This is an optimization exercise on Yosys and OpenROAD, whose aim is small area and a short achievable clock period, not a production implementation. RTL that was checked went through simulation tests only; none was proved equivalent to the original. The series may have gaps, and a smaller design here may also do less where the tests do not look. The RTL of run 7 was laid out without a check of its function.

<file path="flow/design.v">
module thumb (read_instruction_n, instruction_address,
              instruction, read_data_n, write_data_n,
              data_address, data_in, data_out, reset_n, clk);
  output read_instruction_n;
  output [31:0] instruction_address;
  input [15:0] instruction;
  output read_data_n;
  output write_data_n;
  output [31:0] data_address;
  input [31:0] data_in;
  output [31:0] data_out;
  input reset_n;
  input clk;
  reg read_data_n, write_data_n;
  reg [31:0] PC, SP, LR;
  reg [31:0] R [0:7];
  reg [7:0] rvalid;           
  reg N_Flag, Z_Flag, C_Flag, V_Flag;
  reg n_mul, z_exr, z_mul;    
  reg [15:0] IF_IR;
  reg if_bub;                 
  reg branch_taken;
  reg [31:0] opA, opB, opS;
  reg [15:0] e_one, e_two, e_neg;   
  reg e_a32, e_b32, e_cin1, e_cinc;
  reg e_radd, e_rlog, e_rshr, e_rshl, e_rmul;
  reg [3:0] e_tt;
  reg e_fill;
  reg e_fN, e_fZ, e_fC, e_fV;
  reg e_lsr0, e_zpre, e_rorc, e_sbc;
  reg e_wb, e_ld, e_st;
  reg [2:0] e_rd;
  reg [2:0] e_ldt;            
  reg e_spwe, e_lrwe, e_lror1, e_br, e_bc;
  reg [3:0] e_cond;
  reg [31:0] EXR, DR, MR;     
  reg w_we, w_ld, w_mul;
  reg [2:0] w_rd;
  reg [2:0] w_ldt;
  assign read_instruction_n = 1'b0;
  assign instruction_address = PC;
  assign data_address = EXR;
  assign data_out = DR;
  integer i;
  wire ldb = w_ldt[0], ldh = w_ldt[1], lds = w_ldt[2];
  wire [31:0] wb_data;
  wire [31:0] q3 = EXR ^ DR ^ MR;
  wire [31:0] q4 = {(EXR[30:0] & DR[30:0]) | (MR[30:0] & (EXR[30:0] ^ DR[30:0])), 1'b0};
  wire [31:0] P = q3 + q4;
  wire Pz = ~|((q3 ^ q4) ^ {q3[30:0] | q4[30:0], 1'b0});
  wire [31:0] wr = w_mul ? P : EXR;
  assign wb_data[7:0] = w_ld ? data_in[7:0] : wr[7:0];
  assign wb_data[15:8] = w_ld ? (ldb ? {8{lds & data_in[7]}} : data_in[15:8])
                              : wr[15:8];
  assign wb_data[31:16] = w_ld ? (ldb ? {16{lds & data_in[7]}} :
                                  ldh ? {16{lds & data_in[15]}} :
                                  data_in[31:16]) : wr[31:16];
  wire exv = ~branch_taken;
  wire cin = e_cinc ? C_Flag : e_cin1;
  wire [33:0] S0 = {e_a32, opA, 1'b1} + {e_b32, opB, cin};
  wire [32:0] S = S0[33:1];
  wire [32:0] ag = {e_a32, opA} & {e_b32, opB};
  wire [32:0] ap = {e_a32, opA} ^ {e_b32, opB};
  wire [31:0] L;
  genvar g;
  generate for (g = 0; g < 32; g = g + 1) begin : lg
    assign L[g] = e_tt[{opA[g], opB[g]}];
  end endgenerate
  wire [32:0] sh0 = {opA, 1'b0};
  wire [32:0] sh1 = opB[0] ? {e_fill, sh0[32:1]} : sh0;
  wire [32:0] sh2 = opB[1] ? {{2{e_fill}}, sh1[32:2]} : sh1;
  wire [32:0] sh3 = opB[2] ? {{4{e_fill}}, sh2[32:4]} : sh2;
  wire [32:0] sh4 = opB[3] ? {{8{e_fill}}, sh3[32:8]} : sh3;
  wire [32:0] sh5 = opB[4] ? {{16{e_fill}}, sh4[32:16]} : sh4;
  wire [32:0] sh6 = opB[5] ? {{32{e_fill}}, sh5[32]} : sh5;
  wire [31:0] SH = sh6[32:1];
  wire shc = sh6[0];
  wire [31:0] SHL;
  generate for (g = 0; g < 32; g = g + 1) begin : rv
    assign SHL[g] = SH[31-g];
  end endgenerate
  wire [31:0] ms, mc, mt;
  thumb_mul mul (.a(opA), .one(e_one), .two(e_two), .neg(e_neg), .s(ms), .c(mc), .t(mt));
  wire [31:0] res = ({32{e_radd}} & S[31:0]) | ({32{e_rlog}} & L) |
                    ({32{e_rshr}} & SH) | ({32{e_rshl}} & SHL);
  wire Nn = e_lsr0 ? shc : res[31];
  wire N_eff = n_mul ? P[31] : N_Flag;
  wire Z_eff = z_exr ? (EXR == 32'b0) : (z_mul ? Pz : Z_Flag);
  wire s1ones = ((ag[0] | (ap[0] & cin)) ^ ap[1]) & (&(ag[29:1] ^ ap[30:2]));
  wire T31 = S[31] ^ (e_sbc & s1ones);
  wire T32 = S[32] ^ (e_sbc & s1ones & S[31]);
  wire Cn = e_radd ? T32 : (e_rorc ? opA[31] : shc);
  wire Vn = T32 ^ T31;
  wire e_wp = e_rmul | e_sbc;    
  reg cpass;
  always @* begin
    case (e_cond)
      4'b0000: cpass = Z_eff;
      4'b0001: cpass = ~Z_eff;
      4'b0010: cpass = C_Flag;
      4'b0011: cpass = ~C_Flag;
      4'b0100: cpass = N_eff;
      4'b0101: cpass = ~N_eff;
      4'b0110: cpass = V_Flag;
      4'b0111: cpass = ~V_Flag;
      4'b1000: cpass = C_Flag & ~Z_eff;
      4'b1001: cpass = ~C_Flag & Z_eff;
      4'b1010: cpass = (N_eff == V_Flag);
      4'b1011: cpass = (N_eff != V_Flag);
      4'b1100: cpass = ~Z_eff & (N_eff == V_Flag);
      4'b1101: cpass = Z_eff & (N_eff != V_Flag);
      default: cpass = 1'b1;
    endcase
  end
  wire sp_we = exv & e_spwe;
  wire lr_we = exv & e_lrwe;
  wire [31:0] SP_next = sp_we ? S[31:0] : SP;
  wire [31:0] LR_next = lr_we ? {S[31:1], S[0] | e_lror1} : LR;
  wire [15:0] ir = IF_IR;
  wire idv = ~if_bub & ~branch_taken;
  function [2:0] hibit;
    input [7:0] l;
    integer k;
    begin
      hibit = 3'd0;
      for (k = 0; k < 8; k = k + 1)
        if (l[k]) hibit = k;
    end
  endfunction
  wire [15:0] in = instruction;
  wire n_dp = (in[15:10] == 6'b010000);
  wire n_i8 = (in[15:13] == 3'b001);
  wire n_push = (in[15:8] == 8'b10110100);
  wire [2:0] ix_n = n_i8 ? in[10:8] : (n_dp ? in[2:0] : in[5:3]);
  wire [2:0] iy_n = n_dp ? in[5:3] : in[8:6];
  wire [2:0] iz_n = n_push ? hibit(in[7:0]) :
                    ((in[15:12] == 4'b1001) ? in[10:8] : in[2:0]);
  reg [2:0] ix, iy, iz;
  always @(posedge clk) begin
    ix <= ix_n; iy <= iy_n; iz <= iz_n;
  end
  wire [2:0] found = hibit(ir[7:0]);
  wire is_push = (ir[15:8] == 8'b10110100);
  function [31:0] rread;
    input [2:0] idx;
    input [255:0] rf;
    input [7:0] vld;
    integer k;
    reg [7:0] sel;
    begin
      sel = 8'b0;
      sel[idx] = 1'b1;
      sel = sel & vld;
      rread = {32{~|sel}};
      for (k = 0; k < 8; k = k + 1)
        rread = rread | ({32{sel[k]}} & rf[32*k +: 32]);
    end
  endfunction
  wire [255:0] rflat = {R[7], R[6], R[5], R[4], R[3], R[2], R[1], R[0]};
  wire [31:0] X = rread(ix, rflat, rvalid);
  wire [31:0] Y = rread(iy, rflat, rvalid);
  wire [31:0] Zr = rread(iz, rflat, rvalid);
  wire fwd = is_push & w_we & (w_rd == iz);
  wire [31:0] Zv = fwd ? wb_data : Zr;
  wire [31:0] Xrev;
  generate for (g = 0; g < 32; g = g + 1) begin : xr
    assign Xrev[g] = X[31-g];
  end endgenerate
  wire [31:0] pc2 = PC + 32'd2;
  reg [2:0] asel;      
  reg [1:0] bsel;      
  reg [3:0] ksel;      
  reg binv;
  reg a32, b32, cin1, cinc;
  reg radd, rlog, rshr, rshl, rmul;
  reg [3:0] tt;
  reg fill_s;          
  reg fN, fZ, fC, fV;
  reg lsr0, rorc;
  reg sbc;             
  reg wb, ld, st;
  reg [2:0] rd, ldt;
  reg spwe, lrwe, lror1, br, bc;
  reg [1:0] amode;     
  reg ror;
  wire [7:0] rs8 = Y[7:0];
  wire [4:0] imm5 = ir[10:6];
  reg [5:0] amt;
  always @* begin
    case (amode)
      2'd0: amt = {1'b0, imm5};
      2'd1: amt = (imm5 == 5'd0) ? 6'd32 : {1'b0, imm5};
      2'd2: amt = (rs8 > 8'd32) ? 6'd33 : rs8[5:0];
      default: amt = ror ? {1'b0, rs8[4:0]} :
                     ((rs8 >= 8'd32) ? 6'd32 : {1'b0, rs8[4:0]});
    endcase
  end
  always @* begin
    asel = 3'd0; bsel = 2'd0; ksel = 4'd0; binv = 1'b0;
    a32 = 1'b0; b32 = 1'b0; cin1 = 1'b0; cinc = 1'b0;
    radd = 1'b0; rlog = 1'b0; rshr = 1'b0; rshl = 1'b0; rmul = 1'b0;
    tt = 4'b0000; fill_s = 1'b0;
    fN = 1'b0; fZ = 1'b0; fC = 1'b0; fV = 1'b0;
    lsr0 = 1'b0; rorc = 1'b0; sbc = 1'b0;
    wb = 1'b0; ld = 1'b0; st = 1'b0; rd = ir[2:0]; ldt = 3'b000;
    spwe = 1'b0; lrwe = 1'b0; lror1 = 1'b0; br = 1'b0; bc = 1'b0;
    amode = 2'd0; ror = 1'b0;
    case (ir[15:13])
      3'b000: begin
        if (ir[12:11] == 2'b11) begin     
          radd = 1'b1; wb = 1'b1; fN = 1'b1; fZ = 1'b1;
          bsel = ir[10] ? 2'd2 : 2'd0;    
          ksel = 4'd0;
          binv = ir[9]; b32 = ir[9]; cin1 = ir[9];
          if (ir[10] == 1'b0 || ir[9] == 1'b1 || ir[8:6] != 3'b000) begin
            fC = 1'b1; fV = 1'b1;
          end
        end
        else begin                        
          wb = 1'b1; fN = 1'b1; fZ = 1'b1; fC = 1'b1;
          bsel = 2'd3;
          case (ir[12:11])
            2'b00: begin asel = 3'd1; rshl = 1'b1; amode = 2'd0; end
            2'b01: begin rshr = 1'b1; amode = 2'd1; lsr0 = (imm5 == 5'd0); end
            default: begin rshr = 1'b1; amode = 2'd1; fill_s = 1'b1; end
          endcase
        end
      end
      3'b001: begin                       
        rd = ir[10:8]; fN = 1'b1; fZ = 1'b1;
        bsel = 2'd2; ksel = 4'd1;
        case (ir[12:11])
          2'b00: begin rlog = 1'b1; tt = 4'b1010; wb = 1'b1; end        
          2'b01: begin radd = 1'b1; binv = 1'b1; b32 = 1'b1; cin1 = 1'b1;
                       fC = 1'b1; fV = 1'b1; end                          
          2'b10: begin radd = 1'b1; wb = 1'b1; fC = 1'b1; fV = 1'b1; end  
          default: begin radd = 1'b1; binv = 1'b1; b32 = 1'b1; cin1 = 1'b1;
                       wb = 1'b1; fC = 1'b1; fV = 1'b1; end               
        endcase
      end
      3'b010: begin
        if (ir[12:10] == 3'b000) begin    
          fN = 1'b1; fZ = 1'b1;
          case (ir[9:6])
            4'h0: begin rlog = 1'b1; tt = 4'b1000; wb = 1'b1; end   
            4'h1: begin rlog = 1'b1; tt = 4'b0110; wb = 1'b1; end   
            4'h2: begin asel = 3'd1; bsel = 2'd3; amode = 2'd2; rshl = 1'b1;
                        fC = 1'b1; wb = 1'b1; end                   
            4'h3: begin bsel = 2'd3; amode = 2'd2; rshr = 1'b1;
                        fC = 1'b1; wb = 1'b1; end                   
            4'h4: begin bsel = 2'd3; amode = 2'd3; rshr = 1'b1; fill_s = 1'b1;
                        fC = 1'b1; wb = 1'b1; end                   
            4'h5: begin radd = 1'b1; cinc = 1'b1; fC = 1'b1; fV = 1'b1;
                        wb = 1'b1; end                              
            4'h6: begin radd = 1'b1; binv = 1'b1; b32 = 1'b1; cinc = 1'b1;
                        sbc = 1'b1; fC = 1'b1; fV = 1'b1; wb = 1'b1; end  
            4'h7: begin bsel = 2'd3; amode = 2'd3; ror = 1'b1; rshr = 1'b1;
                        fC = (rs8 != 8'd0); rorc = (rs8[4:0] == 5'd0);
                        wb = 1'b1; end                              
            4'h8: begin rlog = 1'b1; tt = 4'b1000; end              
            4'h9: begin radd = 1'b1; asel = 3'd7; binv = 1'b1; b32 = ~Y[31];
                        cin1 = 1'b1; fC = 1'b1; fV = 1'b1; wb = 1'b1; end  
            4'hA: begin radd = 1'b1; binv = 1'b1; b32 = 1'b1; cin1 = 1'b1;
                        fC = 1'b1; fV = 1'b1; end                   
            4'hB: begin radd = 1'b1; fC = 1'b1; fV = 1'b1; end      
            4'hC: begin rlog = 1'b1; tt = 4'b1110; end             
            4'hD: begin rmul = 1'b1; wb = 1'b1; end                 
            4'hE: begin rlog = 1'b1; tt = 4'b0100; wb = 1'b1; end   
            default: begin rlog = 1'b1; tt = 4'b0101; wb = 1'b1; end  
          endcase
        end
        else if (ir[12:11] == 2'b01) begin    
          asel = 3'd3; bsel = 2'd2; ksel = 4'd5; radd = 1'b1;
          ld = 1'b1; wb = 1'b1; rd = ir[10:8];
        end
        else if (ir[12] == 1'b1) begin        
          radd = 1'b1;
          case (ir[11:9])
            3'b000: st = 1'b1;
            3'b001: st = 1'b1;
            3'b010: st = 1'b1;
            3'b011: begin ld = 1'b1; ldt = 3'b101; end
            3'b100: begin ld = 1'b1; ldt = 3'b000; end
            3'b101: begin ld = 1'b1; ldt = 3'b010; end
            3'b110: begin ld = 1'b1; ldt = 3'b001; end
            default: begin ld = 1'b1; ldt = 3'b110; end
          endcase
          wb = ld;
        end
      end
      3'b011: begin                       
        radd = 1'b1; bsel = 2'd2;
        ksel = ir[12] ? 4'd3 : 4'd2;      
        ld = ir[11]; st = ~ir[11]; wb = ir[11];
        ldt = ir[12] ? 3'b001 : 3'b000;
      end
      3'b100: begin
        radd = 1'b1; bsel = 2'd2;
        ld = ir[11]; st = ~ir[11]; wb = ir[11];
        if (ir[12] == 1'b0) begin         
          ksel = 4'd4; ldt = 3'b010;
        end
        else begin                        
          asel = 3'd5; ksel = 4'd5; rd = ir[10:8];
        end
      end
      3'b101: begin
        if (ir[12] == 1'b0) begin         
          radd = 1'b1; bsel = 2'd2; ksel = 4'd5; wb = 1'b1; rd = ir[10:8];
          asel = ir[11] ? 3'd5 : 3'd3;
        end
        else if (ir[11:8] == 4'b0000) begin   
          radd = 1'b1; bsel = 2'd2; ksel = 4'd6; asel = 3'd5; spwe = 1'b1;
          binv = ir[7]; cin1 = ir[7];
        end
        else if (ir[11:8] == 4'b0100) begin   
          radd = 1'b1; bsel = 2'd2; ksel = 4'd8; asel = 3'd5; spwe = 1'b1;
          st = 1'b1;
        end
        else if (ir[11:8] == 4'b1100) begin   
          rlog = 1'b1; tt = 4'b1100; bsel = 2'd2; ksel = 4'd7; asel = 3'd5;
          spwe = 1'b1; ld = 1'b1; wb = 1'b1; rd = found;
        end
      end
      3'b110: begin
        if (ir[12] == 1'b1) begin
          if (ir[11:8] == 4'b1111) begin      
            radd = 1'b1; asel = 3'd2; bsel = 2'd2; ksel = 4'd13; br = 1'b1;
          end
          else if (ir[11:8] != 4'b1110) begin  
            radd = 1'b1; asel = 3'd4; bsel = 2'd2; ksel = 4'd9; bc = 1'b1;
          end
        end
      end
      default: begin
        case (ir[12:11])
          2'b00: begin radd = 1'b1; asel = 3'd4; bsel = 2'd2; ksel = 4'd10;
                       br = 1'b1; end           
          2'b10: begin radd = 1'b1; asel = 3'd2; bsel = 2'd2; ksel = 4'd11;
                       lrwe = 1'b1; end         
          2'b11: begin radd = 1'b1; asel = 3'd6; bsel = 2'd2; ksel = 4'd12;
                       lrwe = 1'b1; lror1 = 1'b1; br = 1'b1; end   
          default: ;
        endcase
      end
    endcase
  end
  reg [31:0] K;
  always @* begin
    case (ksel)
      4'd0: K = {29'b0, ir[8:6]};
      4'd1: K = {24'b0, ir[7:0]};
      4'd2: K = {25'b0, ir[10:6], 2'b0};
      4'd3: K = {27'b0, ir[10:6]};
      4'd4: K = {26'b0, ir[10:6], 1'b0};
      4'd5: K = {22'b0, ir[7:0], 2'b0};
      4'd6: K = {23'b0, ir[6:0], 2'b0};
      4'd7: K = 32'd4;
      4'd8: K = 32'hfffffffc;
      4'd9: K = {{23{ir[7]}}, ir[7:0], 1'b0};
      4'd10: K = {{20{ir[10]}}, ir[10:0], 1'b0};
      4'd11: K = {{9{ir[10]}}, ir[10:0], 12'b0};
      4'd12: K = {20'b0, ir[10:0], 1'b0};
      default: K = 32'hfffffffe;
    endcase
  end
  reg [31:0] A_d, B_d;
  always @* begin
    case (asel)
      3'd0: A_d = X;
      3'd1: A_d = Xrev;
      3'd2: A_d = PC;
      3'd3: A_d = {PC[31:2], 2'b00};
      3'd4: A_d = pc2;
      3'd5: A_d = SP_next;
      3'd6: A_d = LR_next;
      default: A_d = 32'b0;
    endcase
    case (bsel)
      2'd0: B_d = Y ^ {32{binv}};
      2'd2: B_d = K ^ {32{binv}};
      default: B_d = {26'b0, amt};
    endcase
  end
  always @(posedge clk) begin
    opA <= A_d;
    opB <= B_d;
    opS <= Zv;
    for (i = 0; i < 16; i = i + 1) begin
      e_one[i] <= Y[2*i] ^ ((i == 0) ? 1'b0 : Y[2*i-1]);
      e_two[i] <= (Y[2*i+1] & ~Y[2*i] & ~((i == 0) ? 1'b0 : Y[2*i-1])) |
                  (~Y[2*i+1] & Y[2*i] & ((i == 0) ? 1'b0 : Y[2*i-1]));
      e_neg[i] <= Y[2*i+1];
    end
    e_a32 <= a32; e_b32 <= b32; e_cin1 <= cin1; e_cinc <= cinc;
    e_radd <= radd; e_rlog <= rlog; e_rshr <= rshr; e_rshl <= rshl;
    e_rmul <= rmul;
    e_tt <= tt;
    e_fill <= fill_s & X[31];
    e_lsr0 <= lsr0; e_zpre <= (X == 32'b0); e_rorc <= rorc; e_sbc <= sbc;
    e_rd <= rd; e_ldt <= ldt;
    e_cond <= ir[11:8];
    e_lror1 <= lror1;
    e_fN <= idv & fN; e_fZ <= idv & fZ; e_fC <= idv & fC; e_fV <= idv & fV;
    e_wb <= idv & wb; e_ld <= idv & ld; e_st <= idv & st;
    e_spwe <= idv & spwe; e_lrwe <= idv & lrwe;
    e_br <= idv & br; e_bc <= idv & bc;
  end
  always @(negedge reset_n or posedge clk) begin
    if (~reset_n) begin
      PC <= 32'b0;
      if_bub <= 1'b1;
    end
    else begin
      PC <= branch_taken ? EXR : pc2;
      if_bub <= branch_taken;
    end
  end
  always @(posedge clk) IF_IR <= instruction;
  always @(negedge reset_n or posedge clk) begin
    if (~reset_n) begin
      branch_taken <= 1'b0;
      read_data_n <= 1'b1;
      write_data_n <= 1'b1;
      w_we <= 1'b0;
      SP <= 32'b0;
      LR <= 32'b0;
      N_Flag <= 1'b0;
      Z_Flag <= 1'b0;
      n_mul <= 1'b0;
      z_exr <= 1'b0;
      z_mul <= 1'b0;
      C_Flag <= 1'b0;
      V_Flag <= 1'b0;
    end
    else begin
      branch_taken <= exv & (e_br | (e_bc & cpass));
      read_data_n <= ~(exv & e_ld);
      write_data_n <= ~(exv & e_st);
      w_we <= exv & e_wb;
      SP <= SP_next;
      LR <= LR_next;
      if (exv & e_fN) begin
        N_Flag <= Nn; n_mul <= e_wp;
      end
      else begin
        N_Flag <= N_eff; n_mul <= 1'b0;
      end
      if (exv & e_fZ) begin
        Z_Flag <= e_zpre; z_exr <= ~e_lsr0 & ~e_wp; z_mul <= e_wp;
      end
      else begin
        Z_Flag <= Z_eff; z_exr <= 1'b0; z_mul <= 1'b0;
      end
      if (exv & e_fC) C_Flag <= Cn;
      if (exv & e_fV) V_Flag <= Vn;
    end
  end
  always @(posedge clk) begin
    EXR <= e_rmul ? ms : res;
    MR <= {32{e_rmul}} & mt;
    DR <= e_rmul ? mc : (e_sbc ? 32'd2 : opS);
    w_mul <= e_wp;
    w_rd <= e_rd;
    w_ld <= e_ld;
    w_ldt <= e_ldt;
  end
  always @(negedge reset_n or posedge clk) begin
    if (~reset_n)
      rvalid <= 8'b0;
    else if (w_we)
      rvalid[w_rd] <= 1'b1;
  end
  always @(posedge clk) begin
    if (w_we) R[w_rd] <= wb_data;
  end
endmodule
module thumb_mul (a, one, two, neg, s, c, t);
  input [31:0] a;
  input [15:0] one, two, neg;
  output [31:0] s, c, t;
  wire one0 = one[0];
  wire two0 = two[0];
  wire neg0 = neg[0];
  wire pp0_0 = ((one0 & a[0]) | (two0 & 1'b0)) ^ neg0;
  wire pp0_1 = ((one0 & a[1]) | (two0 & a[0])) ^ neg0;
  wire pp0_2 = ((one0 & a[2]) | (two0 & a[1])) ^ neg0;
  wire pp0_3 = ((one0 & a[3]) | (two0 & a[2])) ^ neg0;
  wire pp0_4 = ((one0 & a[4]) | (two0 & a[3])) ^ neg0;
  wire pp0_5 = ((one0 & a[5]) | (two0 & a[4])) ^ neg0;
  wire pp0_6 = ((one0 & a[6]) | (two0 & a[5])) ^ neg0;
  wire pp0_7 = ((one0 & a[7]) | (two0 & a[6])) ^ neg0;
  wire pp0_8 = ((one0 & a[8]) | (two0 & a[7])) ^ neg0;
  wire pp0_9 = ((one0 & a[9]) | (two0 & a[8])) ^ neg0;
  wire pp0_10 = ((one0 & a[10]) | (two0 & a[9])) ^ neg0;
  wire pp0_11 = ((one0 & a[11]) | (two0 & a[10])) ^ neg0;
  wire pp0_12 = ((one0 & a[12]) | (two0 & a[11])) ^ neg0;
  wire pp0_13 = ((one0 & a[13]) | (two0 & a[12])) ^ neg0;
  wire pp0_14 = ((one0 & a[14]) | (two0 & a[13])) ^ neg0;
  wire pp0_15 = ((one0 & a[15]) | (two0 & a[14])) ^ neg0;
  wire pp0_16 = ((one0 & a[16]) | (two0 & a[15])) ^ neg0;
  wire pp0_17 = ((one0 & a[17]) | (two0 & a[16])) ^ neg0;
  wire pp0_18 = ((one0 & a[18]) | (two0 & a[17])) ^ neg0;
  wire pp0_19 = ((one0 & a[19]) | (two0 & a[18])) ^ neg0;
  wire pp0_20 = ((one0 & a[20]) | (two0 & a[19])) ^ neg0;
  wire pp0_21 = ((one0 & a[21]) | (two0 & a[20])) ^ neg0;
  wire pp0_22 = ((one0 & a[22]) | (two0 & a[21])) ^ neg0;
  wire pp0_23 = ((one0 & a[23]) | (two0 & a[22])) ^ neg0;
  wire pp0_24 = ((one0 & a[24]) | (two0 & a[23])) ^ neg0;
  wire pp0_25 = ((one0 & a[25]) | (two0 & a[24])) ^ neg0;
  wire pp0_26 = ((one0 & a[26]) | (two0 & a[25])) ^ neg0;
  wire pp0_27 = ((one0 & a[27]) | (two0 & a[26])) ^ neg0;
  wire pp0_28 = ((one0 & a[28]) | (two0 & a[27])) ^ neg0;
  wire pp0_29 = ((one0 & a[29]) | (two0 & a[28])) ^ neg0;
  wire pp0_30 = ((one0 & a[30]) | (two0 & a[29])) ^ neg0;
  wire pp0_31 = ((one0 & a[31]) | (two0 & a[30])) ^ neg0;
  wire one1 = one[1];
  wire two1 = two[1];
  wire neg1 = neg[1];
  wire pp1_2 = ((one1 & a[0]) | (two1 & 1'b0)) ^ neg1;
  wire pp1_3 = ((one1 & a[1]) | (two1 & a[0])) ^ neg1;
  wire pp1_4 = ((one1 & a[2]) | (two1 & a[1])) ^ neg1;
  wire pp1_5 = ((one1 & a[3]) | (two1 & a[2])) ^ neg1;
  wire pp1_6 = ((one1 & a[4]) | (two1 & a[3])) ^ neg1;
  wire pp1_7 = ((one1 & a[5]) | (two1 & a[4])) ^ neg1;
  wire pp1_8 = ((one1 & a[6]) | (two1 & a[5])) ^ neg1;
  wire pp1_9 = ((one1 & a[7]) | (two1 & a[6])) ^ neg1;
  wire pp1_10 = ((one1 & a[8]) | (two1 & a[7])) ^ neg1;
  wire pp1_11 = ((one1 & a[9]) | (two1 & a[8])) ^ neg1;
  wire pp1_12 = ((one1 & a[10]) | (two1 & a[9])) ^ neg1;
  wire pp1_13 = ((one1 & a[11]) | (two1 & a[10])) ^ neg1;
  wire pp1_14 = ((one1 & a[12]) | (two1 & a[11])) ^ neg1;
  wire pp1_15 = ((one1 & a[13]) | (two1 & a[12])) ^ neg1;
  wire pp1_16 = ((one1 & a[14]) | (two1 & a[13])) ^ neg1;
  wire pp1_17 = ((one1 & a[15]) | (two1 & a[14])) ^ neg1;
  wire pp1_18 = ((one1 & a[16]) | (two1 & a[15])) ^ neg1;
  wire pp1_19 = ((one1 & a[17]) | (two1 & a[16])) ^ neg1;
  wire pp1_20 = ((one1 & a[18]) | (two1 & a[17])) ^ neg1;
  wire pp1_21 = ((one1 & a[19]) | (two1 & a[18])) ^ neg1;
  wire pp1_22 = ((one1 & a[20]) | (two1 & a[19])) ^ neg1;
  wire pp1_23 = ((one1 & a[21]) | (two1 & a[20])) ^ neg1;
  wire pp1_24 = ((one1 & a[22]) | (two1 & a[21])) ^ neg1;
  wire pp1_25 = ((one1 & a[23]) | (two1 & a[22])) ^ neg1;
  wire pp1_26 = ((one1 & a[24]) | (two1 & a[23])) ^ neg1;
  wire pp1_27 = ((one1 & a[25]) | (two1 & a[24])) ^ neg1;
  wire pp1_28 = ((one1 & a[26]) | (two1 & a[25])) ^ neg1;
  wire pp1_29 = ((one1 & a[27]) | (two1 & a[26])) ^ neg1;
  wire pp1_30 = ((one1 & a[28]) | (two1 & a[27])) ^ neg1;
  wire pp1_31 = ((one1 & a[29]) | (two1 & a[28])) ^ neg1;
  wire one2 = one[2];
  wire two2 = two[2];
  wire neg2 = neg[2];
  wire pp2_4 = ((one2 & a[0]) | (two2 & 1'b0)) ^ neg2;
  wire pp2_5 = ((one2 & a[1]) | (two2 & a[0])) ^ neg2;
  wire pp2_6 = ((one2 & a[2]) | (two2 & a[1])) ^ neg2;
  wire pp2_7 = ((one2 & a[3]) | (two2 & a[2])) ^ neg2;
  wire pp2_8 = ((one2 & a[4]) | (two2 & a[3])) ^ neg2;
  wire pp2_9 = ((one2 & a[5]) | (two2 & a[4])) ^ neg2;
  wire pp2_10 = ((one2 & a[6]) | (two2 & a[5])) ^ neg2;
  wire pp2_11 = ((one2 & a[7]) | (two2 & a[6])) ^ neg2;
  wire pp2_12 = ((one2 & a[8]) | (two2 & a[7])) ^ neg2;
  wire pp2_13 = ((one2 & a[9]) | (two2 & a[8])) ^ neg2;
  wire pp2_14 = ((one2 & a[10]) | (two2 & a[9])) ^ neg2;
  wire pp2_15 = ((one2 & a[11]) | (two2 & a[10])) ^ neg2;
  wire pp2_16 = ((one2 & a[12]) | (two2 & a[11])) ^ neg2;
  wire pp2_17 = ((one2 & a[13]) | (two2 & a[12])) ^ neg2;
  wire pp2_18 = ((one2 & a[14]) | (two2 & a[13])) ^ neg2;
  wire pp2_19 = ((one2 & a[15]) | (two2 & a[14])) ^ neg2;
  wire pp2_20 = ((one2 & a[16]) | (two2 & a[15])) ^ neg2;
  wire pp2_21 = ((one2 & a[17]) | (two2 & a[16])) ^ neg2;
  wire pp2_22 = ((one2 & a[18]) | (two2 & a[17])) ^ neg2;
  wire pp2_23 = ((one2 & a[19]) | (two2 & a[18])) ^ neg2;
  wire pp2_24 = ((one2 & a[20]) | (two2 & a[19])) ^ neg2;
  wire pp2_25 = ((one2 & a[21]) | (two2 & a[20])) ^ neg2;
  wire pp2_26 = ((one2 & a[22]) | (two2 & a[21])) ^ neg2;
  wire pp2_27 = ((one2 & a[23]) | (two2 & a[22])) ^ neg2;
  wire pp2_28 = ((one2 & a[24]) | (two2 & a[23])) ^ neg2;
  wire pp2_29 = ((one2 & a[25]) | (two2 & a[24])) ^ neg2;
  wire pp2_30 = ((one2 & a[26]) | (two2 & a[25])) ^ neg2;
  wire pp2_31 = ((one2 & a[27]) | (two2 & a[26])) ^ neg2;
  wire one3 = one[3];
  wire two3 = two[3];
  wire neg3 = neg[3];
  wire pp3_6 = ((one3 & a[0]) | (two3 & 1'b0)) ^ neg3;
  wire pp3_7 = ((one3 & a[1]) | (two3 & a[0])) ^ neg3;
  wire pp3_8 = ((one3 & a[2]) | (two3 & a[1])) ^ neg3;
  wire pp3_9 = ((one3 & a[3]) | (two3 & a[2])) ^ neg3;
  wire pp3_10 = ((one3 & a[4]) | (two3 & a[3])) ^ neg3;
  wire pp3_11 = ((one3 & a[5]) | (two3 & a[4])) ^ neg3;
  wire pp3_12 = ((one3 & a[6]) | (two3 & a[5])) ^ neg3;
  wire pp3_13 = ((one3 & a[7]) | (two3 & a[6])) ^ neg3;
  wire pp3_14 = ((one3 & a[8]) | (two3 & a[7])) ^ neg3;
  wire pp3_15 = ((one3 & a[9]) | (two3 & a[8])) ^ neg3;
  wire pp3_16 = ((one3 & a[10]) | (two3 & a[9])) ^ neg3;
  wire pp3_17 = ((one3 & a[11]) | (two3 & a[10])) ^ neg3;
  wire pp3_18 = ((one3 & a[12]) | (two3 & a[11])) ^ neg3;
  wire pp3_19 = ((one3 & a[13]) | (two3 & a[12])) ^ neg3;
  wire pp3_20 = ((one3 & a[14]) | (two3 & a[13])) ^ neg3;
  wire pp3_21 = ((one3 & a[15]) | (two3 & a[14])) ^ neg3;
  wire pp3_22 = ((one3 & a[16]) | (two3 & a[15])) ^ neg3;
  wire pp3_23 = ((one3 & a[17]) | (two3 & a[16])) ^ neg3;
  wire pp3_24 = ((one3 & a[18]) | (two3 & a[17])) ^ neg3;
  wire pp3_25 = ((one3 & a[19]) | (two3 & a[18])) ^ neg3;
  wire pp3_26 = ((one3 & a[20]) | (two3 & a[19])) ^ neg3;
  wire pp3_27 = ((one3 & a[21]) | (two3 & a[20])) ^ neg3;
  wire pp3_28 = ((one3 & a[22]) | (two3 & a[21])) ^ neg3;
  wire pp3_29 = ((one3 & a[23]) | (two3 & a[22])) ^ neg3;
  wire pp3_30 = ((one3 & a[24]) | (two3 & a[23])) ^ neg3;
  wire pp3_31 = ((one3 & a[25]) | (two3 & a[24])) ^ neg3;
  wire one4 = one[4];
  wire two4 = two[4];
  wire neg4 = neg[4];
  wire pp4_8 = ((one4 & a[0]) | (two4 & 1'b0)) ^ neg4;
  wire pp4_9 = ((one4 & a[1]) | (two4 & a[0])) ^ neg4;
  wire pp4_10 = ((one4 & a[2]) | (two4 & a[1])) ^ neg4;
  wire pp4_11 = ((one4 & a[3]) | (two4 & a[2])) ^ neg4;
  wire pp4_12 = ((one4 & a[4]) | (two4 & a[3])) ^ neg4;
  wire pp4_13 = ((one4 & a[5]) | (two4 & a[4])) ^ neg4;
  wire pp4_14 = ((one4 & a[6]) | (two4 & a[5])) ^ neg4;
  wire pp4_15 = ((one4 & a[7]) | (two4 & a[6])) ^ neg4;
  wire pp4_16 = ((one4 & a[8]) | (two4 & a[7])) ^ neg4;
  wire pp4_17 = ((one4 & a[9]) | (two4 & a[8])) ^ neg4;
  wire pp4_18 = ((one4 & a[10]) | (two4 & a[9])) ^ neg4;
  wire pp4_19 = ((one4 & a[11]) | (two4 & a[10])) ^ neg4;
  wire pp4_20 = ((one4 & a[12]) | (two4 & a[11])) ^ neg4;
  wire pp4_21 = ((one4 & a[13]) | (two4 & a[12])) ^ neg4;
  wire pp4_22 = ((one4 & a[14]) | (two4 & a[13])) ^ neg4;
  wire pp4_23 = ((one4 & a[15]) | (two4 & a[14])) ^ neg4;
  wire pp4_24 = ((one4 & a[16]) | (two4 & a[15])) ^ neg4;
  wire pp4_25 = ((one4 & a[17]) | (two4 & a[16])) ^ neg4;
  wire pp4_26 = ((one4 & a[18]) | (two4 & a[17])) ^ neg4;
  wire pp4_27 = ((one4 & a[19]) | (two4 & a[18])) ^ neg4;
  wire pp4_28 = ((one4 & a[20]) | (two4 & a[19])) ^ neg4;
  wire pp4_29 = ((one4 & a[21]) | (two4 & a[20])) ^ neg4;
  wire pp4_30 = ((one4 & a[22]) | (two4 & a[21])) ^ neg4;
  wire pp4_31 = ((one4 & a[23]) | (two4 & a[22])) ^ neg4;
  wire one5 = one[5];
  wire two5 = two[5];
  wire neg5 = neg[5];
  wire pp5_10 = ((one5 & a[0]) | (two5 & 1'b0)) ^ neg5;
  wire pp5_11 = ((one5 & a[1]) | (two5 & a[0])) ^ neg5;
  wire pp5_12 = ((one5 & a[2]) | (two5 & a[1])) ^ neg5;
  wire pp5_13 = ((one5 & a[3]) | (two5 & a[2])) ^ neg5;
  wire pp5_14 = ((one5 & a[4]) | (two5 & a[3])) ^ neg5;
  wire pp5_15 = ((one5 & a[5]) | (two5 & a[4])) ^ neg5;
  wire pp5_16 = ((one5 & a[6]) | (two5 & a[5])) ^ neg5;
  wire pp5_17 = ((one5 & a[7]) | (two5 & a[6])) ^ neg5;
  wire pp5_18 = ((one5 & a[8]) | (two5 & a[7])) ^ neg5;
  wire pp5_19 = ((one5 & a[9]) | (two5 & a[8])) ^ neg5;
  wire pp5_20 = ((one5 & a[10]) | (two5 & a[9])) ^ neg5;
  wire pp5_21 = ((one5 & a[11]) | (two5 & a[10])) ^ neg5;
  wire pp5_22 = ((one5 & a[12]) | (two5 & a[11])) ^ neg5;
  wire pp5_23 = ((one5 & a[13]) | (two5 & a[12])) ^ neg5;
  wire pp5_24 = ((one5 & a[14]) | (two5 & a[13])) ^ neg5;
  wire pp5_25 = ((one5 & a[15]) | (two5 & a[14])) ^ neg5;
  wire pp5_26 = ((one5 & a[16]) | (two5 & a[15])) ^ neg5;
  wire pp5_27 = ((one5 & a[17]) | (two5 & a[16])) ^ neg5;
  wire pp5_28 = ((one5 & a[18]) | (two5 & a[17])) ^ neg5;
  wire pp5_29 = ((one5 & a[19]) | (two5 & a[18])) ^ neg5;
  wire pp5_30 = ((one5 & a[20]) | (two5 & a[19])) ^ neg5;
  wire pp5_31 = ((one5 & a[21]) | (two5 & a[20])) ^ neg5;
  wire one6 = one[6];
  wire two6 = two[6];
  wire neg6 = neg[6];
  wire pp6_12 = ((one6 & a[0]) | (two6 & 1'b0)) ^ neg6;
  wire pp6_13 = ((one6 & a[1]) | (two6 & a[0])) ^ neg6;
  wire pp6_14 = ((one6 & a[2]) | (two6 & a[1])) ^ neg6;
  wire pp6_15 = ((one6 & a[3]) | (two6 & a[2])) ^ neg6;
  wire pp6_16 = ((one6 & a[4]) | (two6 & a[3])) ^ neg6;
  wire pp6_17 = ((one6 & a[5]) | (two6 & a[4])) ^ neg6;
  wire pp6_18 = ((one6 & a[6]) | (two6 & a[5])) ^ neg6;
  wire pp6_19 = ((one6 & a[7]) | (two6 & a[6])) ^ neg6;
  wire pp6_20 = ((one6 & a[8]) | (two6 & a[7])) ^ neg6;
  wire pp6_21 = ((one6 & a[9]) | (two6 & a[8])) ^ neg6;
  wire pp6_22 = ((one6 & a[10]) | (two6 & a[9])) ^ neg6;
  wire pp6_23 = ((one6 & a[11]) | (two6 & a[10])) ^ neg6;
  wire pp6_24 = ((one6 & a[12]) | (two6 & a[11])) ^ neg6;
  wire pp6_25 = ((one6 & a[13]) | (two6 & a[12])) ^ neg6;
  wire pp6_26 = ((one6 & a[14]) | (two6 & a[13])) ^ neg6;
  wire pp6_27 = ((one6 & a[15]) | (two6 & a[14])) ^ neg6;
  wire pp6_28 = ((one6 & a[16]) | (two6 & a[15])) ^ neg6;
  wire pp6_29 = ((one6 & a[17]) | (two6 & a[16])) ^ neg6;
  wire pp6_30 = ((one6 & a[18]) | (two6 & a[17])) ^ neg6;
  wire pp6_31 = ((one6 & a[19]) | (two6 & a[18])) ^ neg6;
  wire one7 = one[7];
  wire two7 = two[7];
  wire neg7 = neg[7];
  wire pp7_14 = ((one7 & a[0]) | (two7 & 1'b0)) ^ neg7;
  wire pp7_15 = ((one7 & a[1]) | (two7 & a[0])) ^ neg7;
  wire pp7_16 = ((one7 & a[2]) | (two7 & a[1])) ^ neg7;
  wire pp7_17 = ((one7 & a[3]) | (two7 & a[2])) ^ neg7;
  wire pp7_18 = ((one7 & a[4]) | (two7 & a[3])) ^ neg7;
  wire pp7_19 = ((one7 & a[5]) | (two7 & a[4])) ^ neg7;
  wire pp7_20 = ((one7 & a[6]) | (two7 & a[5])) ^ neg7;
  wire pp7_21 = ((one7 & a[7]) | (two7 & a[6])) ^ neg7;
  wire pp7_22 = ((one7 & a[8]) | (two7 & a[7])) ^ neg7;
  wire pp7_23 = ((one7 & a[9]) | (two7 & a[8])) ^ neg7;
  wire pp7_24 = ((one7 & a[10]) | (two7 & a[9])) ^ neg7;
  wire pp7_25 = ((one7 & a[11]) | (two7 & a[10])) ^ neg7;
  wire pp7_26 = ((one7 & a[12]) | (two7 & a[11])) ^ neg7;
  wire pp7_27 = ((one7 & a[13]) | (two7 & a[12])) ^ neg7;
  wire pp7_28 = ((one7 & a[14]) | (two7 & a[13])) ^ neg7;
  wire pp7_29 = ((one7 & a[15]) | (two7 & a[14])) ^ neg7;
  wire pp7_30 = ((one7 & a[16]) | (two7 & a[15])) ^ neg7;
  wire pp7_31 = ((one7 & a[17]) | (two7 & a[16])) ^ neg7;
  wire one8 = one[8];
  wire two8 = two[8];
  wire neg8 = neg[8];
  wire pp8_16 = ((one8 & a[0]) | (two8 & 1'b0)) ^ neg8;
  wire pp8_17 = ((one8 & a[1]) | (two8 & a[0])) ^ neg8;
  wire pp8_18 = ((one8 & a[2]) | (two8 & a[1])) ^ neg8;
  wire pp8_19 = ((one8 & a[3]) | (two8 & a[2])) ^ neg8;
  wire pp8_20 = ((one8 & a[4]) | (two8 & a[3])) ^ neg8;
  wire pp8_21 = ((one8 & a[5]) | (two8 & a[4])) ^ neg8;
  wire pp8_22 = ((one8 & a[6]) | (two8 & a[5])) ^ neg8;
  wire pp8_23 = ((one8 & a[7]) | (two8 & a[6])) ^ neg8;
  wire pp8_24 = ((one8 & a[8]) | (two8 & a[7])) ^ neg8;
  wire pp8_25 = ((one8 & a[9]) | (two8 & a[8])) ^ neg8;
  wire pp8_26 = ((one8 & a[10]) | (two8 & a[9])) ^ neg8;
  wire pp8_27 = ((one8 & a[11]) | (two8 & a[10])) ^ neg8;
  wire pp8_28 = ((one8 & a[12]) | (two8 & a[11])) ^ neg8;
  wire pp8_29 = ((one8 & a[13]) | (two8 & a[12])) ^ neg8;
  wire pp8_30 = ((one8 & a[14]) | (two8 & a[13])) ^ neg8;
  wire pp8_31 = ((one8 & a[15]) | (two8 & a[14])) ^ neg8;
  wire one9 = one[9];
  wire two9 = two[9];
  wire neg9 = neg[9];
  wire pp9_18 = ((one9 & a[0]) | (two9 & 1'b0)) ^ neg9;
  wire pp9_19 = ((one9 & a[1]) | (two9 & a[0])) ^ neg9;
  wire pp9_20 = ((one9 & a[2]) | (two9 & a[1])) ^ neg9;
  wire pp9_21 = ((one9 & a[3]) | (two9 & a[2])) ^ neg9;
  wire pp9_22 = ((one9 & a[4]) | (two9 & a[3])) ^ neg9;
  wire pp9_23 = ((one9 & a[5]) | (two9 & a[4])) ^ neg9;
  wire pp9_24 = ((one9 & a[6]) | (two9 & a[5])) ^ neg9;
  wire pp9_25 = ((one9 & a[7]) | (two9 & a[6])) ^ neg9;
  wire pp9_26 = ((one9 & a[8]) | (two9 & a[7])) ^ neg9;
  wire pp9_27 = ((one9 & a[9]) | (two9 & a[8])) ^ neg9;
  wire pp9_28 = ((one9 & a[10]) | (two9 & a[9])) ^ neg9;
  wire pp9_29 = ((one9 & a[11]) | (two9 & a[10])) ^ neg9;
  wire pp9_30 = ((one9 & a[12]) | (two9 & a[11])) ^ neg9;
  wire pp9_31 = ((one9 & a[13]) | (two9 & a[12])) ^ neg9;
  wire one10 = one[10];
  wire two10 = two[10];
  wire neg10 = neg[10];
  wire pp10_20 = ((one10 & a[0]) | (two10 & 1'b0)) ^ neg10;
  wire pp10_21 = ((one10 & a[1]) | (two10 & a[0])) ^ neg10;
  wire pp10_22 = ((one10 & a[2]) | (two10 & a[1])) ^ neg10;
  wire pp10_23 = ((one10 & a[3]) | (two10 & a[2])) ^ neg10;
  wire pp10_24 = ((one10 & a[4]) | (two10 & a[3])) ^ neg10;
  wire pp10_25 = ((one10 & a[5]) | (two10 & a[4])) ^ neg10;
  wire pp10_26 = ((one10 & a[6]) | (two10 & a[5])) ^ neg10;
  wire pp10_27 = ((one10 & a[7]) | (two10 & a[6])) ^ neg10;
  wire pp10_28 = ((one10 & a[8]) | (two10 & a[7])) ^ neg10;
  wire pp10_29 = ((one10 & a[9]) | (two10 & a[8])) ^ neg10;
  wire pp10_30 = ((one10 & a[10]) | (two10 & a[9])) ^ neg10;
  wire pp10_31 = ((one10 & a[11]) | (two10 & a[10])) ^ neg10;
  wire one11 = one[11];
  wire two11 = two[11];
  wire neg11 = neg[11];
  wire pp11_22 = ((one11 & a[0]) | (two11 & 1'b0)) ^ neg11;
  wire pp11_23 = ((one11 & a[1]) | (two11 & a[0])) ^ neg11;
  wire pp11_24 = ((one11 & a[2]) | (two11 & a[1])) ^ neg11;
  wire pp11_25 = ((one11 & a[3]) | (two11 & a[2])) ^ neg11;
  wire pp11_26 = ((one11 & a[4]) | (two11 & a[3])) ^ neg11;
  wire pp11_27 = ((one11 & a[5]) | (two11 & a[4])) ^ neg11;
  wire pp11_28 = ((one11 & a[6]) | (two11 & a[5])) ^ neg11;
  wire pp11_29 = ((one11 & a[7]) | (two11 & a[6])) ^ neg11;
  wire pp11_30 = ((one11 & a[8]) | (two11 & a[7])) ^ neg11;
  wire pp11_31 = ((one11 & a[9]) | (two11 & a[8])) ^ neg11;
  wire one12 = one[12];
  wire two12 = two[12];
  wire neg12 = neg[12];
  wire pp12_24 = ((one12 & a[0]) | (two12 & 1'b0)) ^ neg12;
  wire pp12_25 = ((one12 & a[1]) | (two12 & a[0])) ^ neg12;
  wire pp12_26 = ((one12 & a[2]) | (two12 & a[1])) ^ neg12;
  wire pp12_27 = ((one12 & a[3]) | (two12 & a[2])) ^ neg12;
  wire pp12_28 = ((one12 & a[4]) | (two12 & a[3])) ^ neg12;
  wire pp12_29 = ((one12 & a[5]) | (two12 & a[4])) ^ neg12;
  wire pp12_30 = ((one12 & a[6]) | (two12 & a[5])) ^ neg12;
  wire pp12_31 = ((one12 & a[7]) | (two12 & a[6])) ^ neg12;
  wire one13 = one[13];
  wire two13 = two[13];
  wire neg13 = neg[13];
  wire pp13_26 = ((one13 & a[0]) | (two13 & 1'b0)) ^ neg13;
  wire pp13_27 = ((one13 & a[1]) | (two13 & a[0])) ^ neg13;
  wire pp13_28 = ((one13 & a[2]) | (two13 & a[1])) ^ neg13;
  wire pp13_29 = ((one13 & a[3]) | (two13 & a[2])) ^ neg13;
  wire pp13_30 = ((one13 & a[4]) | (two13 & a[3])) ^ neg13;
  wire pp13_31 = ((one13 & a[5]) | (two13 & a[4])) ^ neg13;
  wire one14 = one[14];
  wire two14 = two[14];
  wire neg14 = neg[14];
  wire pp14_28 = ((one14 & a[0]) | (two14 & 1'b0)) ^ neg14;
  wire pp14_29 = ((one14 & a[1]) | (two14 & a[0])) ^ neg14;
  wire pp14_30 = ((one14 & a[2]) | (two14 & a[1])) ^ neg14;
  wire pp14_31 = ((one14 & a[3]) | (two14 & a[2])) ^ neg14;
  wire one15 = one[15];
  wire two15 = two[15];
  wire neg15 = neg[15];
  wire pp15_30 = ((one15 & a[0]) | (two15 & 1'b0)) ^ neg15;
  wire pp15_31 = ((one15 & a[1]) | (two15 & a[0])) ^ neg15;
  wire hs1;
  wire hc2;
  assign hs1 = pp0_24 ^ pp1_24;
  assign hc2 = pp0_24 & pp1_24;
  wire hs3;
  wire hc4;
  assign hs3 = pp0_25 ^ pp1_25;
  assign hc4 = pp0_25 & pp1_25;
  wire fs5;
  wire fc6;
  assign fs5 = pp0_26 ^ pp1_26 ^ pp2_26;
  assign fc6 = (pp0_26 & pp1_26) | (pp2_26 & (pp0_26 ^ pp1_26));
  wire hs7;
  wire hc8;
  assign hs7 = pp3_26 ^ pp4_26;
  assign hc8 = pp3_26 & pp4_26;
  wire fs9;
  wire fc10;
  assign fs9 = pp0_27 ^ pp1_27 ^ pp2_27;
  assign fc10 = (pp0_27 & pp1_27) | (pp2_27 & (pp0_27 ^ pp1_27));
  wire hs11;
  wire hc12;
  assign hs11 = pp3_27 ^ pp4_27;
  assign hc12 = pp3_27 & pp4_27;
  wire fs13;
  wire fc14;
  assign fs13 = pp0_28 ^ pp1_28 ^ pp2_28;
  assign fc14 = (pp0_28 & pp1_28) | (pp2_28 & (pp0_28 ^ pp1_28));
  wire fs15;
  wire fc16;
  assign fs15 = pp3_28 ^ pp4_28 ^ pp5_28;
  assign fc16 = (pp3_28 & pp4_28) | (pp5_28 & (pp3_28 ^ pp4_28));
  wire hs17;
  wire hc18;
  assign hs17 = pp6_28 ^ pp7_28;
  assign hc18 = pp6_28 & pp7_28;
  wire fs19;
  wire fc20;
  assign fs19 = pp0_29 ^ pp1_29 ^ pp2_29;
  assign fc20 = (pp0_29 & pp1_29) | (pp2_29 & (pp0_29 ^ pp1_29));
  wire fs21;
  wire fc22;
  assign fs21 = pp3_29 ^ pp4_29 ^ pp5_29;
  assign fc22 = (pp3_29 & pp4_29) | (pp5_29 & (pp3_29 ^ pp4_29));
  wire hs23;
  wire hc24;
  assign hs23 = pp6_29 ^ pp7_29;
  assign hc24 = pp6_29 & pp7_29;
  wire fs25;
  wire fc26;
  assign fs25 = pp0_30 ^ pp1_30 ^ pp2_30;
  assign fc26 = (pp0_30 & pp1_30) | (pp2_30 & (pp0_30 ^ pp1_30));
  wire fs27;
  wire fc28;
  assign fs27 = pp3_30 ^ pp4_30 ^ pp5_30;
  assign fc28 = (pp3_30 & pp4_30) | (pp5_30 & (pp3_30 ^ pp4_30));
  wire fs29;
  wire fc30;
  assign fs29 = pp6_30 ^ pp7_30 ^ pp8_30;
  assign fc30 = (pp6_30 & pp7_30) | (pp8_30 & (pp6_30 ^ pp7_30));
  wire hs31;
  wire hc32;
  assign hs31 = pp9_30 ^ pp10_30;
  assign hc32 = pp9_30 & pp10_30;
  wire hs33;
  wire hc34;
  assign hs33 = pp0_16 ^ pp1_16;
  assign hc34 = pp0_16 & pp1_16;
  wire hs35;
  wire hc36;
  assign hs35 = pp0_17 ^ pp1_17;
  assign hc36 = pp0_17 & pp1_17;
  wire fs37;
  wire fc38;
  assign fs37 = pp0_18 ^ pp1_18 ^ pp2_18;
  assign fc38 = (pp0_18 & pp1_18) | (pp2_18 & (pp0_18 ^ pp1_18));
  wire hs39;
  wire hc40;
  assign hs39 = pp3_18 ^ pp4_18;
  assign hc40 = pp3_18 & pp4_18;
  wire fs41;
  wire fc42;
  assign fs41 = pp0_19 ^ pp1_19 ^ pp2_19;
  assign fc42 = (pp0_19 & pp1_19) | (pp2_19 & (pp0_19 ^ pp1_19));
  wire hs43;
  wire hc44;
  assign hs43 = pp3_19 ^ pp4_19;
  assign hc44 = pp3_19 & pp4_19;
  wire fs45;
  wire fc46;
  assign fs45 = pp0_20 ^ pp1_20 ^ pp2_20;
  assign fc46 = (pp0_20 & pp1_20) | (pp2_20 & (pp0_20 ^ pp1_20));
  wire fs47;
  wire fc48;
  assign fs47 = pp3_20 ^ pp4_20 ^ pp5_20;
  assign fc48 = (pp3_20 & pp4_20) | (pp5_20 & (pp3_20 ^ pp4_20));
  wire hs49;
  wire hc50;
  assign hs49 = pp6_20 ^ pp7_20;
  assign hc50 = pp6_20 & pp7_20;
  wire fs51;
  wire fc52;
  assign fs51 = pp0_21 ^ pp1_21 ^ pp2_21;
  assign fc52 = (pp0_21 & pp1_21) | (pp2_21 & (pp0_21 ^ pp1_21));
  wire fs53;
  wire fc54;
  assign fs53 = pp3_21 ^ pp4_21 ^ pp5_21;
  assign fc54 = (pp3_21 & pp4_21) | (pp5_21 & (pp3_21 ^ pp4_21));
  wire hs55;
  wire hc56;
  assign hs55 = pp6_21 ^ pp7_21;
  assign hc56 = pp6_21 & pp7_21;
  wire fs57;
  wire fc58;
  assign fs57 = pp0_22 ^ pp1_22 ^ pp2_22;
  assign fc58 = (pp0_22 & pp1_22) | (pp2_22 & (pp0_22 ^ pp1_22));
  wire fs59;
  wire fc60;
  assign fs59 = pp3_22 ^ pp4_22 ^ pp5_22;
  assign fc60 = (pp3_22 & pp4_22) | (pp5_22 & (pp3_22 ^ pp4_22));
  wire fs61;
  wire fc62;
  assign fs61 = pp6_22 ^ pp7_22 ^ pp8_22;
  assign fc62 = (pp6_22 & pp7_22) | (pp8_22 & (pp6_22 ^ pp7_22));
  wire hs63;
  wire hc64;
  assign hs63 = pp9_22 ^ pp10_22;
  assign hc64 = pp9_22 & pp10_22;
  wire fs65;
  wire fc66;
  assign fs65 = pp0_23 ^ pp1_23 ^ pp2_23;
  assign fc66 = (pp0_23 & pp1_23) | (pp2_23 & (pp0_23 ^ pp1_23));
  wire fs67;
  wire fc68;
  assign fs67 = pp3_23 ^ pp4_23 ^ pp5_23;
  assign fc68 = (pp3_23 & pp4_23) | (pp5_23 & (pp3_23 ^ pp4_23));
  wire fs69;
  wire fc70;
  assign fs69 = pp6_23 ^ pp7_23 ^ pp8_23;
  assign fc70 = (pp6_23 & pp7_23) | (pp8_23 & (pp6_23 ^ pp7_23));
  wire hs71;
  wire hc72;
  assign hs71 = pp9_23 ^ pp10_23;
  assign hc72 = pp9_23 & pp10_23;
  wire fs73;
  wire fc74;
  assign fs73 = pp2_24 ^ pp3_24 ^ pp4_24;
  assign fc74 = (pp2_24 & pp3_24) | (pp4_24 & (pp2_24 ^ pp3_24));
  wire fs75;
  wire fc76;
  assign fs75 = pp5_24 ^ pp6_24 ^ pp7_24;
  assign fc76 = (pp5_24 & pp6_24) | (pp7_24 & (pp5_24 ^ pp6_24));
  wire fs77;
  wire fc78;
  assign fs77 = pp8_24 ^ pp9_24 ^ pp10_24;
  assign fc78 = (pp8_24 & pp9_24) | (pp10_24 & (pp8_24 ^ pp9_24));
  wire fs79;
  wire fc80;
  assign fs79 = pp11_24 ^ pp12_24 ^ neg12;
  assign fc80 = (pp11_24 & pp12_24) | (neg12 & (pp11_24 ^ pp12_24));
  wire fs81;
  wire fc82;
  assign fs81 = pp2_25 ^ pp3_25 ^ pp4_25;
  assign fc82 = (pp2_25 & pp3_25) | (pp4_25 & (pp2_25 ^ pp3_25));
  wire fs83;
  wire fc84;
  assign fs83 = pp5_25 ^ pp6_25 ^ pp7_25;
  assign fc84 = (pp5_25 & pp6_25) | (pp7_25 & (pp5_25 ^ pp6_25));
  wire fs85;
  wire fc86;
  assign fs85 = pp8_25 ^ pp9_25 ^ pp10_25;
  assign fc86 = (pp8_25 & pp9_25) | (pp10_25 & (pp8_25 ^ pp9_25));
  wire fs87;
  wire fc88;
  assign fs87 = pp11_25 ^ pp12_25 ^ hs3;
  assign fc88 = (pp11_25 & pp12_25) | (hs3 & (pp11_25 ^ pp12_25));
  wire fs89;
  wire fc90;
  assign fs89 = pp5_26 ^ pp6_26 ^ pp7_26;
  assign fc90 = (pp5_26 & pp6_26) | (pp7_26 & (pp5_26 ^ pp6_26));
  wire fs91;
  wire fc92;
  assign fs91 = pp8_26 ^ pp9_26 ^ pp10_26;
  assign fc92 = (pp8_26 & pp9_26) | (pp10_26 & (pp8_26 ^ pp9_26));
  wire fs93;
  wire fc94;
  assign fs93 = pp11_26 ^ pp12_26 ^ pp13_26;
  assign fc94 = (pp11_26 & pp12_26) | (pp13_26 & (pp11_26 ^ pp12_26));
  wire fs95;
  wire fc96;
  assign fs95 = neg13 ^ fs5 ^ hs7;
  assign fc96 = (neg13 & fs5) | (hs7 & (neg13 ^ fs5));
  wire fs97;
  wire fc98;
  assign fs97 = pp5_27 ^ pp6_27 ^ pp7_27;
  assign fc98 = (pp5_27 & pp6_27) | (pp7_27 & (pp5_27 ^ pp6_27));
  wire fs99;
  wire fc100;
  assign fs99 = pp8_27 ^ pp9_27 ^ pp10_27;
  assign fc100 = (pp8_27 & pp9_27) | (pp10_27 & (pp8_27 ^ pp9_27));
  wire fs101;
  wire fc102;
  assign fs101 = pp11_27 ^ pp12_27 ^ pp13_27;
  assign fc102 = (pp11_27 & pp12_27) | (pp13_27 & (pp11_27 ^ pp12_27));
  wire fs103;
  wire fc104;
  assign fs103 = fs9 ^ hs11 ^ fc6;
  assign fc104 = (fs9 & hs11) | (fc6 & (fs9 ^ hs11));
  wire fs105;
  wire fc106;
  assign fs105 = pp8_28 ^ pp9_28 ^ pp10_28;
  assign fc106 = (pp8_28 & pp9_28) | (pp10_28 & (pp8_28 ^ pp9_28));
  wire fs107;
  wire fc108;
  assign fs107 = pp11_28 ^ pp12_28 ^ pp13_28;
  assign fc108 = (pp11_28 & pp12_28) | (pp13_28 & (pp11_28 ^ pp12_28));
  wire fs109;
  wire fc110;
  assign fs109 = pp14_28 ^ neg14 ^ fs13;
  assign fc110 = (pp14_28 & neg14) | (fs13 & (pp14_28 ^ neg14));
  wire fs111;
  wire fc112;
  assign fs111 = fs15 ^ hs17 ^ fc10;
  assign fc112 = (fs15 & hs17) | (fc10 & (fs15 ^ hs17));
  wire fs113;
  wire fc114;
  assign fs113 = pp8_29 ^ pp9_29 ^ pp10_29;
  assign fc114 = (pp8_29 & pp9_29) | (pp10_29 & (pp8_29 ^ pp9_29));
  wire fs115;
  wire fc116;
  assign fs115 = pp11_29 ^ pp12_29 ^ pp13_29;
  assign fc116 = (pp11_29 & pp12_29) | (pp13_29 & (pp11_29 ^ pp12_29));
  wire fs117;
  wire fc118;
  assign fs117 = pp14_29 ^ fs19 ^ fs21;
  assign fc118 = (pp14_29 & fs19) | (fs21 & (pp14_29 ^ fs19));
  wire fs119;
  wire fc120;
  assign fs119 = hs23 ^ fc14 ^ fc16;
  assign fc120 = (hs23 & fc14) | (fc16 & (hs23 ^ fc14));
  wire fs121;
  wire fc122;
  assign fs121 = pp11_30 ^ pp12_30 ^ pp13_30;
  assign fc122 = (pp11_30 & pp12_30) | (pp13_30 & (pp11_30 ^ pp12_30));
  wire fs123;
  wire fc124;
  assign fs123 = pp14_30 ^ pp15_30 ^ neg15;
  assign fc124 = (pp14_30 & pp15_30) | (neg15 & (pp14_30 ^ pp15_30));
  wire fs125;
  wire fc126;
  assign fs125 = fs25 ^ fs27 ^ fs29;
  assign fc126 = (fs25 & fs27) | (fs29 & (fs25 ^ fs27));
  wire fs127;
  wire fc128;
  assign fs127 = hs31 ^ fc20 ^ fc22;
  assign fc128 = (hs31 & fc20) | (fc22 & (hs31 ^ fc20));
  wire hs129;
  wire hc130;
  assign hs129 = pp0_10 ^ pp1_10;
  assign hc130 = pp0_10 & pp1_10;
  wire hs131;
  wire hc132;
  assign hs131 = pp0_11 ^ pp1_11;
  assign hc132 = pp0_11 & pp1_11;
  wire fs133;
  wire fc134;
  assign fs133 = pp0_12 ^ pp1_12 ^ pp2_12;
  assign fc134 = (pp0_12 & pp1_12) | (pp2_12 & (pp0_12 ^ pp1_12));
  wire hs135;
  wire hc136;
  assign hs135 = pp3_12 ^ pp4_12;
  assign hc136 = pp3_12 & pp4_12;
  wire fs137;
  wire fc138;
  assign fs137 = pp0_13 ^ pp1_13 ^ pp2_13;
  assign fc138 = (pp0_13 & pp1_13) | (pp2_13 & (pp0_13 ^ pp1_13));
  wire hs139;
  wire hc140;
  assign hs139 = pp3_13 ^ pp4_13;
  assign hc140 = pp3_13 & pp4_13;
  wire fs141;
  wire fc142;
  assign fs141 = pp0_14 ^ pp1_14 ^ pp2_14;
  assign fc142 = (pp0_14 & pp1_14) | (pp2_14 & (pp0_14 ^ pp1_14));
  wire fs143;
  wire fc144;
  assign fs143 = pp3_14 ^ pp4_14 ^ pp5_14;
  assign fc144 = (pp3_14 & pp4_14) | (pp5_14 & (pp3_14 ^ pp4_14));
  wire hs145;
  wire hc146;
  assign hs145 = pp6_14 ^ pp7_14;
  assign hc146 = pp6_14 & pp7_14;
  wire fs147;
  wire fc148;
  assign fs147 = pp0_15 ^ pp1_15 ^ pp2_15;
  assign fc148 = (pp0_15 & pp1_15) | (pp2_15 & (pp0_15 ^ pp1_15));
  wire fs149;
  wire fc150;
  assign fs149 = pp3_15 ^ pp4_15 ^ pp5_15;
  assign fc150 = (pp3_15 & pp4_15) | (pp5_15 & (pp3_15 ^ pp4_15));
  wire hs151;
  wire hc152;
  assign hs151 = pp6_15 ^ pp7_15;
  assign hc152 = pp6_15 & pp7_15;
  wire fs153;
  wire fc154;
  assign fs153 = pp2_16 ^ pp3_16 ^ pp4_16;
  assign fc154 = (pp2_16 & pp3_16) | (pp4_16 & (pp2_16 ^ pp3_16));
  wire fs155;
  wire fc156;
  assign fs155 = pp5_16 ^ pp6_16 ^ pp7_16;
  assign fc156 = (pp5_16 & pp6_16) | (pp7_16 & (pp5_16 ^ pp6_16));
  wire fs157;
  wire fc158;
  assign fs157 = pp8_16 ^ neg8 ^ hs33;
  assign fc158 = (pp8_16 & neg8) | (hs33 & (pp8_16 ^ neg8));
  wire fs159;
  wire fc160;
  assign fs159 = pp2_17 ^ pp3_17 ^ pp4_17;
  assign fc160 = (pp2_17 & pp3_17) | (pp4_17 & (pp2_17 ^ pp3_17));
  wire fs161;
  wire fc162;
  assign fs161 = pp5_17 ^ pp6_17 ^ pp7_17;
  assign fc162 = (pp5_17 & pp6_17) | (pp7_17 & (pp5_17 ^ pp6_17));
  wire fs163;
  wire fc164;
  assign fs163 = pp8_17 ^ hs35 ^ hc34;
  assign fc164 = (pp8_17 & hs35) | (hc34 & (pp8_17 ^ hs35));
  wire fs165;
  wire fc166;
  assign fs165 = pp5_18 ^ pp6_18 ^ pp7_18;
  assign fc166 = (pp5_18 & pp6_18) | (pp7_18 & (pp5_18 ^ pp6_18));
  wire fs167;
  wire fc168;
  assign fs167 = pp8_18 ^ pp9_18 ^ neg9;
  assign fc168 = (pp8_18 & pp9_18) | (neg9 & (pp8_18 ^ pp9_18));
  wire fs169;
  wire fc170;
  assign fs169 = fs37 ^ hs39 ^ hc36;
  assign fc170 = (fs37 & hs39) | (hc36 & (fs37 ^ hs39));
  wire fs171;
  wire fc172;
  assign fs171 = pp5_19 ^ pp6_19 ^ pp7_19;
  assign fc172 = (pp5_19 & pp6_19) | (pp7_19 & (pp5_19 ^ pp6_19));
  wire fs173;
  wire fc174;
  assign fs173 = pp8_19 ^ pp9_19 ^ fs41;
  assign fc174 = (pp8_19 & pp9_19) | (fs41 & (pp8_19 ^ pp9_19));
  wire fs175;
  wire fc176;
  assign fs175 = hs43 ^ fc38 ^ hc40;
  assign fc176 = (hs43 & fc38) | (hc40 & (hs43 ^ fc38));
  wire fs177;
  wire fc178;
  assign fs177 = pp8_20 ^ pp9_20 ^ pp10_20;
  assign fc178 = (pp8_20 & pp9_20) | (pp10_20 & (pp8_20 ^ pp9_20));
  wire fs179;
  wire fc180;
  assign fs179 = neg10 ^ fs45 ^ fs47;
  assign fc180 = (neg10 & fs45) | (fs47 & (neg10 ^ fs45));
  wire fs181;
  wire fc182;
  assign fs181 = hs49 ^ fc42 ^ hc44;
  assign fc182 = (hs49 & fc42) | (hc44 & (hs49 ^ fc42));
  wire fs183;
  wire fc184;
  assign fs183 = pp8_21 ^ pp9_21 ^ pp10_21;
  assign fc184 = (pp8_21 & pp9_21) | (pp10_21 & (pp8_21 ^ pp9_21));
  wire fs185;
  wire fc186;
  assign fs185 = fs51 ^ fs53 ^ hs55;
  assign fc186 = (fs51 & fs53) | (hs55 & (fs51 ^ fs53));
  wire fs187;
  wire fc188;
  assign fs187 = fc46 ^ fc48 ^ hc50;
  assign fc188 = (fc46 & fc48) | (hc50 & (fc46 ^ fc48));
  wire fs189;
  wire fc190;
  assign fs189 = pp11_22 ^ neg11 ^ fs57;
  assign fc190 = (pp11_22 & neg11) | (fs57 & (pp11_22 ^ neg11));
  wire fs191;
  wire fc192;
  assign fs191 = fs59 ^ fs61 ^ hs63;
  assign fc192 = (fs59 & fs61) | (hs63 & (fs59 ^ fs61));
  wire fs193;
  wire fc194;
  assign fs193 = fc52 ^ fc54 ^ hc56;
  assign fc194 = (fc52 & fc54) | (hc56 & (fc52 ^ fc54));
  wire fs195;
  wire fc196;
  assign fs195 = pp11_23 ^ fs65 ^ fs67;
  assign fc196 = (pp11_23 & fs65) | (fs67 & (pp11_23 ^ fs65));
  wire fs197;
  wire fc198;
  assign fs197 = fs69 ^ hs71 ^ fc58;
  assign fc198 = (fs69 & hs71) | (fc58 & (fs69 ^ hs71));
  wire fs199;
  wire fc200;
  assign fs199 = fc60 ^ fc62 ^ hc64;
  assign fc200 = (fc60 & fc62) | (hc64 & (fc60 ^ fc62));
  wire fs201;
  wire fc202;
  assign fs201 = hs1 ^ fs73 ^ fs75;
  assign fc202 = (hs1 & fs73) | (fs75 & (hs1 ^ fs73));
  wire fs203;
  wire fc204;
  assign fs203 = fs77 ^ fs79 ^ fc66;
  assign fc204 = (fs77 & fs79) | (fc66 & (fs77 ^ fs79));
  wire fs205;
  wire fc206;
  assign fs205 = fc68 ^ fc70 ^ hc72;
  assign fc206 = (fc68 & fc70) | (hc72 & (fc68 ^ fc70));
  wire fs207;
  wire fc208;
  assign fs207 = hc2 ^ fs81 ^ fs83;
  assign fc208 = (hc2 & fs81) | (fs83 & (hc2 ^ fs81));
  wire fs209;
  wire fc210;
  assign fs209 = fs85 ^ fs87 ^ fc74;
  assign fc210 = (fs85 & fs87) | (fc74 & (fs85 ^ fs87));
  wire fs211;
  wire fc212;
  assign fs211 = fc76 ^ fc78 ^ fc80;
  assign fc212 = (fc76 & fc78) | (fc80 & (fc76 ^ fc78));
  wire fs213;
  wire fc214;
  assign fs213 = hc4 ^ fs89 ^ fs91;
  assign fc214 = (hc4 & fs89) | (fs91 & (hc4 ^ fs89));
  wire fs215;
  wire fc216;
  assign fs215 = fs93 ^ fs95 ^ fc82;
  assign fc216 = (fs93 & fs95) | (fc82 & (fs93 ^ fs95));
  wire fs217;
  wire fc218;
  assign fs217 = fc84 ^ fc86 ^ fc88;
  assign fc218 = (fc84 & fc86) | (fc88 & (fc84 ^ fc86));
  wire fs219;
  wire fc220;
  assign fs219 = hc8 ^ fs97 ^ fs99;
  assign fc220 = (hc8 & fs97) | (fs99 & (hc8 ^ fs97));
  wire fs221;
  wire fc222;
  assign fs221 = fs101 ^ fs103 ^ fc90;
  assign fc222 = (fs101 & fs103) | (fc90 & (fs101 ^ fs103));
  wire fs223;
  wire fc224;
  assign fs223 = fc92 ^ fc94 ^ fc96;
  assign fc224 = (fc92 & fc94) | (fc96 & (fc92 ^ fc94));
  wire fs225;
  wire fc226;
  assign fs225 = hc12 ^ fs105 ^ fs107;
  assign fc226 = (hc12 & fs105) | (fs107 & (hc12 ^ fs105));
  wire fs227;
  wire fc228;
  assign fs227 = fs109 ^ fs111 ^ fc98;
  assign fc228 = (fs109 & fs111) | (fc98 & (fs109 ^ fs111));
  wire fs229;
  wire fc230;
  assign fs229 = fc100 ^ fc102 ^ fc104;
  assign fc230 = (fc100 & fc102) | (fc104 & (fc100 ^ fc102));
  wire fs231;
  wire fc232;
  assign fs231 = hc18 ^ fs113 ^ fs115;
  assign fc232 = (hc18 & fs113) | (fs115 & (hc18 ^ fs113));
  wire fs233;
  wire fc234;
  assign fs233 = fs117 ^ fs119 ^ fc106;
  assign fc234 = (fs117 & fs119) | (fc106 & (fs117 ^ fs119));
  wire fs235;
  wire fc236;
  assign fs235 = fc108 ^ fc110 ^ fc112;
  assign fc236 = (fc108 & fc110) | (fc112 & (fc108 ^ fc110));
  wire fs237;
  wire fc238;
  assign fs237 = hc24 ^ fs121 ^ fs123;
  assign fc238 = (hc24 & fs121) | (fs123 & (hc24 ^ fs121));
  wire fs239;
  wire fc240;
  assign fs239 = fs125 ^ fs127 ^ fc114;
  assign fc240 = (fs125 & fs127) | (fc114 & (fs125 ^ fs127));
  wire fs241;
  wire fc242;
  assign fs241 = fc116 ^ fc118 ^ fc120;
  assign fc242 = (fc116 & fc118) | (fc120 & (fc116 ^ fc118));
  wire hs243;
  wire hc244;
  assign hs243 = pp0_6 ^ pp1_6;
  assign hc244 = pp0_6 & pp1_6;
  wire hs245;
  wire hc246;
  assign hs245 = pp0_7 ^ pp1_7;
  assign hc246 = pp0_7 & pp1_7;
  wire fs247;
  wire fc248;
  assign fs247 = pp0_8 ^ pp1_8 ^ pp2_8;
  assign fc248 = (pp0_8 & pp1_8) | (pp2_8 & (pp0_8 ^ pp1_8));
  wire hs249;
  wire hc250;
  assign hs249 = pp3_8 ^ pp4_8;
  assign hc250 = pp3_8 & pp4_8;
  wire fs251;
  wire fc252;
  assign fs251 = pp0_9 ^ pp1_9 ^ pp2_9;
  assign fc252 = (pp0_9 & pp1_9) | (pp2_9 & (pp0_9 ^ pp1_9));
  wire hs253;
  wire hc254;
  assign hs253 = pp3_9 ^ pp4_9;
  assign hc254 = pp3_9 & pp4_9;
  wire fs255;
  wire fc256;
  assign fs255 = pp2_10 ^ pp3_10 ^ pp4_10;
  assign fc256 = (pp2_10 & pp3_10) | (pp4_10 & (pp2_10 ^ pp3_10));
  wire fs257;
  wire fc258;
  assign fs257 = pp5_10 ^ neg5 ^ hs129;
  assign fc258 = (pp5_10 & neg5) | (hs129 & (pp5_10 ^ neg5));
  wire fs259;
  wire fc260;
  assign fs259 = pp2_11 ^ pp3_11 ^ pp4_11;
  assign fc260 = (pp2_11 & pp3_11) | (pp4_11 & (pp2_11 ^ pp3_11));
  wire fs261;
  wire fc262;
  assign fs261 = pp5_11 ^ hs131 ^ hc130;
  assign fc262 = (pp5_11 & hs131) | (hc130 & (pp5_11 ^ hs131));
  wire fs263;
  wire fc264;
  assign fs263 = pp5_12 ^ pp6_12 ^ neg6;
  assign fc264 = (pp5_12 & pp6_12) | (neg6 & (pp5_12 ^ pp6_12));
  wire fs265;
  wire fc266;
  assign fs265 = fs133 ^ hs135 ^ hc132;
  assign fc266 = (fs133 & hs135) | (hc132 & (fs133 ^ hs135));
  wire fs267;
  wire fc268;
  assign fs267 = pp5_13 ^ pp6_13 ^ fs137;
  assign fc268 = (pp5_13 & pp6_13) | (fs137 & (pp5_13 ^ pp6_13));
  wire fs269;
  wire fc270;
  assign fs269 = hs139 ^ fc134 ^ hc136;
  assign fc270 = (hs139 & fc134) | (hc136 & (hs139 ^ fc134));
  wire fs271;
  wire fc272;
  assign fs271 = neg7 ^ fs141 ^ fs143;
  assign fc272 = (neg7 & fs141) | (fs143 & (neg7 ^ fs141));
  wire fs273;
  wire fc274;
  assign fs273 = hs145 ^ fc138 ^ hc140;
  assign fc274 = (hs145 & fc138) | (hc140 & (hs145 ^ fc138));
  wire fs275;
  wire fc276;
  assign fs275 = fs147 ^ fs149 ^ hs151;
  assign fc276 = (fs147 & fs149) | (hs151 & (fs147 ^ fs149));
  wire fs277;
  wire fc278;
  assign fs277 = fc142 ^ fc144 ^ hc146;
  assign fc278 = (fc142 & fc144) | (hc146 & (fc142 ^ fc144));
  wire fs279;
  wire fc280;
  assign fs279 = fs153 ^ fs155 ^ fs157;
  assign fc280 = (fs153 & fs155) | (fs157 & (fs153 ^ fs155));
  wire fs281;
  wire fc282;
  assign fs281 = fc148 ^ fc150 ^ hc152;
  assign fc282 = (fc148 & fc150) | (hc152 & (fc148 ^ fc150));
  wire fs283;
  wire fc284;
  assign fs283 = fs159 ^ fs161 ^ fs163;
  assign fc284 = (fs159 & fs161) | (fs163 & (fs159 ^ fs161));
  wire fs285;
  wire fc286;
  assign fs285 = fc154 ^ fc156 ^ fc158;
  assign fc286 = (fc154 & fc156) | (fc158 & (fc154 ^ fc156));
  wire fs287;
  wire fc288;
  assign fs287 = fs165 ^ fs167 ^ fs169;
  assign fc288 = (fs165 & fs167) | (fs169 & (fs165 ^ fs167));
  wire fs289;
  wire fc290;
  assign fs289 = fc160 ^ fc162 ^ fc164;
  assign fc290 = (fc160 & fc162) | (fc164 & (fc160 ^ fc162));
  wire fs291;
  wire fc292;
  assign fs291 = fs171 ^ fs173 ^ fs175;
  assign fc292 = (fs171 & fs173) | (fs175 & (fs171 ^ fs173));
  wire fs293;
  wire fc294;
  assign fs293 = fc166 ^ fc168 ^ fc170;
  assign fc294 = (fc166 & fc168) | (fc170 & (fc166 ^ fc168));
  wire fs295;
  wire fc296;
  assign fs295 = fs177 ^ fs179 ^ fs181;
  assign fc296 = (fs177 & fs179) | (fs181 & (fs177 ^ fs179));
  wire fs297;
  wire fc298;
  assign fs297 = fc172 ^ fc174 ^ fc176;
  assign fc298 = (fc172 & fc174) | (fc176 & (fc172 ^ fc174));
  wire fs299;
  wire fc300;
  assign fs299 = fs183 ^ fs185 ^ fs187;
  assign fc300 = (fs183 & fs185) | (fs187 & (fs183 ^ fs185));
  wire fs301;
  wire fc302;
  assign fs301 = fc178 ^ fc180 ^ fc182;
  assign fc302 = (fc178 & fc180) | (fc182 & (fc178 ^ fc180));
  wire fs303;
  wire fc304;
  assign fs303 = fs189 ^ fs191 ^ fs193;
  assign fc304 = (fs189 & fs191) | (fs193 & (fs189 ^ fs191));
  wire fs305;
  wire fc306;
  assign fs305 = fc184 ^ fc186 ^ fc188;
  assign fc306 = (fc184 & fc186) | (fc188 & (fc184 ^ fc186));
  wire fs307;
  wire fc308;
  assign fs307 = fs195 ^ fs197 ^ fs199;
  assign fc308 = (fs195 & fs197) | (fs199 & (fs195 ^ fs197));
  wire fs309;
  wire fc310;
  assign fs309 = fc190 ^ fc192 ^ fc194;
  assign fc310 = (fc190 & fc192) | (fc194 & (fc190 ^ fc192));
  wire fs311;
  wire fc312;
  assign fs311 = fs201 ^ fs203 ^ fs205;
  assign fc312 = (fs201 & fs203) | (fs205 & (fs201 ^ fs203));
  wire fs313;
  wire fc314;
  assign fs313 = fc196 ^ fc198 ^ fc200;
  assign fc314 = (fc196 & fc198) | (fc200 & (fc196 ^ fc198));
  wire fs315;
  wire fc316;
  assign fs315 = fs207 ^ fs209 ^ fs211;
  assign fc316 = (fs207 & fs209) | (fs211 & (fs207 ^ fs209));
  wire fs317;
  wire fc318;
  assign fs317 = fc202 ^ fc204 ^ fc206;
  assign fc318 = (fc202 & fc204) | (fc206 & (fc202 ^ fc204));
  wire fs319;
  wire fc320;
  assign fs319 = fs213 ^ fs215 ^ fs217;
  assign fc320 = (fs213 & fs215) | (fs217 & (fs213 ^ fs215));
  wire fs321;
  wire fc322;
  assign fs321 = fc208 ^ fc210 ^ fc212;
  assign fc322 = (fc208 & fc210) | (fc212 & (fc208 ^ fc210));
  wire fs323;
  wire fc324;
  assign fs323 = fs219 ^ fs221 ^ fs223;
  assign fc324 = (fs219 & fs221) | (fs223 & (fs219 ^ fs221));
  wire fs325;
  wire fc326;
  assign fs325 = fc214 ^ fc216 ^ fc218;
  assign fc326 = (fc214 & fc216) | (fc218 & (fc214 ^ fc216));
  wire fs327;
  wire fc328;
  assign fs327 = fs225 ^ fs227 ^ fs229;
  assign fc328 = (fs225 & fs227) | (fs229 & (fs225 ^ fs227));
  wire fs329;
  wire fc330;
  assign fs329 = fc220 ^ fc222 ^ fc224;
  assign fc330 = (fc220 & fc222) | (fc224 & (fc220 ^ fc222));
  wire fs331;
  wire fc332;
  assign fs331 = fs231 ^ fs233 ^ fs235;
  assign fc332 = (fs231 & fs233) | (fs235 & (fs231 ^ fs233));
  wire fs333;
  wire fc334;
  assign fs333 = fc226 ^ fc228 ^ fc230;
  assign fc334 = (fc226 & fc228) | (fc230 & (fc226 ^ fc228));
  wire fs335;
  wire fc336;
  assign fs335 = fs237 ^ fs239 ^ fs241;
  assign fc336 = (fs237 & fs239) | (fs241 & (fs237 ^ fs239));
  wire fs337;
  wire fc338;
  assign fs337 = fc232 ^ fc234 ^ fc236;
  assign fc338 = (fc232 & fc234) | (fc236 & (fc232 ^ fc234));
  wire hs339;
  wire hc340;
  assign hs339 = pp0_4 ^ pp1_4;
  assign hc340 = pp0_4 & pp1_4;
  wire hs341;
  wire hc342;
  assign hs341 = pp0_5 ^ pp1_5;
  assign hc342 = pp0_5 & pp1_5;
  wire fs343;
  wire fc344;
  assign fs343 = pp2_6 ^ pp3_6 ^ neg3;
  assign fc344 = (pp2_6 & pp3_6) | (neg3 & (pp2_6 ^ pp3_6));
  wire fs345;
  wire fc346;
  assign fs345 = pp2_7 ^ pp3_7 ^ hs245;
  assign fc346 = (pp2_7 & pp3_7) | (hs245 & (pp2_7 ^ pp3_7));
  wire fs347;
  wire fc348;
  assign fs347 = neg4 ^ fs247 ^ hs249;
  assign fc348 = (neg4 & fs247) | (hs249 & (neg4 ^ fs247));
  wire fs349;
  wire fc350;
  assign fs349 = fs251 ^ hs253 ^ fc248;
  assign fc350 = (fs251 & hs253) | (fc248 & (fs251 ^ hs253));
  wire fs351;
  wire fc352;
  assign fs351 = fs255 ^ fs257 ^ fc252;
  assign fc352 = (fs255 & fs257) | (fc252 & (fs255 ^ fs257));
  wire fs353;
  wire fc354;
  assign fs353 = fs259 ^ fs261 ^ fc256;
  assign fc354 = (fs259 & fs261) | (fc256 & (fs259 ^ fs261));
  wire fs355;
  wire fc356;
  assign fs355 = fs263 ^ fs265 ^ fc260;
  assign fc356 = (fs263 & fs265) | (fc260 & (fs263 ^ fs265));
  wire fs357;
  wire fc358;
  assign fs357 = fs267 ^ fs269 ^ fc264;
  assign fc358 = (fs267 & fs269) | (fc264 & (fs267 ^ fs269));
  wire fs359;
  wire fc360;
  assign fs359 = fs271 ^ fs273 ^ fc268;
  assign fc360 = (fs271 & fs273) | (fc268 & (fs271 ^ fs273));
  wire fs361;
  wire fc362;
  assign fs361 = fs275 ^ fs277 ^ fc272;
  assign fc362 = (fs275 & fs277) | (fc272 & (fs275 ^ fs277));
  wire fs363;
  wire fc364;
  assign fs363 = fs279 ^ fs281 ^ fc276;
  assign fc364 = (fs279 & fs281) | (fc276 & (fs279 ^ fs281));
  wire fs365;
  wire fc366;
  assign fs365 = fs283 ^ fs285 ^ fc280;
  assign fc366 = (fs283 & fs285) | (fc280 & (fs283 ^ fs285));
  wire fs367;
  wire fc368;
  assign fs367 = fs287 ^ fs289 ^ fc284;
  assign fc368 = (fs287 & fs289) | (fc284 & (fs287 ^ fs289));
  wire fs369;
  wire fc370;
  assign fs369 = fs291 ^ fs293 ^ fc288;
  assign fc370 = (fs291 & fs293) | (fc288 & (fs291 ^ fs293));
  wire fs371;
  wire fc372;
  assign fs371 = fs295 ^ fs297 ^ fc292;
  assign fc372 = (fs295 & fs297) | (fc292 & (fs295 ^ fs297));
  wire fs373;
  wire fc374;
  assign fs373 = fs299 ^ fs301 ^ fc296;
  assign fc374 = (fs299 & fs301) | (fc296 & (fs299 ^ fs301));
  wire fs375;
  wire fc376;
  assign fs375 = fs303 ^ fs305 ^ fc300;
  assign fc376 = (fs303 & fs305) | (fc300 & (fs303 ^ fs305));
  wire fs377;
  wire fc378;
  assign fs377 = fs307 ^ fs309 ^ fc304;
  assign fc378 = (fs307 & fs309) | (fc304 & (fs307 ^ fs309));
  wire fs379;
  wire fc380;
  assign fs379 = fs311 ^ fs313 ^ fc308;
  assign fc380 = (fs311 & fs313) | (fc308 & (fs311 ^ fs313));
  wire fs381;
  wire fc382;
  assign fs381 = fs315 ^ fs317 ^ fc312;
  assign fc382 = (fs315 & fs317) | (fc312 & (fs315 ^ fs317));
  wire fs383;
  wire fc384;
  assign fs383 = fs319 ^ fs321 ^ fc316;
  assign fc384 = (fs319 & fs321) | (fc316 & (fs319 ^ fs321));
  wire fs385;
  wire fc386;
  assign fs385 = fs323 ^ fs325 ^ fc320;
  assign fc386 = (fs323 & fs325) | (fc320 & (fs323 ^ fs325));
  wire fs387;
  wire fc388;
  assign fs387 = fs327 ^ fs329 ^ fc324;
  assign fc388 = (fs327 & fs329) | (fc324 & (fs327 ^ fs329));
  wire fs389;
  wire fc390;
  assign fs389 = fs331 ^ fs333 ^ fc328;
  assign fc390 = (fs331 & fs333) | (fc328 & (fs331 ^ fs333));
  wire fs391;
  wire fc392;
  assign fs391 = fs335 ^ fs337 ^ fc332;
  assign fc392 = (fs335 & fs337) | (fc332 & (fs335 ^ fs337));
  wire px393;
  assign px393 = pp0_31 ^ pp1_31;
  wire px394;
  assign px394 = pp2_31 ^ pp3_31;
  wire px395;
  assign px395 = pp4_31 ^ pp5_31;
  wire px396;
  assign px396 = pp6_31 ^ pp7_31;
  wire px397;
  assign px397 = pp8_31 ^ pp9_31;
  wire px398;
  assign px398 = pp10_31 ^ pp11_31;
  wire px399;
  assign px399 = pp12_31 ^ pp13_31;
  wire px400;
  assign px400 = pp14_31 ^ pp15_31;
  wire px401;
  assign px401 = hc32 ^ px393;
  wire px402;
  assign px402 = px394 ^ px395;
  wire px403;
  assign px403 = px396 ^ px397;
  wire px404;
  assign px404 = px398 ^ px399;
  wire px405;
  assign px405 = px400 ^ fc26;
  wire px406;
  assign px406 = fc28 ^ fc30;
  wire px407;
  assign px407 = fc122 ^ fc124;
  wire px408;
  assign px408 = px401 ^ px402;
  wire px409;
  assign px409 = px403 ^ px404;
  wire px410;
  assign px410 = px405 ^ px406;
  wire px411;
  assign px411 = px407 ^ px408;
  wire px412;
  assign px412 = px409 ^ fc126;
  wire px413;
  assign px413 = fc128 ^ fc238;
  wire px414;
  assign px414 = px410 ^ px411;
  wire px415;
  assign px415 = px412 ^ px413;
  wire px416;
  assign px416 = px414 ^ fc240;
  wire px417;
  assign px417 = fc242 ^ px415;
  wire px418;
  assign px418 = px416 ^ px417;
  wire px419;
  assign px419 = fc336 ^ px418;
  assign s[0] = pp0_0;
  assign c[0] = neg0;
  assign t[0] = 1'b0;
  assign s[1] = pp0_1;
  assign c[1] = 1'b0;
  assign t[1] = 1'b0;
  assign s[2] = pp0_2;
  assign c[2] = pp1_2;
  assign t[2] = neg1;
  assign s[3] = pp0_3;
  assign c[3] = pp1_3;
  assign t[3] = 1'b0;
  assign s[4] = pp2_4;
  assign c[4] = neg2;
  assign t[4] = hs339;
  assign s[5] = pp2_5;
  assign c[5] = hs341;
  assign t[5] = hc340;
  assign s[6] = hs243;
  assign c[6] = fs343;
  assign t[6] = hc342;
  assign s[7] = hc244;
  assign c[7] = fs345;
  assign t[7] = fc344;
  assign s[8] = hc246;
  assign c[8] = fs347;
  assign t[8] = fc346;
  assign s[9] = hc250;
  assign c[9] = fs349;
  assign t[9] = fc348;
  assign s[10] = hc254;
  assign c[10] = fs351;
  assign t[10] = fc350;
  assign s[11] = fc258;
  assign c[11] = fs353;
  assign t[11] = fc352;
  assign s[12] = fc262;
  assign c[12] = fs355;
  assign t[12] = fc354;
  assign s[13] = fc266;
  assign c[13] = fs357;
  assign t[13] = fc356;
  assign s[14] = fc270;
  assign c[14] = fs359;
  assign t[14] = fc358;
  assign s[15] = fc274;
  assign c[15] = fs361;
  assign t[15] = fc360;
  assign s[16] = fc278;
  assign c[16] = fs363;
  assign t[16] = fc362;
  assign s[17] = fc282;
  assign c[17] = fs365;
  assign t[17] = fc364;
  assign s[18] = fc286;
  assign c[18] = fs367;
  assign t[18] = fc366;
  assign s[19] = fc290;
  assign c[19] = fs369;
  assign t[19] = fc368;
  assign s[20] = fc294;
  assign c[20] = fs371;
  assign t[20] = fc370;
  assign s[21] = fc298;
  assign c[21] = fs373;
  assign t[21] = fc372;
  assign s[22] = fc302;
  assign c[22] = fs375;
  assign t[22] = fc374;
  assign s[23] = fc306;
  assign c[23] = fs377;
  assign t[23] = fc376;
  assign s[24] = fc310;
  assign c[24] = fs379;
  assign t[24] = fc378;
  assign s[25] = fc314;
  assign c[25] = fs381;
  assign t[25] = fc380;
  assign s[26] = fc318;
  assign c[26] = fs383;
  assign t[26] = fc382;
  assign s[27] = fc322;
  assign c[27] = fs385;
  assign t[27] = fc384;
  assign s[28] = fc326;
  assign c[28] = fs387;
  assign t[28] = fc386;
  assign s[29] = fc330;
  assign c[29] = fs389;
  assign t[29] = fc388;
  assign s[30] = fc334;
  assign c[30] = fs391;
  assign t[30] = fc390;
  assign s[31] = px419;
  assign c[31] = fc338;
  assign t[31] = fc392;
endmodule
</file>
<file path="flow/standard.sh">
#!/bin/bash
# synth_recipe.tcl (not shown) runs the flow's synth.tcl, then flattens the netlist and writes it again
# the make line also repeats each setting of config.mk as NAME=value (left out here)
make -C /OpenROAD-flow-scripts/flow DESIGN_CONFIG=/design/flow/config.mk WORK_HOME=/design/flow/orfs CLKGATE_MAP_FILE= SYNTH_SCRIPT=/design/flow/synth_recipe.tcl "${@:-finish}"
</file>
<file path="flow/constraint.sdc">
create_clock -name core_clock -period 15.0 [get_ports {clk}]
set_input_delay 3.0000 -clock core_clock [delete_from_list [all_inputs] [get_ports {clk}]]
set_output_delay 3.0000 -clock core_clock [all_outputs]
set_load 0.01 [all_outputs]
</file>
<file path="flow/config.mk">
export PLATFORM = sky130hd
export DESIGN_NAME = thumb
export DESIGN_NICKNAME = thumb
export VERILOG_FILES = /design/flow/design.v
export SDC_FILE = /design/flow/constraint.sdc
export NUM_CORES = 4
export LEC_CHECK = 0
export ABC_AREA = 1
export CAP_MARGIN = 20
export CORE_MARGIN = 2
export CORE_UTILIZATION = 45
export CTS_CLUSTER_DIAMETER = 100
export CTS_CLUSTER_SIZE = 20
export GPL_ROUTABILITY_DRIVEN = 1
export PLACE_DENSITY = 0.6
export SLEW_MARGIN = 20
</file>
<file path="flow/flow/run.sh">
#!/bin/bash
export BUFFER_PORTS_ARGS="-buffer_cell sky130_fd_sc_hd__buf_4"
bash standard.sh SETUP_SLACK_MARGIN=10.4 finish > standard.log 2>&1
</file>
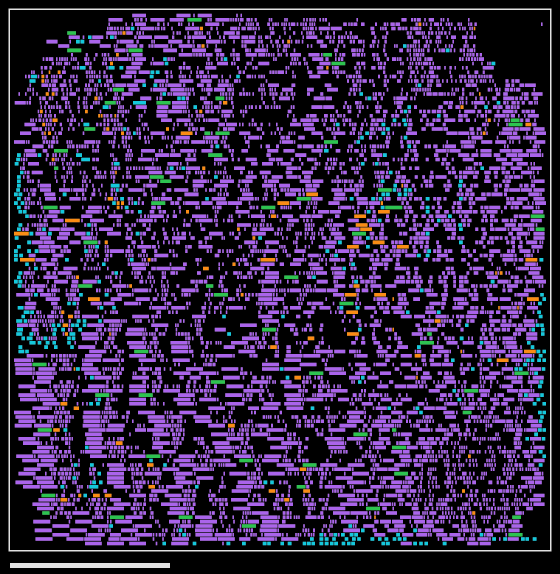
Fig. 1. Cells by drive strength (run 1).
Scale bar: 100 um.
[cyan] x3 and x4 | cells: 356 | share: 5.5%
[purple] x1 and smaller | cells: 5954 | share: 92%
[green] x6 and larger | cells: 65 | share: 1.0%
[orange] x2 | cells: 117 | share: 1.8%

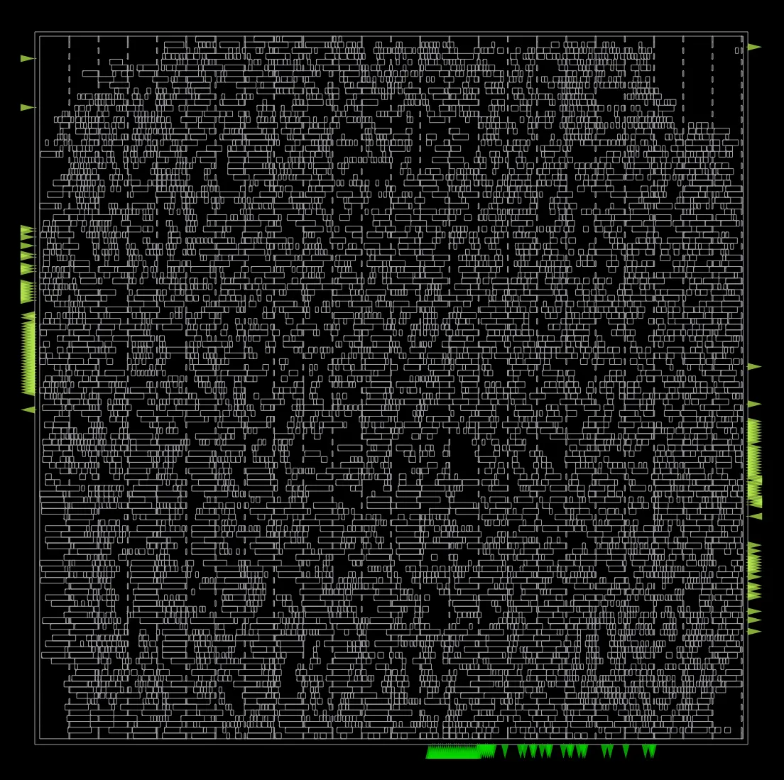
Fig. 2. Placed standard cells (run 1).
final core utilization: 49.4%
row count: 122
Core Area: 0.110 sq mm
number of sequential cells: 679
n_taps: 1488

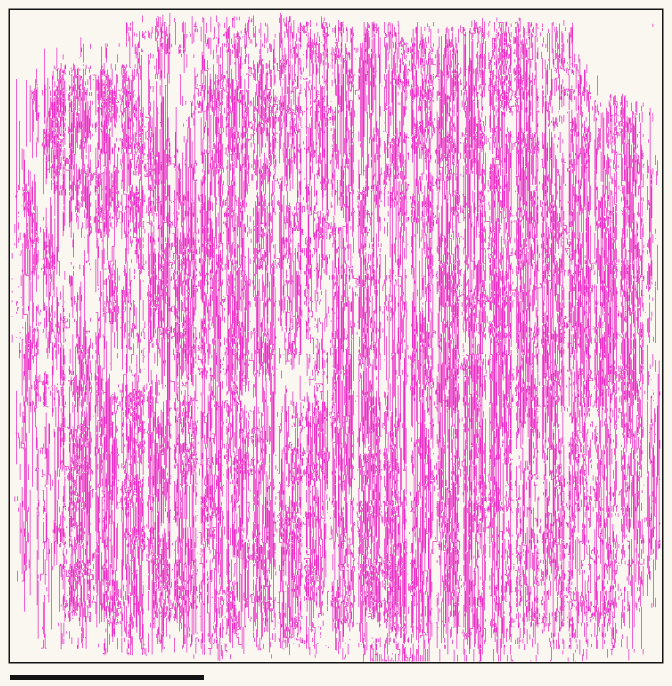
Fig. 3. The metal 2 layer (run 1).
Scale bar: 100 um.
wire length on this layer: 103 mm
main direction: vertical
longest straight run: 113 um
share of all routed wire: 41%
Total Wirelength: 254 mm
GR Util met2: 62.5%
via count: 49900

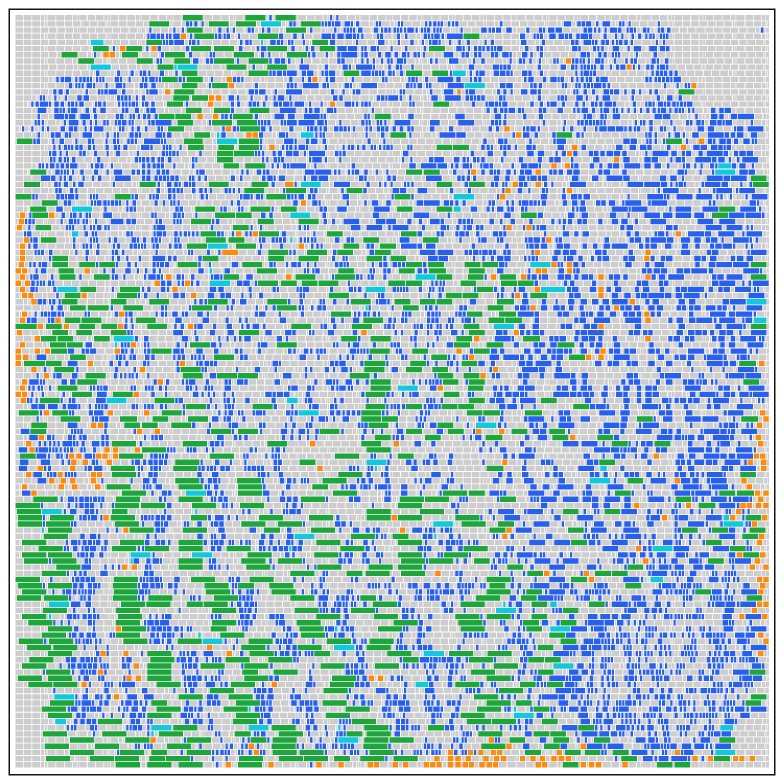
Fig. 4. Cell classes on the final placement (run 1).
Fill, decap, tap and diode cells in grey.
[green] sequential cells | cells: 679
[blue] remaining logic cells | cells: 5416
[orange] remaining buffers and delay cells | cells: 314
[cyan] clock drivers and dummy loads | cells: 83

==> impl_metrics.csv, run 1 <==
group,metric,value,unit
outcome,status,"timing/DRC/antenna clean",
yosys,netlist_instances,6433,
timing,relSlewSlack,15.7,%
timing,whs,326,ps
floorplanning,fp.dieH,337,um
worst_setup_path,crit_slowest_cell,"dfxtp_1",
worst_setup_path,rrSetupSlack,10460,ps
worst_setup_path,worstReg2RegStart,"opA[14]",
cells_and_area,design_area,0.0545,sq mm
yosys,synthXorXnorAreaFrac,6.54,%
yosys,synth_seq_cells,679,
yosys,synth_cell_types,68,
timing,fmaxAchievable,217,MHz
flow_run,max_cap_viol_count,0,
worst_setup_path,worstSetupEndpointType,"output pin",
placement,dpl.cell_count,7869,
global_routing,grt_pass1_wl,351,mm
worst_setup_path,crit_required,12000,ps
yosys,syn-cell-area,0.0498,sq mm
timing,finalCriticalPeriod,4600,ps
drt,first_pass_iters,7,
yosys,synth_common_cells,"nand2_1, inv_1, o22ai_1",
worst_setup_path,cp.arrival,1600,ps
floorplanning,ios,149,
cells_and_area,drive_above_1_share,8.29,%
clocking,h-tree-depth,2,
cells_and_area,instances_no_fill,7989,
==> run 1: state kept, by name, summed over array words and instances (netlist names), 16 cells and up <==
register  cells
R           256
DR           32
EXR          32
LR           32
PC           32
SP           32
opA          32
opB          32
opS          32
MR           29
IF_IR        16
e_neg        16
e_one        16
e_two        16
==> run 1: cells in the final DEF (no fill, tap or decap), types with 13 or more instances in the layout <==
master / count
clkbuf_16: 46
clkinv_1: 13
a221oi_1: 26
xnor2_1: 37
buf_4: 311
clkinvlp_4: 19
a31oi_1: 17
ha_1: 144
nand2_1: 1188
nand4_1: 52
nor3_1: 42
o2111ai_1: 19
a211oi_1: 21
a22o_1: 28
nor2_1: 389
a21oi_1: 270
o21ai_1: 16
o221ai_1: 46
nor4_1: 57
inv_2: 18
o21ai_0: 444
edfxtp_1: 256
o22ai_1: 520
xor2_1: 335
o211ai_1: 79
nand3_1: 222
clkbuf_1: 21
fa_1: 219
dfxtp_1: 288
nor4_2: 15
dfxtp_2: 19
a22oi_1: 21
o21bai_1: 13
inv_1: 973
dfrtp_1: 111
mux2i_1: 18
or2_2: 24
==> run 1: timing repair <==
| action | in CTS | in global routing |
|---|---|---|
| setup buffers | 0 | 25 |
| pin swaps | 0 | 1 |
| resized for setup | 16 | 29 |
| setup endpoints to repair | 26 | 41 |
| hold endpoints to repair | 0 | 0 |
==> run 1: final cells by class <==
class / instances / area [sq um]
fill: 11000 / 55800
multi-input combinational: 4388 / 28000
sequential: 679 / 16800
inverter: 1028 / 3940
timing repair buffer: 314 / 2370
tap: 1488 / 1860
clock buffer: 69 / 1260
clock inverter: 14 / 203
antenna: 9 / 22.5
==> run 1: cells by family (layout without fill, tap and decap cells) <==
logic type | Yosys count | in the layout
buf+inv | 1366 | 1425
mux | 22 | 22
other cells | 1 | 10
flops | 679 | 679
simple gates | 2064 | 2064
xor+xnor | 372 | 372
compound gates | 1566 | 1566
fa+ha+maj | 363 | 363
==> run 1: routing by layer <==
metal	wire, um	vias up
met5	115	-
met4	18700	20
met3	33600	773
met2	103000	3644
met1	97800	23900
li1	-	21600
## Run 2: what changed since run 1
--- a/flow/design.v
+++ b/flow/design.v
@@ -34,6 +34,7 @@
   reg e_spwe, e_lrwe, e_lror1, e_br, e_bc;
   reg [3:0] e_cond;
   reg [31:0] EXR, DR, MR;     
+  reg [1:0] MX;               
   reg w_we, w_ld, w_mul;
   reg [2:0] w_rd;
   reg [2:0] w_ldt;
@@ -44,7 +45,7 @@
   integer i;
   wire ldb = w_ldt[0], ldh = w_ldt[1], lds = w_ldt[2];
   wire [31:0] wb_data;
-  wire [31:0] q3 = EXR ^ DR ^ MR;
+  wire [31:0] q3 = EXR ^ DR ^ MR ^ {MX[1] ^ MX[0], 31'b0};
   wire [31:0] q4 = {(EXR[30:0] & DR[30:0]) | (MR[30:0] & (EXR[30:0] ^ DR[30:0])), 1'b0};
   wire [31:0] P = q3 + q4;
   wire Pz = ~|((q3 ^ q4) ^ {q3[30:0] | q4[30:0], 1'b0});
@@ -80,7 +81,8 @@
     assign SHL[g] = SH[31-g];
   end endgenerate
   wire [31:0] ms, mc, mt;
-  thumb_mul mul (.a(opA), .one(e_one), .two(e_two), .neg(e_neg), .s(ms), .c(mc), .t(mt));
+  wire [1:0] mx;
+  thumb_mul mul (.a(opA), .one(e_one), .two(e_two), .neg(e_neg), .s(ms), .c(mc), .t(mt), .x(mx));
   wire [31:0] res = ({32{e_radd}} & S[31:0]) | ({32{e_rlog}} & L) |
                     ({32{e_rshr}} & SH) | ({32{e_rshl}} & SHL);
   wire Nn = e_lsr0 ? shc : res[31];
@@ -459,6 +461,7 @@
   always @(posedge clk) begin
     EXR <= e_rmul ? ms : res;
     MR <= {32{e_rmul}} & mt;
+    MX <= {2{e_rmul}} & mx;
     DR <= e_rmul ? mc : (e_sbc ? 32'd2 : opS);
     w_mul <= e_wp;
     w_rd <= e_rd;
@@ -475,10 +478,11 @@
     if (w_we) R[w_rd] <= wb_data;
   end
 endmodule
-module thumb_mul (a, one, two, neg, s, c, t);
+module thumb_mul (a, one, two, neg, s, c, t, x);
   input [31:0] a;
   input [15:0] one, two, neg;
   output [31:0] s, c, t;
+  output [1:0] x;        
   wire one0 = one[0];
   wire two0 = two[0];
   wire neg0 = neg[0];
@@ -1632,11 +1636,9 @@
   wire px416;
   assign px416 = px414 ^ fc240;
   wire px417;
-  assign px417 = fc242 ^ px415;
-  wire px418;
-  assign px418 = px416 ^ px417;
-  wire px419;
-  assign px419 = fc336 ^ px418;
+  assign px417 = px415 ^ px416;
+  assign x[0] = fc242;
+  assign x[1] = fc336;
   assign s[0] = pp0_0;
   assign c[0] = neg0;
   assign t[0] = 1'b0;
@@ -1730,7 +1732,7 @@
   assign s[30] = fc334;
   assign c[30] = fs391;
   assign t[30] = fc390;
-  assign s[31] = px419;
+  assign s[31] = px417;
   assign c[31] = fc338;
   assign t[31] = fc392;
 endmodule
==> run 2 against run 1 <==
Non-clock buffer count down 28. Routed wire length fell by 0.80%. Cell count is 0.13% lower. Critical path depth rose by 10. Setup slack got worse by 200 ps. Global-route usage decreased by 0.65 points. Sequential share of layout area grew 0.13 points. Register-to-register slack got worse by 260 ps. Count of clock-buffer cells in the layout unchanged. Critical path type is now reg2reg. Critical endpoint is now opA[21]. Highest routed layer unchanged.
==> impl_metrics.csv, run 2 <==
group,metric,value,unit
outcome,status,"timing/DRC/antenna clean",
timing,tns,0,ps
clocking,tritoncts,"built",
yosys,synth_common_cells,"nand2_1, inv_1, o22ai_1",
floorplanning,coreArea,0.110,sq mm
cells_and_area,final_common_cell,"nand2_1",
cells_and_area,drive_above_1_share,7.84,%
worst_setup_path,crit_required,15470,ps
timing,whs,335,ps
cells_and_area,design_area,0.0544,sq mm
cells_and_area,largest_reg_flops,256,
worst_setup_path,worstSetupEndpointType,"flip-flop",
global_routing,antenna_found_initial,19,
timing,finalCriticalPeriod,4800,ps
floorplanning,rows,122,
timing,fmaxAchievable,208,MHz
cells_and_area,n_fill_cell,10900,
yosys,syn-cell-area,0.0499,sq mm
worst_setup_path,crit_slowest_cell,"nand3_1",
timing,timing_hold_violations_final,0,
drt,first_pass_iters,9,
floorplanning,die_area,0.113,sq mm
cells_and_area,instances_no_fill,7979,
timing,relSlewSlack,11.8,%
worst_setup_path,cp.arrival,5270,ps
cells_and_area,largest_register,"R",
flow_run,max_cap_viol_count,0,
yosys,synth_seq_cells,681,
global_routing,grt_pass1_wl,346,mm
placement,port_buffers,147,
yosys,synth_cell_types,69,
cells_and_area,most-common-layout-cells,"nand2_1, inv_1, o22ai_1, o21ai_0, nor2_1",
drt,drc,0,
drt,wl,252,mm
## run 2: cell count changes after synthesis, sizes merged, moves of 7 or more
cell	previous run	this run
o22ai	520	465
inv	1001	951
nor4	72	30
a21oi	272	308
nand3	226	251
nor2	416	441
a221oi	26	45
a41oi	4	21
nand4	52	69
a22oi	21	35
nand2	1202	1213
nor3	46	56
o2111ai	19	12
## run 2: worst max-delay path, delay by kind of cell (launching register included)
family,cells,cell delay [ps]
buffers and inverters,3,980
AO/OA/AOI/OAI,2,960
adder cells (fa/ha/maj),1,230
AND/OR/NAND/NOR,5,1990
flip-flops,1,390
## run 2: layout make-up
cell class	count	area [sq um]	share of cell area [%]
Timing Repair Buffer	286	2180	4.01
Tap cell	1488	1860	3.43
Inverter	983	3720	6.84
Clock inverter	15	245	0.451
Antenna cell	11	27.5	0.0506
Timing Repair inverter	1	5.00	0.00921
Clock buffer	69	1250	2.30
Sequential cell	681	16800	30.9
Multi-Input combinational cell	4445	28300	52.0
## run 2: repair_timing
action                                  4_1_cts  5_1_grt
endpoints found under the hold margin         0        0
endpoints found under the setup margin       16       32
setup buffers                                 0        7
resized for setup                            17       15
pin swaps                                     0        2
cloned                                        0        2
## run 2: final timing paths
path	start	endpoint	slack, ps	depth (start not counted)
worst max-delay path	ix[0]	opA[21]	10200	11
worst min-delay path	e_rd[0]	w_rd[0]	330	0
worst max register to register	ix[0]	opA[21]	10200	11
worst min register to register	e_rd[0]	w_rd[0]	330	0
max in group asynchronous	reset_n	SP[31]	11230	2
min in group asynchronous	reset_n	rvalid[7]	2370	1
## run 2: cells by family after synthesis
kind of cell / share of synthesized area, %
xor gates and xnor gates: 6.46
muxes: 0.369
and+or+nand+nor: 17.9
other: 0.00752
buffers and inverters: 9.99
adders and majority gates: 12.4
DFF: 33.6
AOI/OAI and AO/OA: 19.2
## run 2: routing by layer
layer	share of wire [%]	up-vias	track usage (%)
met2	40	3890	60.5
li1	-	21600	-
met3	15	848	14.8
met1	38	24100	56.7
met5	0.032	-	0
met4	7.7	12	27.3
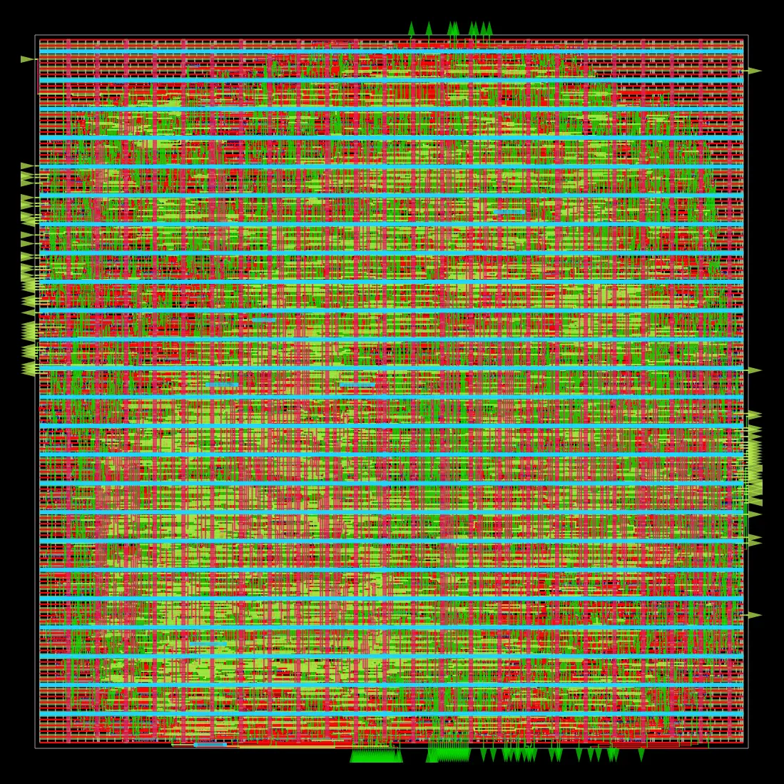
Fig. 5. Final layout (run 2).
Die Span Y: 337 um
Die X: 337 um
I/O pin count: 149
final core utilization: 49.3%

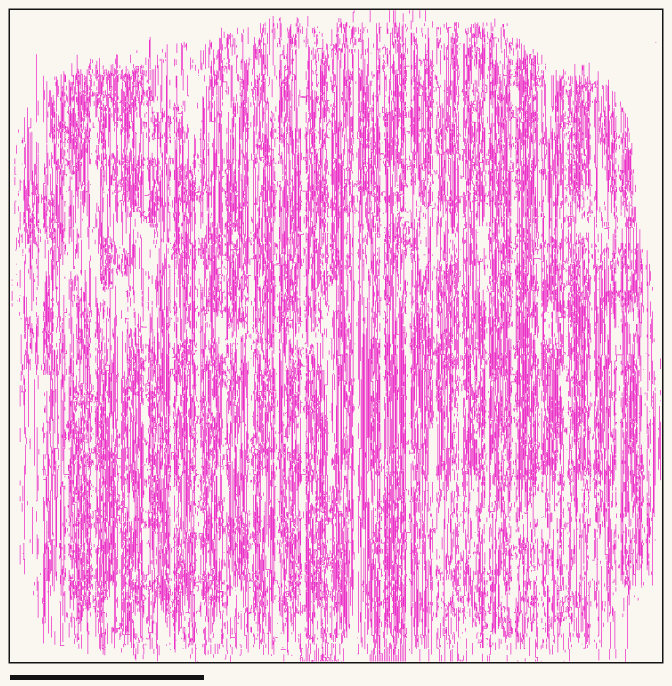
Fig. 6. The metal 2 layer (run 2).
Scale bar: 100 um.
longest straight run: 124 um
share of all routed wire: 40%
main direction: vertical
nets with wire on the layer: 5437

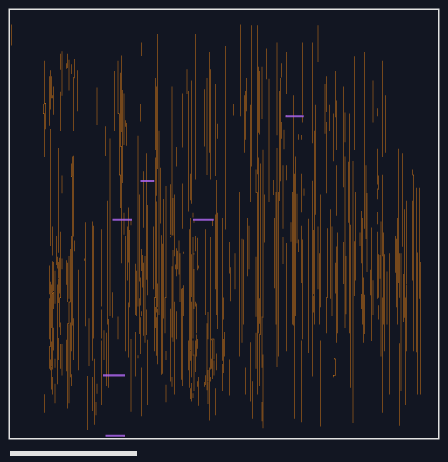
Fig. 7. Routed metal, one colour a layer (run 2).
Scale bar: 100 um. Only two layers are drawn.
[purple] M5 | wire length: 80.0 um
[orange] M4 | wire length: 19400 um
GRT Util Overall: 43.2%
via count: 50500

## Run 3: what changed since run 2
--- a/flow/config.mk
+++ b/flow/config.mk
@@ -5,7 +5,6 @@
 export SDC_FILE = /design/flow/constraint.sdc
 export NUM_CORES = 4
 export LEC_CHECK = 0
-export ABC_AREA = 1
 export CAP_MARGIN = 20
 export CORE_MARGIN = 2
 export CORE_UTILIZATION = 45
==> run 3 against run 2 <==
Via count decreased by 14%. Worst hold slack worse by 4.2 ps. Routed wire length down 14%. Register-to-register slack better by 220 ps. Global-route usage is 4.7 points lower. Clock skew is 15 ps lower. Critical path depth shrank 10. Non-clock buffer count increased by 8. Synthesized cell count is 24% lower. Maximum frequency rose by 3.4%.
==> impl_metrics.csv, run 3 <==
group,metric,value,unit
global_routing,grt_usage,38.5,%
cells_and_area,multi_input_area,0.0287,sq mm
worst_setup_path,worstReg2RegStart,"EXR[15]",
worst_setup_path,reg2regPathDepth,10,
worst_setup_path,worstSetupStartpoint,"EXR[24]",
timing,timing_hold_violations_final,0,
drt,num_vias,43500,
cells_and_area,n_fill_cell,9876,
timing,tns,0,ps
outcome,status,"timing/DRC/antenna clean",
cells_and_area,largest_reg_flops,256,
global_routing,grt_pass1_wl,302,mm
cells_and_area,largest_register,"R",
worst_setup_path,cp.arrival,1640,ps
cells_and_area,ff_latch_area,0.0168,sq mm
cells_and_area,final_common_cell,"a22oi_1",
flow_run,max_cap_viol_count,0,
yosys,syn-cell-area,0.0479,sq mm
drt,first_pass_iters,22,
worst_setup_path,crit_buf_inv,1,
timing,whs,331,ps
timing,finalSetupViolations,0,
timing,relSlewSlack,14.6,%
drt,first_iter_violations,8412,
clocking,h-tree-depth,2,
worst_setup_path,worstSetupEndpointType,"output pin",
worst_setup_path,endpoint,"data_address[24]",
worst_setup_path,crit_cells,1,
cells_and_area,instances_no_fill,6229,
worst_setup_path,cpLargestDelayFamily,"flip-flops",
drt,drc,0,
timing,finalCriticalPeriod,4640,ps
cells_and_area,drive_above_1_share,11.8,%
cells_and_area,most-common-layout-cells,"a22oi_1, nand2_1, dfxtp_1, buf_4, xnor2_1",
drt,wl,215,mm
worst_setup_path,reg2reg_to,"R[6][22]",
placement,port_buffers,147,
yosys,synth_seq_cells,681,
==> run 3: changes by cell type in the layout (fill, tap and decap cells not counted), moves of 51 or more <==
cell and delta:
nand3_1 -148, nor2_1 -183, a22oi_1 +373, o21ai_0 -204, xor2_1 -144, inv_1 -660, nand2_1 -882, a21oi_1 -64
a222oi_1 +170, o211ai_1 -51, xnor2_1 +239, mux4_2 +64, o22ai_1 -454
==> run 3: cells by family (layout without fill, tap and decap cells) <==
kind of cell,count (synthesis),after routing,synth area share [%]
xor+xnor,466,466,8.55
flops,681,681,35.0
mux,147,147,4.83
simple gates,1050,1050,10.8
fa+ha+maj,363,363,12.9
other cells,1,10,0.00783
compound gates,1486,1486,22.3
buf+inv,705,635,5.69
==> run 3: worst min-delay path by stage <==
stage	slack, ps	to	from	cells after the start
after floorplan	310	w_ldt[0]	e_ldt[0]	0
after global placement	310	w_rd[1]	e_rd[1]	0
after detailed placement	310	w_rd[0]	e_rd[0]	0
after CTS	330	w_rd[0]	e_rd[0]	0
after global routing	350	w_rd[1]	e_rd[1]	0
final	330	w_rd[1]	e_rd[1]	0
==> run 3: cell type report <==
type                            instances  share of cell area, %
Timing Repair Buffer                  294                   4.32
Tap cell                             1391                   3.36
Clock buffer                           69                   2.21
Inverter                              265                   1.92
Multi-Input combinational cell       3513                   55.5
Clock inverter                          7                  0.213
Antenna cell                            9                 0.0435
Sequential cell                       681                   32.5
==> run 3: per-layer routing <==
layer,wire length [um],up-vias,global-route usage (%)
li1,-,18000,-
met1,78800,21200,51.0
met2,87500,3519,54.0
met3,32900,740,13.8
met4,16000,16,22.4
met5,91,-,0
==> run 3: timing repair <==
item | in CTS | in global routing
setup endpoints to repair | 34 | 72
setup buffers | 0 | 3
hold buffers | 0 | 0
pin swaps | 0 | 2
gates resized for setup | 7 | 24
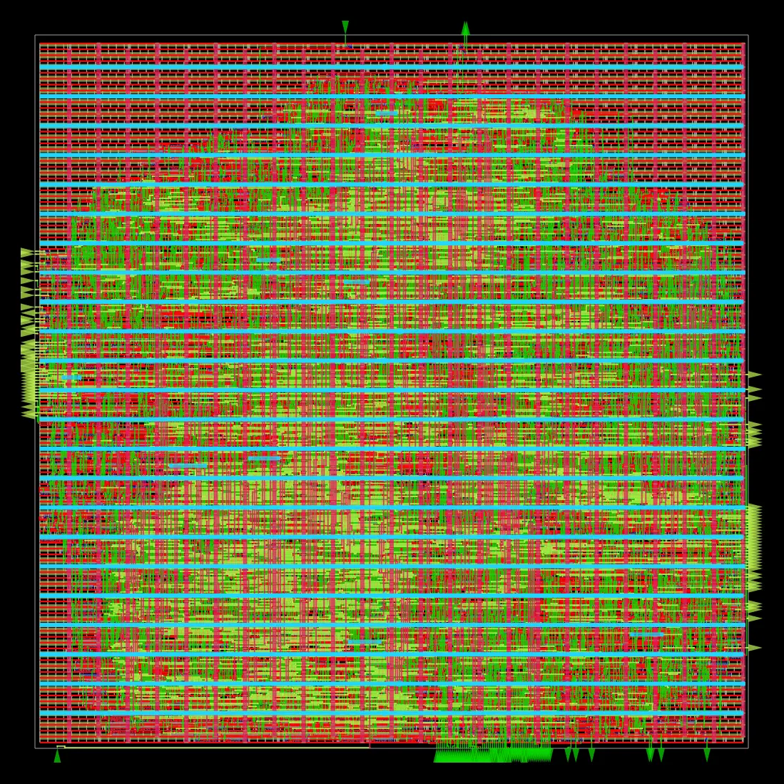
Fig. 8. Final layout (run 3).
row count: 119
Die X: 330 um
die area: 0.109 sq mm
Final Instance Area: 0.0517 sq mm

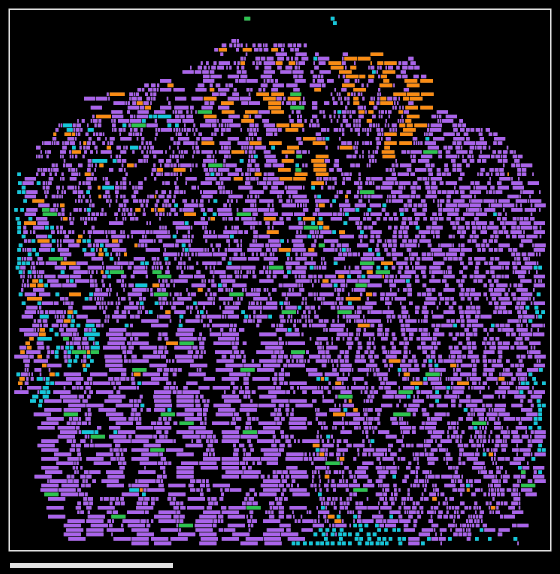
Fig. 9. Cells by drive strength (run 3).
Scale bar: 100 um.
[purple] x1 and smaller | cells: 4261 | share: 88%
[cyan] x3 and x4 | cells: 312 | share: 6.5%
[green] x6 and larger | cells: 53 | share: 1.1%
[orange] x2 | cells: 203 | share: 4.2%

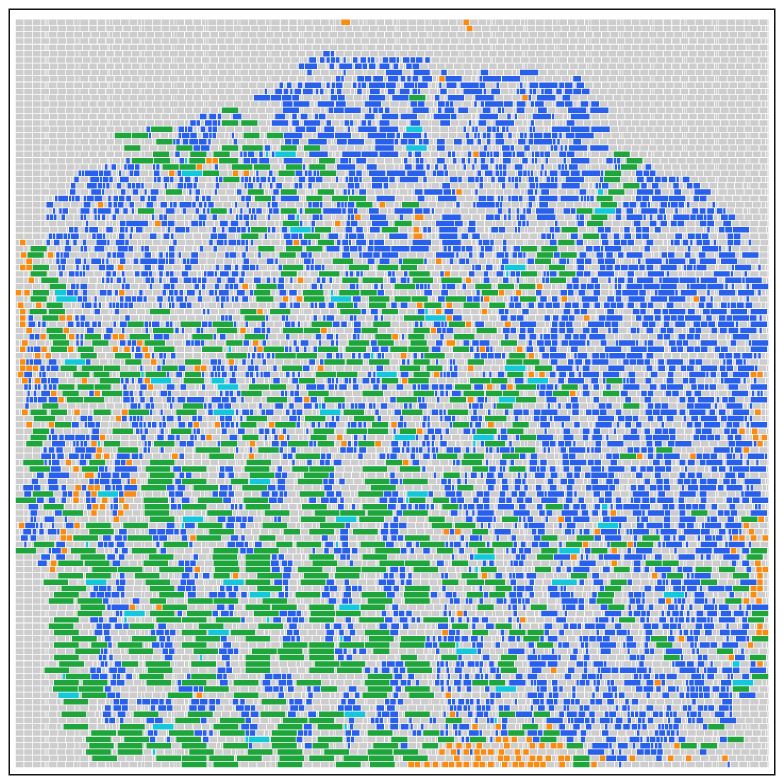
Fig. 10. Cell classes on the final placement (run 3).
Fill, decap, tap and diode cells in grey.
final core utilization: 49.1%
sequential cell area share: 32.5%
Core Area: 0.105 sq mm

## Run 4: what changed since run 3
==> flow/flow/run.sh (replaced) <==
#!/bin/bash
export BUFFER_PORTS_ARGS="-buffer_cell sky130_fd_sc_hd__buf_4"
bash standard.sh SETUP_SLACK_MARGIN=10.8 finish > standard.log 2>&1
==> run 4 against run 3 <==
Still clean. Flip-flop and latch count did not move. Cell area rose by 3.9%. Worst hold slack barely moved. Non-clock buffer count rose by 107. Routed wire length rose by 3.3%. Critical endpoint is now instruction_address[0]. Highest routed layer unchanged.
==> impl_metrics.csv, run 4 <==
group,metric,value,unit
outcome,status,"timing/DRC/antenna clean",
drt,first_iter_violations,8990,
worst_hold_path,hold_path_depth,0,
cells_and_area,multi_input_area,0.0291,sq mm
global_routing,grt_pass1_wl,308,mm
yosys,synth_compound_gate_area_share,22.3,%
global_routing,use_met3,13.9,%
global_routing,grtUsageMet1,51.2,%
drt,first_pass_iters,22,
worst_setup_path,reg2regPathDepth,14,
cells_and_area,drive_above_1_share,16.7,%
yosys,synth_seq_cells,681,
floorplanning,die_w,330,um
cells_and_area,most-common-layout-cells,"a22oi_1, nand2_1, buf_4, xnor2_1, inv_1",
timing,tns,0,ps
drt,num_vias,44600,
worst_setup_path,worstSetupEndpointType,"output pin",
yosys,synth_top_family_by_area,"compound AO/OA/AOI/OAI gates",
cells_and_area,largest_register,"R",
clocking,h-tree-depth,2,
cells_and_area,final_common_cell,"a22oi_1",
floorplanning,coreArea,0.105,sq mm
timing,whs,330,ps
drt,drc,0,
timing,finalSetupViolations,0,
yosys,synthXorXnorAreaFrac,8.55,%
global_routing,grt_usage,39.4,%
floorplanning,rows,119,
worst_setup_path,cp.arrival,1380,ps
placement,port_buffers,147,
flow_run,max_cap_viol_count,0,
timing,finalCriticalPeriod,4380,ps
clocking,ctsHoldBuffers,0,
## run 4: cell types whose count changed in the layout (fill, tap and decap cells not counted), sizes merged
cell / before / now
inv: 267 / 269
diode: 9 / 7
clkbuf: 69 / 72
nand3: 97 / 98
o22a: 6 / 7
buf: 294 / 398
bufinv: 0 / 1
bufbuf: 0 / 1
## run 4: final timing paths
kind / start / endpoint / slack [ps]
worst min register to register: e_rd[0] / w_rd[0] / 330
worst min-delay path: e_rd[0] / w_rd[0] / 330
worst max-delay path: PC[0] / instruction_address[0] / 10620
worst max register to register: iy[1] / e_two[11] / 10800
max in group asynchronous: reset_n / PC[25] / 11270
min in group asynchronous: reset_n / branch_taken / 2300
## run 4: layout make-up
class | count | share of cell area (%)
clock buffers | 70 | 2.21
well taps | 1391 | 3.24
clock inverters | 10 | 0.305
diodes | 7 | 0.0326
inverters | 265 | 1.86
multi-input cells | 3515 | 54.1
repair buffers | 401 | 6.65
flip-flops and latches | 681 | 31.6
## run 4: logic make-up (layout without fill, tap and decap cells)
kind of cell / after synthesis / after routing
AO/OA/AOI/OAI: 1486 / 1487
AND/OR/NAND/NOR: 1050 / 1051
buffers and inverters: 705 / 746
flip-flops: 681 / 681
XOR/XNOR: 466 / 466
adder cells (fa/ha/maj): 363 / 363
multiplexers: 147 / 147
other: 1 / 8
## run 4: layer usage
metal  wire length, um  part of all wire, %
met4             18100                  8.1
met5               106                0.048
met2             90100                   40
met3             35200                   16
met1             79000                   36
## run 4: stage by stage
| step | area [sq um] | instances |
|---|---|---|
| floorplan | 47900 | 4899 |
| global placement | 50400 | 6146 |
| detailed placement | 50400 | 6146 |
| CTS | 53000 | 6306 |
| global route | 53700 | 6333 |
| finish | 53800 | 6340 |
## run 4: repair_timing
item	CTS	global route
setup endpoints to repair	303	234
gates resized for setup	229	116
hold endpoints to repair	0	0
pin swaps	4	11
setup buffers	79	24
gates cloned	1	3
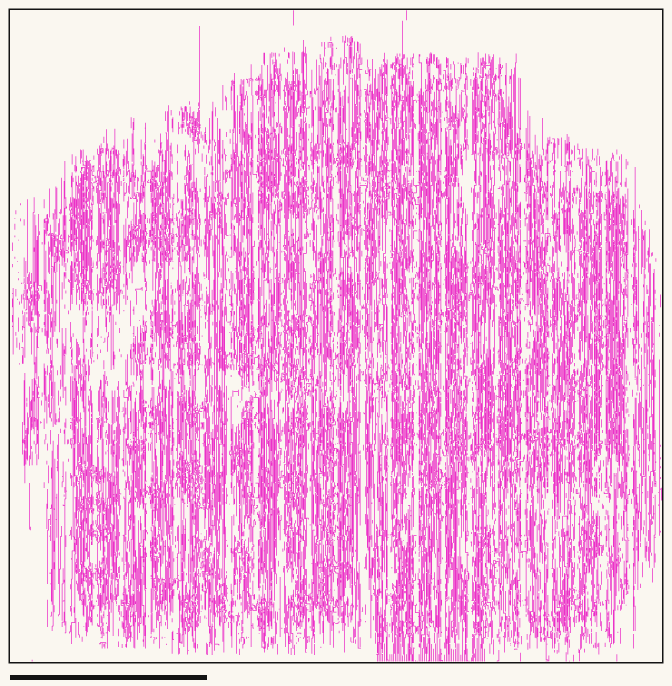
Fig. 11. The metal 2 layer (run 4).
Scale bar: 100 um.
nets with wire on the layer: 4416
share of all routed wire: 40%
main direction: vertical

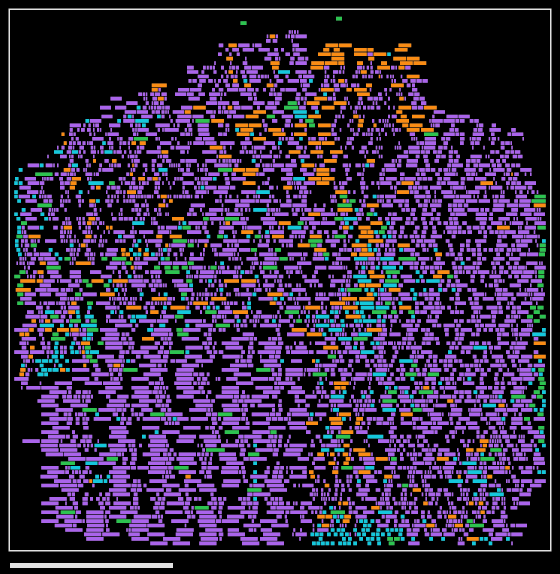
Fig. 12. Cells by drive strength (run 4).
Scale bar: 100 um.
[purple] x1 and smaller | cells: 4117 | share: 83%
[cyan] x3 and x4 | cells: 372 | share: 7.5%
[orange] x2 | cells: 296 | share: 6.0%
[green] x6 and larger | cells: 157 | share: 3.2%
Worst Setup Slack, final: 10620 ps
Final Instance Area: 0.0538 sq mm
Area Growth Syn to Fin: 12.2%
Non-CTS buffers: 401

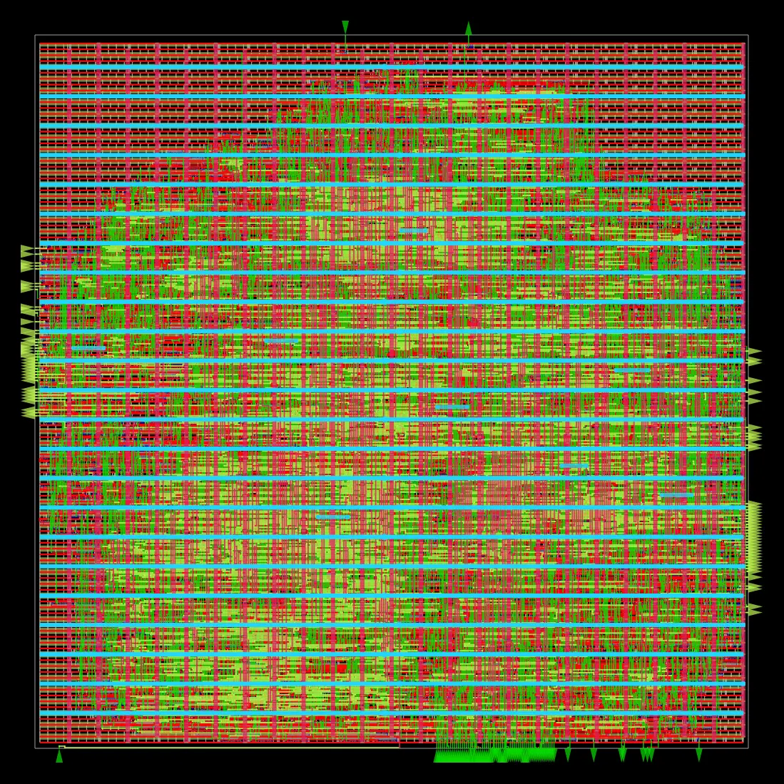
Fig. 13. Final layout (run 4).
Die Span Y: 330 um
final core utilization: 51.0%
Total Wirelength: 223 mm

## Run 5: what changed since run 4
==> flow/flow/run.sh (replaced) <==
#!/bin/bash
export BUFFER_PORTS_ARGS="-buffer_cell sky130_fd_sc_hd__buf_4"
bash standard.sh SETUP_SLACK_MARGIN=10.6 finish > standard.log 2>&1
==> run 5 against run 4 <==
Still clean. Synthesized cell count is the same. Worst hold slack gained 0.51 ps. Routed wire length shrank 3.1%. Clock skew grew 4.6 ps. Utilization shrank 1.7 points. Area after synthesis is the same. Critical path type unchanged. Highest routed layer unchanged.
==> impl_metrics.csv, run 5 <==
group,metric,value,unit
yosys,synth_mux_area_share,4.83,%
cells_and_area,most-common-layout-cells,"a22oi_1, nand2_1, buf_4, xnor2_1, dfxtp_1",
cells_and_area,final_common_cell,"a22oi_1",
timing,setup_ws,10590,ps
timing,tns,0,ps
global_routing,grtUsageMet1,51.3,%
outcome,status,"timing/DRC/antenna clean",
yosys,synth_seq_cells,681,
worst_setup_path,crit_slowest_cell,"dfxtp_1",
worst_setup_path,worstSetupEndpointType,"output pin",
cells_and_area,largest_reg_flops,256,
global_routing,grt_pass1_wl,303,mm
placement,port_buffers,147,
drt,first_iter_violations,8571,
worst_setup_path,rrSetupSlack,10660,ps
worst_setup_path,worstReg2RegStart,"iy[0]",
cells_and_area,syn_to_final_growth,8.35,%
worst_setup_path,cp.arrival,1410,ps
cells_and_area,largest_register,"R",
timing,rsz0062_at_grt,"true",
worst_setup_path,worstSetupStartpointType,"flip-flop",
timing,finalCriticalPeriod,4410,ps
yosys,synth_edf_count,256,
floorplanning,fp.dieH,330,um
cells_and_area,drive_above_1_share,12.9,%
clocking,numCtsBuffers,41,
flow_run,max_cap_viol_count,0,
clocking,tritoncts,"built",
worst_setup_path,worstSetupStartpoint,"EXR[1]",
yosys,synth_compound_gate_area_share,22.3,%
worst_setup_path,reg2reg_to,"opB[2]",
timing,finalSetupViolations,0,
drt,first_pass_iters,22,
cells_and_area,multi_input_area,0.0287,sq mm
yosys,synth_top_family_by_area,"compound AO/OA/AOI/OAI gates",
worst_setup_path,critical_path.max_stage_delay,550,ps
floorplanning,die_w,330,um
floorplanning,coreArea,0.105,sq mm
drt,drc,0,
worst_setup_path,critical_path_class,"reg2out",
yosys,synthXorXnorAreaFrac,8.55,%
worst_setup_path,reg2regPathDepth,12,
global_routing,use_met3,13.3,%
floorplanning,rows,119,
yosys,synth_most_common_cell,"a22oi_1",
worst_setup_path,endpoint,"data_address[1]",
clocking,h-tree-depth,2,
==> run 5: cell counts after synthesis <==
No cell type changed its count.
==> run 5: how the worst min path moves through the flow <==
stage | from | end | slack, ps | cells after the start
6_report | e_rd[1] | w_rd[1] | 330 | 0
5_1_grt | e_rd[1] | w_rd[1] | 350 | 0
4_1_cts | e_rd[0] | w_rd[0] | 330 | 0
3_5_place_dp | e_rd[0] | w_rd[0] | 310 | 0
3_3_place_gp | e_rd[1] | w_rd[1] | 310 | 0
2_1_floorplan | e_ldt[0] | w_ldt[0] | 310 | 0
==> run 5: cells by family after synthesis <==
logic type | count (synthesis)
AO/OA/AOI/OAI | 1486
buffers and inverters | 705
adder cells (fa/ha/maj) | 363
other | 1
AND/OR/NAND/NOR | 1050
multiplexers | 147
XOR/XNOR | 466
flip-flops | 681
==> run 5: per-stage QoR <==
| stage | instances | utilization (%) | hold WS [ps] | instance area (sq um) |
|---|---|---|---|---|
| 3_5_place_dp | 6141 | 47.7 | 314 | 50300 |
| 4_1_cts | 6217 | 49.0 | 333 | 51700 |
| 6_report | 6231 | 49.3 | 331 | 51900 |
| 3_3_place_gp | 6141 | 47.7 | 312 | 50300 |
| 5_1_grt | 6224 | 49.2 | 350 | 51900 |
| 2_1_floorplan | 4899 | - | 310 | 47900 |
==> run 5: area by class of cell <==
cell class	count	area share, %
Clock inverter	7	0.212
Tap cell	1391	3.35
Inverter	265	1.92
Antenna cell	7	0.0337
Sequential cell	681	32.5
Timing Repair Buffer	298	4.45
Multi-Input combinational cell	3513	55.4
Clock buffer	69	2.20
==> run 5: repair_timing <==
| action | 4_1_cts | 5_1_grt |
|---|---|---|
| cloned | 0 | 0 |
| hold buffers | 0 | 0 |
| resized for setup | 65 | 39 |
| pin swaps | 1 | 5 |
| buffers inserted | 0 | 7 |
| setup endpoints to repair | 173 | 80 |
==> run 5: routing by layer <==
layer | up-vias | wire length (um)
li1 | 18000 | -
met5 | - | 69
met3 | 738 | 32500
met4 | 12 | 16200
met2 | 3631 | 87200
met1 | 21200 | 79500
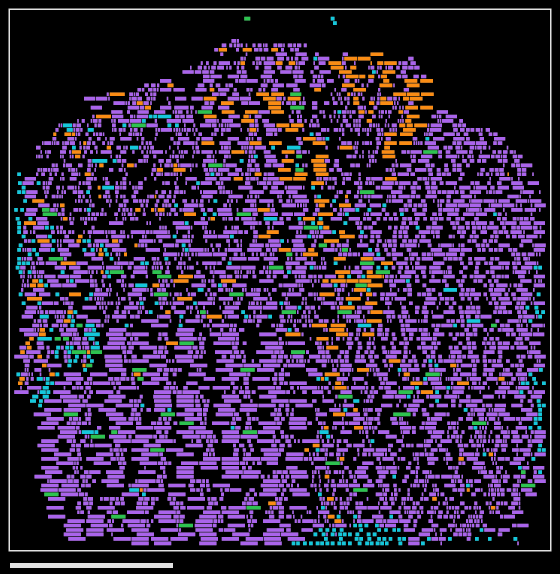
Fig. 14. Cells by drive strength (run 5).
Scale bar: 100 um.
[purple] x1 and smaller | cells: 4210 | share: 87%
[green] x6 and larger | cells: 62 | share: 1.3%
[cyan] x3 and x4 | cells: 315 | share: 6.5%
[orange] x2 | cells: 246 | share: 5.1%

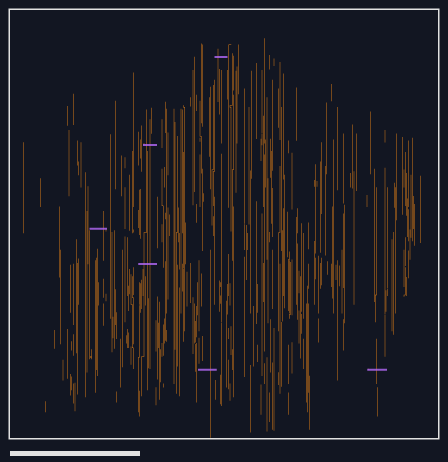
Fig. 15. Routed metal, one colour a layer (run 5).
Scale bar: 100 um. Only two layers are drawn.
[purple] M5 | wire length: 69.0 um
[orange] M4 | wire length: 16200 um
GRT Util Overall: 38.5%
via count: 43600
wire length per cell: 34.6 um
Total Wirelength: 215 mm

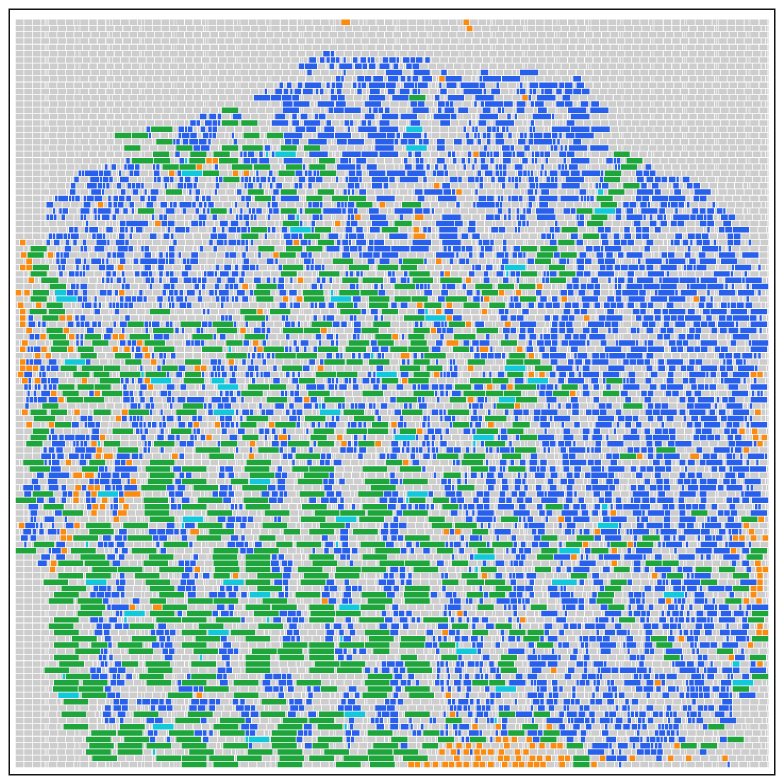
Fig. 16. Cell classes on the final placement (run 5).
Fill, decap, tap and diode cells in grey.
Final Instance Area: 0.0519 sq mm
final core utilization: 49.3%
sequential cell area share: 32.5%

## Run 6: what changed since run 5
==> flow/flow/run.sh (replaced) <==
#!/bin/bash
export BUFFER_PORTS_ARGS="-buffer_cell sky130_fd_sc_hd__buf_4"
bash standard.sh SETUP_SLACK_MARGIN=10.4 finish > standard.log 2>&1
==> flow/config.mk (replaced) <==
export PLATFORM = sky130hd
export DESIGN_NAME = thumb
export DESIGN_NICKNAME = thumb
export VERILOG_FILES = /design/flow/design.v
export SDC_FILE = /design/flow/constraint.sdc
export NUM_CORES = 4
export LEC_CHECK = 0
export CAP_MARGIN = 10
export CORE_MARGIN = 2
export CORE_UTILIZATION = 55
export CTS_CLUSTER_DIAMETER = 100
export CTS_CLUSTER_SIZE = 20
export GPL_ROUTABILITY_DRIVEN = 1
export PLACE_DENSITY = 0.7
export SLEW_MARGIN = 10
==> run 6 against run 5 <==
Setup slack got worse by 230 ps. Utilization rose by 10 points. Critical path type unchanged.
==> impl_metrics.csv, run 6 <==
group,metric,value,unit
cells_and_area,final_common_cell,"a22oi_1",
worst_setup_path,cp.arrival,1650,ps
timing,tns,0,ps
clocking,numCtsBuffers,43,
worst_hold_path,hold_path_depth,0,
timing,whs,305,ps
worst_setup_path,critical_path.max_stage_delay,780,ps
timing,finalCriticalPeriod,4650,ps
yosys,synth_most_common_cell,"a22oi_1",
drt,drc,0,
flow_run,max_cap_viol_count,0,
timing,finalSetupViolations,0,
worst_setup_path,worstSetupEndpointType,"output pin",
floorplanning,fp.dieH,299,um
clocking,ctsHoldBuffers,0,
clocking,h-tree-depth,2,
yosys,synth_edf_count,256,
floorplanning,die_w,299,um
placement,port_buffers,147,
cells_and_area,largest_register,"R",
cells_and_area,most-common-layout-cells,"a22oi_1, nand2_1, dfxtp_1, buf_4, xnor2_1",
drt,first_iter_violations,10100,
worst_setup_path,critical_path_class,"reg2out",
outcome,status,"timing/DRC/antenna clean",
clocking,tritoncts,"built",
yosys,synth_seq_cells,681,
## run 6: area by class of cell
cell class	instances	area (sq um)
diodes	9	22.5
clock buffers	69	1200
clock inverters	11	145
fillers	7371	35100
inverters	265	995
multi-input cells	3513	28700
flip-flops and latches	681	16800
well taps	1155	1450
repair buffers	293	2220
## run 6: per-layer routing
| metal | vias up | track usage, % | part of all wire [%] |
|---|---|---|---|
| li1 | 18000 | - | - |
| met1 | 21000 | 58.7 | 35 |
| met2 | 4248 | 61.8 | 40 |
| met3 | 956 | 19.4 | 18 |
| met4 | 12 | 27.6 | 8.3 |
| met5 | - | 0.741 | 0.10 |
## run 6: cell families (layout without fill, tap and decap cells)
logic type	count (synthesis)	count (layout)	share of synthesized area [%]
AO/OA/AOI/OAI	1486	1486	22.3
AND/OR/NAND/NOR	1050	1050	10.8
buffers and inverters	705	638	5.69
flip-flops	681	681	35.0
XOR/XNOR	466	466	8.55
adder cells (fa/ha/maj)	363	363	12.9
multiplexers	147	147	4.83
other	1	10	0.00783
## run 6: stage by stage
stage                     cell area (sq um)  cells  setup WS, ps
after global placement                50000   5904         10270
after global routing                  51500   5988         10360
final                                 51500   5996         10350
after CTS                             51400   5984         10410
after detailed placement              50000   5904         10170
after floorplan                       47900   4899         10710
## run 6: final timing paths
| kind | startpoint | endpoint | slack [ps] |
|---|---|---|---|
| worst max-delay path | EXR[21] | data_address[21] | 10350 |
| min in group asynchronous | reset_n | C_Flag | 2470 |
| max in group asynchronous | reset_n | LR[3] | 11190 |
| worst min register to register | e_rd[1] | w_rd[1] | 310 |
| worst max register to register | iy[0] | opB[25] | 10400 |
| worst min-delay path | e_rd[1] | w_rd[1] | 310 |
## run 6: timing repair
action,CTS,global route
endpoints found under the setup margin,4,58
pin swaps,0,2
buffers inserted,0,3
resized for setup,4,23
hold endpoints to repair,0,0
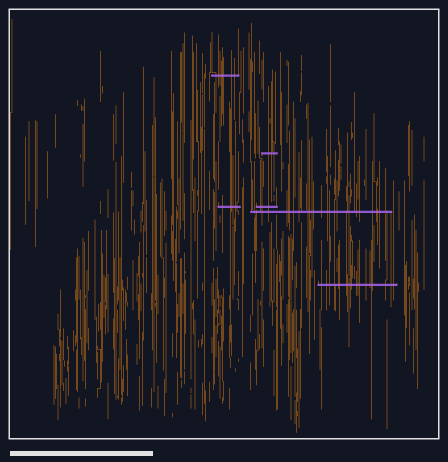
Fig. 17. Routed metal, one colour a layer (run 6).
Scale bar: 100 um. Only two layers are drawn.
[purple] M5 | wire length: 209 um
[orange] M4 | wire length: 17300 um
GRT Util Overall: 45.2%
wire length per cell: 34.7 um
via count: 44200
Total Wirelength: 208 mm

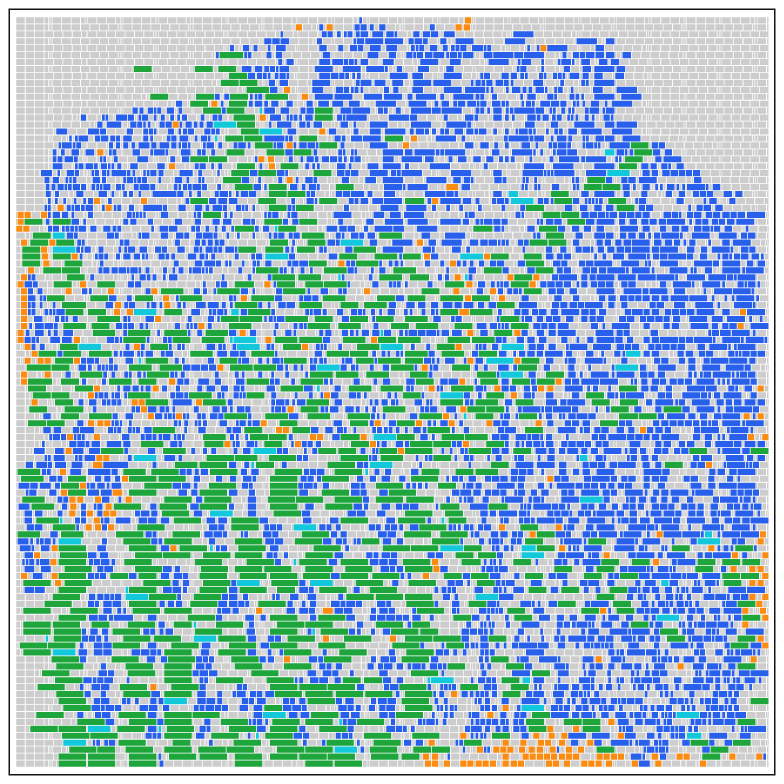
Fig. 18. Cell classes on the final placement (run 6).
Fill, decap, tap and diode cells in grey.
[orange] remaining buffers and delay cells | cells: 293
[blue] remaining logic cells | cells: 3778
[green] sequential cells | cells: 681
[cyan] clock drivers and dummy loads | cells: 80
final core utilization: 59.5%
row count: 108
Core Area: 0.0866 sq mm
Final Instance Area: 0.0515 sq mm

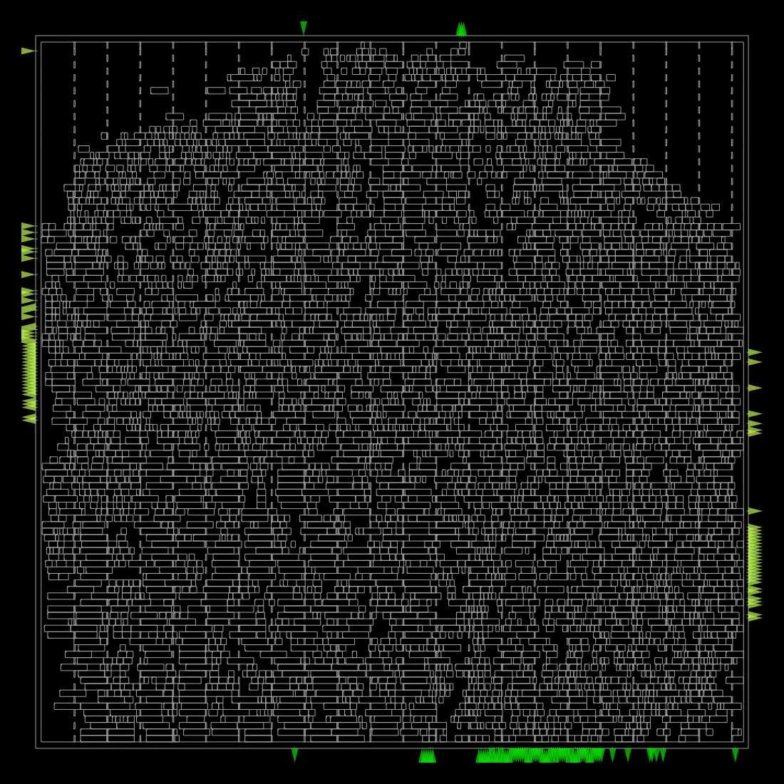
Fig. 19. Placed standard cells (run 6).
sequential cell area share: 32.6%
final std cells w/o fill: 5996
Fillers: 7371
n_taps: 1155

--- run 7 (changed files replaced; the others as in run 6) ---
removed: flow/flow/run.sh
removed: flow/standard.sh
==> flow/design.v <==
module thumb (read_instruction_n, instruction_address,
              instruction, read_data_n, write_data_n,
              data_address, data_in, data_out, reset_n, clk);
  output read_instruction_n;   
  output [32-1:0] instruction_address;  
  input [16-1:0] instruction;   
  output read_data_n;      
  output write_data_n;     
  output [32-1:0] data_address;  
  input [32-1:0] data_in;        
  output [32-1:0] data_out;      
  input reset_n;     
  input clk;         
  reg read_instruction_n, read_data_n, write_data_n;
  wire [32-1:0] instruction_address;
  reg [32-1:0] data_address;
  wire [16-1:0] instruction;
  wire [32-1:0] data_in;
  wire [32-1:0] data_out;
  wire reset_n;
  wire clk;
  reg [32-1:0] PC;         
  reg [32-1:0] LR;         
  reg [32-1:0] SP;         
  reg [16-1:0] IR;        
  reg [32-1:0] R [8-1:0];  
  reg N_Flag;              
  reg Z_Flag;              
  reg C_Flag;              
  reg V_Flag;              
  reg branch_taken;        
  reg [32-1:0] branch_target;  
  reg [32:0] ALU_out;      
  reg [32-1:0] DR;         
  integer i, wb_i;                 
  integer found_i, found_wb_i;     
  reg [16-1:0] IF_IR;     
  reg [32-1:0] IF_PC, ID_PC;            
  reg [32-1:0] ID_Rd, ID_Rn, ID_Rm_Rs;  
  reg [32-1:0] EX_ALU_out; 
  reg [5:0] ID_opcode, EX_opcode;  
  reg [10:0] ID_imm_offset;  
  reg [7:0] EX_imm_offset;   
  reg [3:0] ID_cond;         
  reg [2:0] ID_Rd_code, EX_Rd_code;   
  assign instruction_address = PC;   
  assign data_out = DR;   
  function condition_passed;
    input [3:0] cond_code;   
  begin
    case (cond_code)   
      4'b0000: condition_passed = Z_Flag;   
      4'b0001: condition_passed = ~Z_Flag;  
      4'b0010: condition_passed = C_Flag;   
      4'b0011: condition_passed = ~C_Flag;  
      4'b0100: condition_passed = N_Flag;   
      4'b0101: condition_passed = ~N_Flag;  
      4'b0110: condition_passed = V_Flag;   
      4'b0111: condition_passed = ~V_Flag;  
      4'b1000: condition_passed = (C_Flag & (~Z_Flag));  
      4'b1001: condition_passed = ((~C_Flag) & Z_Flag);  
      4'b1010: condition_passed = (N_Flag == V_Flag);   
      4'b1011: condition_passed = (N_Flag != V_Flag);   
      4'b1100: condition_passed = ~Z_Flag & (N_Flag == V_Flag);
      4'b1101: condition_passed = Z_Flag & (N_Flag != V_Flag);
      4'b1110: condition_passed = 1'b1;     
      default: condition_passed = 1'b1;  
    endcase
  end   
  endfunction   
  always @(negedge reset_n or posedge clk) begin
    if (~reset_n) begin
      PC <= 0;               
      read_instruction_n <= 0;  
      IF_IR <= 16'hDE00;  
    end
    else begin         
      read_instruction_n <= 0;  
      if (branch_taken) begin   
        PC <= branch_target;    
        IF_IR <= 16'hDE00;   
        IF_PC <= branch_target;            
      end
      else begin
        PC <= PC + 2;          
        IF_IR <= instruction;  
        IF_PC <= PC + 2;       
      end
    end
  end   
  always @(posedge clk) begin
    case (IF_IR[16-1:13])
      3'b000: begin  
        case (IF_IR[12:11])
          2'b11: begin
            case (IF_IR[10:9])
              2'b10: begin  
                ID_opcode <= 6'b00_0001;
                ID_imm_offset[2:0] <= IF_IR[8:6];
                ID_Rn <= R[IF_IR[5:3]];
                ID_Rd <= R[IF_IR[2:0]];
                ID_Rd_code <= IF_IR[2:0];
              end
              2'b00: begin
                ID_opcode <= 6'b00_0011;
                ID_Rm_Rs <= R[IF_IR[8:6]];
                ID_Rn <= R[IF_IR[5:3]];
                ID_Rd <= R[IF_IR[2:0]];
                ID_Rd_code <= IF_IR[2:0];
              end
              2'b11: begin
                ID_opcode <= 6'b11_0101;
                ID_imm_offset[2:0] <= IF_IR[8:6];
                ID_Rn <= R[IF_IR[5:3]];
                ID_Rd <= R[IF_IR[2:0]];
                ID_Rd_code <= IF_IR[2:0];
              end
              default: begin  
                ID_opcode <= 6'b11_0111;
                ID_Rm_Rs <= R[IF_IR[8:6]];
                ID_Rn <= R[IF_IR[5:3]];
                ID_Rd <= R[IF_IR[2:0]];
                ID_Rd_code <= IF_IR[2:0];
              end
            endcase
          end  
          2'b10: begin
            ID_opcode <= 6'b00_1000;
            ID_imm_offset[4:0] <= IF_IR[10:6];
            ID_Rm_Rs <= R[IF_IR[5:3]];
            ID_Rd <= R[IF_IR[2:0]];
            ID_Rd_code <= IF_IR[2:0];
          end
          2'b00: begin
            ID_opcode <= 6'b01_1110;
            ID_imm_offset[4:0] <= IF_IR[10:6];
            ID_Rm_Rs <= R[IF_IR[5:3]];
            ID_Rd <= R[IF_IR[2:0]];
            ID_Rd_code <= IF_IR[2:0];
          end
          default: begin  
            ID_opcode <= 6'b10_0000;
            ID_imm_offset[4:0] <= IF_IR[10:6];
            ID_Rm_Rs <= R[IF_IR[5:3]];
            ID_Rd <= R[IF_IR[2:0]];
            ID_Rd_code <= IF_IR[2:0];
          end
        endcase
      end  
      3'b001: begin  
        case (IF_IR[12:11])
          2'b10: begin
            ID_opcode <= 6'b00_0010;
            ID_Rd <= R[IF_IR[10:8]];
            ID_Rd_code <= IF_IR[10:8];
            ID_imm_offset[7:0] <= IF_IR[7:0];
          end
          2'b01: begin
            ID_opcode <= 6'b01_0000;
            ID_Rn <= R[IF_IR[10:8]];
            ID_imm_offset[7:0] <= IF_IR[7:0];
          end
          2'b00: begin
            ID_opcode <= 6'b10_0010;
            ID_Rd <= R[IF_IR[10:8]];
            ID_Rd_code <= IF_IR[10:8];
            ID_imm_offset[7:0] <= IF_IR[7:0];
          end
          default: begin  
            ID_opcode <= 6'b11_0110;
            ID_Rd <= R[IF_IR[10:8]];
            ID_Rd_code <= IF_IR[10:8];
            ID_imm_offset[7:0] <= IF_IR[7:0];
          end
        endcase
      end  
      3'b010: begin  
        casex (IF_IR[12:6])
          7'b000_0101: begin
            ID_opcode <= 6'b00_0000;
            ID_Rm_Rs <= R[IF_IR[5:3]];
            ID_Rd <= R[IF_IR[2:0]];
            ID_Rd_code <= IF_IR[2:0];
          end
          7'b000_0000: begin
            ID_opcode <= 6'b00_0111;
            ID_Rm_Rs <= R[IF_IR[5:3]];
            ID_Rd <= R[IF_IR[2:0]];
            ID_Rd_code <= IF_IR[2:0];
          end
          7'b000_0100: begin
            ID_opcode <= 6'b00_1001;
            ID_Rm_Rs <= R[IF_IR[5:3]];
            ID_Rd <= R[IF_IR[2:0]];
            ID_Rd_code <= IF_IR[2:0];
          end
          7'b000_1110: begin
            ID_opcode <= 6'b00_1100;
            ID_Rm_Rs <= R[IF_IR[5:3]];
            ID_Rd <= R[IF_IR[2:0]];
            ID_Rd_code <= IF_IR[2:0];
          end
          7'b000_1011: begin
            ID_opcode <= 6'b00_1111;
            ID_Rm_Rs <= R[IF_IR[5:3]];
            ID_Rn <= R[IF_IR[2:0]];
          end
          7'b000_1010: begin
            ID_opcode <= 6'b01_0001;
            ID_Rm_Rs <= R[IF_IR[5:3]];
            ID_Rn <= R[IF_IR[2:0]];
          end
          7'b000_0001: begin
            ID_opcode <= 6'b01_0010;
            ID_Rm_Rs <= R[IF_IR[5:3]];
            ID_Rd <= R[IF_IR[2:0]];
            ID_Rd_code <= IF_IR[2:0];
          end
          7'b000_0010: begin
            ID_opcode <= 6'b01_1111;
            ID_Rm_Rs <= R[IF_IR[5:3]];
            ID_Rd <= R[IF_IR[2:0]];
            ID_Rd_code <= IF_IR[2:0];
          end
          7'b000_0011: begin
            ID_opcode <= 6'b10_0001;
            ID_Rm_Rs <= R[IF_IR[5:3]];
            ID_Rd <= R[IF_IR[2:0]];
            ID_Rd_code <= IF_IR[2:0];
          end
          7'b000_0111: begin
            ID_opcode <= 6'b10_1011;
            ID_Rm_Rs <= R[IF_IR[5:3]];
            ID_Rd <= R[IF_IR[2:0]];
            ID_Rd_code <= IF_IR[2:0];
          end
          7'b000_0110: begin
            ID_opcode <= 6'b10_1100;
            ID_Rm_Rs <= R[IF_IR[5:3]];
            ID_Rd <= R[IF_IR[2:0]];
            ID_Rd_code <= IF_IR[2:0];
          end
          7'b000_1101: begin
            ID_opcode <= 6'b10_0011;
            ID_Rm_Rs <= R[IF_IR[5:3]];
            ID_Rd <= R[IF_IR[2:0]];
            ID_Rd_code <= IF_IR[2:0];
          end
          7'b000_1111: begin
            ID_opcode <= 6'b10_0100;
            ID_Rm_Rs <= R[IF_IR[5:3]];
            ID_Rd <= R[IF_IR[2:0]];
            ID_Rd_code <= IF_IR[2:0];
          end
          7'b000_1001: begin
            ID_opcode <= 6'b10_0101;
            ID_Rm_Rs <= R[IF_IR[5:3]];
            ID_Rd <= R[IF_IR[2:0]];
            ID_Rd_code <= IF_IR[2:0];
          end
          7'b000_1100: begin
            ID_opcode <= 6'b10_0110;
            ID_Rm_Rs <= R[IF_IR[5:3]];
            ID_Rd <= R[IF_IR[2:0]];
            ID_Rd_code <= IF_IR[2:0];
          end
          7'b000_1000: begin
            ID_opcode <= 6'b11_1010;
            ID_Rm_Rs <= R[IF_IR[5:3]];
            ID_Rn <= R[IF_IR[2:0]];
          end
          7'b1100_xxx: begin
            ID_opcode <= 6'b01_0101;
            ID_Rm_Rs <= R[IF_IR[8:6]];
            ID_Rn <= R[IF_IR[5:3]];
            ID_Rd <= R[IF_IR[2:0]];
            ID_Rd_code <= IF_IR[2:0];
          end
          7'b01_xxxxx: begin
            ID_opcode <= 6'b01_0110;
            ID_Rd <= R[IF_IR[10:8]];
            ID_Rd_code <= IF_IR[10:8];
            ID_imm_offset[7:0] <= IF_IR[7:0];
          end
          7'b1110_xxx: begin
            ID_opcode <= 6'b01_1001;
            ID_Rm_Rs <= R[IF_IR[8:6]];
            ID_Rn <= R[IF_IR[5:3]];
            ID_Rd <= R[IF_IR[2:0]];
            ID_Rd_code <= IF_IR[2:0];
          end
          7'b1101_xxx: begin
            ID_opcode <= 6'b01_1011;
            ID_Rm_Rs <= R[IF_IR[8:6]];
            ID_Rn <= R[IF_IR[5:3]];
            ID_Rd <= R[IF_IR[2:0]];
            ID_Rd_code <= IF_IR[2:0];
          end
          7'b1011_xxx: begin
            ID_opcode <= 6'b01_1100;
            ID_Rm_Rs <= R[IF_IR[8:6]];
            ID_Rn <= R[IF_IR[5:3]];
            ID_Rd <= R[IF_IR[2:0]];
            ID_Rd_code <= IF_IR[2:0];
          end
          7'b1111_xxx: begin
            ID_opcode <= 6'b01_1101;
            ID_Rm_Rs <= R[IF_IR[8:6]];
            ID_Rn <= R[IF_IR[5:3]];
            ID_Rd <= R[IF_IR[2:0]];
            ID_Rd_code <= IF_IR[2:0];
          end
          7'b1000_xxx: begin
            ID_opcode <= 6'b10_1111;
            ID_Rm_Rs <= R[IF_IR[8:6]];
            ID_Rn <= R[IF_IR[5:3]];
            ID_Rd <= R[IF_IR[2:0]];
            ID_Rd_code <= IF_IR[2:0];
          end
          7'b1010_xxx: begin
            ID_opcode <= 6'b11_0010;
            ID_Rm_Rs <= R[IF_IR[8:6]];
            ID_Rn <= R[IF_IR[5:3]];
            ID_Rd <= R[IF_IR[2:0]];
            ID_Rd_code <= IF_IR[2:0];
          end
          7'b1001_xxx: begin
            ID_opcode <= 6'b11_0100;
            ID_Rm_Rs <= R[IF_IR[8:6]];
            ID_Rn <= R[IF_IR[5:3]];
            ID_Rd <= R[IF_IR[2:0]];
            ID_Rd_code <= IF_IR[2:0];
          end
          default: ID_opcode <= 6'b11_1111;
        endcase
      end  
      3'b011: begin  
        case (IF_IR[12:11])
          2'b01: begin
            ID_opcode <= 6'b01_0100;
            ID_imm_offset[4:0] <= IF_IR[10:6];
            ID_Rn <= R[IF_IR[5:3]];
            ID_Rd <= R[IF_IR[2:0]];
            ID_Rd_code <= IF_IR[2:0];
          end
          2'b11: begin
            ID_opcode <= 6'b01_1000;
            ID_imm_offset[4:0] <= IF_IR[10:6];
            ID_Rn <= R[IF_IR[5:3]];
            ID_Rd <= R[IF_IR[2:0]];
            ID_Rd_code <= IF_IR[2:0];
          end
          2'b00: begin
            ID_opcode <= 6'b10_1110;
            ID_imm_offset[4:0] <= IF_IR[10:6];
            ID_Rn <= R[IF_IR[5:3]];
            ID_Rd <= R[IF_IR[2:0]];
            ID_Rd_code <= IF_IR[2:0];
          end
          default: begin  
            ID_opcode <= 6'b11_0001;
            ID_imm_offset[4:0] <= IF_IR[10:6];
            ID_Rn <= R[IF_IR[5:3]];
            ID_Rd <= R[IF_IR[2:0]];
            ID_Rd_code <= IF_IR[2:0];
          end
        endcase
      end  
      3'b100: begin  
        case (IF_IR[12:11])
          2'b11: begin
            ID_opcode <= 6'b01_0111;
            ID_Rd <= R[IF_IR[10:8]];
            ID_Rd_code <= IF_IR[10:8];
            ID_imm_offset[7:0] <= IF_IR[7:0];
          end
          2'b01: begin
            ID_opcode <= 6'b01_1010;
            ID_imm_offset[4:0] <= IF_IR[10:6];
            ID_Rn <= R[IF_IR[5:3]];
            ID_Rd <= R[IF_IR[2:0]];
            ID_Rd_code <= IF_IR[2:0];
          end
          2'b10: begin
            ID_opcode <= 6'b11_0000;
            ID_Rd <= R[IF_IR[10:8]];
            ID_Rd_code <= IF_IR[10:8];
            ID_imm_offset[7:0] <= IF_IR[7:0];
          end
          default: begin  
            ID_opcode <= 6'b11_0011;
            ID_imm_offset[4:0] <= IF_IR[10:6];
            ID_Rn <= R[IF_IR[5:3]];
            ID_Rd <= R[IF_IR[2:0]];
            ID_Rd_code <= IF_IR[2:0];
          end
        endcase
      end  
      3'b101: begin  
        case (IF_IR[12:11])
          2'b00: begin  
            ID_opcode <= 6'b00_0100;
            ID_Rd <= R[IF_IR[10:8]];
            ID_Rd_code <= IF_IR[10:8];
            ID_imm_offset[7:0] <= IF_IR[7:0];
          end
          2'b01: begin  
            ID_opcode <= 6'b00_0101;
            ID_Rd <= R[IF_IR[10:8]];
            ID_Rd_code <= IF_IR[10:8];
            ID_imm_offset[7:0] <= IF_IR[7:0];
          end
          2'b10: begin  
            case (IF_IR[10:8])
              3'b000: begin
                if (IF_IR[7] == 1'b0) begin
                  ID_opcode <= 6'b00_0110;
                  ID_imm_offset[6:0] <= IF_IR[6:0];
                end
                else begin  
                  ID_opcode <= 6'b11_1000;
                  ID_imm_offset[6:0] <= IF_IR[6:0];
                end
              end
              3'b100: begin
                ID_opcode <= 6'b10_1001;
                ID_imm_offset[7:0] <= IF_IR[7:0];
              end
              3'b101: begin
                ID_opcode <= 6'b10_1010;
                ID_imm_offset[7:0] <= IF_IR[7:0];
              end
              default: ID_opcode <= 6'b11_1111;
            endcase
          end  
          default: begin  
            case (IF_IR[10:8])
              3'b100: begin
                ID_opcode <= 6'b10_0111;
                ID_imm_offset[7:0] <= IF_IR[7:0];
              end
              3'b101: begin
                ID_opcode <= 6'b10_1000;
                ID_imm_offset[7:0] <= IF_IR[7:0];
              end
              default: ID_opcode <= 6'b11_1111;
            endcase
          end  
        endcase
      end  
      3'b110: begin  
        case (IF_IR[12:11])
          2'b01: begin
            ID_opcode <= 6'b01_0011;
            ID_Rn <= R[IF_IR[10:8]];
            ID_imm_offset[7:0] <= IF_IR[7:0];
          end
          2'b00: begin
            ID_opcode <= 6'b10_1101;
            ID_Rn <= R[IF_IR[10:8]];
            ID_imm_offset[7:0] <= IF_IR[7:0];
          end
          default: begin  
            if (IF_IR[11:8] == 4'b1110) ID_opcode <= 6'b11_1111;
            else if (IF_IR[11:8] == 4'b1111) begin
              ID_opcode <= 6'b11_1001;  
              ID_imm_offset[7:0] <= IF_IR[7:0];
            end
            else begin  
              ID_opcode <= 6'b00_1010;
              ID_cond <= IF_IR[11:8];
              ID_imm_offset[7:0] <= IF_IR[7:0];
            end
          end  
        endcase
      end  
      3'b111: begin  
        case (IF_IR[12:11])
          2'b00: begin
            ID_opcode <= 6'b00_1011;
            ID_imm_offset <= IF_IR[10:0];
          end
          2'b10: begin
            ID_opcode <= 6'b00_1101;
            ID_imm_offset <= IF_IR[10:0];
          end
          2'b11: begin
            ID_opcode <= 6'b00_1110;
            ID_imm_offset <= IF_IR[10:0];
          end   
          default: ID_opcode <= 6'b11_1111;
        endcase
      end  
      default: ID_opcode <= 6'b11_1111;  
    endcase
    if (branch_taken)
      ID_opcode <= 6'b11_1111;
    ID_PC <= IF_PC;
  end   
  always @(negedge reset_n or posedge clk) begin
    if (~reset_n) begin
      branch_taken <= 1'b0;   
      read_data_n <= 1'b1;    
      write_data_n <= 1'b1;
      EX_opcode <= 6'b11_1111;    
      SP <= 0;
      LR <= 0;
      N_Flag <= 1'b0;
      Z_Flag <= 1'b0;
      C_Flag <= 1'b0;
      V_Flag <= 1'b0;
    end
    else begin   
      read_data_n <= 1'b1;    
      write_data_n <= 1'b1;
      if (branch_taken) begin
        EX_opcode <= 6'b11_1111;
        branch_taken <= 1'b0;
      end
      else begin
        case (ID_opcode)   
          6'b00_0000: ALU_out = ID_Rd + ID_Rm_Rs + C_Flag;
          6'b00_0001: ALU_out = ID_Rn + ID_imm_offset[2:0];
          6'b00_0010: ALU_out = ID_Rd + ID_imm_offset[7:0];
          6'b00_0011: ALU_out = ID_Rn + ID_Rm_Rs;
          6'b00_0100: EX_ALU_out <= (ID_PC & 33'hfffffffc)
            + {ID_imm_offset[7:0], 2'b00};  
          6'b00_0101: EX_ALU_out <= SP + {ID_imm_offset[7:0], 2'b00};
          6'b00_0110: SP <= SP + {ID_imm_offset[6:0], 2'b00};
          6'b00_0111: ALU_out = ID_Rd & ID_Rm_Rs;
          6'b00_1000: begin
            if (ID_imm_offset[4:0] == 0) begin
              if (ID_Rm_Rs[32-1] == 0)
                ALU_out = 0;
              else
                ALU_out = 33'h1ffffffff;  
            end
            else begin   
              ALU_out = {1'b0, ID_Rm_Rs};
              for (i = 0;  i < 32;  i = i + 1) begin
                if (i < ID_imm_offset[4:0]) begin
                  {ALU_out[32-1:0], ALU_out[32]} =
                    {ALU_out[32-1:0], ALU_out[32]} >> 1;
                  ALU_out[32-1] = ID_Rm_Rs[32-1];
                end  
              end  
            end  
          end  
          6'b00_1001: begin
            if (ID_Rm_Rs[7:0] < 32) begin
              ALU_out = {1'b0, ID_Rd};
              for (i = 0;  i < 32;  i = i + 1) begin
                if (i < ID_Rm_Rs[7:0]) begin
                  {ALU_out[32-1:0], ALU_out[32]} =
                    {ALU_out[32-1:0], ALU_out[32]} >> 1;
                  ALU_out[32-1] = ID_Rd[32-1];
                end  
              end  
            end  
            else begin  
              if (ID_Rd[32-1] == 0)
                ALU_out = 0;
              else  
                ALU_out = 33'h1ffffffff;  
            end  
          end  
          6'b00_1010: begin   
            if (condition_passed(ID_cond)) begin
              for (i = 32-1;  i > 8;  i = i - 1)
                ALU_out[i] = ID_imm_offset[7];  
              ALU_out[8:1] = ID_imm_offset[7:0];
              ALU_out[0] = 1'b0;
              branch_taken <= 1'b1;
              branch_target <= ID_PC+2 + ALU_out[32-1:0];
            end
          end  
          6'b00_1011: begin   
            for (i = 32-1;  i > 11;  i = i - 1)
              ALU_out[i] = ID_imm_offset[10];  
            ALU_out[11:1] = ID_imm_offset[10:0];
            ALU_out[0] = 1'b0;
            branch_taken <= 1'b1;
            branch_target <= (ID_PC+2) + ALU_out[32-1:0];
          end  
          6'b00_1100: ALU_out[32-1:0] = ID_Rd & (~ID_Rm_Rs);
          6'b00_1101: begin
            for (i = 32-1;  i > 22;  i = i - 1)
              ALU_out[i] = ID_imm_offset[10];
            ALU_out[22:12] = ID_imm_offset[10:0];
            for (i = 11;  i >= 0;  i = i - 1)
              ALU_out[i] = 1'b0;
            LR <= ID_PC + ALU_out[32-1:0];
          end  
          6'b00_1110: begin
            ALU_out = LR + {ID_imm_offset[10:0], 1'b0};
            branch_taken <= 1'b1;
            branch_target <= ALU_out[32-1:0];
            LR <= ALU_out[32-1:0] | 'h00000001;
          end  
          6'b00_1111: ALU_out = ID_Rn + ID_Rm_Rs;
          6'b01_0000: ALU_out = ID_Rn - ID_imm_offset[7:0];
          6'b01_0001: ALU_out = ID_Rn - ID_Rm_Rs;
          6'b01_0010: ALU_out = ID_Rd ^ ID_Rm_Rs;  
          6'b01_0100: ALU_out = ID_Rn + {ID_imm_offset[4:0], 2'b00};
          6'b01_0101, 6'b01_1001, 6'b01_1011, 6'b01_1100, 6'b01_1101:
                  ALU_out = ID_Rn + ID_Rm_Rs;
          6'b01_0110: ALU_out = {ID_PC[32-1:2], 2'b00}
                            + {ID_imm_offset[7:0], 2'b00};
          6'b01_0111: ALU_out = SP + {ID_imm_offset[7:0], 2'b00};
          6'b01_1000: ALU_out = ID_Rn + ID_imm_offset[4:0];
          6'b01_1010: ALU_out = ID_Rn + {ID_imm_offset[4:0], 1'b0};
          6'b01_1110: ALU_out = {1'b0,ID_Rm_Rs} <<ID_imm_offset[4:0];
          6'b01_1111: if (ID_Rm_Rs[7:0] <= 32)
                    ALU_out = {1'b0, ID_Rd} << ID_Rm_Rs[7:0];
                  else
                    ALU_out = 0;
          6'b10_0000: {ALU_out[32-1:0], ALU_out[32]}
                    = {ID_Rm_Rs, 1'b0} >> ID_imm_offset[4:0];         
          6'b10_0001: if (ID_Rm_Rs[7:0] <= 32)
                    {ALU_out[32-1:0],ALU_out[32]}
                      = {ID_Rd, 1'b0} >> ID_Rm_Rs[7:0];         
                  else
                    ALU_out = 0;
          6'b10_0010: ALU_out[32-1:0] =
                    {24'b0, ID_imm_offset[7:0]};
          6'b10_0011: ALU_out[32-1:0] = ID_Rd * ID_Rm_Rs;
          6'b10_0100: ALU_out[32-1:0] = ~ID_Rm_Rs;
          6'b10_0101: ALU_out = 0 - {ID_Rm_Rs[32-1], ID_Rm_Rs};
          6'b10_0110: ALU_out[32-1:0] = ID_Rd | ID_Rm_Rs;
          6'b10_0111: begin  
            data_address <= SP;
            read_data_n <= 1'b0;
            SP <= SP + 4;
            EX_imm_offset[7:0] <= ID_imm_offset[7:0];
          end  
          6'b10_1001: begin  
            ALU_out[32-1:0] = SP - 4;
            found_i = 0;
            for (i = 0;  i < 8; i = i + 1)
              if (ID_imm_offset[i])  
                found_i = i;
            DR <= R[found_i];
            write_data_n <= 1'b0;
            data_address <= ALU_out[32-1:0];
            SP <= ALU_out[32-1:0];
            EX_imm_offset[7:0] <= ID_imm_offset[7:0];
          end  
          6'b10_1011: {ALU_out[32-1:0], ALU_out[32]} =
                    {ID_Rd, 1'b0} >> ID_Rm_Rs[4:0];         
          6'b10_1100: ALU_out = ID_Rd - ID_Rm_Rs - (~C_Flag);
          6'b10_1110: ALU_out = ID_Rn + {ID_imm_offset[4:0], 2'b00};
          6'b10_1111, 6'b11_0010, 6'b11_0100:
                  ALU_out = ID_Rn + ID_Rm_Rs;
          6'b11_0000: ALU_out = SP + {ID_imm_offset[7:0], 2'b00};
          6'b11_0001: ALU_out = ID_Rn + ID_imm_offset[4:0];
          6'b11_0011: ALU_out = ID_Rn + {ID_imm_offset[4:0], 1'b0};
          6'b11_0101: ALU_out = ID_Rn - ID_imm_offset[2:0];
          6'b11_0110: ALU_out = ID_Rd - ID_imm_offset[7:0];
          6'b11_0111: ALU_out = ID_Rn - ID_Rm_Rs;
          6'b11_1000: SP <= SP - {ID_imm_offset[6:0], 2'b00};
          6'b11_1001: begin  
            branch_taken <= 1'b1;
            branch_target <= ID_PC - 2;  
          end
          6'b11_1010: begin
            ALU_out = ID_Rn & ID_Rm_Rs;
            N_Flag <= ALU_out[32-1];
            Z_Flag <= (ALU_out[32-1:0] == 0);
          end
          default: ALU_out = 'bx;   
        endcase
        case (ID_opcode)   
          6'b00_0001: begin  
            EX_ALU_out[32-1:0] <=ALU_out[32-1:0];
            N_Flag <= ALU_out[32-1];
            Z_Flag <= (ALU_out[32-1:0] == 0);
            if (ID_imm_offset[2:0] != 3'b000) begin   
              C_Flag <= ALU_out[32];
              V_Flag <=
                (ALU_out[32] != ALU_out[32-1]);
            end
          end
          6'b00_0000, 6'b00_0010, 6'b00_0011, 6'b00_1111, 6'b01_0000, 6'b01_0001,
          6'b10_0101, 6'b10_1100, 6'b11_0101, 6'b11_0110, 6'b11_0111: begin
            EX_ALU_out[32-1:0] <= ALU_out[32-1:0];
            N_Flag <= ALU_out[32-1];
            Z_Flag <= (ALU_out[32-1:0] == 0);
            C_Flag <= ALU_out[32];
            V_Flag <=
              (ALU_out[32] != ALU_out[32-1]);
          end
          6'b00_1000, 6'b00_1001, 6'b01_1110, 6'b01_1111, 6'b10_0001: begin
            EX_ALU_out[32-1:0] <=ALU_out[32-1:0];
            N_Flag <= ALU_out[32-1];
            Z_Flag <= (ALU_out[32-1:0] == 0);
            C_Flag <= ALU_out[32];
          end
          6'b01_0100, 6'b01_0101, 6'b01_0110, 6'b01_0111, 6'b01_1000, 6'b01_1001,
          6'b01_1010, 6'b01_1011, 6'b01_1100, 6'b01_1101: begin
            data_address <= ALU_out[32-1:0];
            read_data_n <= 1'b0;
          end
          6'b10_0000: begin
            if (ID_imm_offset[4:0] == 0) begin
              C_Flag <= ALU_out[32-1];
              EX_ALU_out[32-1:0] <= 'b0;
            end
            else begin
              C_Flag <= ALU_out[32];
              EX_ALU_out[32-1:0] <=
                ALU_out[32-1:0];
            end
            N_Flag <= ALU_out[32-1];
            Z_Flag <= (ALU_out[32-1:0] == 0);
          end  
          6'b00_0111, 6'b00_1100, 6'b01_0010, 6'b10_0010, 6'b10_0011, 6'b10_0100, 6'b10_0110: begin
            EX_ALU_out[32-1:0] <=
              ALU_out[32-1:0];
            N_Flag <= ALU_out[32-1];
            Z_Flag <= (ALU_out[32-1:0] == 0);
          end
          6'b10_1011: begin
            if (ID_Rm_Rs[7:0] == 0)
              EX_ALU_out[32-1:0] <= ID_Rd;
            else if (ID_Rm_Rs[4:0] == 0) begin
              C_Flag <= ALU_out[32-1];
              EX_ALU_out[32-1:0] <= ID_Rd;
            end
            else begin  
              C_Flag <= ALU_out[32];
              EX_ALU_out[32-1:0] <=
                ALU_out[32-1:0];
            end
            N_Flag <= ALU_out[32-1];
            Z_Flag <= (ALU_out[32-1:0] == 0);
          end  
          6'b00_0100, 6'b00_0101: ;  
          6'b10_1110, 6'b10_1111, 6'b11_0000, 6'b11_0001, 6'b11_0010, 6'b11_0011,
          6'b11_0100: begin
            data_address <= ALU_out[32-1:0];
            DR <= ID_Rd;
            write_data_n <= 1'b0;
          end
          default: EX_ALU_out <= 'bx;
        endcase  
        EX_opcode <= ID_opcode;
        EX_Rd_code <= ID_Rd_code;
      end  
    end  
  end  
  always @(negedge reset_n or posedge clk) begin
    if (~reset_n)
      for (wb_i = 0;  wb_i < 8;  wb_i = wb_i + 1)
        R[wb_i] <= 'hffffffff;   
    else case (EX_opcode)
      6'b00_0000, 6'b00_0001, 6'b00_0010, 6'b00_0011, 6'b00_0100, 6'b00_0101, 6'b00_0111,
      6'b00_1000, 6'b00_1001, 6'b00_1100, 6'b01_0010, 6'b01_1110, 6'b01_1111, 6'b10_0000,
      6'b10_0001, 6'b10_0010, 6'b10_0011, 6'b10_0100, 6'b10_0101, 6'b10_1011,
      6'b10_1100, 6'b11_0101, 6'b11_0110, 6'b11_0111:
        R[EX_Rd_code] <= EX_ALU_out;   
      6'b01_0100, 6'b01_0101, 6'b01_0110, 6'b01_0111:
        R[EX_Rd_code] <= data_in;   
      6'b01_1000, 6'b01_1001: R[EX_Rd_code] <= {24'b0, data_in[7:0]};
      6'b01_1010, 6'b01_1011: R[EX_Rd_code] <=
                    {16'b0, data_in[16-1:0]};
      6'b01_1100: if (data_in[7])
                R[EX_Rd_code] <= {24'hffffff, data_in[7:0]};
              else
                R[EX_Rd_code] <= {24'h000000, data_in[7:0]};
      6'b01_1101: if (data_in[16-1])
                R[EX_Rd_code] <=              
                  {16'hffff, data_in[16-1:0]};
              else
                R[EX_Rd_code] <=              
                  {16'h0000, data_in[16-1:0]};
      6'b10_0111: begin
        found_wb_i = 0;
        for (wb_i = 0;  wb_i < 8;  wb_i = wb_i + 1)
          if (EX_imm_offset[wb_i])  
            found_wb_i = wb_i;
        R[found_wb_i] <= data_in;
      end  
      6'b11_1111: found_wb_i = 32'bx;
      default: found_wb_i = 32'bx;
    endcase
  end  
endmodule
==> flow/run.sh <==
#!/bin/bash
# synth_recipe.tcl (not shown) runs the flow's synth.tcl, then flattens the netlist and writes it again
# the make line also repeats each setting of config.mk as NAME=value (left out here)
make -C /OpenROAD-flow-scripts/flow DESIGN_CONFIG=/design/flow/config.mk WORK_HOME=/design/flow/orfs CLKGATE_MAP_FILE= SYNTH_SCRIPT=/design/flow/synth_recipe.tcl finish
==> flow/config.mk <==
export PLATFORM = sky130hd
export DESIGN_NAME = thumb
export DESIGN_NICKNAME = thumb
export VERILOG_FILES = /design/flow/design.v
export SDC_FILE = /design/flow/constraint.sdc
export NUM_CORES = 4
export LEC_CHECK = 0
export CAP_MARGIN = 40
export CORE_MARGIN = 2
export CORE_UTILIZATION = 30
export GPL_ROUTABILITY_DRIVEN = 1
export PLACE_DENSITY = 0.45
export SLEW_MARGIN = 20
==> run 7 against run 6 <==
Clock skew rose by 62 ps. Flip-flop and latch count rose by 53. Die area rose to 3.8 times the previous value. Cell area rose by 130%. Via count rose to 2.8 times the previous value. Area after synthesis rose by 110%. Cell count rose to 3.0 times the previous value. Global-route usage rose by 1.6 points. Non-clock buffer count rose by 793. Utilization fell by 25 points. Critical path type is now reg2reg. Largest cell class unchanged.
==> impl_metrics.csv, run 7 <==
group,metric,value,unit
yosys,synth_top_cells_by_area,"edfxtp_1, fa_1, dfstp_2",
yosys,syn-cell-area,0.101,sq mm
cells_and_area,n_fill_cell,36300,
worst_hold_path,hold_class,"reg2reg",
worst_setup_path,worstSetupEndpointType,"flip-flop",
worst_setup_path,reg2regPathDepth,37,
clocking,cts.root.buffer_cell,"clkbuf_16",
clocking,postCtsSetupRepairBufs,0,
cells_and_area,largest_register,"R",
timing,finalCriticalPeriod,11300,ps
clocking,ctsHoldBuffers,0,
timing,setup_ws,3700,ps
global_routing,grt_max_degree,83,
worst_setup_path,critical_path.max_stage_delay,790,ps
worst_hold_path,hold_path_depth,0,
placement,gp_congestion,1.15,
cells_and_area,fin_util,34.6,%
cells_and_area,final_common_cell,"nand2_1",
cells_and_area,drive_above_1_share,14.4,%
timing,whs,284,ps
floorplanning,die_w,585,um
worst_setup_path,reg2reg_to,"Z_Flag",
worst_setup_path,critical_path_class,"reg2reg",
worst_hold_path,hp-start,"IF_PC[22]",
yosys,synth_seq_cells,734,
timing,tns,0,ps
drt,drt-vias-per-instance,6.70,
worst_setup_path,crit_slowest_cell,"clkinv_1",
outcome,status,"timing/DRC/antenna clean",
clocking,h-tree-depth,3,
placement,port_buffers,147,
clocking,numCtsBuffers,98,
yosys,ys_seq_area_share,19.9,%
worst_setup_path,worstReg2RegStart,"ID_Rd[14]",
clocking,cts_resized,0,
cells_and_area,syn_to_final_growth,14.9,%
worst_setup_path,cp.arrival,12010,ps
clocking,clkSinkCount,734,
yosys,synth_edf_count,317,
worst_hold_path,hold_end,"ID_PC[22]",
placement,dpl_worst_slack,3460,ps
yosys,yosysTopAreaCell,"edfxtp_1",
drt,drc,0,
drt,first_iter_violations,20100,
global_routing,grt_pass1_vias,111000,
flow_run,max_cap_viol_count,0,
timing,min_period_over_period,75.3,%
cells_and_area,most-common-layout-cells,"nand2_1, nor2_1, o21ai_0, a21oi_1, buf_4",
timing,finalSetupViolations,0,
floorplanning,fp.dieH,585,um
worst_setup_path,rrSetupSlack,3700,ps
yosys,synth_most_common_cell,"nand2_1",
clocking,cts.path.max_buffers,4,
clocking,tritoncts,"built",
clocking,clk-insertion-delay-late,910,ps
## run 7: cell type report
cell class,instances,area (sq um),share of cell area (%)
timing repair buffer,1086,9110,7.84
clock buffer,121,2710,2.34
sequential,734,20100,17.3
clock inverter,56,529,0.455
tap,4515,5650,4.86
antenna,97,243,0.209
multi-input combinational,10800,74700,64.3
inverter,831,3120,2.69
## run 7: cell families (layout without fill, tap and decap cells)
kind of cell | after synthesis | in the layout | share of synthesized area, %
AOI/OAI and AO/OA | 4157 | 4157 | 27.0
and+or+nand+nor | 4634 | 4634 | 20.2
adders and majority gates | 904 | 904 | 14.4
other | 1 | 98 | 0.00371
buffers and inverters | 1860 | 2094 | 7.05
muxes | 520 | 520 | 6.69
xor gates and xnor gates | 556 | 556 | 4.82
DFF | 734 | 734 | 19.9
## run 7: metal layers
layer  up-vias  global-route usage (%)  share of wire, %
met5         -                       0             0.052
met4        42                    37.5               9.9
met3      2387                    16.4                12
met2      9471                    64.6                39
met1     61200                    58.4                39
li1      48900                       -                 -
## run 7: how the worst max path moves through the flow
stage / startpoint / endpoint / slack [ps]
5_1_grt: ID_Rm_Rs[2] / Z_Flag / 3220
3_3_place_gp: ID_Rm_Rs[17] / Z_Flag / 3300
4_1_cts: ID_Rm_Rs[2] / Z_Flag / 3350
3_5_place_dp: ID_Rm_Rs[2] / Z_Flag / 3460
6_report: ID_Rd[14] / Z_Flag / 3700
2_1_floorplan: ID_Rm_Rs[3] / Z_Flag / 3520
## run 7: per-stage QoR
stage | area (sq um) | std cells
floorplan | 101000 | 13400
global placement | 110000 | 17700
detailed placement | 112000 | 17900
CTS | 115000 | 18100
global route | 116000 | 18100
finish | 116000 | 18200
## run 7: worst register-to-register path, delay by kind of cell, from the launching register on
| kind | cells | cell delay, ps |
|---|---|---|
| adders and majority gates | 9 | 4430 |
| buffers and inverters | 9 | 1910 |
| and+or+nand+nor | 10 | 2210 |
| AOI/OAI and AO/OA | 9 | 2210 |
| DFF | 1 | 340 |
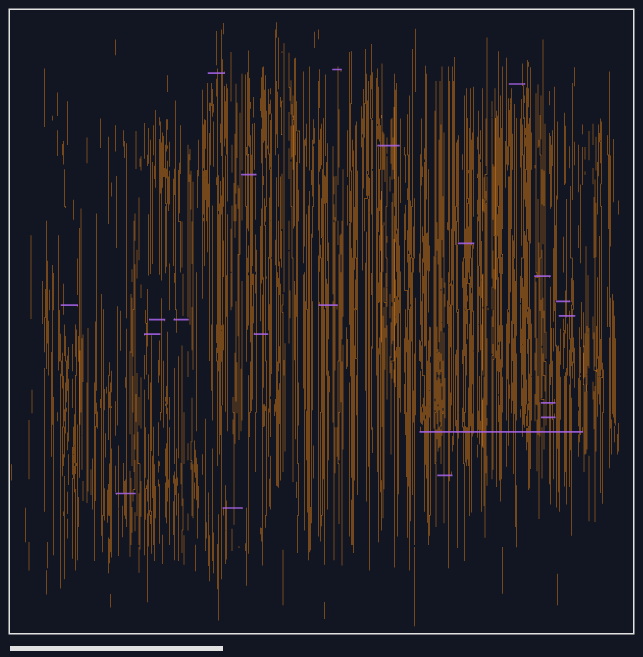
Fig. 20. Routed metal, one colour a layer (run 7).
Scale bar: 200 um. Only two layers are drawn.
wire length per cell: 45.4 um
via count: 122000
GRT Util Overall: 46.8%
Total Wirelength: 826 mm

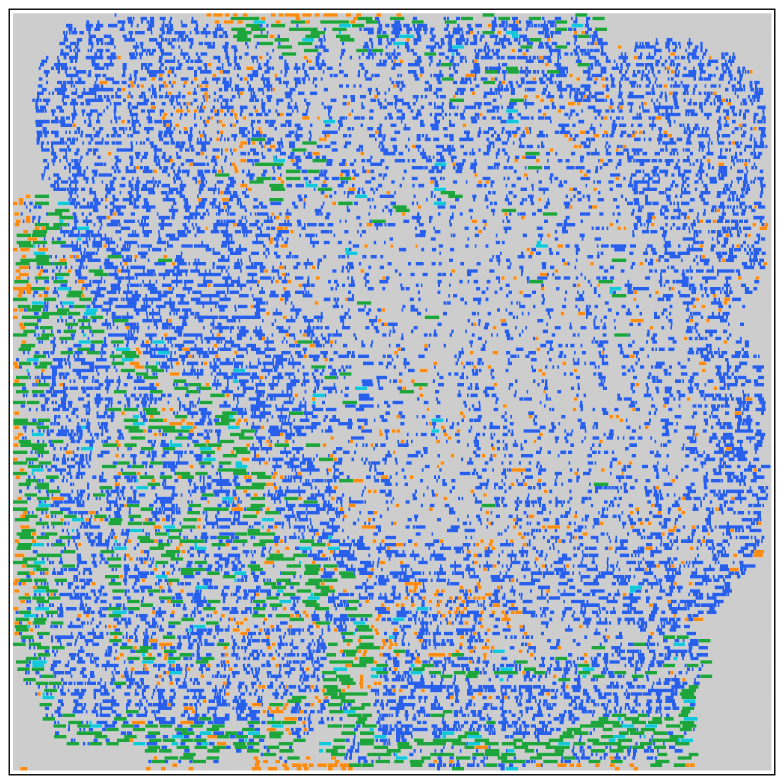
Fig. 21. Cell classes on the final placement (run 7).
Fill, decap, tap and diode cells in grey.
[blue] remaining logic cells | cells: 11603
[orange] remaining buffers and delay cells | cells: 1086
[green] sequential cells | cells: 734
[cyan] clock drivers and dummy loads | cells: 177

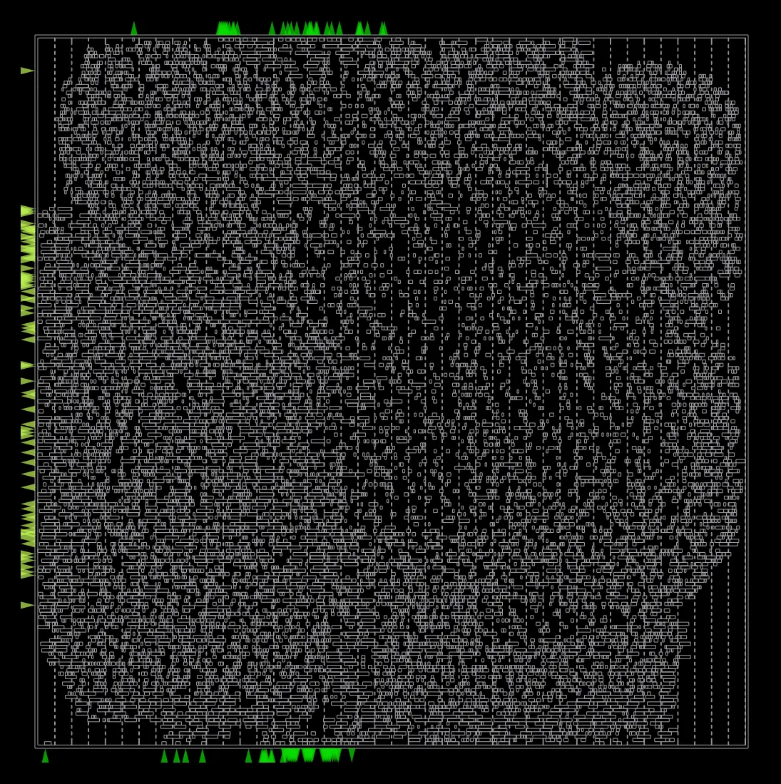
Fig. 22. Placed standard cells (run 7).
row count: 213
number of sequential cells: 734
Core Area: 0.336 sq mm

==> separate check: timing with driven ports <==
The results above use ideal ports. As a check the final layouts listed here were re-extracted and re-timed, cells and wires unchanged.
Step 1 (the two cells are an assumption about what drives the block):
set clk [get_ports {clk}]
set_driving_cell -lib_cell sky130_fd_sc_hd__clkbuf_16 $clk
set_driving_cell -lib_cell sky130_fd_sc_hd__buf_2 [delete_from_list [all_inputs] $clk]
Step 2, shift: input delay + t, output delay - t, t = (earliest + latest rising clock arrival at the registers) / 2. This alone moves slack from input paths to output paths.
Three values: ideal ports, drivers, drivers and shift; two values: the first two.
| run | t (ns) | slack for setup (ns) | worst setup path after step 2 |
|---|---|---|---|
| run 1 | 0.757 | 10.400 / 10.319 / 9.894 | input to register |
| run 2 | 0.768 | 10.200 / 10.200 / 10.021 | input to register |
| run 3 | 0.702 | 10.356 / 10.288 / 9.998 | input to register |
| run 4 | 0.710 | 10.623 / 10.555 / 10.204 | input to register |
| run 5 | 0.705 | 10.586 / 10.520 / 10.154 | input to register |
| run 6 | 0.706 | 10.352 / 10.282 / 10.050 | input to register |
| run 7 | 0.964 | 3.704 / 3.704 / 3.704 | register to register |
After both steps every run listed still meets setup and hold. For run 1, which loses most, drivers alone change the setup slack by -0.081 ns; drivers and shift together by -0.506 ns.
